Background: an optimization exercise with open tools, aiming at small area. Do not read the settings as production practice.
At most, simulation tests tie the RTL to the original design; equivalence was not proved.
Not every run is shown, and edits may drop behaviour that the tests do not exercise.
The RTL of runs 11 and 12 was laid out without a check of its function.
No driver is modelled on the clock port, so clocking that relies on it looks cheaper here than on a real chip.

**flow/synth.tcl**
```tcl
# synth_recipe.tcl with one change: the abc call uses $MY_ABC_SCRIPT.
proc synth {args} { yosys synth -nofsm -noshare {*}$args }
proc abc {args} {
  set i [lsearch -exact $args -script]
  if { $i >= 0 } { set args [lreplace $args [expr {$i + 1}] [expr {$i + 1}] $::env(MY_ABC_SCRIPT)] }
  yosys abc {*}$args
}
source $::env(SCRIPTS_DIR)/synth.tcl
# left out here: clear keep_hierarchy, flatten, clean up, hide names made inside functions, write 1_2_yosys.v
```
**flow/abc.script**
```
strash
&get -n
&deepsyn -T 120
&dch -f
&nf -p -R 1000 -C 32 -F 8 -A 8
&put
topo
```
**standard.sh**
```bash
#!/bin/bash
# synth_recipe.tcl (not shown) runs the flow's synth.tcl, then flattens the netlist and writes it again
# the make line also repeats each setting of config.mk as NAME=value (left out here)
make -C /OpenROAD-flow-scripts/flow DESIGN_CONFIG=/design/flow/config.mk WORK_HOME=/design/flow/orfs CLKGATE_MAP_FILE= SYNTH_SCRIPT=/design/flow/synth_recipe.tcl "${@:-finish}"
```
**design.v**
```verilog
localparam [12:0]
    START_WALLS_1 = 13'b0110100001111,
    START_WALLS_2 = 13'b0110000001111,
    START_WALLS_3 = 13'b0111000001111;
module Key(i_Clk, i_Rst, i_Push, o_Push, o_fOut);
    input i_Clk, i_Rst;
    input [3:0] i_Push;
    output [3:0] o_Push;
    output o_fOut;
    reg [5:0] c_ClkCnt;
    reg [3:0] c_Pushed;
    wire fLowZero = ~|c_ClkCnt[4:0];
    wire fChanged = |(i_Push ^ c_Pushed);
    wire fLstClk  = c_ClkCnt[5] & fLowZero;
    assign o_Push = ~(i_Push | c_Pushed),
           o_fOut = fLstClk && fChanged && |o_Push;
    always@(posedge i_Clk, negedge i_Rst)
        if(!i_Rst) begin
            c_ClkCnt <= 0;
            c_Pushed <= 0;
        end else begin
            c_ClkCnt <= fChanged ? {c_ClkCnt[4:0], c_ClkCnt[5] ^ c_ClkCnt[4] ^ fLowZero} : 6'd0;
            if (fChanged && fLstClk) c_Pushed <= ~i_Push;
        end
endmodule
module Timer(
    input i_Clk,
    input i_Rst,
    input i_Enable,
    output reg [3:0] o_Sec0, o_Sec1, o_Sec2
);
    localparam [15:0] LST_CLK = 16'h9487;
    reg [15:0] c_ClkCnt;
    wire fLstClk  = c_ClkCnt == LST_CLK;
    wire fLstSec0 = o_Sec0 == 9,
         fLstSec1 = o_Sec1 == 9,
         fLstSec2 = o_Sec2 == 9;
    wire fIncSec1 = fLstClk && fLstSec0,
         fIncSec2 = fIncSec1 && fLstSec1;
    wire fFeedback = ~(c_ClkCnt[15] ^ c_ClkCnt[14] ^ c_ClkCnt[12] ^ c_ClkCnt[3]);
    always@ (posedge i_Clk, negedge i_Rst)
        if (!i_Rst) begin
            o_Sec0   <= 0;
            o_Sec1   <= 0;
            o_Sec2   <= 0;
            c_ClkCnt <= 0;
        end else if (!i_Enable) begin
            o_Sec0   <= 0;
            o_Sec1   <= 0;
            o_Sec2   <= 0;
            c_ClkCnt <= 0;
        end else begin
            c_ClkCnt <= fLstClk ? 16'd0 : {c_ClkCnt[14:0], fFeedback};
            if (fLstClk)  o_Sec0 <= fLstSec0 ? 4'd0 : o_Sec0 + 4'd1;
            if (fIncSec1) o_Sec1 <= fLstSec1 ? 4'd0 : o_Sec1 + 4'd1;
            if (fIncSec2) o_Sec2 <= fLstSec2 ? 4'd0 : o_Sec2 + 4'd1;
        end
endmodule
module FND(i_Data, o_FND);
input	[3:0] i_Data;
output	reg	[6:0] o_FND;	 
always@*
	case(i_Data)
		4'h0	: o_FND = 7'b1000000;
		4'h1	: o_FND = 7'b1111001;
		4'h2	: o_FND = 7'b0100100;
		4'h3	: o_FND = 7'b0110000;
		4'h4	: o_FND = 7'b0011001;
		4'h5	: o_FND = 7'b0010010;
		4'h6	: o_FND = 7'b0000010;
		4'h7	: o_FND = 7'b1011000;
		4'h8	: o_FND = 7'b0000000;
		4'h9	: o_FND = 7'b0011000;
		default	: o_FND = 7'h7f;
	endcase
endmodule
module ClkDiv(
	input Clk,
	input Rst,
	output Clk25m);
	reg r_Clk;
	assign Clk25m = r_Clk;
always@(posedge Clk, negedge Rst)
begin
	if (!Rst)
		r_Clk <= 0;
	else
		r_Clk <= ~r_Clk;
end
endmodule
module Draw (
    input i_Clk, i_Rst,
    input [1:0] i_Level,
    output reg [5:0] o_BlockPos_X,
    output reg [4:0] o_BlockPos_Y,
    output o_Clk, o_blank, o_hsync, o_vsync, o_fDrawDone);
    reg [9:0] r_PixelPos_X, r_PixelPos_Y;
    reg [5:0] r_BorderCnt_X, r_BorderCnt_Y;
    wire halfClk;
    ClkDiv clk25m(i_Clk, i_Rst, halfClk);
    wire [5:0] BlockLast = i_Level == 2'd2 ? 6'd39 :
                          (i_Level == 2'd3 ? 6'd19 :
                          (i_Level == 2'd0 ? 6'd15 : 6'd62));
    wire hBlank    = r_PixelPos_X >= 640,
         vBlank    = r_PixelPos_Y >= 480,
         hDrawDone = r_PixelPos_X == 639,
         vDrawDone = r_PixelPos_Y == 479,
         fBorder_X = r_BorderCnt_X == BlockLast,
         fBorder_Y = r_BorderCnt_Y == BlockLast;
    assign o_Clk       = halfClk,
           o_hsync     = r_PixelPos_X < 656 || r_PixelPos_X >= 752,
           o_vsync     = r_PixelPos_Y < 490 || r_PixelPos_Y >= 492,
           o_blank     = ~(hBlank || vBlank),
           o_fDrawDone = hDrawDone & vDrawDone;
    always@(posedge i_Clk, negedge i_Rst)
        if (!i_Rst) begin
            r_PixelPos_X  <= 0;
            r_PixelPos_Y  <= 0;
            r_BorderCnt_X <= 0;
            r_BorderCnt_Y <= 0;
            o_BlockPos_X  <= 0;
            o_BlockPos_Y  <= 0;
        end else if (!halfClk) begin
            r_PixelPos_X  <= r_PixelPos_X < 800 ? r_PixelPos_X + 10'd1 : 10'd0;
            if (r_PixelPos_X == 799)
                r_PixelPos_Y <= r_PixelPos_Y == 524 ? 10'd0 : r_PixelPos_Y + 10'd1;
            r_BorderCnt_X <= hBlank | fBorder_X ? 6'd0 : r_BorderCnt_X + 6'd1;
            if (hDrawDone)
                r_BorderCnt_Y <= fBorder_Y | vBlank ? 6'd0 : r_BorderCnt_Y + 6'd1;
            o_BlockPos_X  <= hBlank ? 6'd0 : (fBorder_X ? o_BlockPos_X + 6'd1 : o_BlockPos_X);
            o_BlockPos_Y  <= vBlank ? 5'd0 : (hDrawDone & fBorder_Y ? o_BlockPos_Y + 5'd1 : o_BlockPos_Y);
        end
endmodule
module MazeRom(input [1:0] i_Level, input [4:0] i_Y, input [5:0] i_X, output o_Wall);
  wire n0, n1, n2, n3, n4, n5, n6, n7, n8, n9, n10, n11, n12, n13, n14, n15, n16, n17, n18, n19, n20, n21, n22, n23, n24, n25, n26, n27, n28, n29, n30, n31, n32, n33, n34, n35, n36, n37, n38, n39, n40, n41, n42, n43, n44, n45, n46, n47, n48, n49, n50, n51, n52, n53, n54, n55, n56, n57, n58, n59, n60, n61, n62, n63, n64, n65, n66, n67, n68, n69, n70, n71, n72, n73, n74, n75, n76, n77, n78, n79, n80, n81, n82, n83, n84, n85, n86, n87, n88, n89, n90, n91, n92, n93, n94, n95, n96, n97, n98, n99, n100, n101, n102, n103, n104, n105, n106, n107, n108, n109, n110, n111, n112, n113, n114, n115, n116, n117, n118, n119, n120, n121, n122, n123, n124, n125, n126, n127, n128, n129, n130, n131, n132, n133, n134, n135, n136, n137, n138, n139, n140, n141, n142, n143, n144, n145, n146, n147, n148, n149, n150, n151, n152, n153, n154, n155, n156, n157, n158, n159, n160, n161, n162, n163, n164, n165, n166, n167, n168, n169, n170, n171, n172, n173, n174, n175, n176, n177, n178, n179, n180, n181, n182, n183, n184, n185, n186, n187, n188, n189, n190, n191, n192, n193, n194, n195, n196, n197, n198, n199, n200, n201, n202, n203, n204, n205, n206, n207, n208, n209, n210, n211, n212, n213, n214, n215, n216, n217, n218, n219, n220, n221, n222, n223, n224, n225, n226, n227, n228, n229, n230, n231, n232, n233, n234, n235, n236, n237, n238, n239, n240, n241, n242, n243, n244, n245, n246, n247, n248, n249, n250, n251, n252, n253, n254, n255, n256, n257, n258, n259, n260, n261, n262, n263, n264, n265, n266, n267, n268, n269, n270, n271, n272, n273, n274, n275, n276, n277, n278, n279, n280, n281, n282, n283, n284, n285, n286, n287, n288, n289, n290, n291, n292, n293, n294, n295, n296, n297, n298, n299, n300, n301, n302, n303, n304, n305, n306, n307, n308, n309, n310, n311, n312, n313, n314, n315, n316, n317, n318, n319, n320, n321, n322, n323, n324, n325, n326, n327, n328, n329, n330, n331, n332, n333, n334, n335, n336, n337, n338, n339, n340, n341, n342, n343, n344, n345, n346, n347, n348, n349, n350, n351, n352, n353;
  assign n0 = i_Y[1] ? 1'b0 : 1'b1;
  assign n1 = i_X[1] ? 1'b1 : n0;
  assign n2 = i_X[2] ? 1'b1 : n1;
  assign n3 = i_X[2] ? n1 : n0;
  assign n4 = i_X[3] ? n3 : n2;
  assign n5 = i_X[4] ? n4 : 1'b1;
  assign n6 = i_X[5] ? n0 : n5;
  assign n7 = i_X[1] ? n0 : 1'b1;
  assign n8 = i_X[2] ? n7 : 1'b1;
  assign n9 = i_X[3] ? n8 : 1'b1;
  assign n10 = i_Level[1] ? n9 : n6;
  assign n11 = i_X[2] ? n0 : n7;
  assign n12 = i_X[2] ? 1'b1 : n7;
  assign n13 = i_X[3] ? n12 : n11;
  assign n14 = i_X[3] ? 1'b1 : n12;
  assign n15 = i_X[4] ? n14 : n13;
  assign n16 = i_X[5] ? 1'b1 : n15;
  assign n17 = i_X[3] ? 1'b1 : n3;
  assign n18 = i_Level[1] ? n17 : n16;
  assign n19 = i_X[0] ? n18 : n10;
  assign n20 = i_X[3] ? n8 : n7;
  assign n21 = i_X[4] ? n20 : 1'b1;
  assign n22 = i_X[2] ? n0 : n1;
  assign n23 = i_X[3] ? 1'b1 : n22;
  assign n24 = i_X[4] ? 1'b1 : n23;
  assign n25 = i_X[0] ? n24 : n21;
  assign n26 = i_Level[0] ? n25 : n19;
  assign n27 = i_Y[1] ? 1'b1 : 1'b0;
  assign n28 = i_X[1] ? n27 : n0;
  assign n29 = i_X[2] ? n28 : n7;
  assign n30 = i_X[3] ? n29 : 1'b1;
  assign n31 = i_X[1] ? n0 : n27;
  assign n32 = i_X[2] ? n7 : n31;
  assign n33 = i_X[1] ? n27 : 1'b0;
  assign n34 = i_X[1] ? n27 : 1'b1;
  assign n35 = i_X[2] ? n34 : n33;
  assign n36 = i_X[3] ? n35 : n32;
  assign n37 = i_X[4] ? n36 : n30;
  assign n38 = i_X[2] ? 1'b1 : n27;
  assign n39 = i_X[5] ? n38 : n37;
  assign n40 = i_X[3] ? 1'b0 : n7;
  assign n41 = i_Level[1] ? n40 : n39;
  assign n42 = i_X[2] ? n1 : n31;
  assign n43 = i_X[3] ? 1'b1 : n42;
  assign n44 = i_X[4] ? 1'b1 : n43;
  assign n45 = i_X[5] ? 1'b1 : n44;
  assign n46 = i_X[1] ? n0 : 1'b0;
  assign n47 = i_X[2] ? 1'b0 : n46;
  assign n48 = i_X[1] ? 1'b0 : n27;
  assign n49 = i_X[1] ? 1'b1 : n27;
  assign n50 = i_X[2] ? n49 : n48;
  assign n51 = i_X[3] ? n50 : n47;
  assign n52 = i_Level[1] ? n51 : n45;
  assign n53 = i_X[0] ? n52 : n41;
  assign n54 = i_X[1] ? 1'b0 : 1'b1;
  assign n55 = i_X[2] ? n54 : 1'b1;
  assign n56 = i_X[3] ? n55 : 1'b1;
  assign n57 = i_X[2] ? n7 : n48;
  assign n58 = i_X[2] ? n27 : n31;
  assign n59 = i_X[3] ? n58 : n57;
  assign n60 = i_X[4] ? n59 : n56;
  assign n61 = i_X[2] ? n46 : n49;
  assign n62 = i_X[2] ? n1 : 1'b0;
  assign n63 = i_X[3] ? n62 : n61;
  assign n64 = i_X[4] ? 1'b1 : n63;
  assign n65 = i_X[0] ? n64 : n60;
  assign n66 = i_Level[0] ? n65 : n53;
  assign n67 = i_Y[3] ? n66 : n26;
  assign n68 = i_X[2] ? n1 : n7;
  assign n69 = i_X[2] ? n54 : n7;
  assign n70 = i_X[3] ? n69 : n68;
  assign n71 = i_X[1] ? 1'b1 : 1'b0;
  assign n72 = i_X[2] ? 1'b0 : n71;
  assign n73 = i_X[1] ? 1'b0 : n0;
  assign n74 = i_X[3] ? n73 : n72;
  assign n75 = i_X[4] ? n74 : n70;
  assign n76 = i_X[2] ? n73 : n1;
  assign n77 = i_X[5] ? n76 : n75;
  assign n78 = i_X[2] ? n46 : 1'b1;
  assign n79 = i_X[2] ? n48 : n7;
  assign n80 = i_X[3] ? n79 : n78;
  assign n81 = i_X[4] ? n80 : 1'b1;
  assign n82 = i_Level[1] ? n81 : n77;
  assign n83 = i_X[2] ? n0 : 1'b0;
  assign n84 = i_X[2] ? n1 : n46;
  assign n85 = i_X[3] ? n84 : n83;
  assign n86 = i_X[2] ? n0 : 1'b1;
  assign n87 = i_X[2] ? n1 : 1'b1;
  assign n88 = i_X[3] ? n87 : n86;
  assign n89 = i_X[4] ? n88 : n85;
  assign n90 = i_X[5] ? n87 : n89;
  assign n91 = i_X[2] ? n49 : n46;
  assign n92 = i_X[2] ? n48 : n31;
  assign n93 = i_X[3] ? n92 : n91;
  assign n94 = i_X[3] ? 1'b1 : n2;
  assign n95 = i_X[4] ? n94 : n93;
  assign n96 = i_Level[1] ? n95 : n90;
  assign n97 = i_X[0] ? n96 : n82;
  assign n98 = i_X[2] ? n28 : n34;
  assign n99 = i_X[2] ? 1'b0 : n73;
  assign n100 = i_X[3] ? n99 : n98;
  assign n101 = i_X[4] ? 1'b0 : n100;
  assign n102 = i_X[5] ? 1'b0 : n101;
  assign n103 = i_X[2] ? n73 : n33;
  assign n104 = i_X[3] ? n103 : 1'b0;
  assign n105 = i_X[2] ? n28 : n33;
  assign n106 = i_X[2] ? n48 : n28;
  assign n107 = i_X[3] ? n106 : n105;
  assign n108 = i_X[4] ? n107 : n104;
  assign n109 = i_X[2] ? n71 : n54;
  assign n110 = i_X[5] ? n109 : n108;
  assign n111 = i_X[0] ? n110 : n102;
  assign n112 = i_Y[3] ? n111 : n97;
  assign n113 = i_Y[4] ? n112 : n67;
  assign n114 = i_X[2] ? n54 : n1;
  assign n115 = i_X[3] ? n114 : 1'b1;
  assign n116 = i_X[3] ? 1'b1 : n28;
  assign n117 = i_X[4] ? n116 : n115;
  assign n118 = i_X[2] ? n28 : n48;
  assign n119 = i_X[5] ? n118 : n117;
  assign n120 = i_X[2] ? n46 : n54;
  assign n121 = i_X[3] ? n120 : 1'b1;
  assign n122 = i_Level[1] ? n121 : n119;
  assign n123 = i_X[2] ? 1'b1 : n49;
  assign n124 = i_X[2] ? n27 : n34;
  assign n125 = i_X[3] ? n124 : n123;
  assign n126 = i_X[3] ? 1'b1 : n38;
  assign n127 = i_X[4] ? n126 : n125;
  assign n128 = i_X[5] ? 1'b1 : n127;
  assign n129 = i_X[2] ? 1'b1 : n46;
  assign n130 = i_X[3] ? n129 : n28;
  assign n131 = i_Level[1] ? n130 : n128;
  assign n132 = i_X[0] ? n131 : n122;
  assign n133 = i_X[2] ? n73 : 1'b1;
  assign n134 = i_X[3] ? n133 : 1'b1;
  assign n135 = i_X[2] ? n7 : n49;
  assign n136 = i_X[2] ? n31 : n34;
  assign n137 = i_X[3] ? n136 : n135;
  assign n138 = i_X[4] ? n137 : n134;
  assign n139 = i_X[2] ? n31 : n46;
  assign n140 = i_X[3] ? n38 : n139;
  assign n141 = i_X[4] ? 1'b1 : n140;
  assign n142 = i_X[0] ? n141 : n138;
  assign n143 = i_Level[0] ? n142 : n132;
  assign n144 = i_X[2] ? n34 : 1'b1;
  assign n145 = i_X[3] ? n144 : 1'b1;
  assign n146 = i_X[2] ? n7 : n1;
  assign n147 = i_X[3] ? n146 : n31;
  assign n148 = i_X[4] ? n147 : n145;
  assign n149 = i_X[2] ? n34 : n1;
  assign n150 = i_X[5] ? n149 : n148;
  assign n151 = i_X[2] ? n46 : n48;
  assign n152 = i_X[3] ? n118 : n151;
  assign n153 = i_X[4] ? n152 : 1'b1;
  assign n154 = i_Level[1] ? n153 : n150;
  assign n155 = i_X[2] ? n48 : n71;
  assign n156 = i_X[3] ? n123 : n155;
  assign n157 = i_X[4] ? 1'b1 : n156;
  assign n158 = i_X[5] ? 1'b1 : n157;
  assign n159 = i_X[2] ? n7 : n71;
  assign n160 = i_X[2] ? n31 : n49;
  assign n161 = i_X[3] ? n160 : n159;
  assign n162 = i_X[4] ? 1'b1 : n161;
  assign n163 = i_Level[1] ? n162 : n158;
  assign n164 = i_X[0] ? n163 : n154;
  assign n165 = i_Y[3] ? n164 : n143;
  assign n166 = i_X[2] ? 1'b0 : n34;
  assign n167 = i_X[3] ? n166 : n79;
  assign n168 = i_X[4] ? 1'b0 : n167;
  assign n169 = i_X[5] ? 1'b0 : n168;
  assign n170 = i_X[2] ? n31 : n7;
  assign n171 = i_X[2] ? n31 : n54;
  assign n172 = i_X[3] ? n171 : n170;
  assign n173 = i_X[2] ? 1'b0 : n0;
  assign n174 = i_X[2] ? 1'b0 : n48;
  assign n175 = i_X[3] ? n174 : n173;
  assign n176 = i_X[4] ? n175 : n172;
  assign n177 = i_Level[1] ? n176 : n169;
  assign n178 = i_X[2] ? n28 : n71;
  assign n179 = i_X[3] ? 1'b0 : n178;
  assign n180 = i_X[4] ? n179 : 1'b0;
  assign n181 = i_X[5] ? n95 : n180;
  assign n182 = i_X[2] ? n31 : 1'b0;
  assign n183 = i_X[3] ? n91 : n182;
  assign n184 = i_X[4] ? n183 : 1'b0;
  assign n185 = i_Level[1] ? n184 : n181;
  assign n186 = i_X[0] ? n185 : n177;
  assign n187 = i_X[4] ? 1'b0 : n99;
  assign n188 = i_X[5] ? 1'b0 : n187;
  assign n189 = i_X[3] ? n99 : 1'b0;
  assign n190 = i_X[4] ? n189 : 1'b0;
  assign n191 = i_X[5] ? n38 : n190;
  assign n192 = i_X[0] ? n191 : n188;
  assign n193 = i_Y[3] ? n192 : n186;
  assign n194 = i_Y[4] ? n193 : n165;
  assign n195 = i_Y[2] ? n194 : n113;
  assign n196 = i_X[2] ? n27 : n48;
  assign n197 = i_X[3] ? n196 : n171;
  assign n198 = i_X[2] ? 1'b0 : n33;
  assign n199 = i_X[3] ? 1'b0 : n198;
  assign n200 = i_X[4] ? n199 : n197;
  assign n201 = i_X[5] ? 1'b0 : n200;
  assign n202 = i_X[3] ? n174 : n79;
  assign n203 = i_Level[1] ? n202 : n201;
  assign n204 = i_X[2] ? n33 : n73;
  assign n205 = i_X[2] ? n71 : n31;
  assign n206 = i_X[3] ? n205 : n204;
  assign n207 = i_X[4] ? n206 : 1'b0;
  assign n208 = i_X[2] ? n49 : n27;
  assign n209 = i_X[5] ? n208 : n207;
  assign n210 = i_X[2] ? n71 : 1'b0;
  assign n211 = i_X[3] ? n210 : 1'b0;
  assign n212 = i_Level[1] ? n211 : n209;
  assign n213 = i_X[0] ? n212 : n203;
  assign n214 = i_X[2] ? n71 : n34;
  assign n215 = i_X[2] ? n48 : 1'b0;
  assign n216 = i_X[3] ? n215 : n214;
  assign n217 = i_X[4] ? 1'b0 : n216;
  assign n218 = i_X[2] ? n33 : n31;
  assign n219 = i_X[2] ? n71 : n33;
  assign n220 = i_X[3] ? n219 : n218;
  assign n221 = i_X[4] ? n220 : 1'b0;
  assign n222 = i_X[0] ? n221 : n217;
  assign n223 = i_Level[0] ? n222 : n213;
  assign n224 = i_X[3] ? n198 : n54;
  assign n225 = i_X[4] ? 1'b0 : n224;
  assign n226 = i_X[5] ? 1'b0 : n225;
  assign n227 = i_X[3] ? n34 : 1'b1;
  assign n228 = i_Level[1] ? n227 : n226;
  assign n229 = i_X[3] ? n139 : 1'b0;
  assign n230 = i_X[2] ? n46 : n73;
  assign n231 = i_X[3] ? n230 : n171;
  assign n232 = i_X[4] ? n231 : n229;
  assign n233 = i_X[5] ? n210 : n232;
  assign n234 = i_X[3] ? 1'b1 : n208;
  assign n235 = i_Level[1] ? n234 : n233;
  assign n236 = i_X[0] ? n235 : n228;
  assign n237 = i_X[2] ? n1 : n54;
  assign n238 = i_X[2] ? n27 : n1;
  assign n239 = i_X[3] ? n238 : n237;
  assign n240 = i_X[4] ? 1'b0 : n239;
  assign n241 = i_X[3] ? n83 : 1'b0;
  assign n242 = i_X[2] ? n73 : n27;
  assign n243 = i_X[3] ? n214 : n242;
  assign n244 = i_X[4] ? n243 : n241;
  assign n245 = i_X[0] ? n244 : n240;
  assign n246 = i_Level[0] ? n245 : n236;
  assign n247 = i_Y[3] ? n246 : n223;
  assign n248 = i_X[2] ? n27 : n49;
  assign n249 = i_X[3] ? n248 : 1'b1;
  assign n250 = i_X[3] ? n196 : n210;
  assign n251 = i_X[4] ? n250 : n249;
  assign n252 = i_X[2] ? n33 : 1'b0;
  assign n253 = i_X[5] ? n252 : n251;
  assign n254 = i_X[2] ? n27 : 1'b1;
  assign n255 = i_X[2] ? n34 : n28;
  assign n256 = i_X[3] ? n255 : n254;
  assign n257 = i_X[2] ? n48 : n34;
  assign n258 = i_X[3] ? n252 : n257;
  assign n259 = i_X[4] ? n258 : n256;
  assign n260 = i_Level[1] ? n259 : n253;
  assign n261 = i_X[2] ? n48 : n33;
  assign n262 = i_X[2] ? n1 : n27;
  assign n263 = i_X[3] ? n262 : n261;
  assign n264 = i_X[2] ? 1'b1 : n34;
  assign n265 = i_X[2] ? n34 : n49;
  assign n266 = i_X[3] ? n265 : n264;
  assign n267 = i_X[4] ? n266 : n263;
  assign n268 = i_X[5] ? n38 : n267;
  assign n269 = i_X[3] ? n198 : 1'b0;
  assign n270 = i_X[2] ? n34 : n71;
  assign n271 = i_X[3] ? n49 : n270;
  assign n272 = i_X[4] ? n271 : n269;
  assign n273 = i_Level[1] ? n272 : n268;
  assign n274 = i_X[0] ? n273 : n260;
  assign n275 = i_X[2] ? n49 : 1'b1;
  assign n276 = i_X[3] ? n275 : 1'b1;
  assign n277 = i_X[2] ? n31 : n0;
  assign n278 = i_X[3] ? n277 : n136;
  assign n279 = i_X[4] ? n278 : n276;
  assign n280 = i_X[5] ? n36 : n279;
  assign n281 = i_X[2] ? n27 : n33;
  assign n282 = i_X[3] ? n2 : n281;
  assign n283 = i_X[4] ? 1'b1 : n282;
  assign n284 = i_X[5] ? 1'b1 : n283;
  assign n285 = i_X[0] ? n284 : n280;
  assign n286 = i_Y[3] ? n285 : n274;
  assign n287 = i_Y[4] ? n286 : n247;
  assign n288 = i_X[2] ? 1'b0 : n54;
  assign n289 = i_X[3] ? 1'b0 : n288;
  assign n290 = i_X[4] ? 1'b0 : n289;
  assign n291 = i_X[5] ? 1'b0 : n290;
  assign n292 = i_X[2] ? n28 : n54;
  assign n293 = i_X[2] ? n33 : 1'b1;
  assign n294 = i_X[3] ? n293 : n292;
  assign n295 = i_Level[1] ? n294 : n291;
  assign n296 = i_X[2] ? 1'b1 : n73;
  assign n297 = i_X[3] ? n296 : 1'b0;
  assign n298 = i_X[2] ? n54 : n0;
  assign n299 = i_X[3] ? n215 : n298;
  assign n300 = i_X[4] ? n299 : n297;
  assign n301 = i_X[2] ? n71 : 1'b1;
  assign n302 = i_X[5] ? n301 : n300;
  assign n303 = i_X[3] ? n275 : 1'b0;
  assign n304 = i_Level[1] ? n303 : n302;
  assign n305 = i_X[0] ? n304 : n295;
  assign n306 = i_X[3] ? n173 : n98;
  assign n307 = i_X[4] ? 1'b0 : n306;
  assign n308 = i_X[2] ? 1'b1 : 1'b0;
  assign n309 = i_X[3] ? n308 : 1'b0;
  assign n310 = i_X[2] ? n33 : n48;
  assign n311 = i_X[3] ? n91 : n310;
  assign n312 = i_X[4] ? n311 : n309;
  assign n313 = i_X[0] ? n312 : n307;
  assign n314 = i_Level[0] ? n313 : n305;
  assign n315 = i_X[3] ? n288 : n78;
  assign n316 = i_X[4] ? 1'b0 : n315;
  assign n317 = i_X[5] ? 1'b0 : n316;
  assign n318 = i_X[2] ? n33 : n54;
  assign n319 = i_X[2] ? n71 : n73;
  assign n320 = i_X[3] ? n319 : n318;
  assign n321 = i_X[3] ? 1'b0 : n174;
  assign n322 = i_X[4] ? n321 : n320;
  assign n323 = i_Level[1] ? n322 : n317;
  assign n324 = i_X[2] ? n7 : n46;
  assign n325 = i_X[3] ? n50 : n324;
  assign n326 = i_X[4] ? n325 : n211;
  assign n327 = i_X[5] ? n210 : n326;
  assign n328 = i_X[2] ? n49 : n7;
  assign n329 = i_X[3] ? n328 : n114;
  assign n330 = i_X[4] ? n329 : 1'b0;
  assign n331 = i_Level[1] ? n330 : n327;
  assign n332 = i_X[0] ? n331 : n323;
  assign n333 = i_Y[3] ? n332 : n314;
  assign n334 = i_X[2] ? n31 : 1'b1;
  assign n335 = i_X[3] ? n2 : n334;
  assign n336 = i_X[4] ? n335 : n9;
  assign n337 = i_X[5] ? n69 : n336;
  assign n338 = i_X[3] ? n254 : n144;
  assign n339 = i_X[4] ? n338 : 1'b1;
  assign n340 = i_Level[1] ? n339 : n337;
  assign n341 = i_X[2] ? 1'b1 : n71;
  assign n342 = i_X[3] ? n341 : n262;
  assign n343 = i_X[4] ? 1'b1 : n342;
  assign n344 = i_X[5] ? 1'b1 : n343;
  assign n345 = i_X[3] ? n49 : n248;
  assign n346 = i_X[3] ? n123 : n38;
  assign n347 = i_X[4] ? n346 : n345;
  assign n348 = i_Level[1] ? n347 : n344;
  assign n349 = i_X[0] ? n348 : n340;
  assign n350 = i_Y[3] ? 1'b1 : n349;
  assign n351 = i_Y[4] ? n350 : n333;
  assign n352 = i_Y[2] ? n351 : n287;
  assign n353 = i_Y[0] ? n352 : n195;
  assign o_Wall = n353;
endmodule
module Top(
    input i_Clk, i_Rst,
    input [3:0] i_Keyboard,
    output [6:0] o_FND0, o_FND1, o_FND2,
    output [7:0] o_Red, o_Green, o_Blue,
    output o_Clk, o_blank, o_hsync, o_vsync,
    output [1:0] o_LED0,
    output [3:0] o_LED1,
    output [3:0] o_LED2);
localparam [12:0]
    START_WALLS_1 = 13'b0110100001111,
    START_WALLS_2 = 13'b0110000001111,
    START_WALLS_3 = 13'b0111000001111;
    localparam
        IDLE     = 2'b00,
        RUNNING  = 2'b01,
        MOVE     = 2'b10,
        LV_CHECK = 2'b11;
    localparam
        LV_IDLE = 2'd1,
        LV_1    = 2'd2,
        LV_2    = 2'd3,
        LV_3    = 2'd0;
    localparam
        LEFT  = 2'b00,
        UP    = 2'b01,
        DOWN  = 2'b10,
        RIGHT = 2'b11;
    reg [1:0] c_State;
    reg [1:0] c_Level;           
    reg       c_Lag;             
    reg [5:0] c_PlayerPos_X;     
    reg [4:0] c_PlayerPos_Y;     
    reg [1:0] c_NextDirection;
    reg       c_NeedMove;
    reg wC, wL, wU, wD, wR, wLL, wUU, wDD, wRR, wUL, wUR, wDL, wDR;
    wire [3:0] Key_o_Direction;
    wire       Key_o_fOut;
    wire [3:0] Timer_o_Sec0, Timer_o_Sec1, Timer_o_Sec2;
    wire [5:0] BlockPos_X;
    wire [4:0] BlockPos_Y;
    wire       fDrawDone;
    wire       RomWall;
    wire       fRunning = c_State != IDLE;
    Key K0(i_Clk, i_Rst, i_Keyboard, Key_o_Direction, Key_o_fOut);
    Timer T0(i_Clk, i_Rst, fRunning, Timer_o_Sec0, Timer_o_Sec1, Timer_o_Sec2);
    Draw D0(i_Clk, i_Rst, c_Level, BlockPos_X, BlockPos_Y, o_Clk, o_blank, o_hsync, o_vsync, fDrawDone);
    MazeRom R0(c_Level, BlockPos_Y, BlockPos_X, RomWall);
    FND F0(Timer_o_Sec0, o_FND0);
    FND F1(Timer_o_Sec1, o_FND1);
    FND F2(Timer_o_Sec2, o_FND2);
    wire [5:0] dX = BlockPos_X - c_PlayerPos_X;
    wire [4:0] dY = BlockPos_Y - c_PlayerPos_Y;
    wire dXm2 = dX == 6'd62, dXm1 = dX == 6'd63, dX0 = dX == 6'd0, dXp1 = dX == 6'd1, dXp2 = dX == 6'd2;
    wire dYm2 = dY == 5'd30, dYm1 = dY == 5'd31, dY0 = dY == 5'd0, dYp1 = dY == 5'd1, dYp2 = dY == 5'd2;
    wire fPlayer = dX0 & dY0;
    wire fWall   = RomWall & ~c_Lag & (c_Level != LV_IDLE);
    wire fGoal   = (c_Level == LV_1 & BlockPos_X == 6'd14 & BlockPos_Y == 5'd10) |
                   (c_Level == LV_2 & BlockPos_X == 6'd30 & BlockPos_Y == 5'd22) |
                   (c_Level == LV_3 & BlockPos_X == 6'd38 & BlockPos_Y == 5'd28);
    assign o_Red   = {8{fPlayer | fWall}},
           o_Green = {8{fGoal | fWall}},
           o_Blue  = {8{fWall}};
    reg [3:0] LagFree;
    always @*
        case (c_Level)
            LV_2:    LagFree = ~START_WALLS_1[11:8];
            LV_3:    LagFree = ~START_WALLS_2[11:8];
            default: LagFree = 4'b1111;
        endcase
    wire [3:0] Free = c_Lag ? LagFree : ~{wL, wU, wD, wR};
    wire fLeft = Free[3], fUp = Free[2], fDown = Free[1], fRight = Free[0];
    wire fStart   = c_State == IDLE & Key_o_fOut,
         fMove    = c_State == MOVE,
         fLvCheck = c_State == LV_CHECK;
    wire fNeedMove = fRunning & |(Key_o_Direction & Free);
    wire fAtGoal = (c_Level == LV_1 & c_PlayerPos_X == 6'd14 & c_PlayerPos_Y == 5'd10) |
                   (c_Level == LV_2 & c_PlayerPos_X == 6'd30 & c_PlayerPos_Y == 5'd22) |
                   (c_Level == LV_3 & c_PlayerPos_X == 6'd38 & c_PlayerPos_Y == 5'd28);
    wire fLevelUP = fLvCheck & fAtGoal;
    wire fLoad = fStart | fLevelUP;
    reg [12:0] StartWalls;
    always @*
        case (c_Level)
            LV_IDLE: StartWalls = START_WALLS_1;
            LV_1:    StartWalls = START_WALLS_2;
            default: StartWalls = START_WALLS_3;
        endcase
    assign o_LED0 = c_State,
           o_LED1 = i_Keyboard,
           o_LED2 = Free;
    always @(posedge i_Clk, negedge i_Rst)
        if (!i_Rst) begin
            c_State <= IDLE;
            c_Level <= LV_IDLE;
            c_Lag   <= 0;
            c_PlayerPos_X   <= 0;
            c_PlayerPos_Y   <= 0;
            c_NeedMove      <= 0;
            c_NextDirection <= 0;
            {wC, wL, wU, wD, wR, wLL, wUU, wDD, wRR, wUL, wUR, wDL, wDR} <= 0;
        end else begin
            c_Lag <= fLoad;
            if (fLoad) c_Level <= c_Level + 2'd1;
            c_NeedMove <= fNeedMove ? 1'b1 : (fMove ? 1'b0 : c_NeedMove);
            if (fNeedMove)
                c_NextDirection <= Key_o_Direction[3] ? LEFT :
                                  (Key_o_Direction[2] ? UP :
                                  (Key_o_Direction[1] ? DOWN : RIGHT));
            case (c_State)
                IDLE:     if (fStart) c_State <= RUNNING;
                RUNNING:  if (fDrawDone && c_NeedMove) c_State <= MOVE;
                MOVE:     c_State <= LV_CHECK;
                LV_CHECK: c_State <= RUNNING;
            endcase
            if (fLoad) begin
                c_PlayerPos_X <= 1;
                c_PlayerPos_Y <= 1;
                {wC, wL, wU, wD, wR, wLL, wUU, wDD, wRR, wUL, wUR, wDL, wDR} <= StartWalls;
            end else if (fMove) begin
                case (c_NextDirection)
                    LEFT: begin
                        c_PlayerPos_X <= c_PlayerPos_X - 6'd1;
                        {wL, wU, wD, wR} <= {wLL, wUL, wDL, wC};
                    end
                    RIGHT: begin
                        c_PlayerPos_X <= c_PlayerPos_X + 6'd1;
                        {wL, wU, wD, wR} <= {wC, wUR, wDR, wRR};
                    end
                    UP: begin
                        c_PlayerPos_Y <= c_PlayerPos_Y - 5'd1;
                        {wL, wU, wD, wR} <= {wUL, wUU, wC, wUR};
                    end
                    DOWN: begin
                        c_PlayerPos_Y <= c_PlayerPos_Y + 5'd1;
                        {wL, wU, wD, wR} <= {wDL, wC, wDD, wDR};
                    end
                endcase
                {wC, wLL, wUU, wDD, wRR, wUL, wUR, wDL, wDR} <= 0;
            end else if (o_blank) begin
                if (dX0  & dY0 ) wC  <= RomWall;
                if (dXm2 & dY0 ) wLL <= RomWall;
                if (dX0  & dYm2) wUU <= RomWall;
                if (dX0  & dYp2) wDD <= RomWall;
                if (dXp2 & dY0 ) wRR <= RomWall;
                if (dXm1 & dYm1) wUL <= RomWall;
                if (dXp1 & dYm1) wUR <= RomWall;
                if (dXm1 & dYp1) wDL <= RomWall;
                if (dXp1 & dYp1) wDR <= RomWall;
            end
        end
endmodule
```
**flow/run.sh**
```bash
#!/bin/bash
# Layout flow: the standard ORFS flow (standard.sh), changed only in how
# cells are chosen:
#  - synthesis is the standard flow's script (synth_recipe.tcl's steps, same registers),
#    except that ABC maps the logic with an area-oriented script (abc.script)
#    and adders are left to ABC instead of full/half-adder cells;
#    pass-through wires get buf_1 instead of buf_4
#  - ports are buffered with buf_1
#  - clock tree: clkbuf_8 buffers, no dummy loads
# Every tool writes its full log under orfs/logs; make's output is in flow.log.
set -euo pipefail
F=$(cd "$(dirname "${BASH_SOURCE[0]}")" && pwd)
export MY_ABC_SCRIPT=$F/abc.script
bash standard.sh \
  SYNTH_SCRIPT=$F/synth.tcl \
  ADDER_MAP_FILE= \
  "MIN_BUF_CELL_AND_PORTS=sky130_fd_sc_hd__buf_1 A X" \
  "BUFFER_PORTS_ARGS=-buffer_cell sky130_fd_sc_hd__buf_1" \
  "CTS_ARGS=-sink_clustering_enable -repair_clock_nets -buf_list sky130_fd_sc_hd__clkbuf_8 -dont_use_dummy_load" \
  finish > flow.log 2>&1
```
**constraint.sdc**
```tcl
create_clock -name core_clock -period 20.0 [get_ports {i_Clk}]
set_input_delay 4.0000 -clock core_clock [delete_from_list [all_inputs] [get_ports {i_Clk}]]
set_output_delay 4.0000 -clock core_clock [all_outputs]
set_load 0.01 [all_outputs]
```
**config.mk**
```make
export PLATFORM = sky130hd
export DESIGN_NAME = Top
export DESIGN_NICKNAME = Top
export VERILOG_FILES = /design/flow/design.v
export SDC_FILE = /design/flow/constraint.sdc
export NUM_CORES = 8
export LEC_CHECK = 0
export CAP_MARGIN = 20
export CORE_MARGIN = 2
export CORE_UTILIZATION = 40
export SLEW_MARGIN = 20
```
==> qor.yml, run 1 <==
status: "no timing/DRC/antenna violations"
dominant_cells: "multi-input combinational cells"
layout-drive-gt1-share_pct: 3.17
wl_met2_um: 9830
synth_most_common_cell: "nor2_1"
synthTopCellsByCount: "nor2_1, dfrtp_1, a21oi_1, nand2_1, o21ai_0"
final_cells: 1242
core_sq_mm: 0.0186
slew_headroom_pct: 34.2
synthesis.nets: 950
port_buffers: 64
cts_resized: 0
die_h_um: 141
dpl_cell_area_sq_mm: 0.00803
preCtsSetupSlack_ps: 11630
nFillCells: 1850
seq_cell_count: 114
first_iter_violations: 902
dpl.hpwl_um: 15500
non_clock_buffer_area_share_pct: 4.13
crit_chain: "buf_4 > clkinv_1 > nor2_1 > nand2b_1 > o21ai_0 > a31oi_1 > o2111ai_1 > and4_1 > o311ai_0 > a21oi_1 > a31oi_1 > nand2_1 > o41ai_1 > buf_1"
synth_area_leaders: "dfrtp_1, nor2_1, a21oi_1, nand2_1, o21ai_0"
wl_met1_um: 10100
synthFlopType: "dfrtp_1"
grt_pass1_wl_um: 35900
first_pass_iters: 5
buffers: 77
syn2layout_area_growth_pct: 10.1
multi_input_area_sq_mm: 0.00448
worstSetupEndpointType: "output port"
rows: 50
crit_top_cell: "a31oi_1"
crit_required_ps: 16000
grt-ovfl-total: 0
synth_xor_area_share_pct: 4.55
min_path_type: "reg -> reg"
synth-compound-area-share_pct: 22.4
fin_ws_ps: 11520
cts.path.max_buffers: 2
worstMarginPinSlew_ps: 974
synth_top_family_by_area: "simple AND/OR/NAND/NOR gates"
cp_top_family: "compound AO/OA/AOI/OAI gates"
nClkBuffers: 17
die_w_um: 141
top_usage_layer: "met2"
final_area_sq_mm: 0.00826
grt_pass1_vias: 6880
multi_input_area_share_pct: 54.2
taps: 234
synth_area_per_cell_sq_um: 7.95
fmax_mhz: 118
final_common_cell: "nor2_1"
ys_types: 58
criticalPathCategory: "reg -> out"
via_per_inst: 5.98
setup_tns_ps: 0
run 1: worst paths after layout:
path                                     from                  to  slack (ps)  depth (start not counted)
setup / recovery           D0.o_BlockPos_X[1]          o_Green[2]       11520                         14
hold / removal                 T0.c_ClkCnt[2]      T0.c_ClkCnt[3]         470                          1
setup reg to reg           D0.o_BlockPos_X[1]                 wDL       16140                         13
hold reg to reg                T0.c_ClkCnt[2]      T0.c_ClkCnt[3]         470                          1
max in group asynchronous               i_Rst  c_NextDirection[1]       15050                          2
min in group asynchronous               i_Rst     T0.c_ClkCnt[14]        3600                          1
run 1: sequential cells by signal, summed over array words and instances, names as in the netlist, 4 cells and up:
register,cells
D0.o_BlockPos_Y,5
c_PlayerPos_X,6
T0.o_Sec0,4
D0.r_PixelPos_Y,10
D0.o_BlockPos_X,6
T0.o_Sec1,4
D0.r_BorderCnt_X,6
T0.c_ClkCnt,16
K0.c_ClkCnt,6
K0.c_Pushed,4
T0.o_Sec2,4
c_PlayerPos_Y,5
D0.r_BorderCnt_Y,6
D0.r_PixelPos_X,10
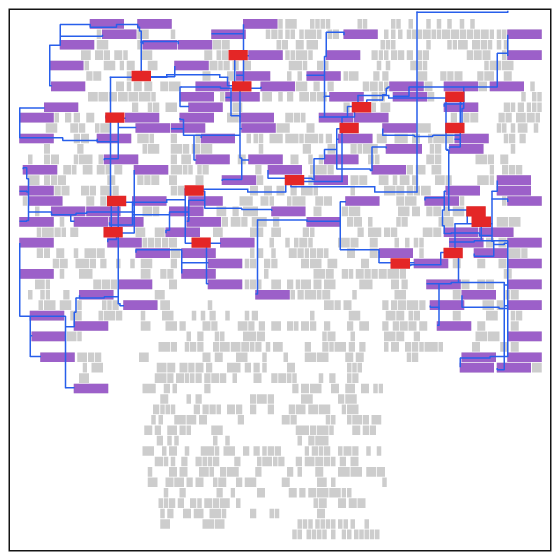
run_1/clock_map.png
clock wires -> blue  # length 1,520 um
cells driving clock nets -> red  # count 17
flip-flops -> purple  # count 114
routed clock nets = 18
worst skew pair latency: 420 ps

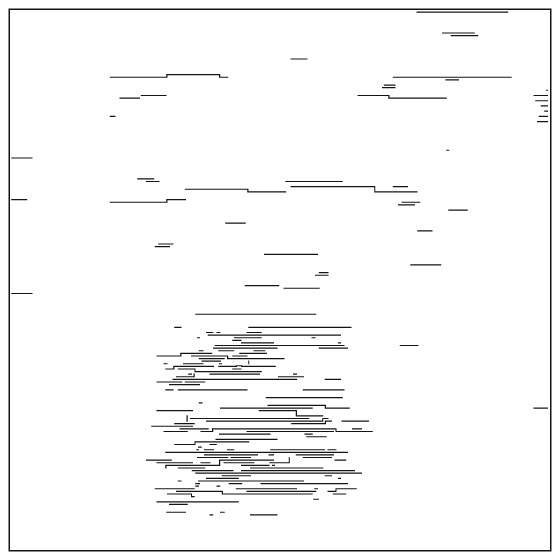
run_1/met3.png
nets with wire on the layer = 104
wire length on this layer = 1,630 um
via count: 7,421
Routed WL: 22,100 um
M3 GR Usage: 5.30%

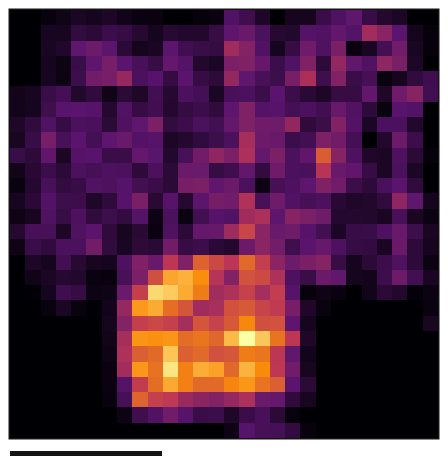
run_1/wire_density.png
Scale bar: 50 um. The die is cut into 28 by 28 equal tiles; black is low, pale yellow is high, scaled to the fullest tile. Values are wire area over tile area, all layers added.
fullest tile = 0.90
nearly empty tiles = 21%
mean over tiles = 0.18
emptiest ninth of the die = bottom right
Total GRT Usage: 22.3%
DR WL/cell: 17.8 um

==> run 2: changes to the inputs <==
--- a/flow/run.sh
+++ b/flow/run.sh
@@ -6,7 +6,7 @@
 #    and adders are left to ABC instead of full/half-adder cells;
 #    pass-through wires get buf_1 instead of buf_4
 #  - ports are buffered with buf_1
-#  - clock tree: clkbuf_8 buffers, no dummy loads
+#  - clock tree: built by cts_pre.tcl (root + leaf clkbuf_8 buffers)
 # Every tool writes its full log under orfs/logs; make's output is in flow.log.
 set -euo pipefail
 F=$(cd "$(dirname "${BASH_SOURCE[0]}")" && pwd)
@@ -16,5 +16,6 @@
   ADDER_MAP_FILE= \
   "MIN_BUF_CELL_AND_PORTS=sky130_fd_sc_hd__buf_1 A X" \
   "BUFFER_PORTS_ARGS=-buffer_cell sky130_fd_sc_hd__buf_1" \
-  "CTS_ARGS=-sink_clustering_enable -repair_clock_nets -buf_list sky130_fd_sc_hd__clkbuf_8 -dont_use_dummy_load" \
+  PRE_CTS_TCL=$F/cts_pre.tcl \
+  "CTS_ARGS=-buf_list sky130_fd_sc_hd__clkbuf_8 -dont_use_dummy_load -clk_nets i_Clk" \
   finish > flow.log 2>&1
==> flow/abc.script (replaced) <==
strash
&get -n
&deepsyn -T 120
&dch -f
&nf -p -R 1000 -C 32 -F 8 -A 8
&put
strash
&get -n
&deepsyn -T 120
&dch -f
&nf -p -R 1000 -C 32 -F 8 -A 8
&put
topo
==> flow/cts_pre.tcl (new file) <==
# Hand-built two-level clock tree (ORFS PRE_CTS hook): a root clkbuf_8 fed by
# the clock port drives leaf clkbuf_8 buffers (clkbuf_16 where a cluster needs it), each placed at the centre of a
# cluster of flip-flops (k-means on their positions). The number of leaves is
# the smallest (from 4) whose estimated clock pin slew is at most 88 ps. CTS
# then skips the clock net (CTS_ARGS -clk_nets i_Clk), and the flow goes on as
# usual (detailed placement, timing repair).
source [file join [file dirname [info script]] manual_cts_lib.tcl]
build_clock_tree i_Clk 4 24 0.088 sky130_fd_sc_hd__clkbuf_8 sky130_fd_sc_hd__clkbuf_16 sky130_fd_sc_hd__clkbuf_8
==> flow/manual_cts_lib.tcl (new file) <==
# Build a two-level clock tree by hand: root buffer at the sinks' centre,
# driving NLEAF leaf buffers, each at the centre of a cluster of flip-flops.
proc manual_clock_tree { clk_port_net nleaf leaf_master root_master } {
  set block [ord::get_db_block]
  set db [ord::get_db]
  set clk [$block findNet $clk_port_net]
  set sinks {}
  foreach it [$clk getITerms] {
    lappend sinks $it
  }
  # positions
  set pts {}
  foreach it $sinks {
    set b [[$it getInst] getBBox]
    lappend pts [list [expr {([$b xMin]+[$b xMax])/2}] [expr {([$b yMin]+[$b yMax])/2}]]
  }
  set n [llength $sinks]
  # k-means init: sort by x then y slices
  set cents {}
  set order [lsort -real -index 0 [lmap p $pts i [lrange [lsearch -all $pts *] 0 end] {list [lindex $p 0] $i}]]
  for {set k 0} {$k < $nleaf} {incr k} {
    set i [lindex [lindex $order [expr {int(($k + 0.5) * $n / $nleaf)}]] 1]
    lappend cents [lindex $pts $i]
  }
  for {set iter 0} {$iter < 30} {incr iter} {
    set asg {}
    foreach p $pts {
      set best 0; set bd 1e30
      for {set k 0} {$k < $nleaf} {incr k} {
        set c [lindex $cents $k]
        set d [expr {abs([lindex $p 0]-[lindex $c 0]) + abs([lindex $p 1]-[lindex $c 1])}]
        if {$d < $bd} {set bd $d; set best $k}
      }
      lappend asg $best
    }
    set nc {}
    for {set k 0} {$k < $nleaf} {incr k} {
      set sx 0; set sy 0; set cnt 0
      foreach p $pts a $asg { if {$a == $k} { set sx [expr {$sx+[lindex $p 0]}]; set sy [expr {$sy+[lindex $p 1]}]; incr cnt } }
      if {$cnt > 0} { lappend nc [list [expr {$sx/$cnt}] [expr {$sy/$cnt}]] } else { lappend nc [lindex $cents $k] }
    }
    set cents $nc
  }
  set lm [$db findMaster $leaf_master]
  set rm [$db findMaster $root_master]
  set rnet [odb::dbNet_create $block clk_root]
  $rnet setSigType CLOCK
  set rx 0; set ry 0
  for {set k 0} {$k < $nleaf} {incr k} {
    set c [lindex $cents $k]
    set rx [expr {$rx + [lindex $c 0]}]; set ry [expr {$ry + [lindex $c 1]}]
    set inst [odb::dbInst_create $block $lm clkleaf_$k]
    set net [odb::dbNet_create $block clk_leaf_$k]
    $net setSigType CLOCK
    [$inst findITerm A] connect $rnet
    [$inst findITerm X] connect $net
    $inst setLocation [expr {int([lindex $c 0])}] [expr {int([lindex $c 1])}]
    $inst setPlacementStatus PLACED
    foreach it $sinks a $asg {
      if {$a == $k} { $it disconnect; $it connect $net }
    }
  }
  set root [odb::dbInst_create $block $rm clkroot]
  [$root findITerm A] connect $clk
  [$root findITerm X] connect $rnet
  $root setLocation [expr {int($rx/$nleaf)}] [expr {int($ry/$nleaf)}]
  $root setPlacementStatus PLACED
}

# Undo manual_clock_tree: sinks back on the clock net, tree cells removed.
proc remove_manual_clock_tree { clk_port_net nleaf } {
  set block [ord::get_db_block]
  set clk [$block findNet $clk_port_net]
  for {set k 0} {$k < $nleaf} {incr k} {
    set net [$block findNet clk_leaf_$k]
    foreach it [$net getITerms] {
      if {[[$it getInst] getName] ne "clkleaf_$k"} { $it disconnect; $it connect $clk }
    }
    odb::dbInst_destroy [$block findInst clkleaf_$k]
    odb::dbNet_destroy $net
  }
  odb::dbInst_destroy [$block findInst clkroot]
  odb::dbNet_destroy [$block findNet clk_root]
}

# Largest slew (ns) at a flip-flop clock pin, from placement parasitics.
proc max_clock_pin_slew { } {
  estimate_parasitics -placement
  set mx 0
  foreach pin [get_pins -hierarchical */CLK] {
    set s [get_property $pin slew_max]
    if {$s > $mx} { set mx $s }
  }
  return $mx
}

# Largest clock pin slew (ns) among the sinks of leaf k.
proc leaf_slew { k } {
  set block [ord::get_db_block]
  set mx 0
  foreach it [[$block findNet clk_leaf_$k] getITerms] {
    if {[[$it getInst] getName] eq "clkleaf_$k"} continue
    set pin [get_pins [[$it getInst] getName]/[[$it getMTerm] getName]]
    set s [get_property $pin slew_max]
    if {$s > $mx} { set mx $s }
  }
  return $mx
}

# Smallest tree (from nmin leaves up) whose estimated clock pin slew is at
# most limit_ns; a leaf over the limit is first given the bigger buffer big.
proc build_clock_tree { clk_port_net nmin nmax limit_ns leaf big root } {
  set db [ord::get_db]
  set block [ord::get_db_block]
  for {set n $nmin} {$n <= $nmax} {incr n} {
    manual_clock_tree $clk_port_net $n $leaf $root
    set_propagated_clock [all_clocks]
    estimate_parasitics -placement
    for {set k 0} {$k < $n} {incr k} {
      if {[leaf_slew $k] > $limit_ns} {
        [$block findInst clkleaf_$k] swapMaster [$db findMaster $big]
      }
    }
    set s [max_clock_pin_slew]
    puts "manual clock tree: $n leaves, estimated clock pin slew $s ns"
    if {$s <= $limit_ns || $n == $nmax} { return $n }
    remove_manual_clock_tree $clk_port_net $n
  }
}
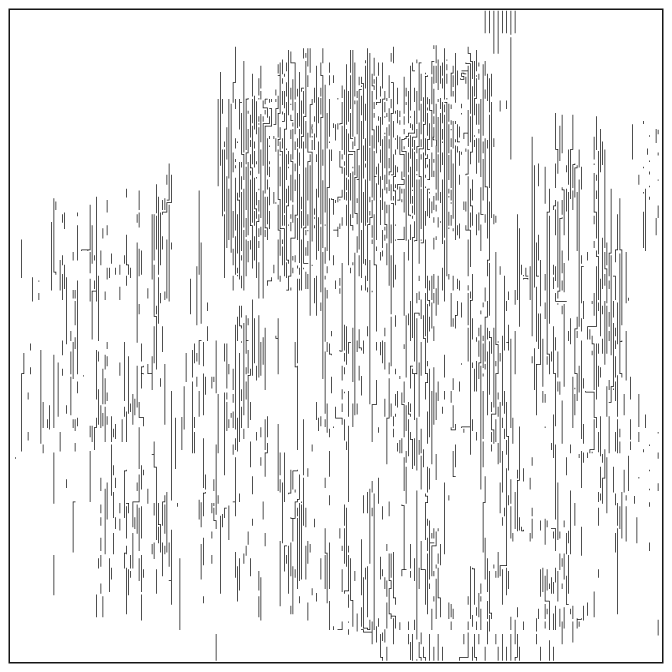
run_2/met2.png
nets with wire on the layer = 819
wire length on this layer = 9,230 um
main direction = vertical
share of all routed wire = 42%
via count: 7,480
Global Route met2 Usage: 31.9%
Routed WL: 21,900 um

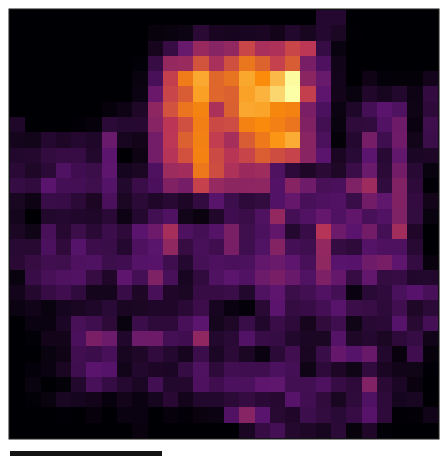
run_2/wire_density.png
Scale bar: 50 um. The die is cut into 28 by 28 equal tiles; black is low, pale yellow is high, scaled to the fullest tile. Values are wire area over tile area, all layers added.
tiles over half the peak = 7.7%
nearly empty tiles = 20%
emptiest ninth of the die = top left
densest ninth of the die = top middle
mean over tiles = 0.19
Total GRT Usage: 21.5%
DR WL/cell: 17.8 um

==> run 2 against run 1 <==
Die area decreased by 0.79%. Wire length decreased by 1.0%. Core utilization increased by 0.47 points. Cell count decreased by 1.1%. Critical endpoint is now o_Blue[3]. Highest routed layer unchanged.
==> qor.yml, run 2 <==
final_common_cell: "nor2_1"
final_core_util_pct: 44.9
ys_seq_elements: 114
top_layer: "met4"
min_path_type: "reg -> reg"
synth_area_leaders: "dfrtp_1, nor2_1, a21oi_1, nand2_1, o21ai_0"
crit_arrival_ps: 4820
post_cts_buffers: 0
critical_path.max_stage_delay_ps: 670
synthesis.nets: 949  # -0.11%
synthTopCellsByCount: "nor2_1, dfrtp_1, nand2_1, a21oi_1, o21ai_0"
dieArea_sq_mm: 0.0197
worstMarginPinSlew_ps: 896  # -78.2 ps
final_cell_mix: "nor2_1, dfrtp_1, nand2_1"
cp-startpoint: "D0.o_BlockPos_X[2]"
grt_setup_unrepaired: "no"
fin_worst_skew_ps: 23.8
hold_start: "c_NeedMove"
reg2reg_from: "D0.o_BlockPos_X[2]"
rows: 49  # -2.0%
dp.cells: 1218
place.gp.congestion: 1.08
timing.final.crit_share_pct: 44.1
grt_pass1_wl_um: 35500  # -1.1%
crit_required_ps: 16000  # about the same
dpl_cell_area_sq_mm: 0.00795  # -0.94%
via_per_inst: 6.09  # +1.9%
preCtsSetupSlack_ps: 11640  # +6.80 ps
clk_pin_slew_ps: 70
setup_tns_ps: 0  # unchanged
synth_top_cell_area_share_pct: 38.0
cp-start-kind: "flip-flop"
cp_num_cells: 16  # +2
die_w_um: 140  # -0.40%
slew_headroom_pct: 39.8  # +5.6 points
ys_warn_count: 6
synth_most_common_cell: "nor2_1"
setup_viol: 0
ys_seq_area_share_pct: 38.3
wl_met1_um: 9820  # -2.9%
hold-path-cell-count: 1  # unchanged
synthFlopType: "dfrtp_1"
synth_edf_count: 0
grt_max_degree: 82
worstSetupEndpointType: "output port"
diodes: 0
final_area_sq_mm: 0.00813  # -1.6%
layout-drive-gt1-share_pct: 2.40  # -0.77 points
cp_slowest_cell: "a31oi_1"
netlist_area_sq_mm: 0.00744
synth_area_leader_cell: "dfrtp_1"
reg2reg_slack_ps: 15730  # -410 ps
criticalPathCategory: "reg -> out"
insertion_delay_ps: 420  # about the same
route.met3.wl_um: 2070
rr_endpoint: "wDR"
die_h_um: 140  # -0.40%
grt-ovfl-total: 0  # unchanged
drcViolationCount: 0
port_buffers: 64  # unchanged
top_usage_layer: "met1"
wl_met2_um: 9230  # -6.1%
crit_chain: "buf_4 > clkinv_1 > nor2_1 > nor2_1 > nand2_1 > a21oi_1 > o311ai_0 > nor2_1 > o21ai_0 > nor3_1 > or3_1 > a31oi_1 > nor2_1 > o21ai_0 > clkinv_1 > buf_1"
core_sq_mm: 0.0181  # -2.7%
dpl.hpwl_um: 15700  # +1.2%
status: "no timing/DRC/antenna violations"
reg2reg_depth: 14  # +1
fin_ws_ps: 11180  # -342 ps
synthCells: 943
cp_top_family: "compound AO/OA/AOI/OAI gates"
reg_top3: "T0.c_ClkCnt: 16 flops, D0.r_PixelPos_X: 10 flops, D0.r_PixelPos_Y: 10 flops"
crit_top_cell: "nor2_1"
syn2layout_area_growth_pct: 9.18
min_to: "c_NeedMove"
path_max_fanout: 19
synth_area_per_cell_sq_um: 7.89  # -0.71%
period_minus_slack_ps: 8820
cp-endpoint: "o_Blue[3]"
regMostFlops: "T0.c_ClkCnt"
first_pass_iters: 8  # +3
fmax_mhz: 113  # -3.9%
largest_reg_flops: 16  # unchanged
first_iter_violations: 960  # +6.4%
cts_resized: 0  # unchanged
ant_nets: 0
grt_pass1_vias: 6861  # -0.28%
ys_types: 59  # +1.7%
grt.met1_usage_pct: 32.0
holdBufCountCts: 0
final_cells: 1228  # -1.1%
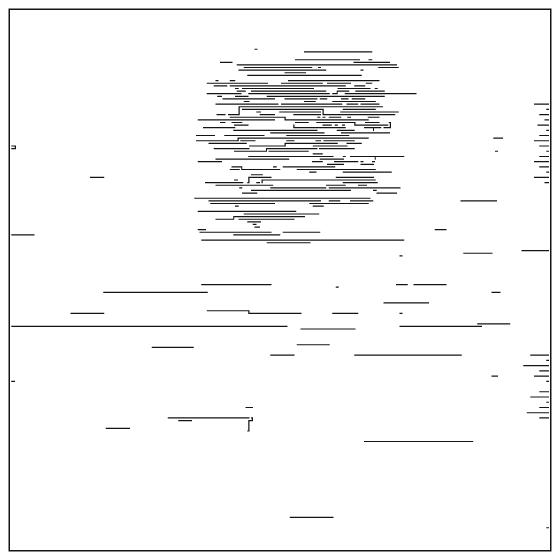
run_2/met3.png
nets with wire on the layer = 143
wire length on this layer = 2,070 um
M3 GR Usage: 3.62%

-- run 2: cell types whose count changed after synthesis, moves of 6 or more --
cell	previous run	this run
nor3b_1	9	3
clkinv_1	16	22
nand2_1	80	91
nand3_1	34	42
and2_0	19	27
mux2i_1	9	3
-- run 2: cells by family after synthesis --
logic type                 after synthesis  synth area share (%)
AOI/OAI and AO/OA                      264                  22.7
xor gates and xnor gates                35                  4.12
adders and majority gates                2                 0.269
buffers and inverters                   52                  2.62
DFF                                    114                  38.3
muxes                                    6                 0.857
and+or+nand+nor                        470                  31.1
-- run 2: layout make-up --
| cell class | instances | area [sq um] |
|---|---|---|
| inverter | 22 | 82.6 |
| fill | 1835 | 9960 |
| multi-input combinational | 777 | 4400 |
| sequential | 114 | 2850 |
| tap | 229 | 287 |
| buffer | 10 | 171 |
| timing repair buffer | 76 | 338 |
==> run 3: changes to the inputs <==
--- a/design.v
+++ b/design.v
@@ -43,18 +43,17 @@
             o_Sec0   <= 0;
             o_Sec1   <= 0;
             o_Sec2   <= 0;
-            c_ClkCnt <= 0;
         end else if (!i_Enable) begin
             o_Sec0   <= 0;
             o_Sec1   <= 0;
             o_Sec2   <= 0;
-            c_ClkCnt <= 0;
         end else begin
-            c_ClkCnt <= fLstClk ? 16'd0 : {c_ClkCnt[14:0], fFeedback};
             if (fLstClk)  o_Sec0 <= fLstSec0 ? 4'd0 : o_Sec0 + 4'd1;
             if (fIncSec1) o_Sec1 <= fLstSec1 ? 4'd0 : o_Sec1 + 4'd1;
             if (fIncSec2) o_Sec2 <= fLstSec2 ? 4'd0 : o_Sec2 + 4'd1;
         end
+    always@ (posedge i_Clk)
+        c_ClkCnt <= (!i_Enable | fLstClk) ? 16'd0 : {c_ClkCnt[14:0], fFeedback};
 endmodule
 module FND(i_Data, o_FND);
 input	[3:0] i_Data;
@@ -580,24 +579,21 @@
     assign o_LED0 = c_State,
            o_LED1 = i_Keyboard,
            o_LED2 = Free;
+    wire [1:0] NewDirection = Key_o_Direction[3] ? LEFT :
+                             (Key_o_Direction[2] ? UP :
+                             (Key_o_Direction[1] ? DOWN : RIGHT));
     always @(posedge i_Clk, negedge i_Rst)
         if (!i_Rst) begin
             c_State <= IDLE;
             c_Level <= LV_IDLE;
-            c_Lag   <= 0;
             c_PlayerPos_X   <= 0;
             c_PlayerPos_Y   <= 0;
             c_NeedMove      <= 0;
             c_NextDirection <= 0;
-            {wC, wL, wU, wD, wR, wLL, wUU, wDD, wRR, wUL, wUR, wDL, wDR} <= 0;
         end else begin
-            c_Lag <= fLoad;
+            if (fNeedMove) c_NextDirection <= NewDirection;
             if (fLoad) c_Level <= c_Level + 2'd1;
             c_NeedMove <= fNeedMove ? 1'b1 : (fMove ? 1'b0 : c_NeedMove);
-            if (fNeedMove)
-                c_NextDirection <= Key_o_Direction[3] ? LEFT :
-                                  (Key_o_Direction[2] ? UP :
-                                  (Key_o_Direction[1] ? DOWN : RIGHT));
             case (c_State)
                 IDLE:     if (fStart) c_State <= RUNNING;
                 RUNNING:  if (fDrawDone && c_NeedMove) c_State <= MOVE;
@@ -607,37 +603,36 @@
             if (fLoad) begin
                 c_PlayerPos_X <= 1;
                 c_PlayerPos_Y <= 1;
-                {wC, wL, wU, wD, wR, wLL, wUU, wDD, wRR, wUL, wUR, wDL, wDR} <= StartWalls;
-            end else if (fMove) begin
+            end else if (fMove)
                 case (c_NextDirection)
-                    LEFT: begin
-                        c_PlayerPos_X <= c_PlayerPos_X - 6'd1;
-                        {wL, wU, wD, wR} <= {wLL, wUL, wDL, wC};
-                    end
-                    RIGHT: begin
-                        c_PlayerPos_X <= c_PlayerPos_X + 6'd1;
-                        {wL, wU, wD, wR} <= {wC, wUR, wDR, wRR};
-                    end
-                    UP: begin
-                        c_PlayerPos_Y <= c_PlayerPos_Y - 5'd1;
-                        {wL, wU, wD, wR} <= {wUL, wUU, wC, wUR};
-                    end
-                    DOWN: begin
-                        c_PlayerPos_Y <= c_PlayerPos_Y + 5'd1;
-                        {wL, wU, wD, wR} <= {wDL, wC, wDD, wDR};
-                    end
+                    LEFT:  c_PlayerPos_X <= c_PlayerPos_X - 6'd1;
+                    RIGHT: c_PlayerPos_X <= c_PlayerPos_X + 6'd1;
+                    UP:    c_PlayerPos_Y <= c_PlayerPos_Y - 5'd1;
+                    DOWN:  c_PlayerPos_Y <= c_PlayerPos_Y + 5'd1;
                 endcase
-                {wC, wLL, wUU, wDD, wRR, wUL, wUR, wDL, wDR} <= 0;
-            end else if (o_blank) begin
-                if (dX0  & dY0 ) wC  <= RomWall;
-                if (dXm2 & dY0 ) wLL <= RomWall;
-                if (dX0  & dYm2) wUU <= RomWall;
-                if (dX0  & dYp2) wDD <= RomWall;
-                if (dXp2 & dY0 ) wRR <= RomWall;
-                if (dXm1 & dYm1) wUL <= RomWall;
-                if (dXp1 & dYm1) wUR <= RomWall;
-                if (dXm1 & dYp1) wDL <= RomWall;
-                if (dXp1 & dYp1) wDR <= RomWall;
-            end
         end
+    wire fScan = ~fLoad & ~fMove & o_blank;    
+    wire fKeep = ~fLoad & ~fMove;
+    reg [3:0] MovedN;
+    always @*
+        case (c_NextDirection)
+            LEFT:  MovedN = {wLL, wUL, wDL, wC};
+            RIGHT: MovedN = {wC, wUR, wDR, wRR};
+            UP:    MovedN = {wUL, wUU, wC, wUR};
+            DOWN:  MovedN = {wDL, wC, wDD, wDR};
+        endcase
+    wire [8:0] Hit = {dX0 & dY0, dXm2 & dY0, dX0 & dYm2, dX0 & dYp2, dXp2 & dY0,
+                      dXm1 & dYm1, dXp1 & dYm1, dXm1 & dYp1, dXp1 & dYp1};
+    wire [8:0] Far = {wC, wLL, wUU, wDD, wRR, wUL, wUR, wDL, wDR};
+    wire [8:0] FarNext = ({9{fLoad}} & {StartWalls[12], StartWalls[7:0]}) |
+                         ({9{fKeep}} & ~({9{fScan}} & Hit) & Far) |
+                         ({9{fScan}} & Hit & {9{RomWall}});
+    wire [3:0] NearNext = ({4{fLoad}} & StartWalls[11:8]) |
+                          ({4{~fLoad & fMove}} & MovedN) |
+                          ({4{fKeep}} & {wL, wU, wD, wR});
+    always @(posedge i_Clk) begin
+        c_Lag <= fLoad;
+        {wC, wLL, wUU, wDD, wRR, wUL, wUR, wDL, wDR} <= FarNext;
+        {wL, wU, wD, wR} <= NearNext;
+    end
 endmodule
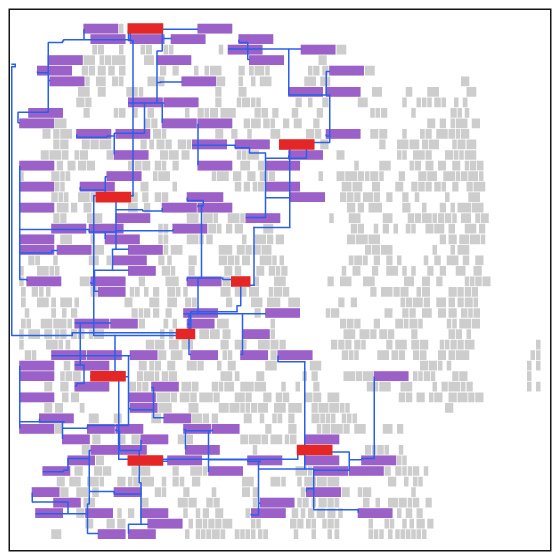
run_3/clock_map.png
flip-flops -> purple  # count 114
clock wires -> blue  # length 1,390 um
cells driving clock nets -> red  # count 8
routed clock nets = 9
worst skew pair latency: 410 ps
Worst Clk Skew: 9.61 ps

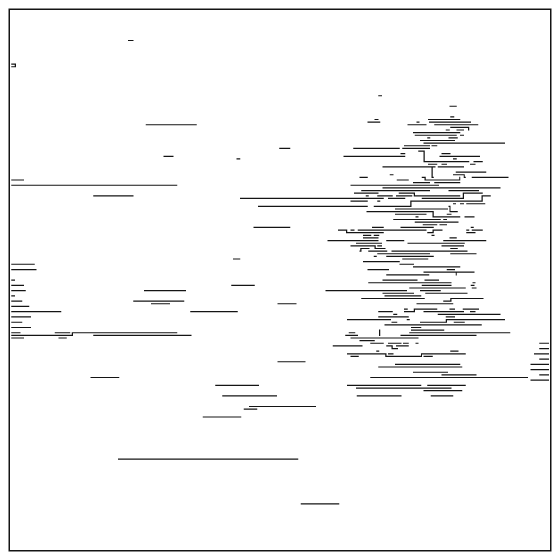
run_3/met3.png
longest straight run = 46.2 um
wire length on this layer = 1,820 um
main direction = horizontal
via count: 7,589
M3 GR Usage: 3.06%
Routed WL: 22,700 um

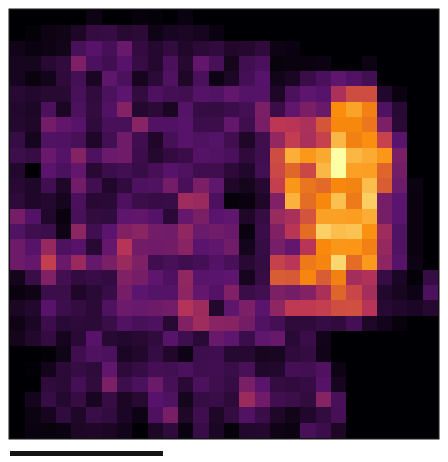
run_3/wire_density.png
Scale bar: 50 um. The die is cut into 28 by 28 equal tiles; black is low, pale yellow is high, scaled to the fullest tile. Values are wire area over tile area, all layers added.
mean over tiles = 0.20
emptiest ninth of the die = bottom right
tiles over half the peak = 9.9%
nearly empty tiles = 18%
Total GRT Usage: 22.5%
DR WL/cell: 18.4 um

==> run 3 against run 2 <==
Still clean on timing, DRC and antenna. Highest routed layer unchanged. Clock skew is 14 ps lower. Fmax down 3.4%. Register-to-register slack got worse by 20 ps.
==> qor.yml, run 3 <==
worstMarginPinSlew_ps: 1010  # +112 ps
reg2reg_slack_ps: 15710  # -20 ps
grt_pass1_wl_um: 36800  # +3.7%
synth_edf_count: 0  # unchanged
largest_reg_flops: 16  # unchanged
grt_max_degree: 70  # -15%
syn2layout_area_growth_pct: 9.34
reg_top3: "T0.c_ClkCnt: 16 flops, D0.r_PixelPos_X: 10 flops, D0.r_PixelPos_Y: 10 flops"
synth_area_per_cell_sq_um: 7.71  # -2.4%
die_w_um: 139  # -0.70%
nFillCells: 1830  # -0.27%
synth_area_leader_cell: "dfrtp_1"
path_max_fanout: 44  # +25
worstSetupEndpointType: "output port"
final_area_sq_mm: 0.00802  # -1.3%
dpl.hpwl_um: 16000  # +1.6%
cp-start-kind: "flip-flop"
drcViolationCount: 0  # unchanged
status: "no timing/DRC/antenna violations"
final_core_util_pct: 44.7  # -0.27 points
regMostFlops: "T0.c_ClkCnt"
ys_seq_elements: 114  # unchanged
setup_viol: 0  # unchanged
dpl_cell_area_sq_mm: 0.00785  # -1.3%
reg2reg_depth: 16  # +2
port_buffers: 64  # unchanged
ys_warn_count: 6  # unchanged
post_cts_buffers: 0  # unchanged
netlist_area_sq_mm: 0.00734  # -1.4%
synth_top_cell_area_share_pct: 28.3  # -9.7 points
grt_setup_unrepaired: "no"
rr_endpoint: "wUR"
ant_nets: 0  # unchanged
min_to: "wU"
clk_pin_slew_ps: 70  # about the same
synthAdderAreaFrac_pct: 0.273  # +0.0039 points
grt-ovfl-total: 0  # unchanged
final_cell_mix: "nor2_1, nand2_1, a21oi_1"
slew_headroom_pct: 32.8  # -7.0 points
cp-endpoint: "o_Green[6]"
critical_path.max_stage_delay_ps: 720  # +50 ps
hold-path-cell-count: 2  # +1
synthMuxAreaShare_pct: 0.409  # -0.45 points
synthTopCellsByCount: "nor2_1, nand2_1, a21oi_1, dfrtp_1, o21ai_0"
diodes: 0  # unchanged
reg2reg_from: "D0.o_BlockPos_X[3]"
synthFlopType: "dfrtp_1"
ys_seq_area_share_pct: 36.8  # -1.5 points
final_common_cell: "nor2_1"
place.gp.congestion: 1.01  # -6.6%
final_cells: 1235  # +0.57%
==> run 3: changes by cell type after synthesis, sizes merged, moves of 5 or more <==
cell,delta
dfrtp,-30
nand3,-14
xor2,+11
a21boi,-6
dfxtp,+30
nor3,+8
nor3b,+5
xnor2,-10
a21oi,+10
o21ai,+23
nor2,-16
or3,+6
==> run 3: critical path, delay by kind of cell (launching register included) <==
family	cells	cell delay, ps
and+or+nand+nor	8	2100
AOI/OAI and AO/OA	8	1710
buffers and inverters	2	570
DFF	1	320
==> run 3: per-layer routing <==
| metal | vias up | wire [um] | GRT usage, % |
|---|---|---|---|
| li1 | 3605 | - | - |
| met1 | 3495 | 9750 | 31.1 |
| met2 | 387 | 10100 | 35.9 |
| met3 | 102 | 1820 | 3.06 |
| met4 | 0 | 1060 | 8.98 |
| met5 | - | 0 | 0 |
==> run 3: final cells by class <==
class	count	area [sq um]	share of cell area, %
Sequential cell	114	2700	33.7
Multi-Input combinational cell	787	4440	55.4
Inverter	21	78.8	0.982
Tap cell	229	287	3.57
Buffer	8	178	2.21
Timing Repair Buffer	76	334	4.16
==> run 4: changes to the inputs <==
--- a/flow/run.sh
+++ b/flow/run.sh
@@ -6,7 +6,7 @@
 #    and adders are left to ABC instead of full/half-adder cells;
 #    pass-through wires get buf_1 instead of buf_4
 #  - ports are buffered with buf_1
-#  - clock tree: built by cts_pre.tcl (root + leaf clkbuf_8 buffers)
+#  - clock tree: built by cts_pre.tcl (root clkbuf_8, leaf clkbuf_4/8 buffers)
 # Every tool writes its full log under orfs/logs; make's output is in flow.log.
 set -euo pipefail
 F=$(cd "$(dirname "${BASH_SOURCE[0]}")" && pwd)
==> flow/cts_pre.tcl (replaced) <==
# Hand-built two-level clock tree (ORFS PRE_CTS hook): a root clkbuf_8 fed by
# the clock port drives leaf clkbuf_4 buffers (clkbuf_8 where a cluster needs it), each placed at the centre of a
# cluster of flip-flops (k-means on their positions). The number of leaves is
# the smallest (from 6) whose estimated clock pin slew is at most 88 ps. CTS
# then skips the clock net (CTS_ARGS -clk_nets i_Clk), and the flow goes on as
# usual (detailed placement, timing repair).
source [file join [file dirname [info script]] manual_cts_lib.tcl]
build_clock_tree i_Clk 6 30 0.088 sky130_fd_sc_hd__clkbuf_4 sky130_fd_sc_hd__clkbuf_8 sky130_fd_sc_hd__clkbuf_8
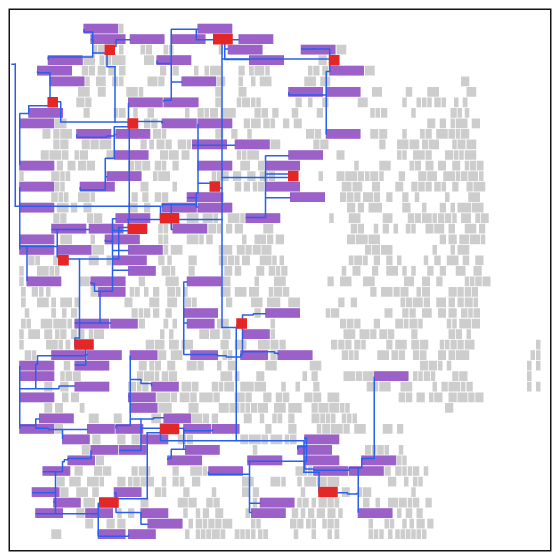
run_4/clock_map.png
cells driving clock nets -> red  # count 15
flip-flops -> purple  # count 114
clock wires -> blue  # length 1,350 um
routed clock nets = 16
worst skew pair latency: 440 ps
Worst Clk Skew: 32.9 ps

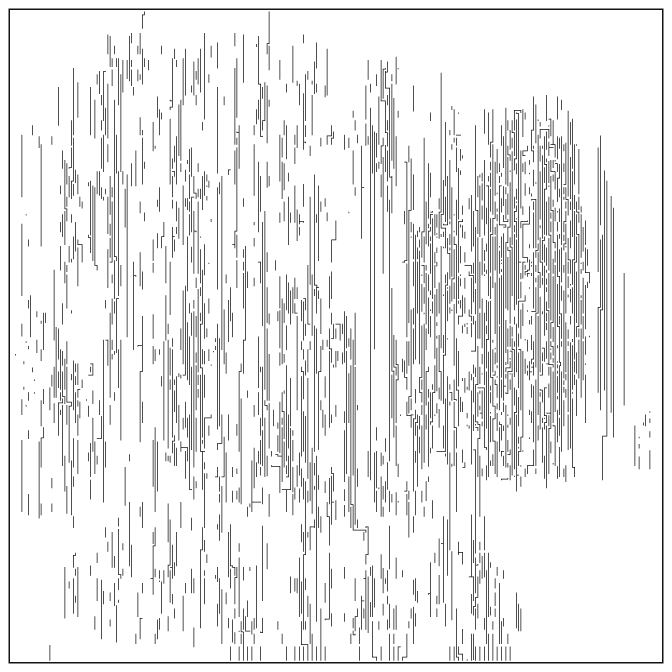
run_4/met2.png
nets with wire on the layer = 841
longest straight run = 79.6 um
main direction = vertical
wire length on this layer = 9,900 um
share of all routed wire = 44%
Routed WL: 22,600 um
Global Route met2 Usage: 35.8%
via count: 7,634

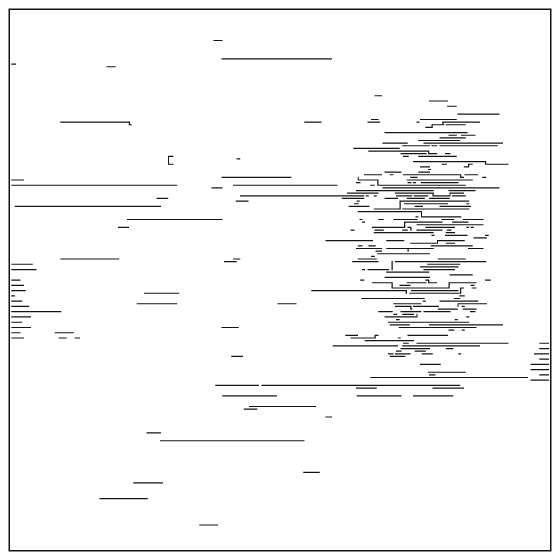
run_4/met3.png
main direction = horizontal
nets with wire on the layer = 136
M3 GR Usage: 3.41%

==> run 4 against run 3 <==
Worst hold slack got worse by 1.8 ps. Fmax decreased by 0.34%. Still clean on timing, DRC and antenna. Synthesized cell count unchanged. Register-to-register slack got worse by 20 ps. Wire length decreased by 0.33%. Clock skew increased by 23 ps. First-iteration DRC count increased by 9.3%. Via count increased by 0.59%. Die area unchanged.
==> qor.yml, run 4 <==
status: "no timing/DRC/antenna violations"
final_core_util_pct: 44.5  # -0.12 points
largest_reg_flops: 16  # unchanged
regMostFlops: "T0.c_ClkCnt"
cap_violations: 0
wl_met2_um: 9900  # -1.8%
path_max_fanout: 44  # unchanged
worstMarginPinSlew_ps: 991  # -16.9 ps
criticalPathCategory: "reg -> out"
crit_arrival_ps: 5160
async_flop_share_pct: 73.7
rows: 49
grt_max_degree: 70  # unchanged
synthFlopType: "dfrtp_1"
timing.final.crit_share_pct: 45.8
die_w_um: 139  # unchanged
netlist_area_sq_mm: 0.00734  # unchanged
grt.met1_usage_pct: 30.7  # -0.37 points
critical_path.max_stage_delay_ps: 730  # about the same
fmax_mhz: 109
cp_num_buf_inv: 2  # unchanged
synth_area_per_cell_sq_um: 7.71  # unchanged
top_layer: "met4"
cp_top_family: "simple AND/OR/NAND/NOR gates"
wl_met1_um: 9680  # -0.70%
via_per_inst: 6.15
synthesis.nets: 958
final_nets: 1021
diodes: 0  # unchanged
ys_seq_area_share_pct: 36.8  # unchanged
synth_top_cell_area_share_pct: 28.3  # unchanged
multi_input_area_sq_mm: 0.00444  # unchanged
synth_edf_count: 0  # unchanged
place.gp.congestion: 1.01  # unchanged
ys_warn_count: 6  # unchanged
synthCells: 952
reg_top3: "T0.c_ClkCnt: 16 flops, D0.r_PixelPos_X: 10 flops, D0.r_PixelPos_Y: 10 flops"
route.met3.wl_um: 1840  # +1.4%
io_pins: 65
period_minus_slack_ps: 9160
setup_tns_ps: 0
drcViolationCount: 0  # unchanged
final_cell_mix: "nor2_1, nand2_1, a21oi_1"
worstSetupEndpointType: "output port"
nFillCells: 1837  # +0.38%
whs_ps: 440
cts_resized: 0
ant_nets: 0  # unchanged
seq_area_sq_mm: 0.00270  # unchanged
grt_pass1_wl_um: 36700  # -0.21%
clk_pin_slew_ps: 60  # about the same
dpl.hpwl_um: 16000  # unchanged
post_cts_buffers: 0  # unchanged
final_cells: 1242  # +0.57%
grt_pass1_vias: 7086
ys_seq_elements: 114  # unchanged
synthTopCellsByCount: "nor2_1, nand2_1, a21oi_1, dfrtp_1, o21ai_0"
crit_required_ps: 16000
dpl_cell_area_sq_mm: 0.00785  # unchanged
min_path_type: "reg -> reg"
fin_ws_ps: 10840
cp-start-kind: "flip-flop"
cp_slowest_cell: "nor2b_1"
dieArea_sq_mm: 0.0194
top_usage_layer: "met2"
final_common_cell: "nor2_1"
grtUsageTotal_pct: 22.5  # -0.051 points
setup_viol: 0  # unchanged
grt-ovfl-total: 0  # unchanged
synth_area_leader_cell: "dfrtp_1"
slew_headroom_pct: 33.9  # +1.1 points
final_area_sq_mm: 0.00800  # -0.27%
wl_per_cell_um: 18.2  # -0.89%
holdBufCountCts: 0
core_sq_mm: 0.0180
syn2layout_area_growth_pct: 9.05
initial_core_util_pct: 40.9
grt_setup_unrepaired: "no"
port_buffers: 64  # unchanged
run 4: cell types whose count changed in the layout (fill, tap and decap cells not counted):
cell	previous run	this run
clkbuf_4	1	9
clkbuf_16	6	0
clkbuf_8	2	7
run 4: cells by family (layout without fill, tap and decap cells):
logic type,Yosys count,after routing,synth area share (%)
adder cells (fa/ha/maj),2,2,0.273
AND/OR/NAND/NOR,460,460,31.4
multiplexers,3,3,0.409
XOR/XNOR,36,36,4.30
buffers and inverters,51,112,2.61
flip-flops,114,114,36.8
AO/OA/AOI/OAI,286,286,24.1
run 4: final timing paths:
check | from | end | slack, ps | depth (start not counted)
hold / removal | wU | wU | 440 | 2
setup reg to reg | D0.o_BlockPos_X[3] | wUR | 15690 | 16
max in group asynchronous | i_Rst | D0.r_PixelPos_X[7] | 15390 | 2
hold reg to reg | wU | wU | 440 | 2
setup / recovery | D0.o_BlockPos_X[3] | o_Green[6] | 10840 | 18
min in group asynchronous | i_Rst | T0.o_Sec0[1] | 3450 | 1
run 4: layout make-up:
cell class	instances	share of cell area [%]
repair buffers	76	4.17
flip-flops and latches	114	33.8
inverters	21	0.985
well taps	229	3.58
multi-input cells	787	55.5
plain buffers	15	1.95
run_4/wire_density.png
Scale bar: 50 um. The die is cut into 28 by 28 equal tiles; black is low, pale yellow is high, scaled to the fullest tile. Values are wire area over tile area, all layers added.
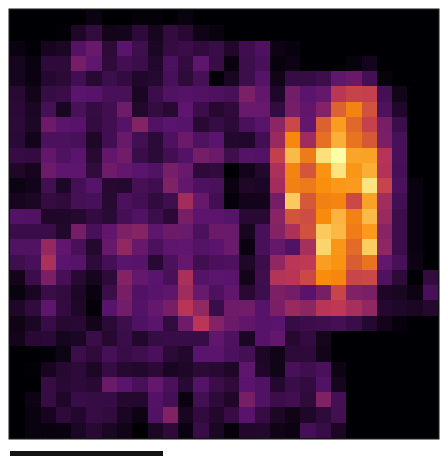

==> run 5: changes to the inputs <==
--- a/flow/run.sh
+++ b/flow/run.sh
@@ -2,7 +2,8 @@
 # Layout flow: the standard ORFS flow (standard.sh), changed only in how
 # cells are chosen:
 #  - synthesis is the standard flow's script (synth_recipe.tcl's steps, same registers),
-#    except that ABC maps the logic with an area-oriented script (abc.script)
+#    except that ABC maps the logic with an area-oriented script (abc.script,
+#    run with four &deepsyn seeds, keeping the smallest result)
 #    and adders are left to ABC instead of full/half-adder cells;
 #    pass-through wires get buf_1 instead of buf_4
 #  - ports are buffered with buf_1
@@ -10,7 +11,8 @@
 # Every tool writes its full log under orfs/logs; make's output is in flow.log.
 set -euo pipefail
 F=$(cd "$(dirname "${BASH_SOURCE[0]}")" && pwd)
-export MY_ABC_SCRIPT=$F/abc.script
+export MY_FLOW_DIR=$F
+export MY_ABC_SEEDS="0 1 2 3"
 bash standard.sh \
   SYNTH_SCRIPT=$F/synth.tcl \
   ADDER_MAP_FILE= \
==> flow/synth.tcl (replaced) <==
# synth_recipe.tcl with one change: the abc call maps with abc.script, run once
# per seed in $MY_ABC_SEEDS (the seed of ABC's &deepsyn), keeping the mapping
# with the smallest cell area.
proc synth {args} { yosys synth -nofsm -noshare {*}$args }
proc abc {args} {
  set i [lsearch -exact $args -script]
  set base [file join $::env(MY_FLOW_DIR) abc.script]
  set best_area ""
  set best_seed ""
  yosys design -save pre_abc
  foreach seed $::env(MY_ABC_SEEDS) {
    yosys design -load pre_abc
    set f [open $base r]; set txt [read $f]; close $f
    set script [file join $::env(OBJECTS_DIR) abc_seed$seed.script]
    set f [open $script w]; puts -nonewline $f [string map [list "&deepsyn " "&deepsyn -S $seed "] $txt]; close $f
    set a [lreplace $args [expr {$i + 1}] [expr {$i + 1}] $script]
    yosys abc {*}$a
    set st [tee -q -s result.string stat {*}$::lib_args]
    regexp {Chip area for module[^:]*:\s*([0-9.]+)} $st -> area
    puts "abc seed $seed: area $area"
    if { $best_area eq "" || $area < $best_area } {
      set best_area $area
      set best_seed $seed
      yosys design -save best_abc
    }
  }
  puts "abc: keeping seed $best_seed (area $best_area)"
  yosys design -load best_abc
}
source $::env(SCRIPTS_DIR)/synth.tcl
# left out here: clear keep_hierarchy, flatten, clean up, hide names made inside functions, write 1_2_yosys.v
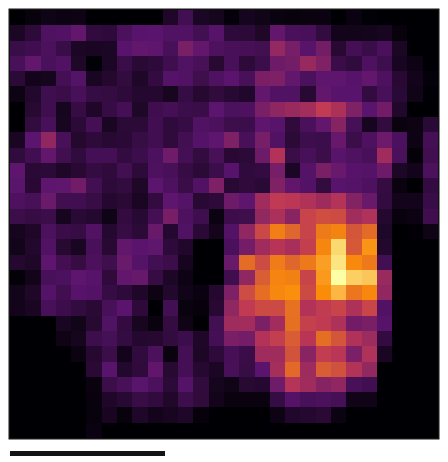
run_5/wire_density.png
Scale bar: 50 um. The die is cut into 28 by 28 equal tiles; black is low, pale yellow is high, scaled to the fullest tile. Values are wire area over tile area, all layers added.
emptiest ninth of the die = bottom left
fullest tile = 1.0
densest ninth of the die = right middle
Total GRT Usage: 22.6%
Routed WL: 22,600 um
DR WL/cell: 18.2 um
via count: 7,532

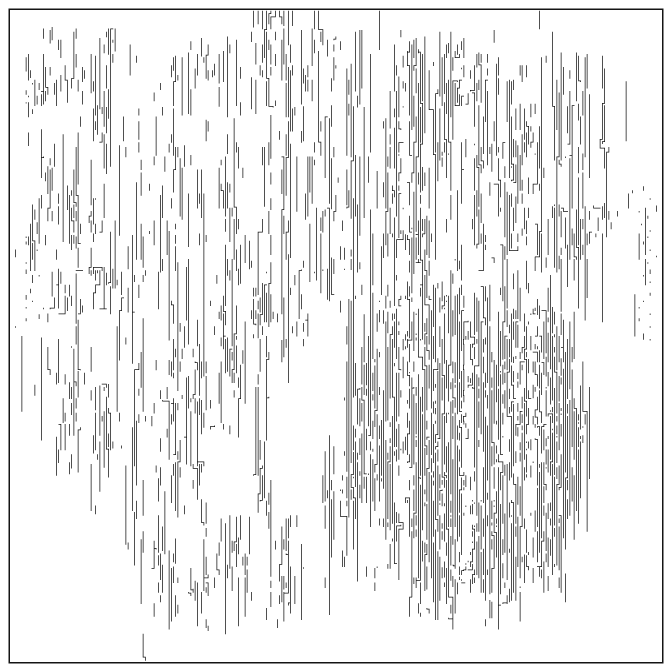
run_5/met2.png
wire length on this layer = 9,790 um
nets with wire on the layer = 843
main direction = vertical
share of all routed wire = 43%
longest straight run = 56.8 um
Global Route met2 Usage: 35.5%

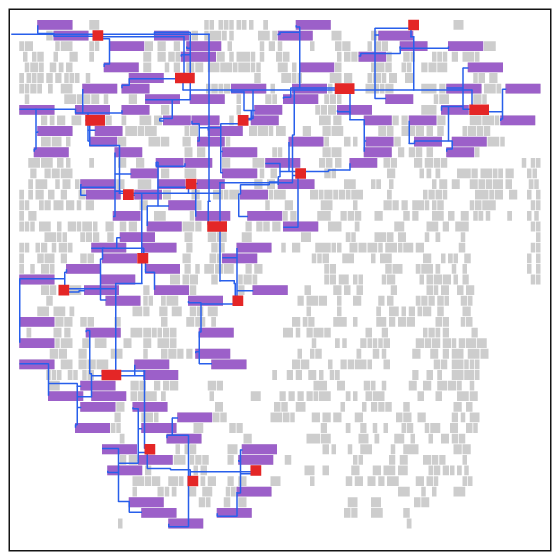
run_5/clock_map.png
cells driving clock nets -> red  # count 18
flip-flops -> purple  # count 114
clock wires -> blue  # length 1,420 um
routed clock nets = 19
worst skew pair latency: 450 ps
Worst Clk Skew: 27.7 ps

==> run 5 against run 4 <==
Global-route usage is 0.10 points higher. Clock skew is 5.2 ps lower. Critical endpoint is now o_Green[3]. Fmax is 0.74% lower. Via count is 1.3% lower. Cell count stayed put. Register-to-register slack worse by 90 ps. Core utilization is 0.26 points lower. Worst setup slack worse by 69 ps. Critical path type unchanged.
==> qor.yml, run 5 <==
port_buffers: 64  # unchanged
grt_pass1_vias: 6948  # -1.9%
cts_resized: 0  # unchanged
crit_arrival_ps: 5230  # +70 ps
fin_ws_ps: 10770  # -68.6 ps
synthesis.nets: 957  # -0.10%
dpl_cell_area_sq_mm: 0.00773  # -1.5%
synth_edf_count: 0  # unchanged
cap_violations: 0  # unchanged
netlist_area_sq_mm: 0.00723  # -1.4%
holdBufCountCts: 0  # unchanged
route.met3.wl_um: 1760  # -4.7%
reg2reg_slack_ps: 15600  # -90 ps
synthMuxAreaShare_pct: 0.882  # +0.47 points
io_pins: 65  # unchanged
ys_warn_count: 6  # unchanged
clk_pin_slew_ps: 70  # about the same
dieArea_sq_mm: 0.0192  # -1.4%
nFillCells: 1880  # +2.3%
ant_nets: 0  # unchanged
grt_setup_unrepaired: "no"
met3_usage_pct: 2.84  # -0.57 points
cp-endpoint: "o_Green[3]"
path_max_fanout: 20  # -55%
slew_headroom_pct: 37.5  # +3.5 points
rows: 49  # unchanged
core_sq_mm: 0.0178  # -0.68%
syn2layout_area_growth_pct: 9.24
final_common_cell: "nor2_1"
status: "no timing/DRC/antenna violations"
final_area_sq_mm: 0.00790  # -1.3%
synth-simple-area-share_pct: 32.3  # +0.84 points
synth_top_family_by_area: "simple AND/OR/NAND/NOR gates"
timing.final.crit_share_pct: 46.1  # +0.34 points
cp-start-kind: "flip-flop"
diodes: 0  # unchanged
wl_met1_um: 10100  # +4.0%
async_flop_share_pct: 73.7  # unchanged
largest_reg_flops: 16  # unchanged
min_path_type: "reg -> reg"
reg_top3: "T0.c_ClkCnt: 16 flops, D0.r_PixelPos_X: 10 flops, D0.r_PixelPos_Y: 10 flops"
top_usage_layer: "met2"
drcViolationCount: 0  # unchanged
whs_ps: 448  # +8.27 ps
place.gp.congestion: 1.01  # +0.38%
rr_endpoint: "wUU"
final_cell_mix: "nor2_1, nand2_1, a21oi_1"
worstMarginPinSlew_ps: 938  # -53.0 ps
cp-startpoint: "D0.o_BlockPos_X[3]"
synth-compound-area-share_pct: 22.2  # -2.0 points
initial_core_util_pct: 40.5  # -0.31 points
run 5: cell count changes after synthesis, moves of 5 or more:
cell,delta
nor2_1,+18
nor2b_1,-10
o22ai_1,+9
nand2_1,+8
o21ai_0,-8
xor2_1,-6
a311oi_1,-5
and3_1,+5
o311ai_0,-5
o32ai_1,-5
xnor2_1,+5
run 5: worst max-delay path: stages (launching register included):
cell       delay [ps]
dfrtp_1           680
buf_4             370
nand2_1           250
nor2_1            330
a21oi_1           190
a21oi_1           360
o21ai_0           180
o2111ai_1         140
a22oi_1           110
a211oi_1          180
a2111oi_0         100
a31oi_1           230
nor2_1             60
a21oi_1           180
nor2_1             60
a21oi_1           620
nand3b_1          270
o21ai_0           280
buf_1             210
run 5: area by class of cell:
cell class / instances / area, sq um / area share [%]
buffer: 18 / 173 / 2.19
inverter: 24 / 90.1 / 1.14
tap: 229 / 287 / 3.63
timing repair buffer: 74 / 319 / 4.04
sequential: 114 / 2700 / 34.2
multi-input combinational: 783 / 4330 / 54.8
run_5/met3.png
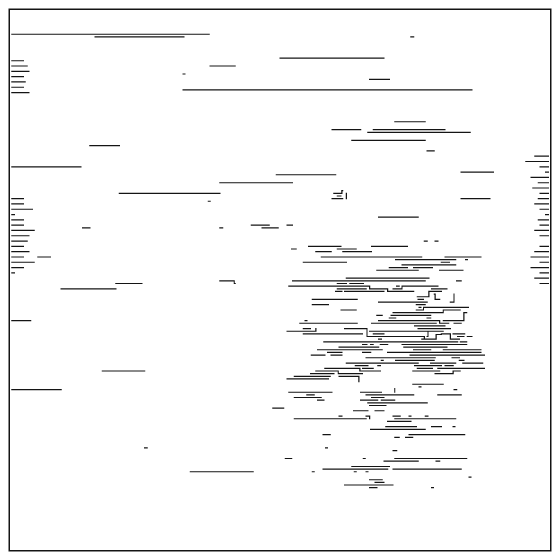

==> run 6: changes to the inputs <==
--- a/flow/run.sh
+++ b/flow/run.sh
@@ -7,7 +7,7 @@
 #    and adders are left to ABC instead of full/half-adder cells;
 #    pass-through wires get buf_1 instead of buf_4
 #  - ports are buffered with buf_1
-#  - clock tree: built by cts_pre.tcl (root clkbuf_8, leaf clkbuf_4/8 buffers)
+#  - clock tree: built by cts_pre.tcl (root clkbuf_8, leaf clkbuf_4/8/16 buffers)
 # Every tool writes its full log under orfs/logs; make's output is in flow.log.
 set -euo pipefail
 F=$(cd "$(dirname "${BASH_SOURCE[0]}")" && pwd)
==> flow/cts_pre.tcl (replaced) <==
# Hand-built two-level clock tree (ORFS PRE_CTS hook): a root clkbuf_8 fed by
# the clock port drives leaf buffers, each placed at the centre of a cluster
# of flip-flops (k-means on their positions). Each leaf is the smallest of
# clkbuf_4/8/16 that keeps its flip-flops' estimated clock pin slew at most
# 88 ps; the number of leaves (4 to 16) is the one with the smallest total
# buffer area. CTS then skips the clock net (CTS_ARGS -clk_nets i_Clk), and
# the flow goes on as usual (detailed placement, timing repair).
source [file join [file dirname [info script]] manual_cts_lib.tcl]
best_clock_tree i_Clk 4 16 0.088 {sky130_fd_sc_hd__clkbuf_4 sky130_fd_sc_hd__clkbuf_8 sky130_fd_sc_hd__clkbuf_16} sky130_fd_sc_hd__clkbuf_8
--- a/flow/manual_cts_lib.tcl
+++ b/flow/manual_cts_lib.tcl
@@ -4,9 +4,14 @@
   set block [ord::get_db_block]
   set db [ord::get_db]
   set clk [$block findNet $clk_port_net]
+  # sinks in name order, so that the result does not depend on net order
+  set named {}
+  foreach it [$clk getITerms] {
+    lappend named [list [[$it getInst] getName] $it]
+  }
   set sinks {}
-  foreach it [$clk getITerms] {
-    lappend sinks $it
+  foreach p [lsort -index 0 $named] {
+    lappend sinks [lindex $p 1]
   }
   # positions
   set pts {}
@@ -127,3 +132,57 @@
     remove_manual_clock_tree $clk_port_net $n
   }
 }
+
+# Tree area (um^2) of the root and leaf buffers.
+proc clock_tree_area { n } {
+  set block [ord::get_db_block]
+  set a 0
+  foreach name [concat clkroot [lmap k [lrange [lsearch -all [lrepeat $n x] x] 0 end] {string cat clkleaf_ $k}]] {
+    set m [[$block findInst $name] getMaster]
+    set a [expr {$a + [$m getWidth] * [$m getHeight] / 1e6}]
+  }
+  return $a
+}
+
+# Build the tree with n leaves; a leaf whose sinks see a slew over limit_ns
+# is moved up the list of buffers sizes. Returns the tree area, or -1 when
+# some leaf stays over the limit.
+proc sized_clock_tree { clk_port_net n limit_ns sizes root } {
+  set db [ord::get_db]
+  set block [ord::get_db_block]
+  manual_clock_tree $clk_port_net $n [lindex $sizes 0] $root
+  set_propagated_clock [all_clocks]
+  for {set step 1} {$step < [llength $sizes]} {incr step} {
+    estimate_parasitics -placement
+    set changed 0
+    for {set k 0} {$k < $n} {incr k} {
+      if {[leaf_slew $k] > $limit_ns} {
+        set inst [$block findInst clkleaf_$k]
+        set cur [lsearch -exact $sizes [[$inst getMaster] getName]]
+        if {$cur < [llength $sizes] - 1} {
+          $inst swapMaster [$db findMaster [lindex $sizes [expr {$cur + 1}]]]
+          set changed 1
+        }
+      }
+    }
+    if {!$changed} break
+  }
+  if {[max_clock_pin_slew] > $limit_ns} { return -1 }
+  return [clock_tree_area $n]
+}
+
+# The smallest-area tree over nmin..nmax leaves.
+proc best_clock_tree { clk_port_net nmin nmax limit_ns sizes root } {
+  set best_n -1
+  set best_a 0
+  for {set n $nmin} {$n <= $nmax} {incr n} {
+    set a [sized_clock_tree $clk_port_net $n $limit_ns $sizes $root]
+    puts "manual clock tree: $n leaves, area $a"
+    remove_manual_clock_tree $clk_port_net $n
+    if {$a > 0 && ($best_n < 0 || $a < $best_a)} { set best_n $n; set best_a $a }
+  }
+  if {$best_n < 0} { set best_n $nmax }
+  set a [sized_clock_tree $clk_port_net $best_n $limit_ns $sizes $root]
+  puts "manual clock tree: using $best_n leaves, area $a, estimated clock pin slew [max_clock_pin_slew] ns"
+  return $best_n
+}
--- a/config.mk
+++ b/config.mk
@@ -7,5 +7,5 @@
 export LEC_CHECK = 0
 export CAP_MARGIN = 20
 export CORE_MARGIN = 2
-export CORE_UTILIZATION = 40
+export CORE_UTILIZATION = 50
 export SLEW_MARGIN = 20
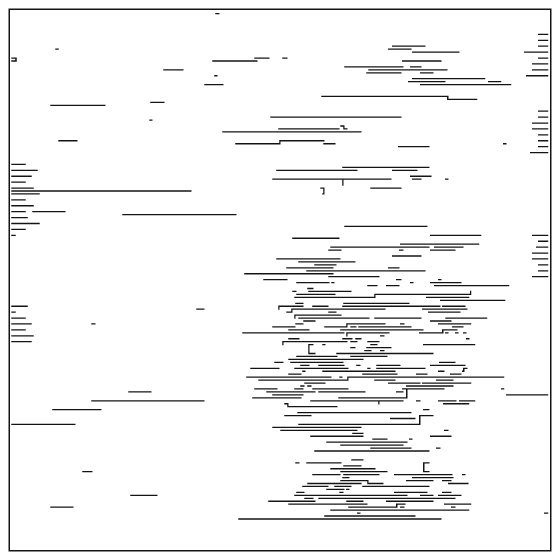
run_6/met3.png
nets with wire on the layer = 187
share of all routed wire = 10%
longest straight run = 46.5 um
wire length on this layer = 2,350 um
main direction = horizontal
via count: 7,773
M3 GR Usage: 3.44%
Routed WL: 23,600 um

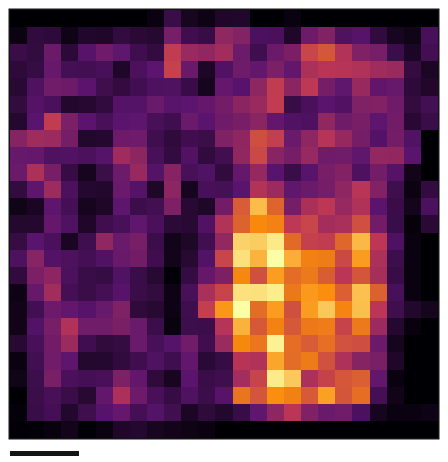
run_6/wire_density.png
Scale bar: 20 um. The die is cut into 25 by 25 equal tiles; black is low, pale yellow is high, scaled to the fullest tile. Values are wire area over tile area, all layers added.
tiles over half the peak = 16%
nearly empty tiles = 8.6%
mean over tiles = 0.26
densest ninth of the die = middle
Total GRT Usage: 29.5%
DR WL/cell: 19.8 um

==> run 6 against run 5 <==
First-iteration DRC count rose by 6.8%. Worst setup slack improved by 2.1 ps. Synthesized cell count did not move. Highest routed layer unchanged.
==> qor.yml, run 6 <==
seq_area_sq_mm: 0.00270  # unchanged
min_to: "T0.c_ClkCnt[8]"
die_w_um: 124
cp_num_buf_inv: 1  # -1
grt_max_degree: 80
synth_xor_area_share_pct: 4.24
crit_arrival_ps: 5230  # about the same
dp.cells: 1175
reg_top3: "T0.c_ClkCnt: 16 flops, D0.r_PixelPos_X: 10 flops, D0.r_PixelPos_Y: 10 flops"
crit_chain: "nand2_1 > nor2_1 > a21oi_1 > a21oi_1 > o21ai_0 > o2111ai_1 > a22oi_1 > a211oi_1 > a2111oi_0 > a31oi_1 > nor2_1 > a21oi_1 > nor2_1 > a21oi_1 > nand3b_1 > o21ai_0 > buf_1"
regMostFlops: "T0.c_ClkCnt"
final_common_cell: "nor2_1"
crit_required_ps: 16000
synth_top_cell_area_share_pct: 28.7
first_pass_iters: 6
criticalPathCategory: "reg -> out"
synth_most_common_cell: "nor2_1"
rr_endpoint: "wRR"
core_sq_mm: 0.0140  # -22%
path_max_fanout: 27  # +35%
setup_tns_ps: 0
initial_core_util_pct: 51.7  # +11 points
place.gp.congestion: 1.06  # +4.7%
reg2reg_slack_ps: 15580  # -20 ps
ys_seq_elements: 114
nFillCells: 1353  # -28%
netlist_area_sq_mm: 0.00723  # unchanged
final_area_sq_mm: 0.00783  # -0.97%
synth_area_per_cell_sq_um: 7.61
reg2reg_depth: 15
cp-start-kind: "flip-flop"
dpl.hpwl_um: 17000
first_iter_violations: 937
synthesis.nets: 957  # unchanged
wl_met1_um: 9500  # -5.6%
fin_ws_ps: 10770  # +2.10 ps
synthFlopType: "dfrtp_1"
fmax_mhz: 108
final_cells: 1190
min_path_type: "reg -> reg"
dpl_cell_area_sq_mm: 0.00766  # -0.79%
ys_seq_area_share_pct: 37.4
async_flop_share_pct: 73.7  # unchanged
timing.final.crit_share_pct: 46.1  # about the same
io_pins: 65  # unchanged
synth_edf_count: 0  # unchanged
holdBufCountCts: 0  # unchanged
largest_reg_flops: 16  # unchanged
synthAdderAreaFrac_pct: 0.277
slew_viol_final: 0
status: "no timing/DRC/antenna violations"
insertion_delay_ps: 430  # -20 ps
route.met3.wl_um: 2350  # +34%
grt_pass1_vias: 7325  # +5.4%
grt_setup_unrepaired: "no"
worstMarginPinSlew_ps: 1000  # +64.2 ps
multi_input_area_sq_mm: 0.00433  # about the same
hold-path-cell-count: 1
synth-compound-area-share_pct: 22.2  # unchanged
grt-ovfl-total: 0
drcViolationCount: 0  # unchanged
crit_top_cell: "a21oi_1"
final_cell_mix: "nor2_1, nand2_1, a21oi_1"
slew_headroom_pct: 32.9  # -4.5 points
ant_nets: 0  # unchanged
top_layer: "met4"
whs_ps: 447  # -0.955 ps
cp_top_family: "compound AO/OA/AOI/OAI gates"
synthMuxAreaShare_pct: 0.882  # unchanged
synthCells: 951
setup_viol: 0
critical_path.max_stage_delay_ps: 910  # +230 ps
grt_antenna_before_repair: 0
period_minus_slack_ps: 9230
synth_area_leader_cell: "dfrtp_1"
reg2reg_from: "D0.o_BlockPos_X[2]"
final_nets: 1018
diodes: 0  # unchanged
preCtsSetupSlack_ps: 11400
wl_met2_um: 10600
final_core_util_pct: 55.9
synth-simple-area-share_pct: 32.3  # unchanged
dieArea_sq_mm: 0.0154  # -19%
fin_worst_skew_ps: 45.5  # +17.9 ps
cts_resized: 0  # unchanged
clk_pin_slew_ps: 70  # about the same
synth_top_family_by_area: "simple AND/OR/NAND/NOR gates"
rows: 43  # -12%
synthTopCellsByCount: "nor2_1, nand2_1, a21oi_1, dfrtp_1, o21ai_0"
cap_violations: 0  # unchanged
cp_slowest_cell: "dfrtp_1"
port_buffers: 64  # unchanged
ys_warn_count: 6  # unchanged
syn2layout_area_growth_pct: 8.18
post_cts_buffers: 0
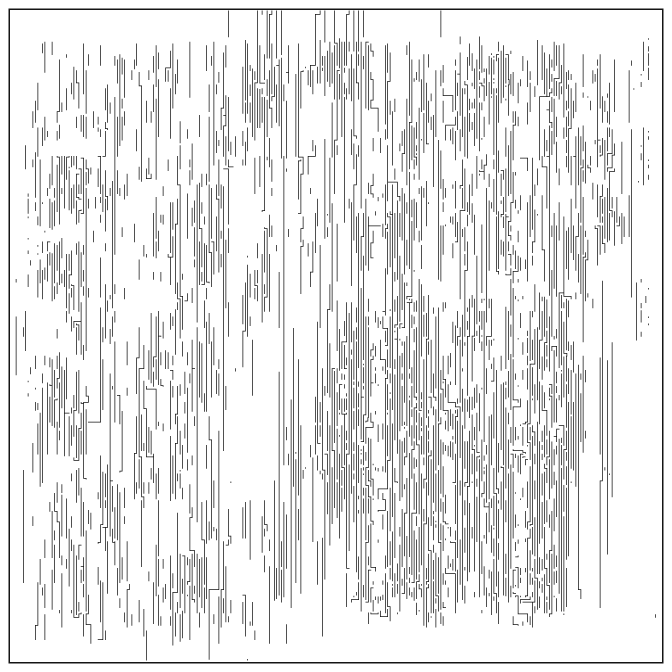
run_6/met2.png
nets with wire on the layer = 884
main direction = vertical
longest straight run = 58.8 um
share of all routed wire = 45%
Global Route met2 Usage: 48.2%

run 6: worst max path at each step:
stage / from / to / slack [ps] / depth (start not counted)
CTS: D0.o_BlockPos_X[2] / o_Green[4] / 10940 / 17
floorplan: i_Keyboard[0] / o_LED1[0] / 11880 / 1
global placement: D0.o_BlockPos_X[2] / o_Green[3] / 11590 / 16
detailed placement: D0.o_BlockPos_X[2] / o_Green[4] / 11400 / 17
finish: D0.o_BlockPos_X[2] / o_Green[4] / 10770 / 17
global route: D0.o_BlockPos_X[2] / o_Green[5] / 10330 / 17
run 6: metal layers:
metal | vias to the layer above | global-route usage [%]
met5 | - | 0
met4 | 0 | 11.0
met3 | 111 | 3.44
met2 | 500 | 48.2
met1 | 3581 | 40.5
li1 | 3581 | -
run 6: cell type report:
| class | count | area share [%] |
|---|---|---|
| multi-input combinational | 783 | 55.3 |
| sequential | 114 | 34.6 |
| timing repair buffer | 74 | 4.13 |
| tap | 180 | 2.88 |
| buffer | 15 | 2.00 |
| inverter | 24 | 1.15 |
==> run 7: changes to the inputs <==
--- a/config.mk
+++ b/config.mk
@@ -7,5 +7,5 @@
 export LEC_CHECK = 0
 export CAP_MARGIN = 20
 export CORE_MARGIN = 2
-export CORE_UTILIZATION = 50
+export CORE_UTILIZATION = 30
 export SLEW_MARGIN = 20
==> run 7 against run 6 <==
Still clean. Worst setup slack got worse by 140 ps. First-iteration DRC count fell by 30%. Global-route usage fell by 12 points. Clock skew fell by 25 ps. Critical path depth did not move. Fmax fell by 1.5%. Sequential share of layout area fell by 0.76 points. Wire length fell by 1.9%. Largest cell class unchanged.
==> qor.yml, run 7 <==
synth_most_common_cell: "nor2_1"
synth_area_per_cell_sq_um: 7.61  # unchanged
post_cts_buffers: 0  # unchanged
cp-start-kind: "flip-flop"
status: "no timing/DRC/antenna violations"
cp-endpoint: "o_Green[5]"
criticalPathCategory: "reg -> out"
setup_viol: 0  # unchanged
synthFlopType: "dfrtp_1"
reg_top3: "T0.c_ClkCnt: 16 flops, D0.r_PixelPos_X: 10 flops, D0.r_PixelPos_Y: 10 flops"
netlist_area_sq_mm: 0.00723  # unchanged
synth_area_leader_cell: "dfrtp_1"
worstMarginPinSlew_ps: 997  # -5.00 ps
setup_tns_ps: 0  # unchanged
critical_path.max_stage_delay_ps: 970  # +60 ps
crit_chain: "nand2_1 > nor2_1 > a21oi_1 > a21oi_1 > o21ai_0 > o2111ai_1 > a22oi_1 > a211oi_1 > a2111oi_0 > a31oi_1 > nor2_1 > a21oi_1 > nor2_1 > a21oi_1 > nand3b_1 > o21ai_0 > buf_1"
syn2layout_area_growth_pct: 10.6
grt_antenna_before_repair: 0  # unchanged
fin_ws_ps: 10640  # -137 ps
whs_ps: 462  # +15.2 ps
synthCells: 951  # unchanged
hold-path-cell-count: 1  # unchanged
clk_pin_slew_ps: 80  # about the same
fmax_mhz: 107  # -1.5%
final_cells: 1325  # +11%
cap_violations: 0  # unchanged
largest_reg_flops: 16  # unchanged
nFillCells: 2529  # +87%
rr_endpoint: "wDR"
slew_headroom_pct: 33.3  # +0.33 points
rows: 56  # +30%
grt_max_degree: 55  # -31%
grt-ovfl-total: 0  # unchanged
preCtsSetupSlack_ps: 11250  # -150 ps
synthesis.nets: 957  # unchanged
final_area_sq_mm: 0.00800  # +2.3%
dpl_cell_area_sq_mm: 0.00784  # +2.3%
timing.final.crit_share_pct: 46.8  # +0.68 points
synth_top_cell_area_share_pct: 28.7  # unchanged
synth_edf_count: 0  # unchanged
core_sq_mm: 0.0235  # +68%
drcViolationCount: 0  # unchanged
crit_arrival_ps: 5360  # +130 ps
grt_pass1_vias: 6885  # -6.0%
-- run 7: cell types whose count changed in the layout (fill, tap and decap cells not counted) --
cell	delta
buf_4	+1
clkbuf_16	+1
clkbuf_4	-8
clkbuf_8	+3
buf_6	-1
-- run 7: layer usage --
layer	GRT usage [%]	vias up	part of all wire [%]
met3	2.45	91	8.2
met4	7.23	0	4.8
met2	27.5	383	43
met5	0	-	0
li1	-	3549	-
met1	24.1	3481	44
-- run 7: kinds of logic after synthesis --
| group | synth area share, % |
|---|---|
| buf+inv | 2.80 |
| xor+xnor | 4.24 |
| fa+ha+maj | 0.277 |
| mux | 0.882 |
| compound gates | 22.2 |
| flops | 37.4 |
| simple gates | 32.3 |
-- run 7: cell type report --
cell class	instances	area, sq um	share of cell area, %
Sequential cell	114	2700	33.8
Multi-Input combinational cell	783	4330	54.1
Timing Repair Buffer	74	319	3.99
Inverter	24	90.1	1.13
Tap cell	319	399	4.99
Buffer	11	163	2.03
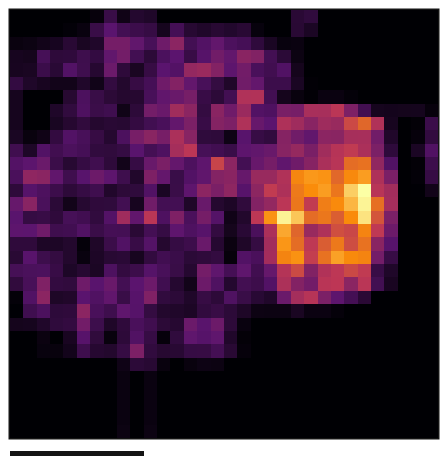
run_7/wire_density.png
Scale bar: 50 um. The die is cut into 32 by 32 equal tiles; black is low, pale yellow is high, scaled to the fullest tile. Values are wire area over tile area, all layers added.
fullest tile = 0.98
emptiest ninth of the die = bottom right
mean over tiles = 0.15
DR WL/cell: 17.4 um
Total GRT Usage: 17.5%
via count: 7,504
Routed WL: 23,100 um

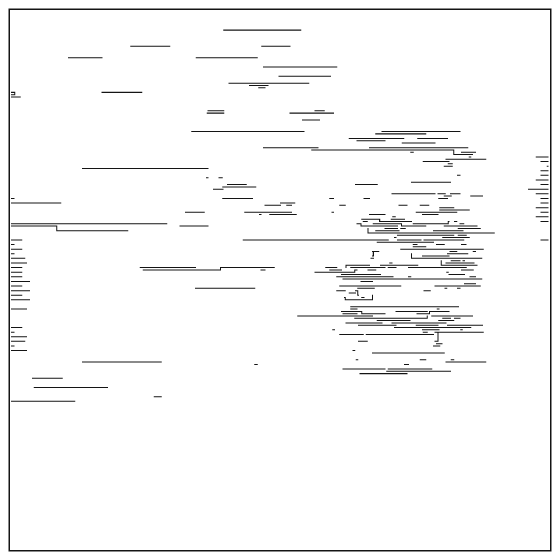
run_7/met3.png
wire length on this layer = 1,900 um
longest straight run = 45.8 um
M3 GR Usage: 2.45%

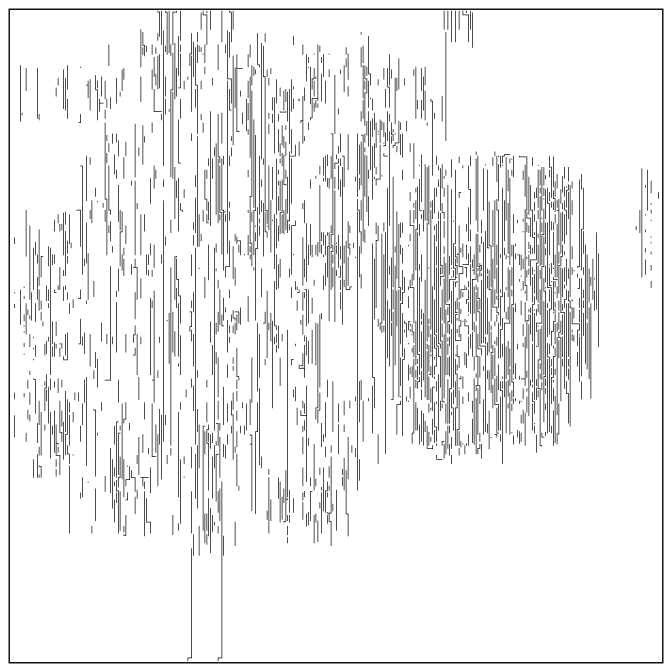
run_7/met2.png
longest straight run = 68.0 um
share of all routed wire = 43%
nets with wire on the layer = 834
main direction = vertical
Global Route met2 Usage: 27.5%

==> run 8: changes to the inputs <==
--- a/config.mk
+++ b/config.mk
@@ -7,5 +7,5 @@
 export LEC_CHECK = 0
 export CAP_MARGIN = 20
 export CORE_MARGIN = 2
-export CORE_UTILIZATION = 30
+export CORE_UTILIZATION = 40
 export SLEW_MARGIN = 20
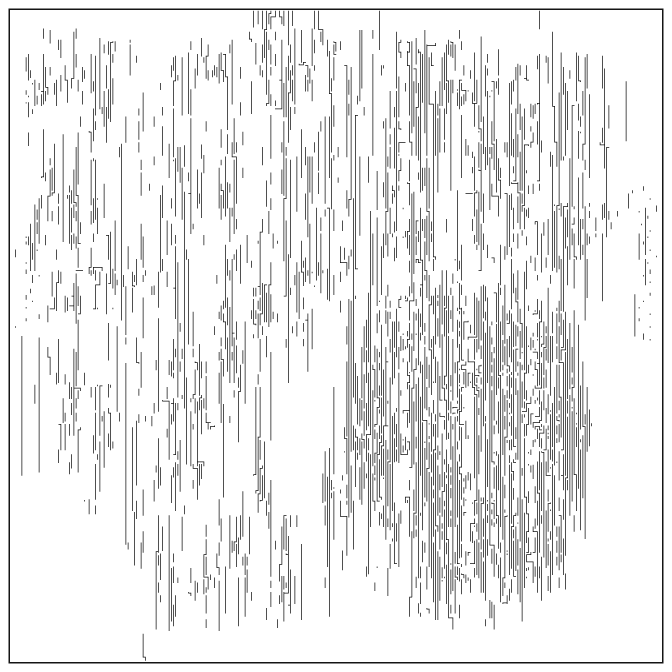
run_8/met2.png
nets with wire on the layer = 838
share of all routed wire = 43%
via count: 7,537
Routed WL: 22,600 um
Global Route met2 Usage: 35.7%

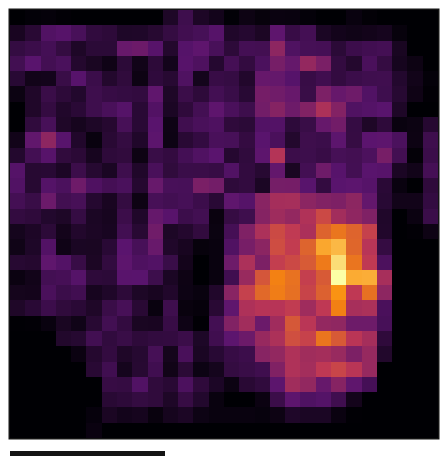
run_8/wire_density.png
Scale bar: 50 um. The die is cut into 28 by 28 equal tiles; black is low, pale yellow is high, scaled to the fullest tile. Values are wire area over tile area, all layers added.
nearly empty tiles = 19%
densest ninth of the die = right middle
emptiest ninth of the die = bottom left
Total GRT Usage: 22.5%
DR WL/cell: 18.2 um

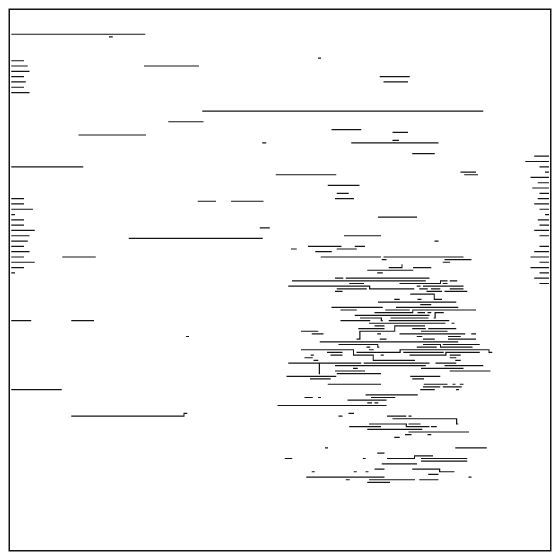
run_8/met3.png
longest straight run = 71.8 um
nets with wire on the layer = 151
share of all routed wire = 7.3%
M3 GR Usage: 2.53%

==> run 8 against run 7 <==
Still clean on timing, DRC and antenna. Via count is 0.44% higher. Critical endpoint is now o_Green[3]. Worst setup slack better by 97 ps. Die area is 24% lower. Register-to-register slack hardly changed. First-iteration DRC count is 45% higher.
==> qor.yml, run 8 <==
status: "no timing/DRC/antenna violations"
synthCells: 951  # unchanged
seq_area_sq_mm: 0.00270  # unchanged
grt_antenna_before_repair: 0  # unchanged
grt_pass1_vias: 6924  # +0.57%
nFillCells: 1884  # -26%
synth_xor_area_share_pct: 4.24  # unchanged
cp-start-kind: "flip-flop"
multi_input_area_share_pct: 54.8  # +0.68 points
post_cts_buffers: 0  # unchanged
synth_edf_count: 0  # unchanged
final_area_sq_mm: 0.00790  # -1.3%
synthAdderAreaFrac_pct: 0.277  # unchanged
netlist_area_sq_mm: 0.00723  # unchanged
worstMarginPinSlew_ps: 918  # -79.6 ps
synth_area_per_cell_sq_um: 7.61  # unchanged
setup_tns_ps: 0  # unchanged
dominant_cells: "multi-input combinational cells"
cap_violations: 0  # unchanged
fmax_mhz: 108  # +1.0%
multi_input_area_sq_mm: 0.00433  # unchanged
synth-simple-area-share_pct: 32.3  # unchanged
crit_arrival_ps: 5270  # -90 ps
largest_reg_flops: 16  # unchanged
core_sq_mm: 0.0178  # -24%
criticalPathCategory: "reg -> out"
synth_top_family_by_area: "simple AND/OR/NAND/NOR gates"
drcViolationCount: 0  # unchanged
preCtsSetupSlack_ps: 11380  # +138 ps
whs_ps: 448  # -14.1 ps
seq_cell_count: 114  # unchanged
syn2layout_area_growth_pct: 9.24
setup_viol: 0  # unchanged
grt_max_degree: 59  # +7.3%
synth_most_common_cell: "nor2_1"
taps: 229  # -28%
inverters_excl_clock: 24  # unchanged
fin_ws_ps: 10730  # +96.9 ps
rows: 49  # -13%
grt-ovfl-total: 0  # unchanged
multi_input_gates: 783  # unchanged
synth_area_leader_cell: "dfrtp_1"
clk_pin_slew_ps: 80  # about the same
timing.final.crit_share_pct: 46.3  # -0.48 points
sh_seq_area_pct: 34.2  # +0.43 points
-- run 8: final timing paths --
| check | from | end | depth (start not counted) |
|---|---|---|---|
| hold reg to reg | T0.c_ClkCnt[5] | T0.c_ClkCnt[6] | 1 |
| setup reg to reg | D0.o_BlockPos_X[3] | wUU | 16 |
| max in group asynchronous | i_Rst | D0.r_PixelPos_X[5] | 2 |
| setup / recovery | D0.o_BlockPos_X[3] | o_Green[3] | 18 |
| hold / removal | T0.c_ClkCnt[5] | T0.c_ClkCnt[6] | 1 |
| min in group asynchronous | i_Rst | c_NextDirection[1] | 1 |
-- run 8: worst max-delay path, stage by stage, from the launching register on --
cell and delay (ps):
dfrtp_1 690, buf_4 370, nand2_1 260, nor2_1 330, a21oi_1 200, a21oi_1 360, o21ai_0 180, o2111ai_1 150
a22oi_1 110, a211oi_1 180, a2111oi_0 110, a31oi_1 220, nor2_1 50, a21oi_1 180, nor2_1 70, a21oi_1 610
nand3b_1 280, o21ai_0 280, buf_1 210
-- run 8: metal layers --
metal  up-vias  GRT usage, %  routed length [um]
met2       377          35.7                9810
met4         0          8.06                 887
met3        76          2.53                1650
li1       3573             -                   -
met1      3511          31.8               10300
met5         -             0                   0
==> run 9: changes to the inputs <==
--- a/design.v
+++ b/design.v
@@ -97,9 +97,13 @@
     reg [5:0] r_BorderCnt_X, r_BorderCnt_Y;
     wire halfClk;
     ClkDiv clk25m(i_Clk, i_Rst, halfClk);
-    wire [5:0] BlockLast = i_Level == 2'd2 ? 6'd39 :
-                          (i_Level == 2'd3 ? 6'd19 :
-                          (i_Level == 2'd0 ? 6'd15 : 6'd62));
+    wire [5:0] BlockLast = i_Level == 2'd2 ? 6'b011011 :
+                          (i_Level == 2'd3 ? 6'b001111 :
+                          (i_Level == 2'd0 ? 6'b010100 : 6'b110000));
+    function [5:0] Step;
+        input [5:0] s;
+        Step = {s[4:0], s[5] ^ s[4] ^ ~|s[4:0]};
+    endfunction
     wire hBlank    = r_PixelPos_X >= 640,
          vBlank    = r_PixelPos_Y >= 480,
          hDrawDone = r_PixelPos_X == 639,
@@ -123,9 +127,9 @@
             r_PixelPos_X  <= r_PixelPos_X < 800 ? r_PixelPos_X + 10'd1 : 10'd0;
             if (r_PixelPos_X == 799)
                 r_PixelPos_Y <= r_PixelPos_Y == 524 ? 10'd0 : r_PixelPos_Y + 10'd1;
-            r_BorderCnt_X <= hBlank | fBorder_X ? 6'd0 : r_BorderCnt_X + 6'd1;
+            r_BorderCnt_X <= hBlank | fBorder_X ? 6'd0 : Step(r_BorderCnt_X);
             if (hDrawDone)
-                r_BorderCnt_Y <= fBorder_Y | vBlank ? 6'd0 : r_BorderCnt_Y + 6'd1;
+                r_BorderCnt_Y <= fBorder_Y | vBlank ? 6'd0 : Step(r_BorderCnt_Y);
             o_BlockPos_X  <= hBlank ? 6'd0 : (fBorder_X ? o_BlockPos_X + 6'd1 : o_BlockPos_X);
             o_BlockPos_Y  <= vBlank ? 5'd0 : (hDrawDone & fBorder_Y ? o_BlockPos_Y + 5'd1 : o_BlockPos_Y);
         end
==> run 9 against run 8 <==
Still clean. Die area increased by 0.19%. Sequential cell count stayed put. Wire length down 0.93%. Clock skew grew 4.7 ps. Worst setup slack better by 110 ps. Cell count is 0.40% lower. Via count rose by 0.29%. Critical path type unchanged.
==> qor.yml, run 9 <==
layout-drive-gt1-share_pct: 3.28
ys_seq_elements: 114
reg2reg_depth: 12  # -4
setup_viol: 0  # unchanged
whs_ps: 452  # +3.98 ps
slew_headroom_pct: 34.5
preCtsSetupSlack_ps: 11480  # +98.8 ps
grt_max_degree: 63  # +6.8%
setup_tns_ps: 0  # unchanged
first_iter_violations: 939
fin_ws_ps: 10840  # +108 ps
cp_top_family: "simple AND/OR/NAND/NOR gates"
cp-start-kind: "flip-flop"
rr_endpoint: "wDD"
path_max_fanout: 24
worstSetupEndpointType: "output port"
cp_slowest_cell: "or4_1"
ys_seq_area_share_pct: 37.3
timing.final.crit_share_pct: 45.8  # -0.54 points
fmax_mhz: 109  # +1.2%
met3_usage_pct: 3.42  # +0.89 points
hold-path-cell-count: 1  # unchanged
cts_resized: 0
crit_required_ps: 16000
port_buffers: 64
synth_area_leader_cell: "dfrtp_1"
grt-ovfl-total: 0  # unchanged
status: "no timing/DRC/antenna violations"
synthTopCellsByCount: "nor2_1, nand2_1, dfrtp_1, o21ai_0, a21oi_1"
wl_met1_um: 9890  # -3.7%
syn2layout_area_growth_pct: 9.58
reg2reg_from: "D0.o_BlockPos_X[1]"
criticalPathCategory: "reg -> out"
largest_reg_flops: 16  # unchanged
crit_top_cell: "nand2_1"
synth_edf_count: 0  # unchanged
top_layer: "met4"
critical_path.max_stage_delay_ps: 540  # -150 ps
cp-startpoint: "D0.o_BlockPos_X[1]"
clk_pin_slew_ps: 80  # about the same
synth_top_cell_area_share_pct: 28.7
synth_most_common_cell: "nor2_1"
grt_antenna_before_repair: 0  # unchanged
cp_num_buf_inv: 3  # +1
nFillCells: 1826  # -3.1%
io_pins: 65
crit_arrival_ps: 5160  # -110 ps
grt_pass1_wl_um: 37000
grt_setup_unrepaired: "no"
min_to: "T0.c_ClkCnt[3]"
synthCells: 940  # -1.2%
dieArea_sq_mm: 0.0192
netlist_area_sq_mm: 0.00725  # +0.19%
dpl.hpwl_um: 16000
min_path_type: "reg -> reg"
dpl_cell_area_sq_mm: 0.00778
diodes: 0
grt.met1_usage_pct: 32.0  # +0.26 points
slew_viol_final: 0
die_w_um: 139
rows: 49  # unchanged
reg_top3: "T0.c_ClkCnt: 16 flops, D0.r_PixelPos_X: 10 flops, D0.r_PixelPos_Y: 10 flops"
synth_area_per_cell_sq_um: 7.71  # +1.4%
hold_start: "T0.c_ClkCnt[2]"
cap_violations: 0  # unchanged
cp_num_cells: 17  # -1
holdBufCountCts: 0
wl_met2_um: 9850  # +0.47%
route.met3.wl_um: 1800  # +9.3%
post_cts_buffers: 0  # unchanged
synthFlopType: "dfrtp_1"
crit_chain: "buf_4 > clkinv_1 > nor2_1 > nand2_1 > o211ai_1 > nand2_1 > nand3_1 > o21ai_0 > o221ai_1 > a221oi_1 > or4_1 > o311ai_0 > a21o_1 > a41oi_1 > or3_1 > o41ai_1 > buf_1"
final_area_sq_mm: 0.00794  # +0.51%
core_sq_mm: 0.0178  # unchanged
regMostFlops: "T0.c_ClkCnt"
drcViolationCount: 0  # unchanged
final_cell_mix: "nor2_1, nand2_1, dfrtp_1"
top_usage_layer: "met2"
reg2reg_slack_ps: 15610
final_common_cell: "nor2_1"
ys_warn_count: 6
worstMarginPinSlew_ps: 975  # +57.2 ps
first_pass_iters: 12
final_core_util_pct: 44.5
final_cells: 1234
ant_nets: 0
grt_pass1_vias: 7169  # +3.5%
[run 9: cell types whose count changed in the layout (fill, tap and decap cells not counted), moves of 8 or more]
cell     change
a21oi_1     -16
a22o_1      +10
and3_1       -8
nand2_1      +8
nor2_1       -9
nor3_1      -19
[run 9: cell type report]
type | instances | area, sq um | area share [%]
repair buffers | 79 | 357 | 4.49
multi-input cells | 772 | 4340 | 54.7
well taps | 229 | 287 | 3.61
plain buffers | 16 | 164 | 2.06
flip-flops and latches | 114 | 2700 | 34.0
inverters | 24 | 90.1 | 1.13
[run 9: cell families (layout without fill, tap and decap cells)]
logic type / Yosys count / in the layout / synth area share [%]
xor gates and xnor gates: 34 / 34 / 4.11
AOI/OAI and AO/OA: 286 / 286 / 25.1
DFF: 114 / 114 / 37.3
buffers and inverters: 54 / 119 / 2.80
and+or+nand+nor: 446 / 446 / 29.8
muxes: 6 / 6 / 0.881
[run 9: worst max-delay path by stage]
stage | end | slack (ps)
4_1_cts | o_Green[2] | 11010
3_3_place_gp | o_Green[5] | 11410
6_report | o_Green[2] | 10840
5_1_grt | o_Green[1] | 10500
2_1_floorplan | o_LED1[0] | 11880
3_5_place_dp | o_Green[2] | 11480
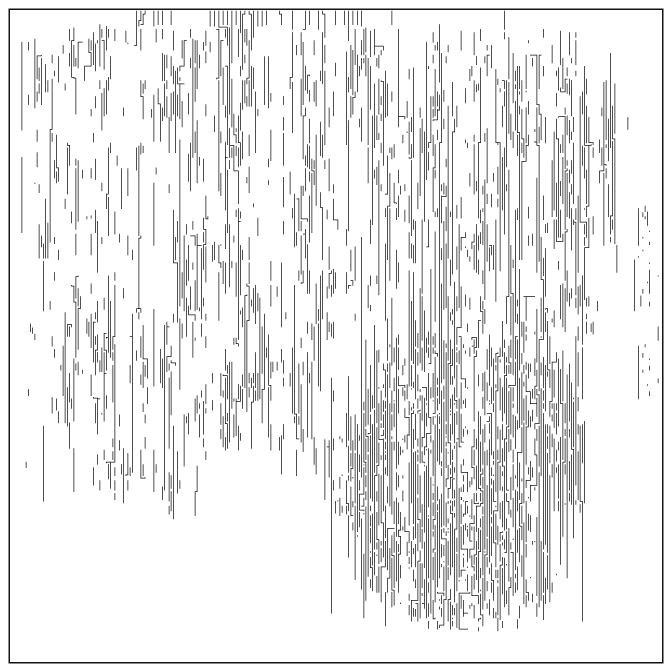
run_9/met2.png
longest straight run = 55.5 um
nets with wire on the layer = 844
Global Route met2 Usage: 35.4%
Routed WL: 22,400 um

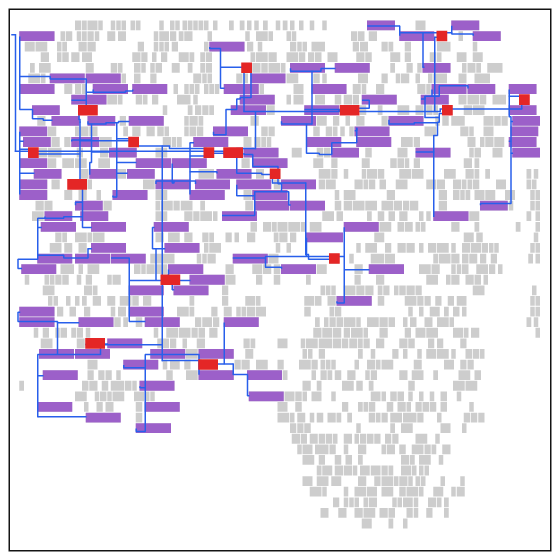
run_9/clock_map.png
clock wires -> blue  # length 1,340 um
cells driving clock nets -> red  # count 16
flip-flops -> purple  # count 114
routed clock nets = 17
Worst Clk Skew: 27.6 ps
worst skew pair latency: 430 ps

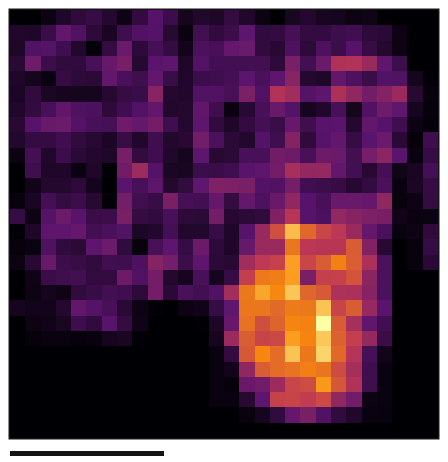
run_9/wire_density.png
Scale bar: 50 um. The die is cut into 28 by 28 equal tiles; black is low, pale yellow is high, scaled to the fullest tile. Values are wire area over tile area, all layers added.
tiles over half the peak = 9.1%
emptiest ninth of the die = bottom left
nearly empty tiles = 22%
fullest tile = 1.0
mean over tiles = 0.20
via count: 7,559
DR WL/cell: 18.2 um
Total GRT Usage: 22.7%

==> run 10: changes to the inputs <==
--- a/flow/run.sh
+++ b/flow/run.sh
@@ -3,7 +3,7 @@
 # cells are chosen:
 #  - synthesis is the standard flow's script (synth_recipe.tcl's steps, same registers),
 #    except that ABC maps the logic with an area-oriented script (abc.script,
-#    run with four &deepsyn seeds, keeping the smallest result)
+#    run with eight &deepsyn seeds, keeping the smallest result)
 #    and adders are left to ABC instead of full/half-adder cells;
 #    pass-through wires get buf_1 instead of buf_4
 #  - ports are buffered with buf_1
@@ -12,7 +12,7 @@
 set -euo pipefail
 F=$(cd "$(dirname "${BASH_SOURCE[0]}")" && pwd)
 export MY_FLOW_DIR=$F
-export MY_ABC_SEEDS="0 1 2 3"
+export MY_ABC_SEEDS="0 1 2 3 4 5 6 7"
 bash standard.sh \
   SYNTH_SCRIPT=$F/synth.tcl \
   ADDER_MAP_FILE= \
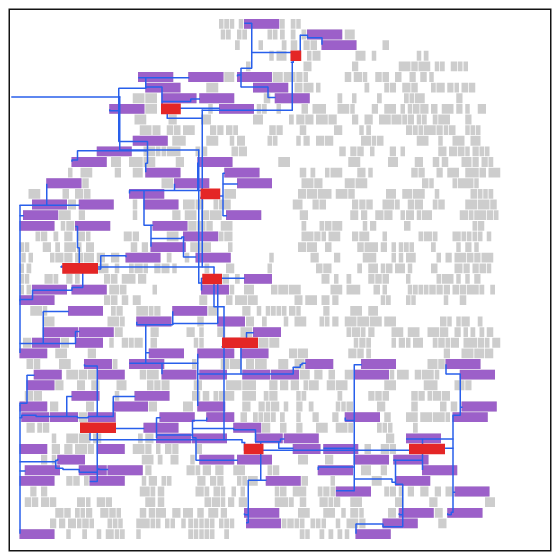
run_10/clock_map.png
flip-flops -> purple  # count 114
clock wires -> blue  # length 1,340 um
cells driving clock nets -> red  # count 9
flops lie = spread over the die
routed clock nets = 10
worst skew pair latency: 400 ps
Worst Clk Skew: 12.0 ps

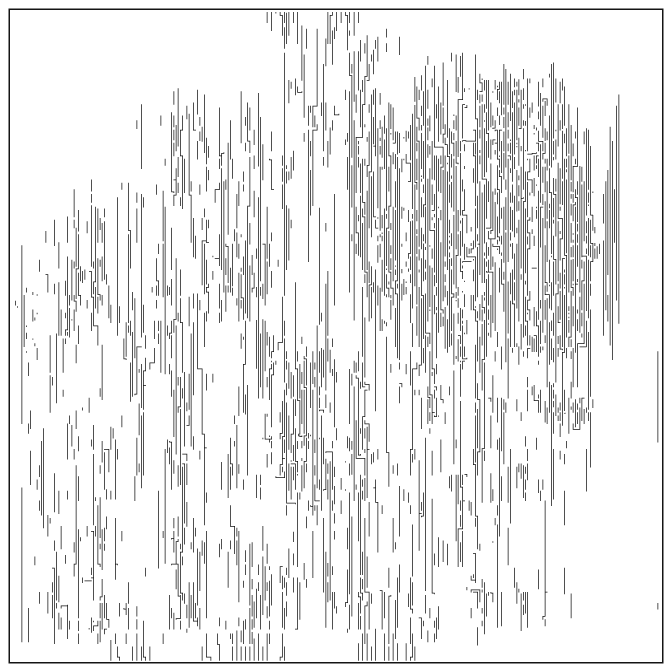
run_10/met2.png
main direction = vertical
wire length on this layer = 10,000 um
via count: 7,578
Global Route met2 Usage: 34.7%
Routed WL: 22,600 um

==> run 10 against run 9 <==
Still clean on timing, DRC and antenna. Clock skew shrank 16 ps. Core utilization is 0.34 points lower. Sequential share of layout area up 0.26 points.
==> qor.yml, run 10 <==
seq_area_sq_mm: 0.00270  # unchanged
reg2reg_depth: 15  # +3
dieArea_sq_mm: 0.0191  # -0.61%
cp-endpoint: "o_Red[2]"
ys_seq_elements: 114  # unchanged
fin_ws_ps: 10740  # -98.9 ps
port_buffers: 64  # unchanged
reg2reg_slack_ps: 15510  # -100 ps
cap_violations: 0  # unchanged
final_common_cell: "nor2_1"
status: "no timing/DRC/antenna violations"
cp-start-kind: "flip-flop"
cp-startpoint: "D0.o_BlockPos_Y[1]"
synthMuxAreaShare_pct: 0.591  # -0.29 points
cp_num_buf_inv: 3  # unchanged
cts_resized: 0  # unchanged
clk_pin_slew_ps: 70  # about the same
drcViolationCount: 0  # unchanged
synthCells: 930  # -1.1%
final_core_util_pct: 44.2  # -0.34 points
synthTopCellsByCount: "nor2_1, nand2_1, dfrtp_1, a21oi_1, o21ai_0"
worstSetupEndpointType: "output port"
diodes: 0  # unchanged
inverters_excl_clock: 16  # -33%
grt_setup_unrepaired: "no"
min_path_type: "reg -> reg"
holdBufCountCts: 0  # unchanged
synth_area_leader_cell: "dfrtp_1"
dpl.hpwl_um: 16000  # about the same
crit_required_ps: 16000  # about the same
preCtsSetupSlack_ps: 11260  # -221 ps
ant_nets: 0  # unchanged
reg_top3: "T0.c_ClkCnt: 16 flops, D0.r_PixelPos_X: 10 flops, D0.r_PixelPos_Y: 10 flops"
cp_num_cells: 17  # unchanged
multi_input_area_sq_mm: 0.00433  # -0.35%
synthAdderAreaFrac_pct: 0.139  # +0.14 points
io_pins: 65  # unchanged
synth_xor_area_share_pct: 4.38  # +0.27 points
seq_cell_count: 114  # unchanged
taps: 229  # unchanged
cp_slowest_cell: "a41oi_1"
synthFlopType: "dfrtp_1"
netlist_area_sq_mm: 0.00720  # -0.62%
first_iter_violations: 1102  # +17%
multi_input_area_share_pct: 54.9  # +0.23 points
path_max_fanout: 34  # +42%
rows: 49  # unchanged
layout-drive-gt1-share_pct: 2.43  # -0.85 points
ys_warn_count: 6  # unchanged
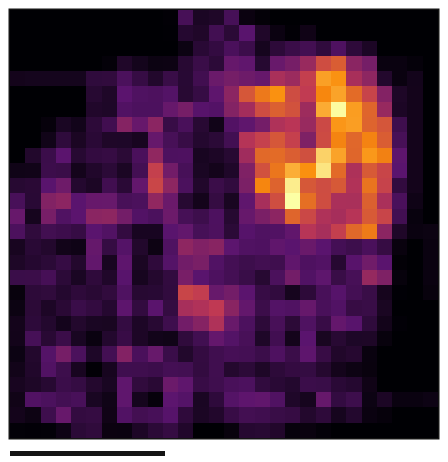
run_10/wire_density.png
Scale bar: 50 um. The die is cut into 28 by 28 equal tiles; black is low, pale yellow is high, scaled to the fullest tile. Values are wire area over tile area, all layers added.
emptiest ninth of the die = top left
mean over tiles = 0.20
densest ninth of the die = right middle
nearly empty tiles = 18%
tiles over half the peak = 9.7%
Total GRT Usage: 22.3%
DR WL/cell: 18.6 um

## run 10: metrics by stage
step | hold WS [ps] | cell area, sq um | cells
2_1_floorplan | 420 | 7200 | 930
3_3_place_gp | 437 | 7720 | 1206
3_5_place_dp | 443 | 7720 | 1206
4_1_cts | 459 | 7880 | 1215
5_1_grt | 475 | 7880 | 1215
6_report | 456 | 7880 | 1215
## run 10: how the worst min path moves through the flow
stage                                 to  cells past startpoint  slack, ps
after detailed placement  T0.c_ClkCnt[2]                      1        440
after floorplan                       wR                      2        420
final                     T0.c_ClkCnt[2]                      1        460
after global placement    T0.c_ClkCnt[5]                      1        440
after global routing      T0.c_ClkCnt[2]                      1        480
after CTS                 T0.c_ClkCnt[2]                      1        460
## run 10: metal layers
metal  GRT usage, %  vias up  share of wire, %
met4           6.23        0               3.1
met2           34.7      407                45
li1               -     3538                 -
met5              0        -                 0
met1           32.8     3549                44
met3           2.81       84               8.6
run_10/met3.png
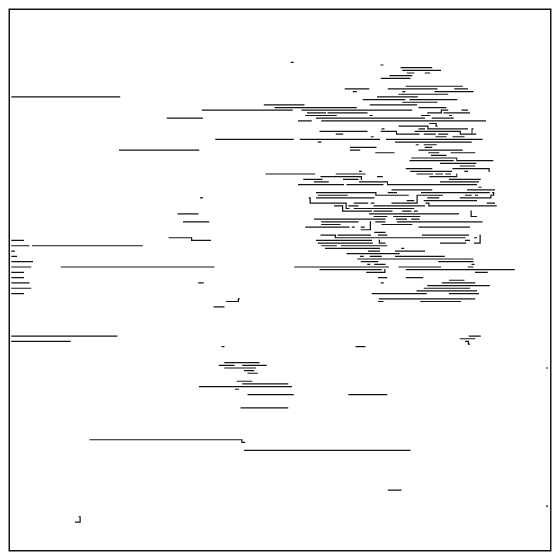

==> run 11: changes to the inputs <==
--- a/design.v
+++ b/design.v
@@ -97,13 +97,9 @@
     reg [5:0] r_BorderCnt_X, r_BorderCnt_Y;
     wire halfClk;
     ClkDiv clk25m(i_Clk, i_Rst, halfClk);
-    wire [5:0] BlockLast = i_Level == 2'd2 ? 6'b011011 :
-                          (i_Level == 2'd3 ? 6'b001111 :
-                          (i_Level == 2'd0 ? 6'b010100 : 6'b110000));
-    function [5:0] Step;
-        input [5:0] s;
-        Step = {s[4:0], s[5] ^ s[4] ^ ~|s[4:0]};
-    endfunction
+    wire [5:0] BlockLast = i_Level == 2'd2 ? 6'd39 :
+                          (i_Level == 2'd3 ? 6'd19 :
+                          (i_Level == 2'd0 ? 6'd15 : 6'd62));
     wire hBlank    = r_PixelPos_X >= 640,
          vBlank    = r_PixelPos_Y >= 480,
          hDrawDone = r_PixelPos_X == 639,
@@ -127,9 +123,9 @@
             r_PixelPos_X  <= r_PixelPos_X < 800 ? r_PixelPos_X + 10'd1 : 10'd0;
             if (r_PixelPos_X == 799)
                 r_PixelPos_Y <= r_PixelPos_Y == 524 ? 10'd0 : r_PixelPos_Y + 10'd1;
-            r_BorderCnt_X <= hBlank | fBorder_X ? 6'd0 : Step(r_BorderCnt_X);
+            r_BorderCnt_X <= hBlank | fBorder_X ? 6'd0 : r_BorderCnt_X + 6'd1;
             if (hDrawDone)
-                r_BorderCnt_Y <= fBorder_Y | vBlank ? 6'd0 : Step(r_BorderCnt_Y);
+                r_BorderCnt_Y <= fBorder_Y | vBlank ? 6'd0 : r_BorderCnt_Y + 6'd1;
             o_BlockPos_X  <= hBlank ? 6'd0 : (fBorder_X ? o_BlockPos_X + 6'd1 : o_BlockPos_X);
             o_BlockPos_Y  <= vBlank ? 5'd0 : (hDrawDone & fBorder_Y ? o_BlockPos_Y + 5'd1 : o_BlockPos_Y);
         end
@@ -583,9 +579,6 @@
     assign o_LED0 = c_State,
            o_LED1 = i_Keyboard,
            o_LED2 = Free;
-    wire [1:0] NewDirection = Key_o_Direction[3] ? LEFT :
-                             (Key_o_Direction[2] ? UP :
-                             (Key_o_Direction[1] ? DOWN : RIGHT));
     always @(posedge i_Clk, negedge i_Rst)
         if (!i_Rst) begin
             c_State <= IDLE;
@@ -593,9 +586,7 @@
             c_PlayerPos_X   <= 0;
             c_PlayerPos_Y   <= 0;
             c_NeedMove      <= 0;
-            c_NextDirection <= 0;
         end else begin
-            if (fNeedMove) c_NextDirection <= NewDirection;
             if (fLoad) c_Level <= c_Level + 2'd1;
             c_NeedMove <= fNeedMove ? 1'b1 : (fMove ? 1'b0 : c_NeedMove);
             case (c_State)
@@ -615,28 +606,32 @@
                     DOWN:  c_PlayerPos_Y <= c_PlayerPos_Y + 5'd1;
                 endcase
         end
-    wire fScan = ~fLoad & ~fMove & o_blank;    
-    wire fKeep = ~fLoad & ~fMove;
-    reg [3:0] MovedN;
-    always @*
-        case (c_NextDirection)
-            LEFT:  MovedN = {wLL, wUL, wDL, wC};
-            RIGHT: MovedN = {wC, wUR, wDR, wRR};
-            UP:    MovedN = {wUL, wUU, wC, wUR};
-            DOWN:  MovedN = {wDL, wC, wDD, wDR};
-        endcase
-    wire [8:0] Hit = {dX0 & dY0, dXm2 & dY0, dX0 & dYm2, dX0 & dYp2, dXp2 & dY0,
-                      dXm1 & dYm1, dXp1 & dYm1, dXm1 & dYp1, dXp1 & dYp1};
-    wire [8:0] Far = {wC, wLL, wUU, wDD, wRR, wUL, wUR, wDL, wDR};
-    wire [8:0] FarNext = ({9{fLoad}} & {StartWalls[12], StartWalls[7:0]}) |
-                         ({9{fKeep}} & ~({9{fScan}} & Hit) & Far) |
-                         ({9{fScan}} & Hit & {9{RomWall}});
-    wire [3:0] NearNext = ({4{fLoad}} & StartWalls[11:8]) |
-                          ({4{~fLoad & fMove}} & MovedN) |
-                          ({4{fKeep}} & {wL, wU, wD, wR});
     always @(posedge i_Clk) begin
         c_Lag <= fLoad;
-        {wC, wLL, wUU, wDD, wRR, wUL, wUR, wDL, wDR} <= FarNext;
-        {wL, wU, wD, wR} <= NearNext;
+        if (fNeedMove)
+            c_NextDirection <= Key_o_Direction[3] ? LEFT :
+                              (Key_o_Direction[2] ? UP :
+                              (Key_o_Direction[1] ? DOWN : RIGHT));
+        if (fLoad)
+            {wC, wL, wU, wD, wR, wLL, wUU, wDD, wRR, wUL, wUR, wDL, wDR} <= StartWalls;
+        else if (fMove) begin
+            case (c_NextDirection)
+                LEFT:  {wL, wU, wD, wR} <= {wLL, wUL, wDL, wC};
+                RIGHT: {wL, wU, wD, wR} <= {wC, wUR, wDR, wRR};
+                UP:    {wL, wU, wD, wR} <= {wUL, wUU, wC, wUR};
+                DOWN:  {wL, wU, wD, wR} <= {wDL, wC, wDD, wDR};
+            endcase
+            {wC, wLL, wUU, wDD, wRR, wUL, wUR, wDL, wDR} <= 0;
+        end else if (o_blank) begin
+            if (dX0  & dY0 ) wC  <= RomWall;
+            if (dXm2 & dY0 ) wLL <= RomWall;
+            if (dX0  & dYm2) wUU <= RomWall;
+            if (dX0  & dYp2) wDD <= RomWall;
+            if (dXp2 & dY0 ) wRR <= RomWall;
+            if (dXm1 & dYm1) wUL <= RomWall;
+            if (dXp1 & dYm1) wUR <= RomWall;
+            if (dXm1 & dYp1) wDL <= RomWall;
+            if (dXp1 & dYp1) wDR <= RomWall;
+        end
     end
 endmodule
==> flow/run.sh (replaced) <==
#!/bin/bash
# Layout flow: the standard ORFS flow (standard.sh), changed only in how
# cells are chosen:
#  - synthesis is the standard flow's script (synth_recipe.tcl's steps, same registers),
#    except that ABC maps the logic with an area-oriented script (abc.script)
#    and adders are left to ABC instead of full/half-adder cells;
#    pass-through wires get buf_1 instead of buf_4
#  - ports are buffered with buf_1
#  - clock tree: built by cts_pre.tcl (root + leaf clkbuf_8 buffers)
# Every tool writes its full log under orfs/logs; make's output is in flow.log.
set -euo pipefail
F=$(cd "$(dirname "${BASH_SOURCE[0]}")" && pwd)
export MY_ABC_SCRIPT=$F/abc.script
export MANUAL_CTS_NLEAF=8
bash standard.sh \
  SYNTH_SCRIPT=$F/synth.tcl \
  ADDER_MAP_FILE= \
  "MIN_BUF_CELL_AND_PORTS=sky130_fd_sc_hd__buf_1 A X" \
  "BUFFER_PORTS_ARGS=-buffer_cell sky130_fd_sc_hd__buf_1" \
  PRE_CTS_TCL=$F/cts_pre.tcl \
  "CTS_ARGS=-buf_list sky130_fd_sc_hd__clkbuf_8 -dont_use_dummy_load -clk_nets i_Clk" \
  finish > flow.log 2>&1
==> flow/abc.script (replaced) <==
strash
&get -n
&deepsyn -T 120
&dch -f
&nf -p -R 1000 -C 32 -F 8 -A 8
&put
topo
==> flow/cts_pre.tcl (replaced) <==
# Hand-built two-level clock tree (ORFS PRE_CTS hook): a root clkbuf_8 fed by
# the clock port drives NLEAF clkbuf_8 leaf buffers, each placed at the centre
# of a cluster of flip-flops (k-means on their positions). CTS then skips the
# clock net (CTS_ARGS -clk_nets i_Clk), and the flow goes on as usual
# (detailed placement, timing repair).
source [file join [file dirname [info script]] manual_cts_lib.tcl]
manual_clock_tree i_Clk $::env(MANUAL_CTS_NLEAF) sky130_fd_sc_hd__clkbuf_8 sky130_fd_sc_hd__clkbuf_8
==> flow/manual_cts_lib.tcl (replaced) <==
# Build a two-level clock tree by hand: root buffer at the sinks' centre,
# driving NLEAF leaf buffers, each at the centre of a cluster of flip-flops.
proc manual_clock_tree { clk_port_net nleaf leaf_master root_master } {
  set block [ord::get_db_block]
  set db [ord::get_db]
  set clk [$block findNet $clk_port_net]
  set sinks {}
  foreach it [$clk getITerms] {
    lappend sinks $it
  }
  # positions
  set pts {}
  foreach it $sinks {
    set b [[$it getInst] getBBox]
    lappend pts [list [expr {([$b xMin]+[$b xMax])/2}] [expr {([$b yMin]+[$b yMax])/2}]]
  }
  set n [llength $sinks]
  # k-means init: sort by x then y slices
  set idx [lsort -integer -increasing -command {apply {{a b} {expr {0}}}} {}]
  set cents {}
  set order [lsort -real -index 0 [lmap p $pts i [lrange [lsearch -all $pts *] 0 end] {list [lindex $p 0] $i}]]
  for {set k 0} {$k < $nleaf} {incr k} {
    set i [lindex [lindex $order [expr {int(($k + 0.5) * $n / $nleaf)}]] 1]
    lappend cents [lindex $pts $i]
  }
  for {set iter 0} {$iter < 30} {incr iter} {
    set asg {}
    foreach p $pts {
      set best 0; set bd 1e30
      for {set k 0} {$k < $nleaf} {incr k} {
        set c [lindex $cents $k]
        set d [expr {abs([lindex $p 0]-[lindex $c 0]) + abs([lindex $p 1]-[lindex $c 1])}]
        if {$d < $bd} {set bd $d; set best $k}
      }
      lappend asg $best
    }
    set nc {}
    for {set k 0} {$k < $nleaf} {incr k} {
      set sx 0; set sy 0; set cnt 0
      foreach p $pts a $asg { if {$a == $k} { set sx [expr {$sx+[lindex $p 0]}]; set sy [expr {$sy+[lindex $p 1]}]; incr cnt } }
      if {$cnt > 0} { lappend nc [list [expr {$sx/$cnt}] [expr {$sy/$cnt}]] } else { lappend nc [lindex $cents $k] }
    }
    set cents $nc
  }
  set lm [$db findMaster $leaf_master]
  set rm [$db findMaster $root_master]
  set rnet [odb::dbNet_create $block clk_root]
  $rnet setSigType CLOCK
  set rx 0; set ry 0
  for {set k 0} {$k < $nleaf} {incr k} {
    set c [lindex $cents $k]
    set rx [expr {$rx + [lindex $c 0]}]; set ry [expr {$ry + [lindex $c 1]}]
    set inst [odb::dbInst_create $block $lm clkleaf_$k]
    set net [odb::dbNet_create $block clk_leaf_$k]
    $net setSigType CLOCK
    [$inst findITerm A] connect $rnet
    [$inst findITerm X] connect $net
    $inst setLocation [expr {int([lindex $c 0])}] [expr {int([lindex $c 1])}]
    $inst setPlacementStatus PLACED
    foreach it $sinks a $asg {
      if {$a == $k} { $it disconnect; $it connect $net }
    }
  }
  set root [odb::dbInst_create $block $rm clkroot]
  [$root findITerm A] connect $clk
  [$root findITerm X] connect $rnet
  $root setLocation [expr {int($rx/$nleaf)}] [expr {int($ry/$nleaf)}]
  $root setPlacementStatus PLACED
}
==> flow/synth.tcl (replaced) <==
# synth_recipe.tcl with one change: the abc call uses $MY_ABC_SCRIPT.
proc synth {args} { yosys synth -nofsm -noshare {*}$args }
proc abc {args} {
  set i [lsearch -exact $args -script]
  if { $i >= 0 } { set args [lreplace $args [expr {$i + 1}] [expr {$i + 1}] $::env(MY_ABC_SCRIPT)] }
  yosys abc {*}$args
}
source $::env(SCRIPTS_DIR)/synth.tcl
# left out here: clear keep_hierarchy, flatten, clean up, hide names made inside functions, write 1_2_yosys.v
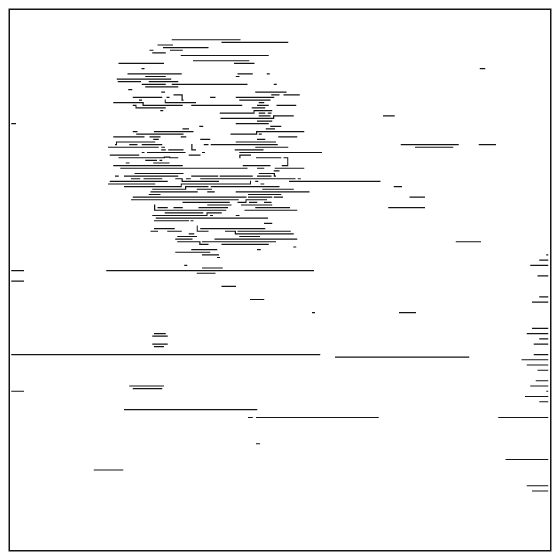
run_11/met3.png
wire length on this layer = 1,750 um
nets with wire on the layer = 145
share of all routed wire = 7.9%
main direction = horizontal
Routed WL: 22,100 um
via count: 7,467
M3 GR Usage: 2.94%

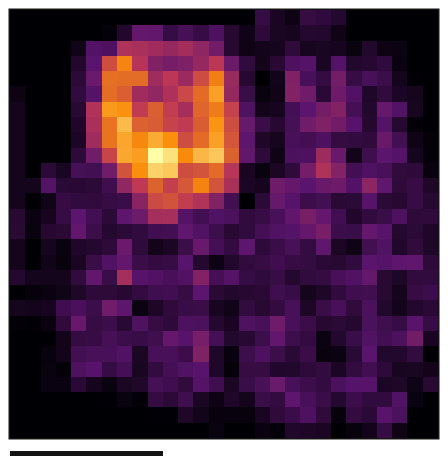
run_11/wire_density.png
Scale bar: 50 um. The die is cut into 28 by 28 equal tiles; black is low, pale yellow is high, scaled to the fullest tile. Values are wire area over tile area, all layers added.
densest ninth of the die = top middle
fullest tile = 1.1
tiles over half the peak = 8.0%
mean over tiles = 0.19
nearly empty tiles = 18%
emptiest ninth of the die = bottom left
Total GRT Usage: 21.7%
DR WL/cell: 18.2 um

==> run 11 against run 10 <==
Critical path depth decreased by 4. Area after synthesis grew 2.7%. Design area is 1.8% higher. Global-route usage is 0.60 points lower. Register-to-register slack gained 190 ps. Die area increased by 2.6%. Worst setup slack improved by 350 ps. Fmax is 3.9% higher. Via count fell by 1.5%. Critical path type unchanged. Largest cell class unchanged.
==> qor.yml, run 11 <==
status: "no timing/DRC/antenna violations"
slew_headroom_pct: 36.9
ys_seq_elements: 114  # unchanged
dpl.hpwl_um: 15900  # -0.52%
ant_nets: 0  # unchanged
period_minus_slack_ps: 8910
preCtsSetupSlack_ps: 11630  # +370 ps
worstSetupEndpointType: "output port"
synthFlopType: "dfrtp_1"
holdBufCountCts: 0  # unchanged
min_path_type: "reg -> reg"
cp_num_cells: 13  # -4
final_cells: 1216  # +0.082%
rows: 49  # unchanged
grt-ovfl-total: 0
synthTopCellsByCount: "nor2_1, nand2_1, a21oi_1, dfrtp_1, o21ai_0"
final_cell_mix: "nor2_1, nand2_1, a21oi_1"
io_pins: 65  # unchanged
final_core_util_pct: 44.5  # +0.32 points
final_nets: 995
synth_xor_area_share_pct: 3.91  # -0.47 points
synthAdderAreaFrac_pct: 0  # -0.14 points
setup_viol: 0
grt_setup_unrepaired: "no"
synthMuxAreaShare_pct: 2.05  # +1.5 points
dieArea_sq_mm: 0.0196  # +2.6%
synth_area_leader_cell: "dfrtp_1"
synth_most_common_cell: "nor2_1"
cp_num_buf_inv: 2  # -1
cp-start-kind: "flip-flop"
fin_worst_skew_ps: 25.4  # +13.4 ps
crit_required_ps: 16000  # about the same
synth_edf_count: 15
synthCells: 933  # +0.32%
netlist_area_sq_mm: 0.00739  # +2.7%
min_to: "T0.c_ClkCnt[3]"
reg_top3: "T0.c_ClkCnt: 16 flops, D0.r_PixelPos_X: 10 flops, D0.r_PixelPos_Y: 10 flops"
path_max_fanout: 13  # -62%
final_common_cell: "nor2_1"
cap_violations: 0  # unchanged
insertion_delay_ps: 400  # about the same
drcViolationCount: 0  # unchanged
ys_warn_count: 6  # unchanged
port_buffers: 64  # unchanged
clk_pin_slew_ps: 100  # +30 ps
ys_seq_area_share_pct: 38.5
rr_endpoint: "wDL"
cp-startpoint: "D0.o_BlockPos_Y[1]"
layout-drive-gt1-share_pct: 2.63  # +0.20 points
dp.cells: 1207  # +0.083%
synth_area_leaders: "dfrtp_1, nor2_1, edfxtp_1, a21oi_1, dfxtp_1"
synthesis.nets: 939
reg2reg_slack_ps: 15700  # +190 ps
crit_arrival_ps: 4910
diodes: 0  # unchanged
cp-endpoint: "o_Green[1]"
slew_viol_final: 0
cp_slowest_cell: "dfrtp_1"
reg2reg_depth: 13  # -2
first_pass_iters: 8
worstMarginPinSlew_ps: 940
hold_start: "T0.c_ClkCnt[2]"
first_iter_violations: 948  # -14%
cts_resized: 0  # unchanged
fin_ws_ps: 11090  # +345 ps
hold-path-cell-count: 1  # unchanged
regMostFlops: "T0.c_ClkCnt"
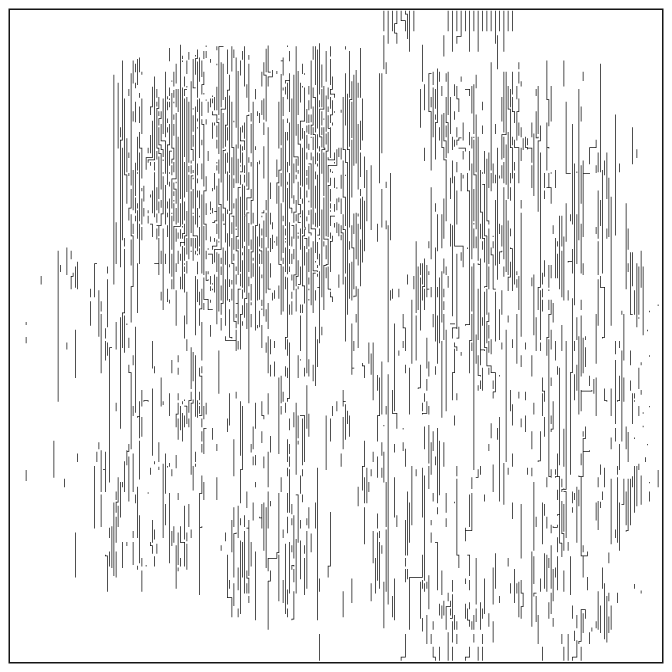
run_11/met2.png
longest straight run = 49.3 um
nets with wire on the layer = 815
share of all routed wire = 43%
wire length on this layer = 9,500 um
Global Route met2 Usage: 33.1%

[run 11: layer usage]
layer	share of wire (%)	global-route usage, %
met1	45	31.9
met2	43	33.1
met3	7.9	2.94
met4	4.3	7.26
met5	0	0
[run 11: worst register-to-register path: cells and delay by family, from the launching register on]
family                 cells  cell delay, ps
flip-flops                 1             650
AND/OR/NAND/NOR            7            1780
buffers and inverters      1             490
AO/OA/AOI/OAI              5            1080
[run 11: stage by stage]
step / instance area, sq um / hold slack, ps
floorplan: 7390 / 422
global placement: 7900 / 431
detailed placement: 7900 / 439
CTS: 8020 / 441
global route: 8020 / 478
finish: 8020 / 461
[run 11: cell type report]
class,instances,area (sq um)
Buffer,9,124
Multi-Input combinational cell,765,4350
Inverter,24,90.1
Timing Repair Buffer,75,327
Tap cell,229,287
Fill cell,1877,10000
Sequential cell,114,2840
## Run 12: large edit since run 11, in outline
design.v: 637 -> 1447 lines; modules unchanged: 2
  Key: edited, 21 -> 20 lines
  Timer: edited, 32 -> 32 lines
  Draw: edited, 43 -> 43 lines
  MazeRom: edited, 358 -> 1158 lines
  Top: edited, 147 -> 158 lines
==> module Draw as of run 12 <==
module Draw (
    input i_Clk, i_Rst,
    input [1:0] i_Level,
    output reg [5:0] o_BlockPos_X,
    output reg [4:0] o_BlockPos_Y,
    output o_Clk, o_blank, o_hsync, o_vsync, o_fDrawDone);
    reg [9:0] r_PixelPos_X, r_PixelPos_Y;
    reg [5:0] r_BorderCnt_X, r_BorderCnt_Y;
    wire halfClk;
    ClkDiv clk25m(i_Clk, i_Rst, halfClk);
    wire [5:0] BlockLast = i_Level == 2'b01 ? 6'd39 :
                          (i_Level == 2'b10 ? 6'd19 :
                          (i_Level == 2'b11 ? 6'd15 : 6'd62));
    wire hBlank    = r_PixelPos_X >= 640,
         vBlank    = r_PixelPos_Y >= 480,
         hDrawDone = r_PixelPos_X == 639,
         vDrawDone = r_PixelPos_Y == 479,
         fBorder_X = r_BorderCnt_X == BlockLast,
         fBorder_Y = r_BorderCnt_Y == BlockLast;
    assign o_Clk       = halfClk,
           o_hsync     = r_PixelPos_X < 656 || r_PixelPos_X >= 752,
           o_vsync     = r_PixelPos_Y < 490 || r_PixelPos_Y >= 492,
           o_blank     = ~(hBlank || vBlank),
           o_fDrawDone = hDrawDone & vDrawDone;
    always@(posedge i_Clk, negedge i_Rst)
        if (!i_Rst) begin
            r_PixelPos_X  <= 0;
            r_PixelPos_Y  <= 0;
            r_BorderCnt_X <= 0;
            r_BorderCnt_Y <= 0;
            o_BlockPos_X  <= 0;
            o_BlockPos_Y  <= 0;
        end else if (!halfClk) begin
            r_PixelPos_X  <= r_PixelPos_X < 800 ? r_PixelPos_X + 10'd1 : 10'd0;
            if (r_PixelPos_X == 799)
                r_PixelPos_Y <= r_PixelPos_Y == 524 ? 10'd0 : r_PixelPos_Y + 10'd1;
            r_BorderCnt_X <= hBlank | fBorder_X ? 6'd0 : r_BorderCnt_X + 6'd1;
            if (hDrawDone)
                r_BorderCnt_Y <= fBorder_Y | vBlank ? 6'd0 : r_BorderCnt_Y + 6'd1;
            o_BlockPos_X  <= hBlank ? 6'd0 : (fBorder_X ? o_BlockPos_X + 6'd1 : o_BlockPos_X);
            o_BlockPos_Y  <= vBlank ? 5'd0 : (hDrawDone & fBorder_Y ? o_BlockPos_Y + 5'd1 : o_BlockPos_Y);
        end
endmodule
==> module Key as of run 12 <==
module Key(i_Clk, i_Rst, i_Push, o_Push, o_fOut);
    input i_Clk, i_Rst;
    input [3:0] i_Push;
    output [3:0] o_Push;
    output o_fOut;
    reg [5:0] c_ClkCnt;
    reg [3:0] c_Pushed;
    wire fChanged = |(i_Push ^ c_Pushed);
    wire fLstClk  = &c_ClkCnt;
    assign o_Push = ~(i_Push | c_Pushed),
           o_fOut = fLstClk && fChanged && |o_Push;
    always@(posedge i_Clk, negedge i_Rst)
        if(!i_Rst) begin
            c_ClkCnt <= 0;
            c_Pushed <= 0;
        end else begin
            c_ClkCnt <= fChanged ? c_ClkCnt + 6'd1 : 6'd0;
            if (fChanged && fLstClk) c_Pushed <= ~i_Push;
        end
endmodule
==> module Top as of run 12 <==
module Top(
    input i_Clk, i_Rst,
    input [3:0] i_Keyboard,
    output [6:0] o_FND0, o_FND1, o_FND2,
    output [7:0] o_Red, o_Green, o_Blue,
    output o_Clk, o_blank, o_hsync, o_vsync,
    output [1:0] o_LED0,
    output [3:0] o_LED1,
    output [3:0] o_LED2);
localparam [12:0]
    START_WALLS_1 = 13'b0110100001111,
    START_WALLS_2 = 13'b0110000001111,
    START_WALLS_3 = 13'b0111000001111;
    localparam
        IDLE     = 2'b00,
        RUNNING  = 2'b01,
        MOVE     = 2'b10,
        LV_CHECK = 2'b11;
    localparam
        LEFT  = 2'b00,
        UP    = 2'b01,
        DOWN  = 2'b10,
        RIGHT = 2'b11;
    reg [1:0] c_State;
    reg [1:0] c_Level;
    reg       c_Lag;             
    reg [5:0] c_PlayerPos_X;     
    reg [4:0] c_PlayerPos_Y;     
    reg [1:0] c_NextDirection;
    reg       c_NeedMove;
    reg wC, wL, wU, wD, wR, wLL, wUU, wDD, wRR, wUL, wUR, wDL, wDR;
    wire [3:0] Key_o_Direction;
    wire       Key_o_fOut;
    wire [3:0] Timer_o_Sec0, Timer_o_Sec1, Timer_o_Sec2;
    wire [5:0] BlockPos_X;
    wire [4:0] BlockPos_Y;
    wire       fDrawDone;
    wire       RomWall;
    wire       fRunning = c_State != IDLE;
    Key K0(i_Clk, i_Rst, i_Keyboard, Key_o_Direction, Key_o_fOut);
    Timer T0(i_Clk, i_Rst, fRunning, Timer_o_Sec0, Timer_o_Sec1, Timer_o_Sec2);
    Draw D0(i_Clk, i_Rst, c_Level, BlockPos_X, BlockPos_Y, o_Clk, o_blank, o_hsync, o_vsync, fDrawDone);
    MazeRom R0(c_Level, BlockPos_Y, BlockPos_X, RomWall);
    FND F0(Timer_o_Sec0, o_FND0);
    FND F1(Timer_o_Sec1, o_FND1);
    FND F2(Timer_o_Sec2, o_FND2);
    wire [5:0] dX = BlockPos_X - c_PlayerPos_X;
    wire [4:0] dY = BlockPos_Y - c_PlayerPos_Y;
    wire dXm2 = dX == 6'd62, dXm1 = dX == 6'd63, dX0 = dX == 6'd0, dXp1 = dX == 6'd1, dXp2 = dX == 6'd2;
    wire dYm2 = dY == 5'd30, dYm1 = dY == 5'd31, dY0 = dY == 5'd0, dYp1 = dY == 5'd1, dYp2 = dY == 5'd2;
    wire fPlayer = dX0 & dY0;
    wire fWall   = RomWall & ~c_Lag & (c_Level != 2'd0);
    wire fGoal   = (c_Level == 2'd1 & BlockPos_X == 6'd14 & BlockPos_Y == 5'd10) |
                   (c_Level == 2'd2 & BlockPos_X == 6'd30 & BlockPos_Y == 5'd22) |
                   (c_Level == 2'd3 & BlockPos_X == 6'd38 & BlockPos_Y == 5'd28);
    assign o_Red   = {8{fPlayer | fWall}},
           o_Green = {8{fGoal | fWall}},
           o_Blue  = {8{fWall}};
    reg [3:0] LagFree;
    always @*
        case (c_Level)
            2'd2:    LagFree = ~START_WALLS_1[11:8];
            2'd3:    LagFree = ~START_WALLS_2[11:8];
            default: LagFree = 4'b1111;
        endcase
    wire [3:0] Free = c_Lag ? LagFree : ~{wL, wU, wD, wR};
    wire fLeft = Free[3], fUp = Free[2], fDown = Free[1], fRight = Free[0];
    wire fStart   = c_State == IDLE & Key_o_fOut,
         fMove    = c_State == MOVE,
         fLvCheck = c_State == LV_CHECK;
    wire fNeedMove = fRunning & |(Key_o_Direction & Free);
    wire fAtGoal = (c_Level == 2'd1 & c_PlayerPos_X == 6'd14 & c_PlayerPos_Y == 5'd10) |
                   (c_Level == 2'd2 & c_PlayerPos_X == 6'd30 & c_PlayerPos_Y == 5'd22) |
                   (c_Level == 2'd3 & c_PlayerPos_X == 6'd38 & c_PlayerPos_Y == 5'd28);
    wire fLevelUP = fLvCheck & fAtGoal;
    wire fLoad = fStart | fLevelUP;
    reg [12:0] StartWalls;
    always @*
        case (c_Level)
            2'd0:    StartWalls = START_WALLS_1;
            2'd1:    StartWalls = START_WALLS_2;
            default: StartWalls = START_WALLS_3;
        endcase
    assign o_LED0 = c_State,
           o_LED1 = i_Keyboard,
           o_LED2 = Free;
    always @(posedge i_Clk, negedge i_Rst)
        if (!i_Rst) begin
            c_State <= IDLE;
            c_Level <= 0;
            c_Lag   <= 0;
            c_PlayerPos_X   <= 0;
            c_PlayerPos_Y   <= 0;
            c_NeedMove      <= 0;
            c_NextDirection <= 0;
            {wC, wL, wU, wD, wR, wLL, wUU, wDD, wRR, wUL, wUR, wDL, wDR} <= 0;
        end else begin
            c_Lag <= fLoad;
            if (fLoad) c_Level <= c_Level + 2'd1;
            c_NeedMove <= fNeedMove ? 1'b1 : (fMove ? 1'b0 : c_NeedMove);
            if (fNeedMove)
                c_NextDirection <= Key_o_Direction[3] ? LEFT :
                                  (Key_o_Direction[2] ? UP :
                                  (Key_o_Direction[1] ? DOWN : RIGHT));
            case (c_State)
                IDLE:     if (fStart) c_State <= RUNNING;
                RUNNING:  if (fDrawDone && c_NeedMove) c_State <= MOVE;
                MOVE:     c_State <= LV_CHECK;
                LV_CHECK: c_State <= RUNNING;
            endcase
            if (fLoad) begin
                c_PlayerPos_X <= 1;
                c_PlayerPos_Y <= 1;
                {wC, wL, wU, wD, wR, wLL, wUU, wDD, wRR, wUL, wUR, wDL, wDR} <= StartWalls;
            end else if (fMove) begin
                case (c_NextDirection)
                    LEFT: begin
                        c_PlayerPos_X <= c_PlayerPos_X - 6'd1;
                        {wC, wL, wU, wD, wR} <= {wL, wLL, wUL, wDL, wC};
                        {wLL, wUU, wDD, wRR} <= {1'b0, 1'b0, 1'b0, wR};
                        {wUL, wUR, wDL, wDR} <= {1'b0, wU, 1'b0, wD};
                    end
                    RIGHT: begin
                        c_PlayerPos_X <= c_PlayerPos_X + 6'd1;
                        {wC, wL, wU, wD, wR} <= {wR, wC, wUR, wDR, wRR};
                        {wLL, wUU, wDD, wRR} <= {wL, 1'b0, 1'b0, 1'b0};
                        {wUL, wUR, wDL, wDR} <= {wU, 1'b0, wD, 1'b0};
                    end
                    UP: begin
                        c_PlayerPos_Y <= c_PlayerPos_Y - 5'd1;
                        {wC, wL, wU, wD, wR} <= {wU, wUL, wUU, wC, wUR};
                        {wLL, wUU, wDD, wRR} <= {1'b0, 1'b0, wD, 1'b0};
                        {wUL, wUR, wDL, wDR} <= {1'b0, 1'b0, wL, wR};
                    end
                    DOWN: begin
                        c_PlayerPos_Y <= c_PlayerPos_Y + 5'd1;
                        {wC, wL, wU, wD, wR} <= {wD, wDL, wC, wDD, wDR};
                        {wLL, wUU, wDD, wRR} <= {1'b0, wU, 1'b0, 1'b0};
                        {wUL, wUR, wDL, wDR} <= {wL, wR, 1'b0, 1'b0};
                    end
                endcase
            end else begin
                if (dX0  & dY0 ) wC  <= RomWall;
                if (dXm1 & dY0 ) wL  <= RomWall;
                if (dX0  & dYm1) wU  <= RomWall;
                if (dX0  & dYp1) wD  <= RomWall;
                if (dXp1 & dY0 ) wR  <= RomWall;
                if (dXm2 & dY0 ) wLL <= RomWall;
                if (dX0  & dYm2) wUU <= RomWall;
                if (dX0  & dYp2) wDD <= RomWall;
                if (dXp2 & dY0 ) wRR <= RomWall;
                if (dXm1 & dYm1) wUL <= RomWall;
                if (dXp1 & dYm1) wUR <= RomWall;
                if (dXm1 & dYp1) wDL <= RomWall;
                if (dXp1 & dYp1) wDR <= RomWall;
            end
        end
endmodule
==> module Timer as of run 12 <==
module Timer(
    input i_Clk,
    input i_Rst,
    input i_Enable,
    output reg [3:0] o_Sec0, o_Sec1, o_Sec2
);
    parameter LST_CLK = 1_000_000 / 20 - 1;
    reg [15:0] c_ClkCnt;
    wire fLstClk  = c_ClkCnt == LST_CLK;
    wire fLstSec0 = o_Sec0 == 9,
         fLstSec1 = o_Sec1 == 9,
         fLstSec2 = o_Sec2 == 9;
    wire fIncSec1 = fLstClk && fLstSec0,
         fIncSec2 = fIncSec1 && fLstSec1;
    always@ (posedge i_Clk, negedge i_Rst)
        if (!i_Rst) begin
            o_Sec0   <= 0;
            o_Sec1   <= 0;
            o_Sec2   <= 0;
            c_ClkCnt <= 0;
        end else if (!i_Enable) begin
            o_Sec0   <= 0;
            o_Sec1   <= 0;
            o_Sec2   <= 0;
            c_ClkCnt <= 0;
        end else begin
            c_ClkCnt <= fLstClk ? 16'd0 : c_ClkCnt + 16'd1;
            if (fLstClk)  o_Sec0 <= fLstSec0 ? 4'd0 : o_Sec0 + 4'd1;
            if (fIncSec1) o_Sec1 <= fLstSec1 ? 4'd0 : o_Sec1 + 4'd1;
            if (fIncSec2) o_Sec2 <= fLstSec2 ? 4'd0 : o_Sec2 + 4'd1;
        end
endmodule
==> run.sh (new file) <==
#!/bin/bash
# synth_recipe.tcl (not shown) runs the flow's synth.tcl, then flattens the netlist and writes it again
# the make line also repeats each setting of config.mk as NAME=value (left out here)
make -C /OpenROAD-flow-scripts/flow DESIGN_CONFIG=/design/flow/config.mk WORK_HOME=/design/flow/orfs CLKGATE_MAP_FILE= SYNTH_SCRIPT=/design/flow/synth_recipe.tcl finish
removed: flow/run.sh
removed: flow/abc.script
removed: flow/cts_pre.tcl
removed: flow/manual_cts_lib.tcl
removed: flow/synth.tcl
removed: standard.sh
==> run 12 against run 11 <==
Sequential share of layout area decreased by 15 points. Worst setup slack got worse by 1100 ps. Largest cell class unchanged. Clock skew decreased by 12 ps. Design area increased by 70%. Still clean on timing, DRC and antenna.
==> qor.yml, run 12 <==
period_minus_slack_ps: 9980  # +1060 ps
synth_area_leader_cell: "dfrtp_1"
synth_edf_count: 0  # -15
crit_required_ps: 16000  # about the same
synth_top_family_by_area: "simple AND/OR/NAND/NOR gates"
multi_input_area_sq_mm: 0.00849  # +95%
grt_setup_unrepaired: "no"
slew_headroom_pct: 25.4  # -11 points
nFillCells: 3104  # +65%
synthFlopType: "dfrtp_1"
fmax_mhz: 100
final_core_util_pct: 44.6  # +0.065 points
synthMuxAreaShare_pct: 2.83  # +0.78 points
ys_warn_count: 7  # +1
synthCells: 1625  # +74%
grt_pass1_wl_um: 82600
slew_viol_final: 0  # unchanged
preCtsSetupSlack_ps: 10610  # -1020 ps
io_pins: 65  # unchanged
final_cell_mix: "nor2_1, nand2_1, dfrtp_1"
grt_max_degree: 66
final_cells: 2003  # +65%
top_layer: "met4"
synth_area_per_cell_sq_um: 7.69
final_nets: 1662  # +67%
holdBufCountCts: 0  # unchanged
cp_num_buf_inv: 4  # +2
layout-drive-gt1-share_pct: 8.71  # +6.1 points
synth_xor_area_share_pct: 5.31  # +1.4 points
ys_seq_area_share_pct: 22.8  # -16 points
drcViolationCount: 0  # unchanged
grt.met1_usage_pct: 44.0  # +12 points
grt_pass1_vias: 12656
final_common_cell: "nor2_1"
ant_nets: 0  # unchanged
core_sq_mm: 0.0307
cp_top_family: "buffers and inverters"
cp-startpoint: "D0.o_BlockPos_X[3]"
synth_area_leaders: "dfrtp_1, ha_1, nor2_1, o21ai_0, nand2_1"
worstSetupEndpointType: "output port"
wl_met2_um: 23900  # +150%
fin_worst_skew_ps: 13.4  # -12.0 ps
setup_tns_ps: 0
seq_area_sq_mm: 0.00286  # +0.44%
largest_reg_flops: 16
cap_violations: 0  # unchanged
regMostFlops: "T0.c_ClkCnt"
reg2reg_slack_ps: 15080  # -620 ps
reg_top3: "T0.c_ClkCnt: 16 flops, D0.r_PixelPos_X: 10 flops, D0.r_PixelPos_Y: 10 flops"
min_to: "T0.c_ClkCnt[0]"
syn2layout_area_growth_pct: 9.29
rows: 64  # +31%
hold_start: "T0.c_ClkCnt[0]"
insertion_delay_ps: 430  # +30 ps
cp_num_cells: 13  # unchanged
synth-compound-area-share_pct: 23.9
clk_pin_slew_ps: 50  # -50 ps
synthTopCellsByCount: "nor2_1, nand2_1, dfrtp_1, o21ai_0, a21oi_1"
first_pass_iters: 6  # -2
wl_met1_um: 23200  # +130%
cp_slowest_cell: "buf_4"
route.met3.wl_um: 5090  # +190%
post_cts_buffers: 0
die_w_um: 181
synthesis.nets: 1693  # +80%
min_path_type: "reg -> reg"
grt-ovfl-total: 0  # unchanged
cp-start-kind: "flip-flop"
reg2reg_from: "D0.o_BlockPos_X[3]"
tritoncts: "built"
port_buffers: 64  # unchanged
dpl_cell_area_sq_mm: 0.0130  # +65%
dp.cells: 1971  # +63%
whs_ps: 460  # -0.794 ps
setup_viol: 0  # unchanged
synth_most_common_cell: "nor2_1"
final_area_sq_mm: 0.0137  # +70%
cp-endpoint: "o_Green[1]"
path_max_fanout: 56  # +43
ys_seq_elements: 114  # unchanged
netlist_area_sq_mm: 0.0125  # +69%
crit_top_cell: "buf_4"
timing.final.crit_share_pct: 49.9
first_iter_violations: 1452  # +53%
dpl.hpwl_um: 40900  # +160%
diodes: 0  # unchanged
top_usage_layer: "met2"
ys_types: 106
reg2reg_depth: 11  # -2
status: "no timing/DRC/antenna violations"
fin_ws_ps: 10020  # -1060 ps
dieArea_sq_mm: 0.0327  # +67%
rr_endpoint: "wC"
synthAdderAreaFrac_pct: 6.44  # +6.4 points
crit_arrival_ps: 5980  # +1070 ps
use_met2_pct: 49.4  # +16 points
grt_antenna_before_repair: 2
worstMarginPinSlew_ps: 1120  # +177 ps
cts_resized: 0  # unchanged
hold-path-cell-count: 1  # unchanged
run 12: cell types whose count changed in the layout (fill, tap and decap cells not counted), moves of 30 or more:
| cell | delta |
|---|---|
| buf_1 | -63 |
| clkdlybuf4s50_1 | +63 |
| inv_1 | +62 |
| ha_1 | +58 |
| nand2_1 | +51 |
| o21ai_0 | +47 |
| nand3_1 | +44 |
| xor2_1 | +35 |
| dfrtp_1 | +30 |
run 12: layout make-up:
cell class | count | share of cell area, %
sequential | 114 | 20.9
inverter | 64 | 1.76
clock inverter | 14 | 1.48
multi-input combinational | 1293 | 62.1
clock buffer | 18 | 3.21
tap | 396 | 3.63
timing repair buffer | 104 | 6.87
run 12: cells by family after synthesis:
logic type,count (synthesis)
AND/OR/NAND/NOR,679
AO/OA/AOI/OAI,448
buffers and inverters,218
flip-flops,114
XOR/XNOR,75
adder cells (fa/ha/maj),62
multiplexers,29
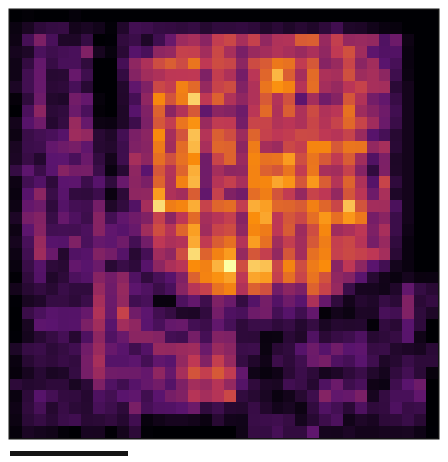
run_12/wire_density.png
Scale bar: 50 um. The die is cut into 36 by 36 equal tiles; black is low, pale yellow is high, scaled to the fullest tile. Values are wire area over tile area, all layers added.
densest ninth of the die = middle
fullest tile = 1.0
mean over tiles = 0.29
tiles over half the peak = 19%
Routed WL: 55,600 um
via count: 13,228
Total GRT Usage: 33.3%
DR WL/cell: 27.8 um

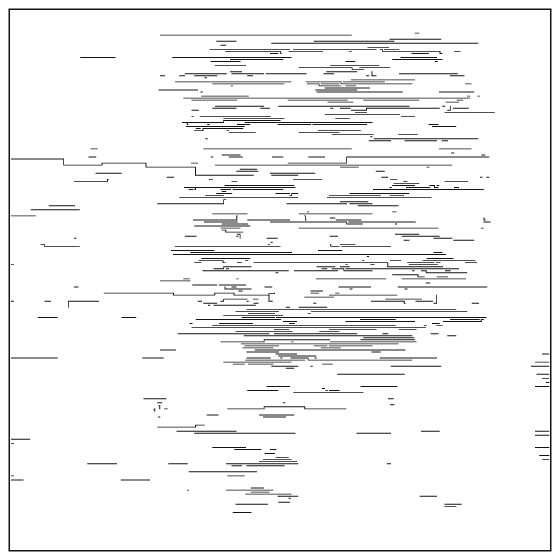
run_12/met3.png
longest straight run = 95.7 um
nets with wire on the layer = 229
M3 GR Usage: 8.57%

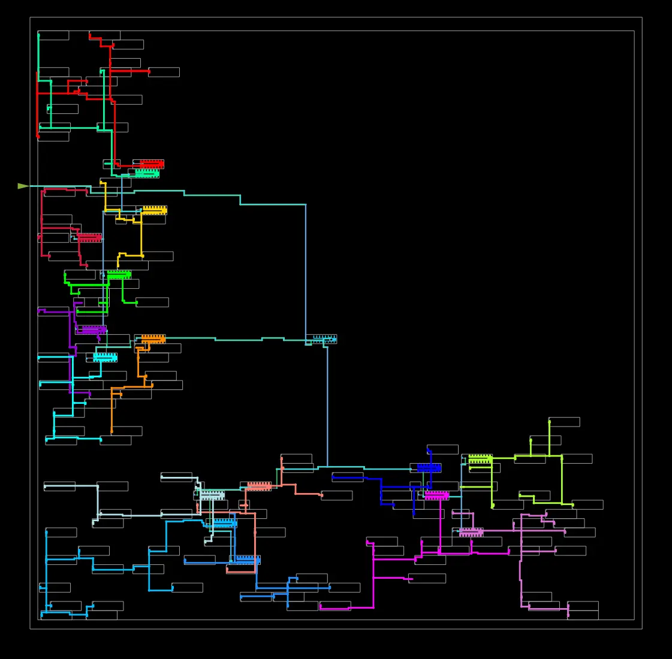
run_12/cts_layout.png
root buf cell: clkbuf_16
CTS HTree Levels: 4
seq_cells: 114

## separate check: timing with driven ports
No port has a modelled driver above. Below, the same layouts with a new extraction and two added sets of constraints. Step 1 assumes that a clkbuf_16 drives the clock port and a buf_2 every other input. Step 2 moves the port delays by t, midway between the first and last clock arrival at a register: inputs arrive t later, outputs are due t later. That takes back most of the time a late clock gives input paths. Three values: ideal, step 1, step 2; two values: the first two.
| run | shift t [ns] | setup WS [ns] | clock arrival spread, ns |
|---|---|---|---|
| run 1 | 0.447 | 11.522 / 11.486 / 11.614 | 0.024 / 0.024 |
| run 2 | 0.447 | 11.180 / 11.144 / 11.591 | 0.024 / 0.025 |
| run 3 | 0.446 | 10.870 / 10.833 / 11.279 | 0.010 / 0.010 |
| run 4 | 0.455 | 10.839 / 10.811 / 11.266 | 0.033 / 0.033 |
| run 5 | 0.466 | 10.770 / 10.736 / 11.202 | 0.030 / 0.030 |
| run 6 | 0.433 | 10.773 / 10.743 / 11.176 | 0.046 / 0.047 |
| run 7 | 0.436 | 10.636 / 10.605 / 11.041 | 0.021 / 0.021 |
| run 8 | 0.428 | 10.733 / 10.699 / 11.127 | 0.024 / 0.024 |
| run 9 | 0.444 | 10.841 / 10.809 / 11.253 | 0.028 / 0.028 |
| run 10 | 0.433 | 10.742 / 10.707 / 11.140 | 0.013 / 0.014 |
| run 11 | 0.428 | 11.087 / 11.051 / 11.479 | 0.026 / 0.026 |
| run 12 | 0.471 | 10.024 / 9.976 / 10.447 | 0.013 / 0.014 |
After both steps every run listed still meets setup and hold.
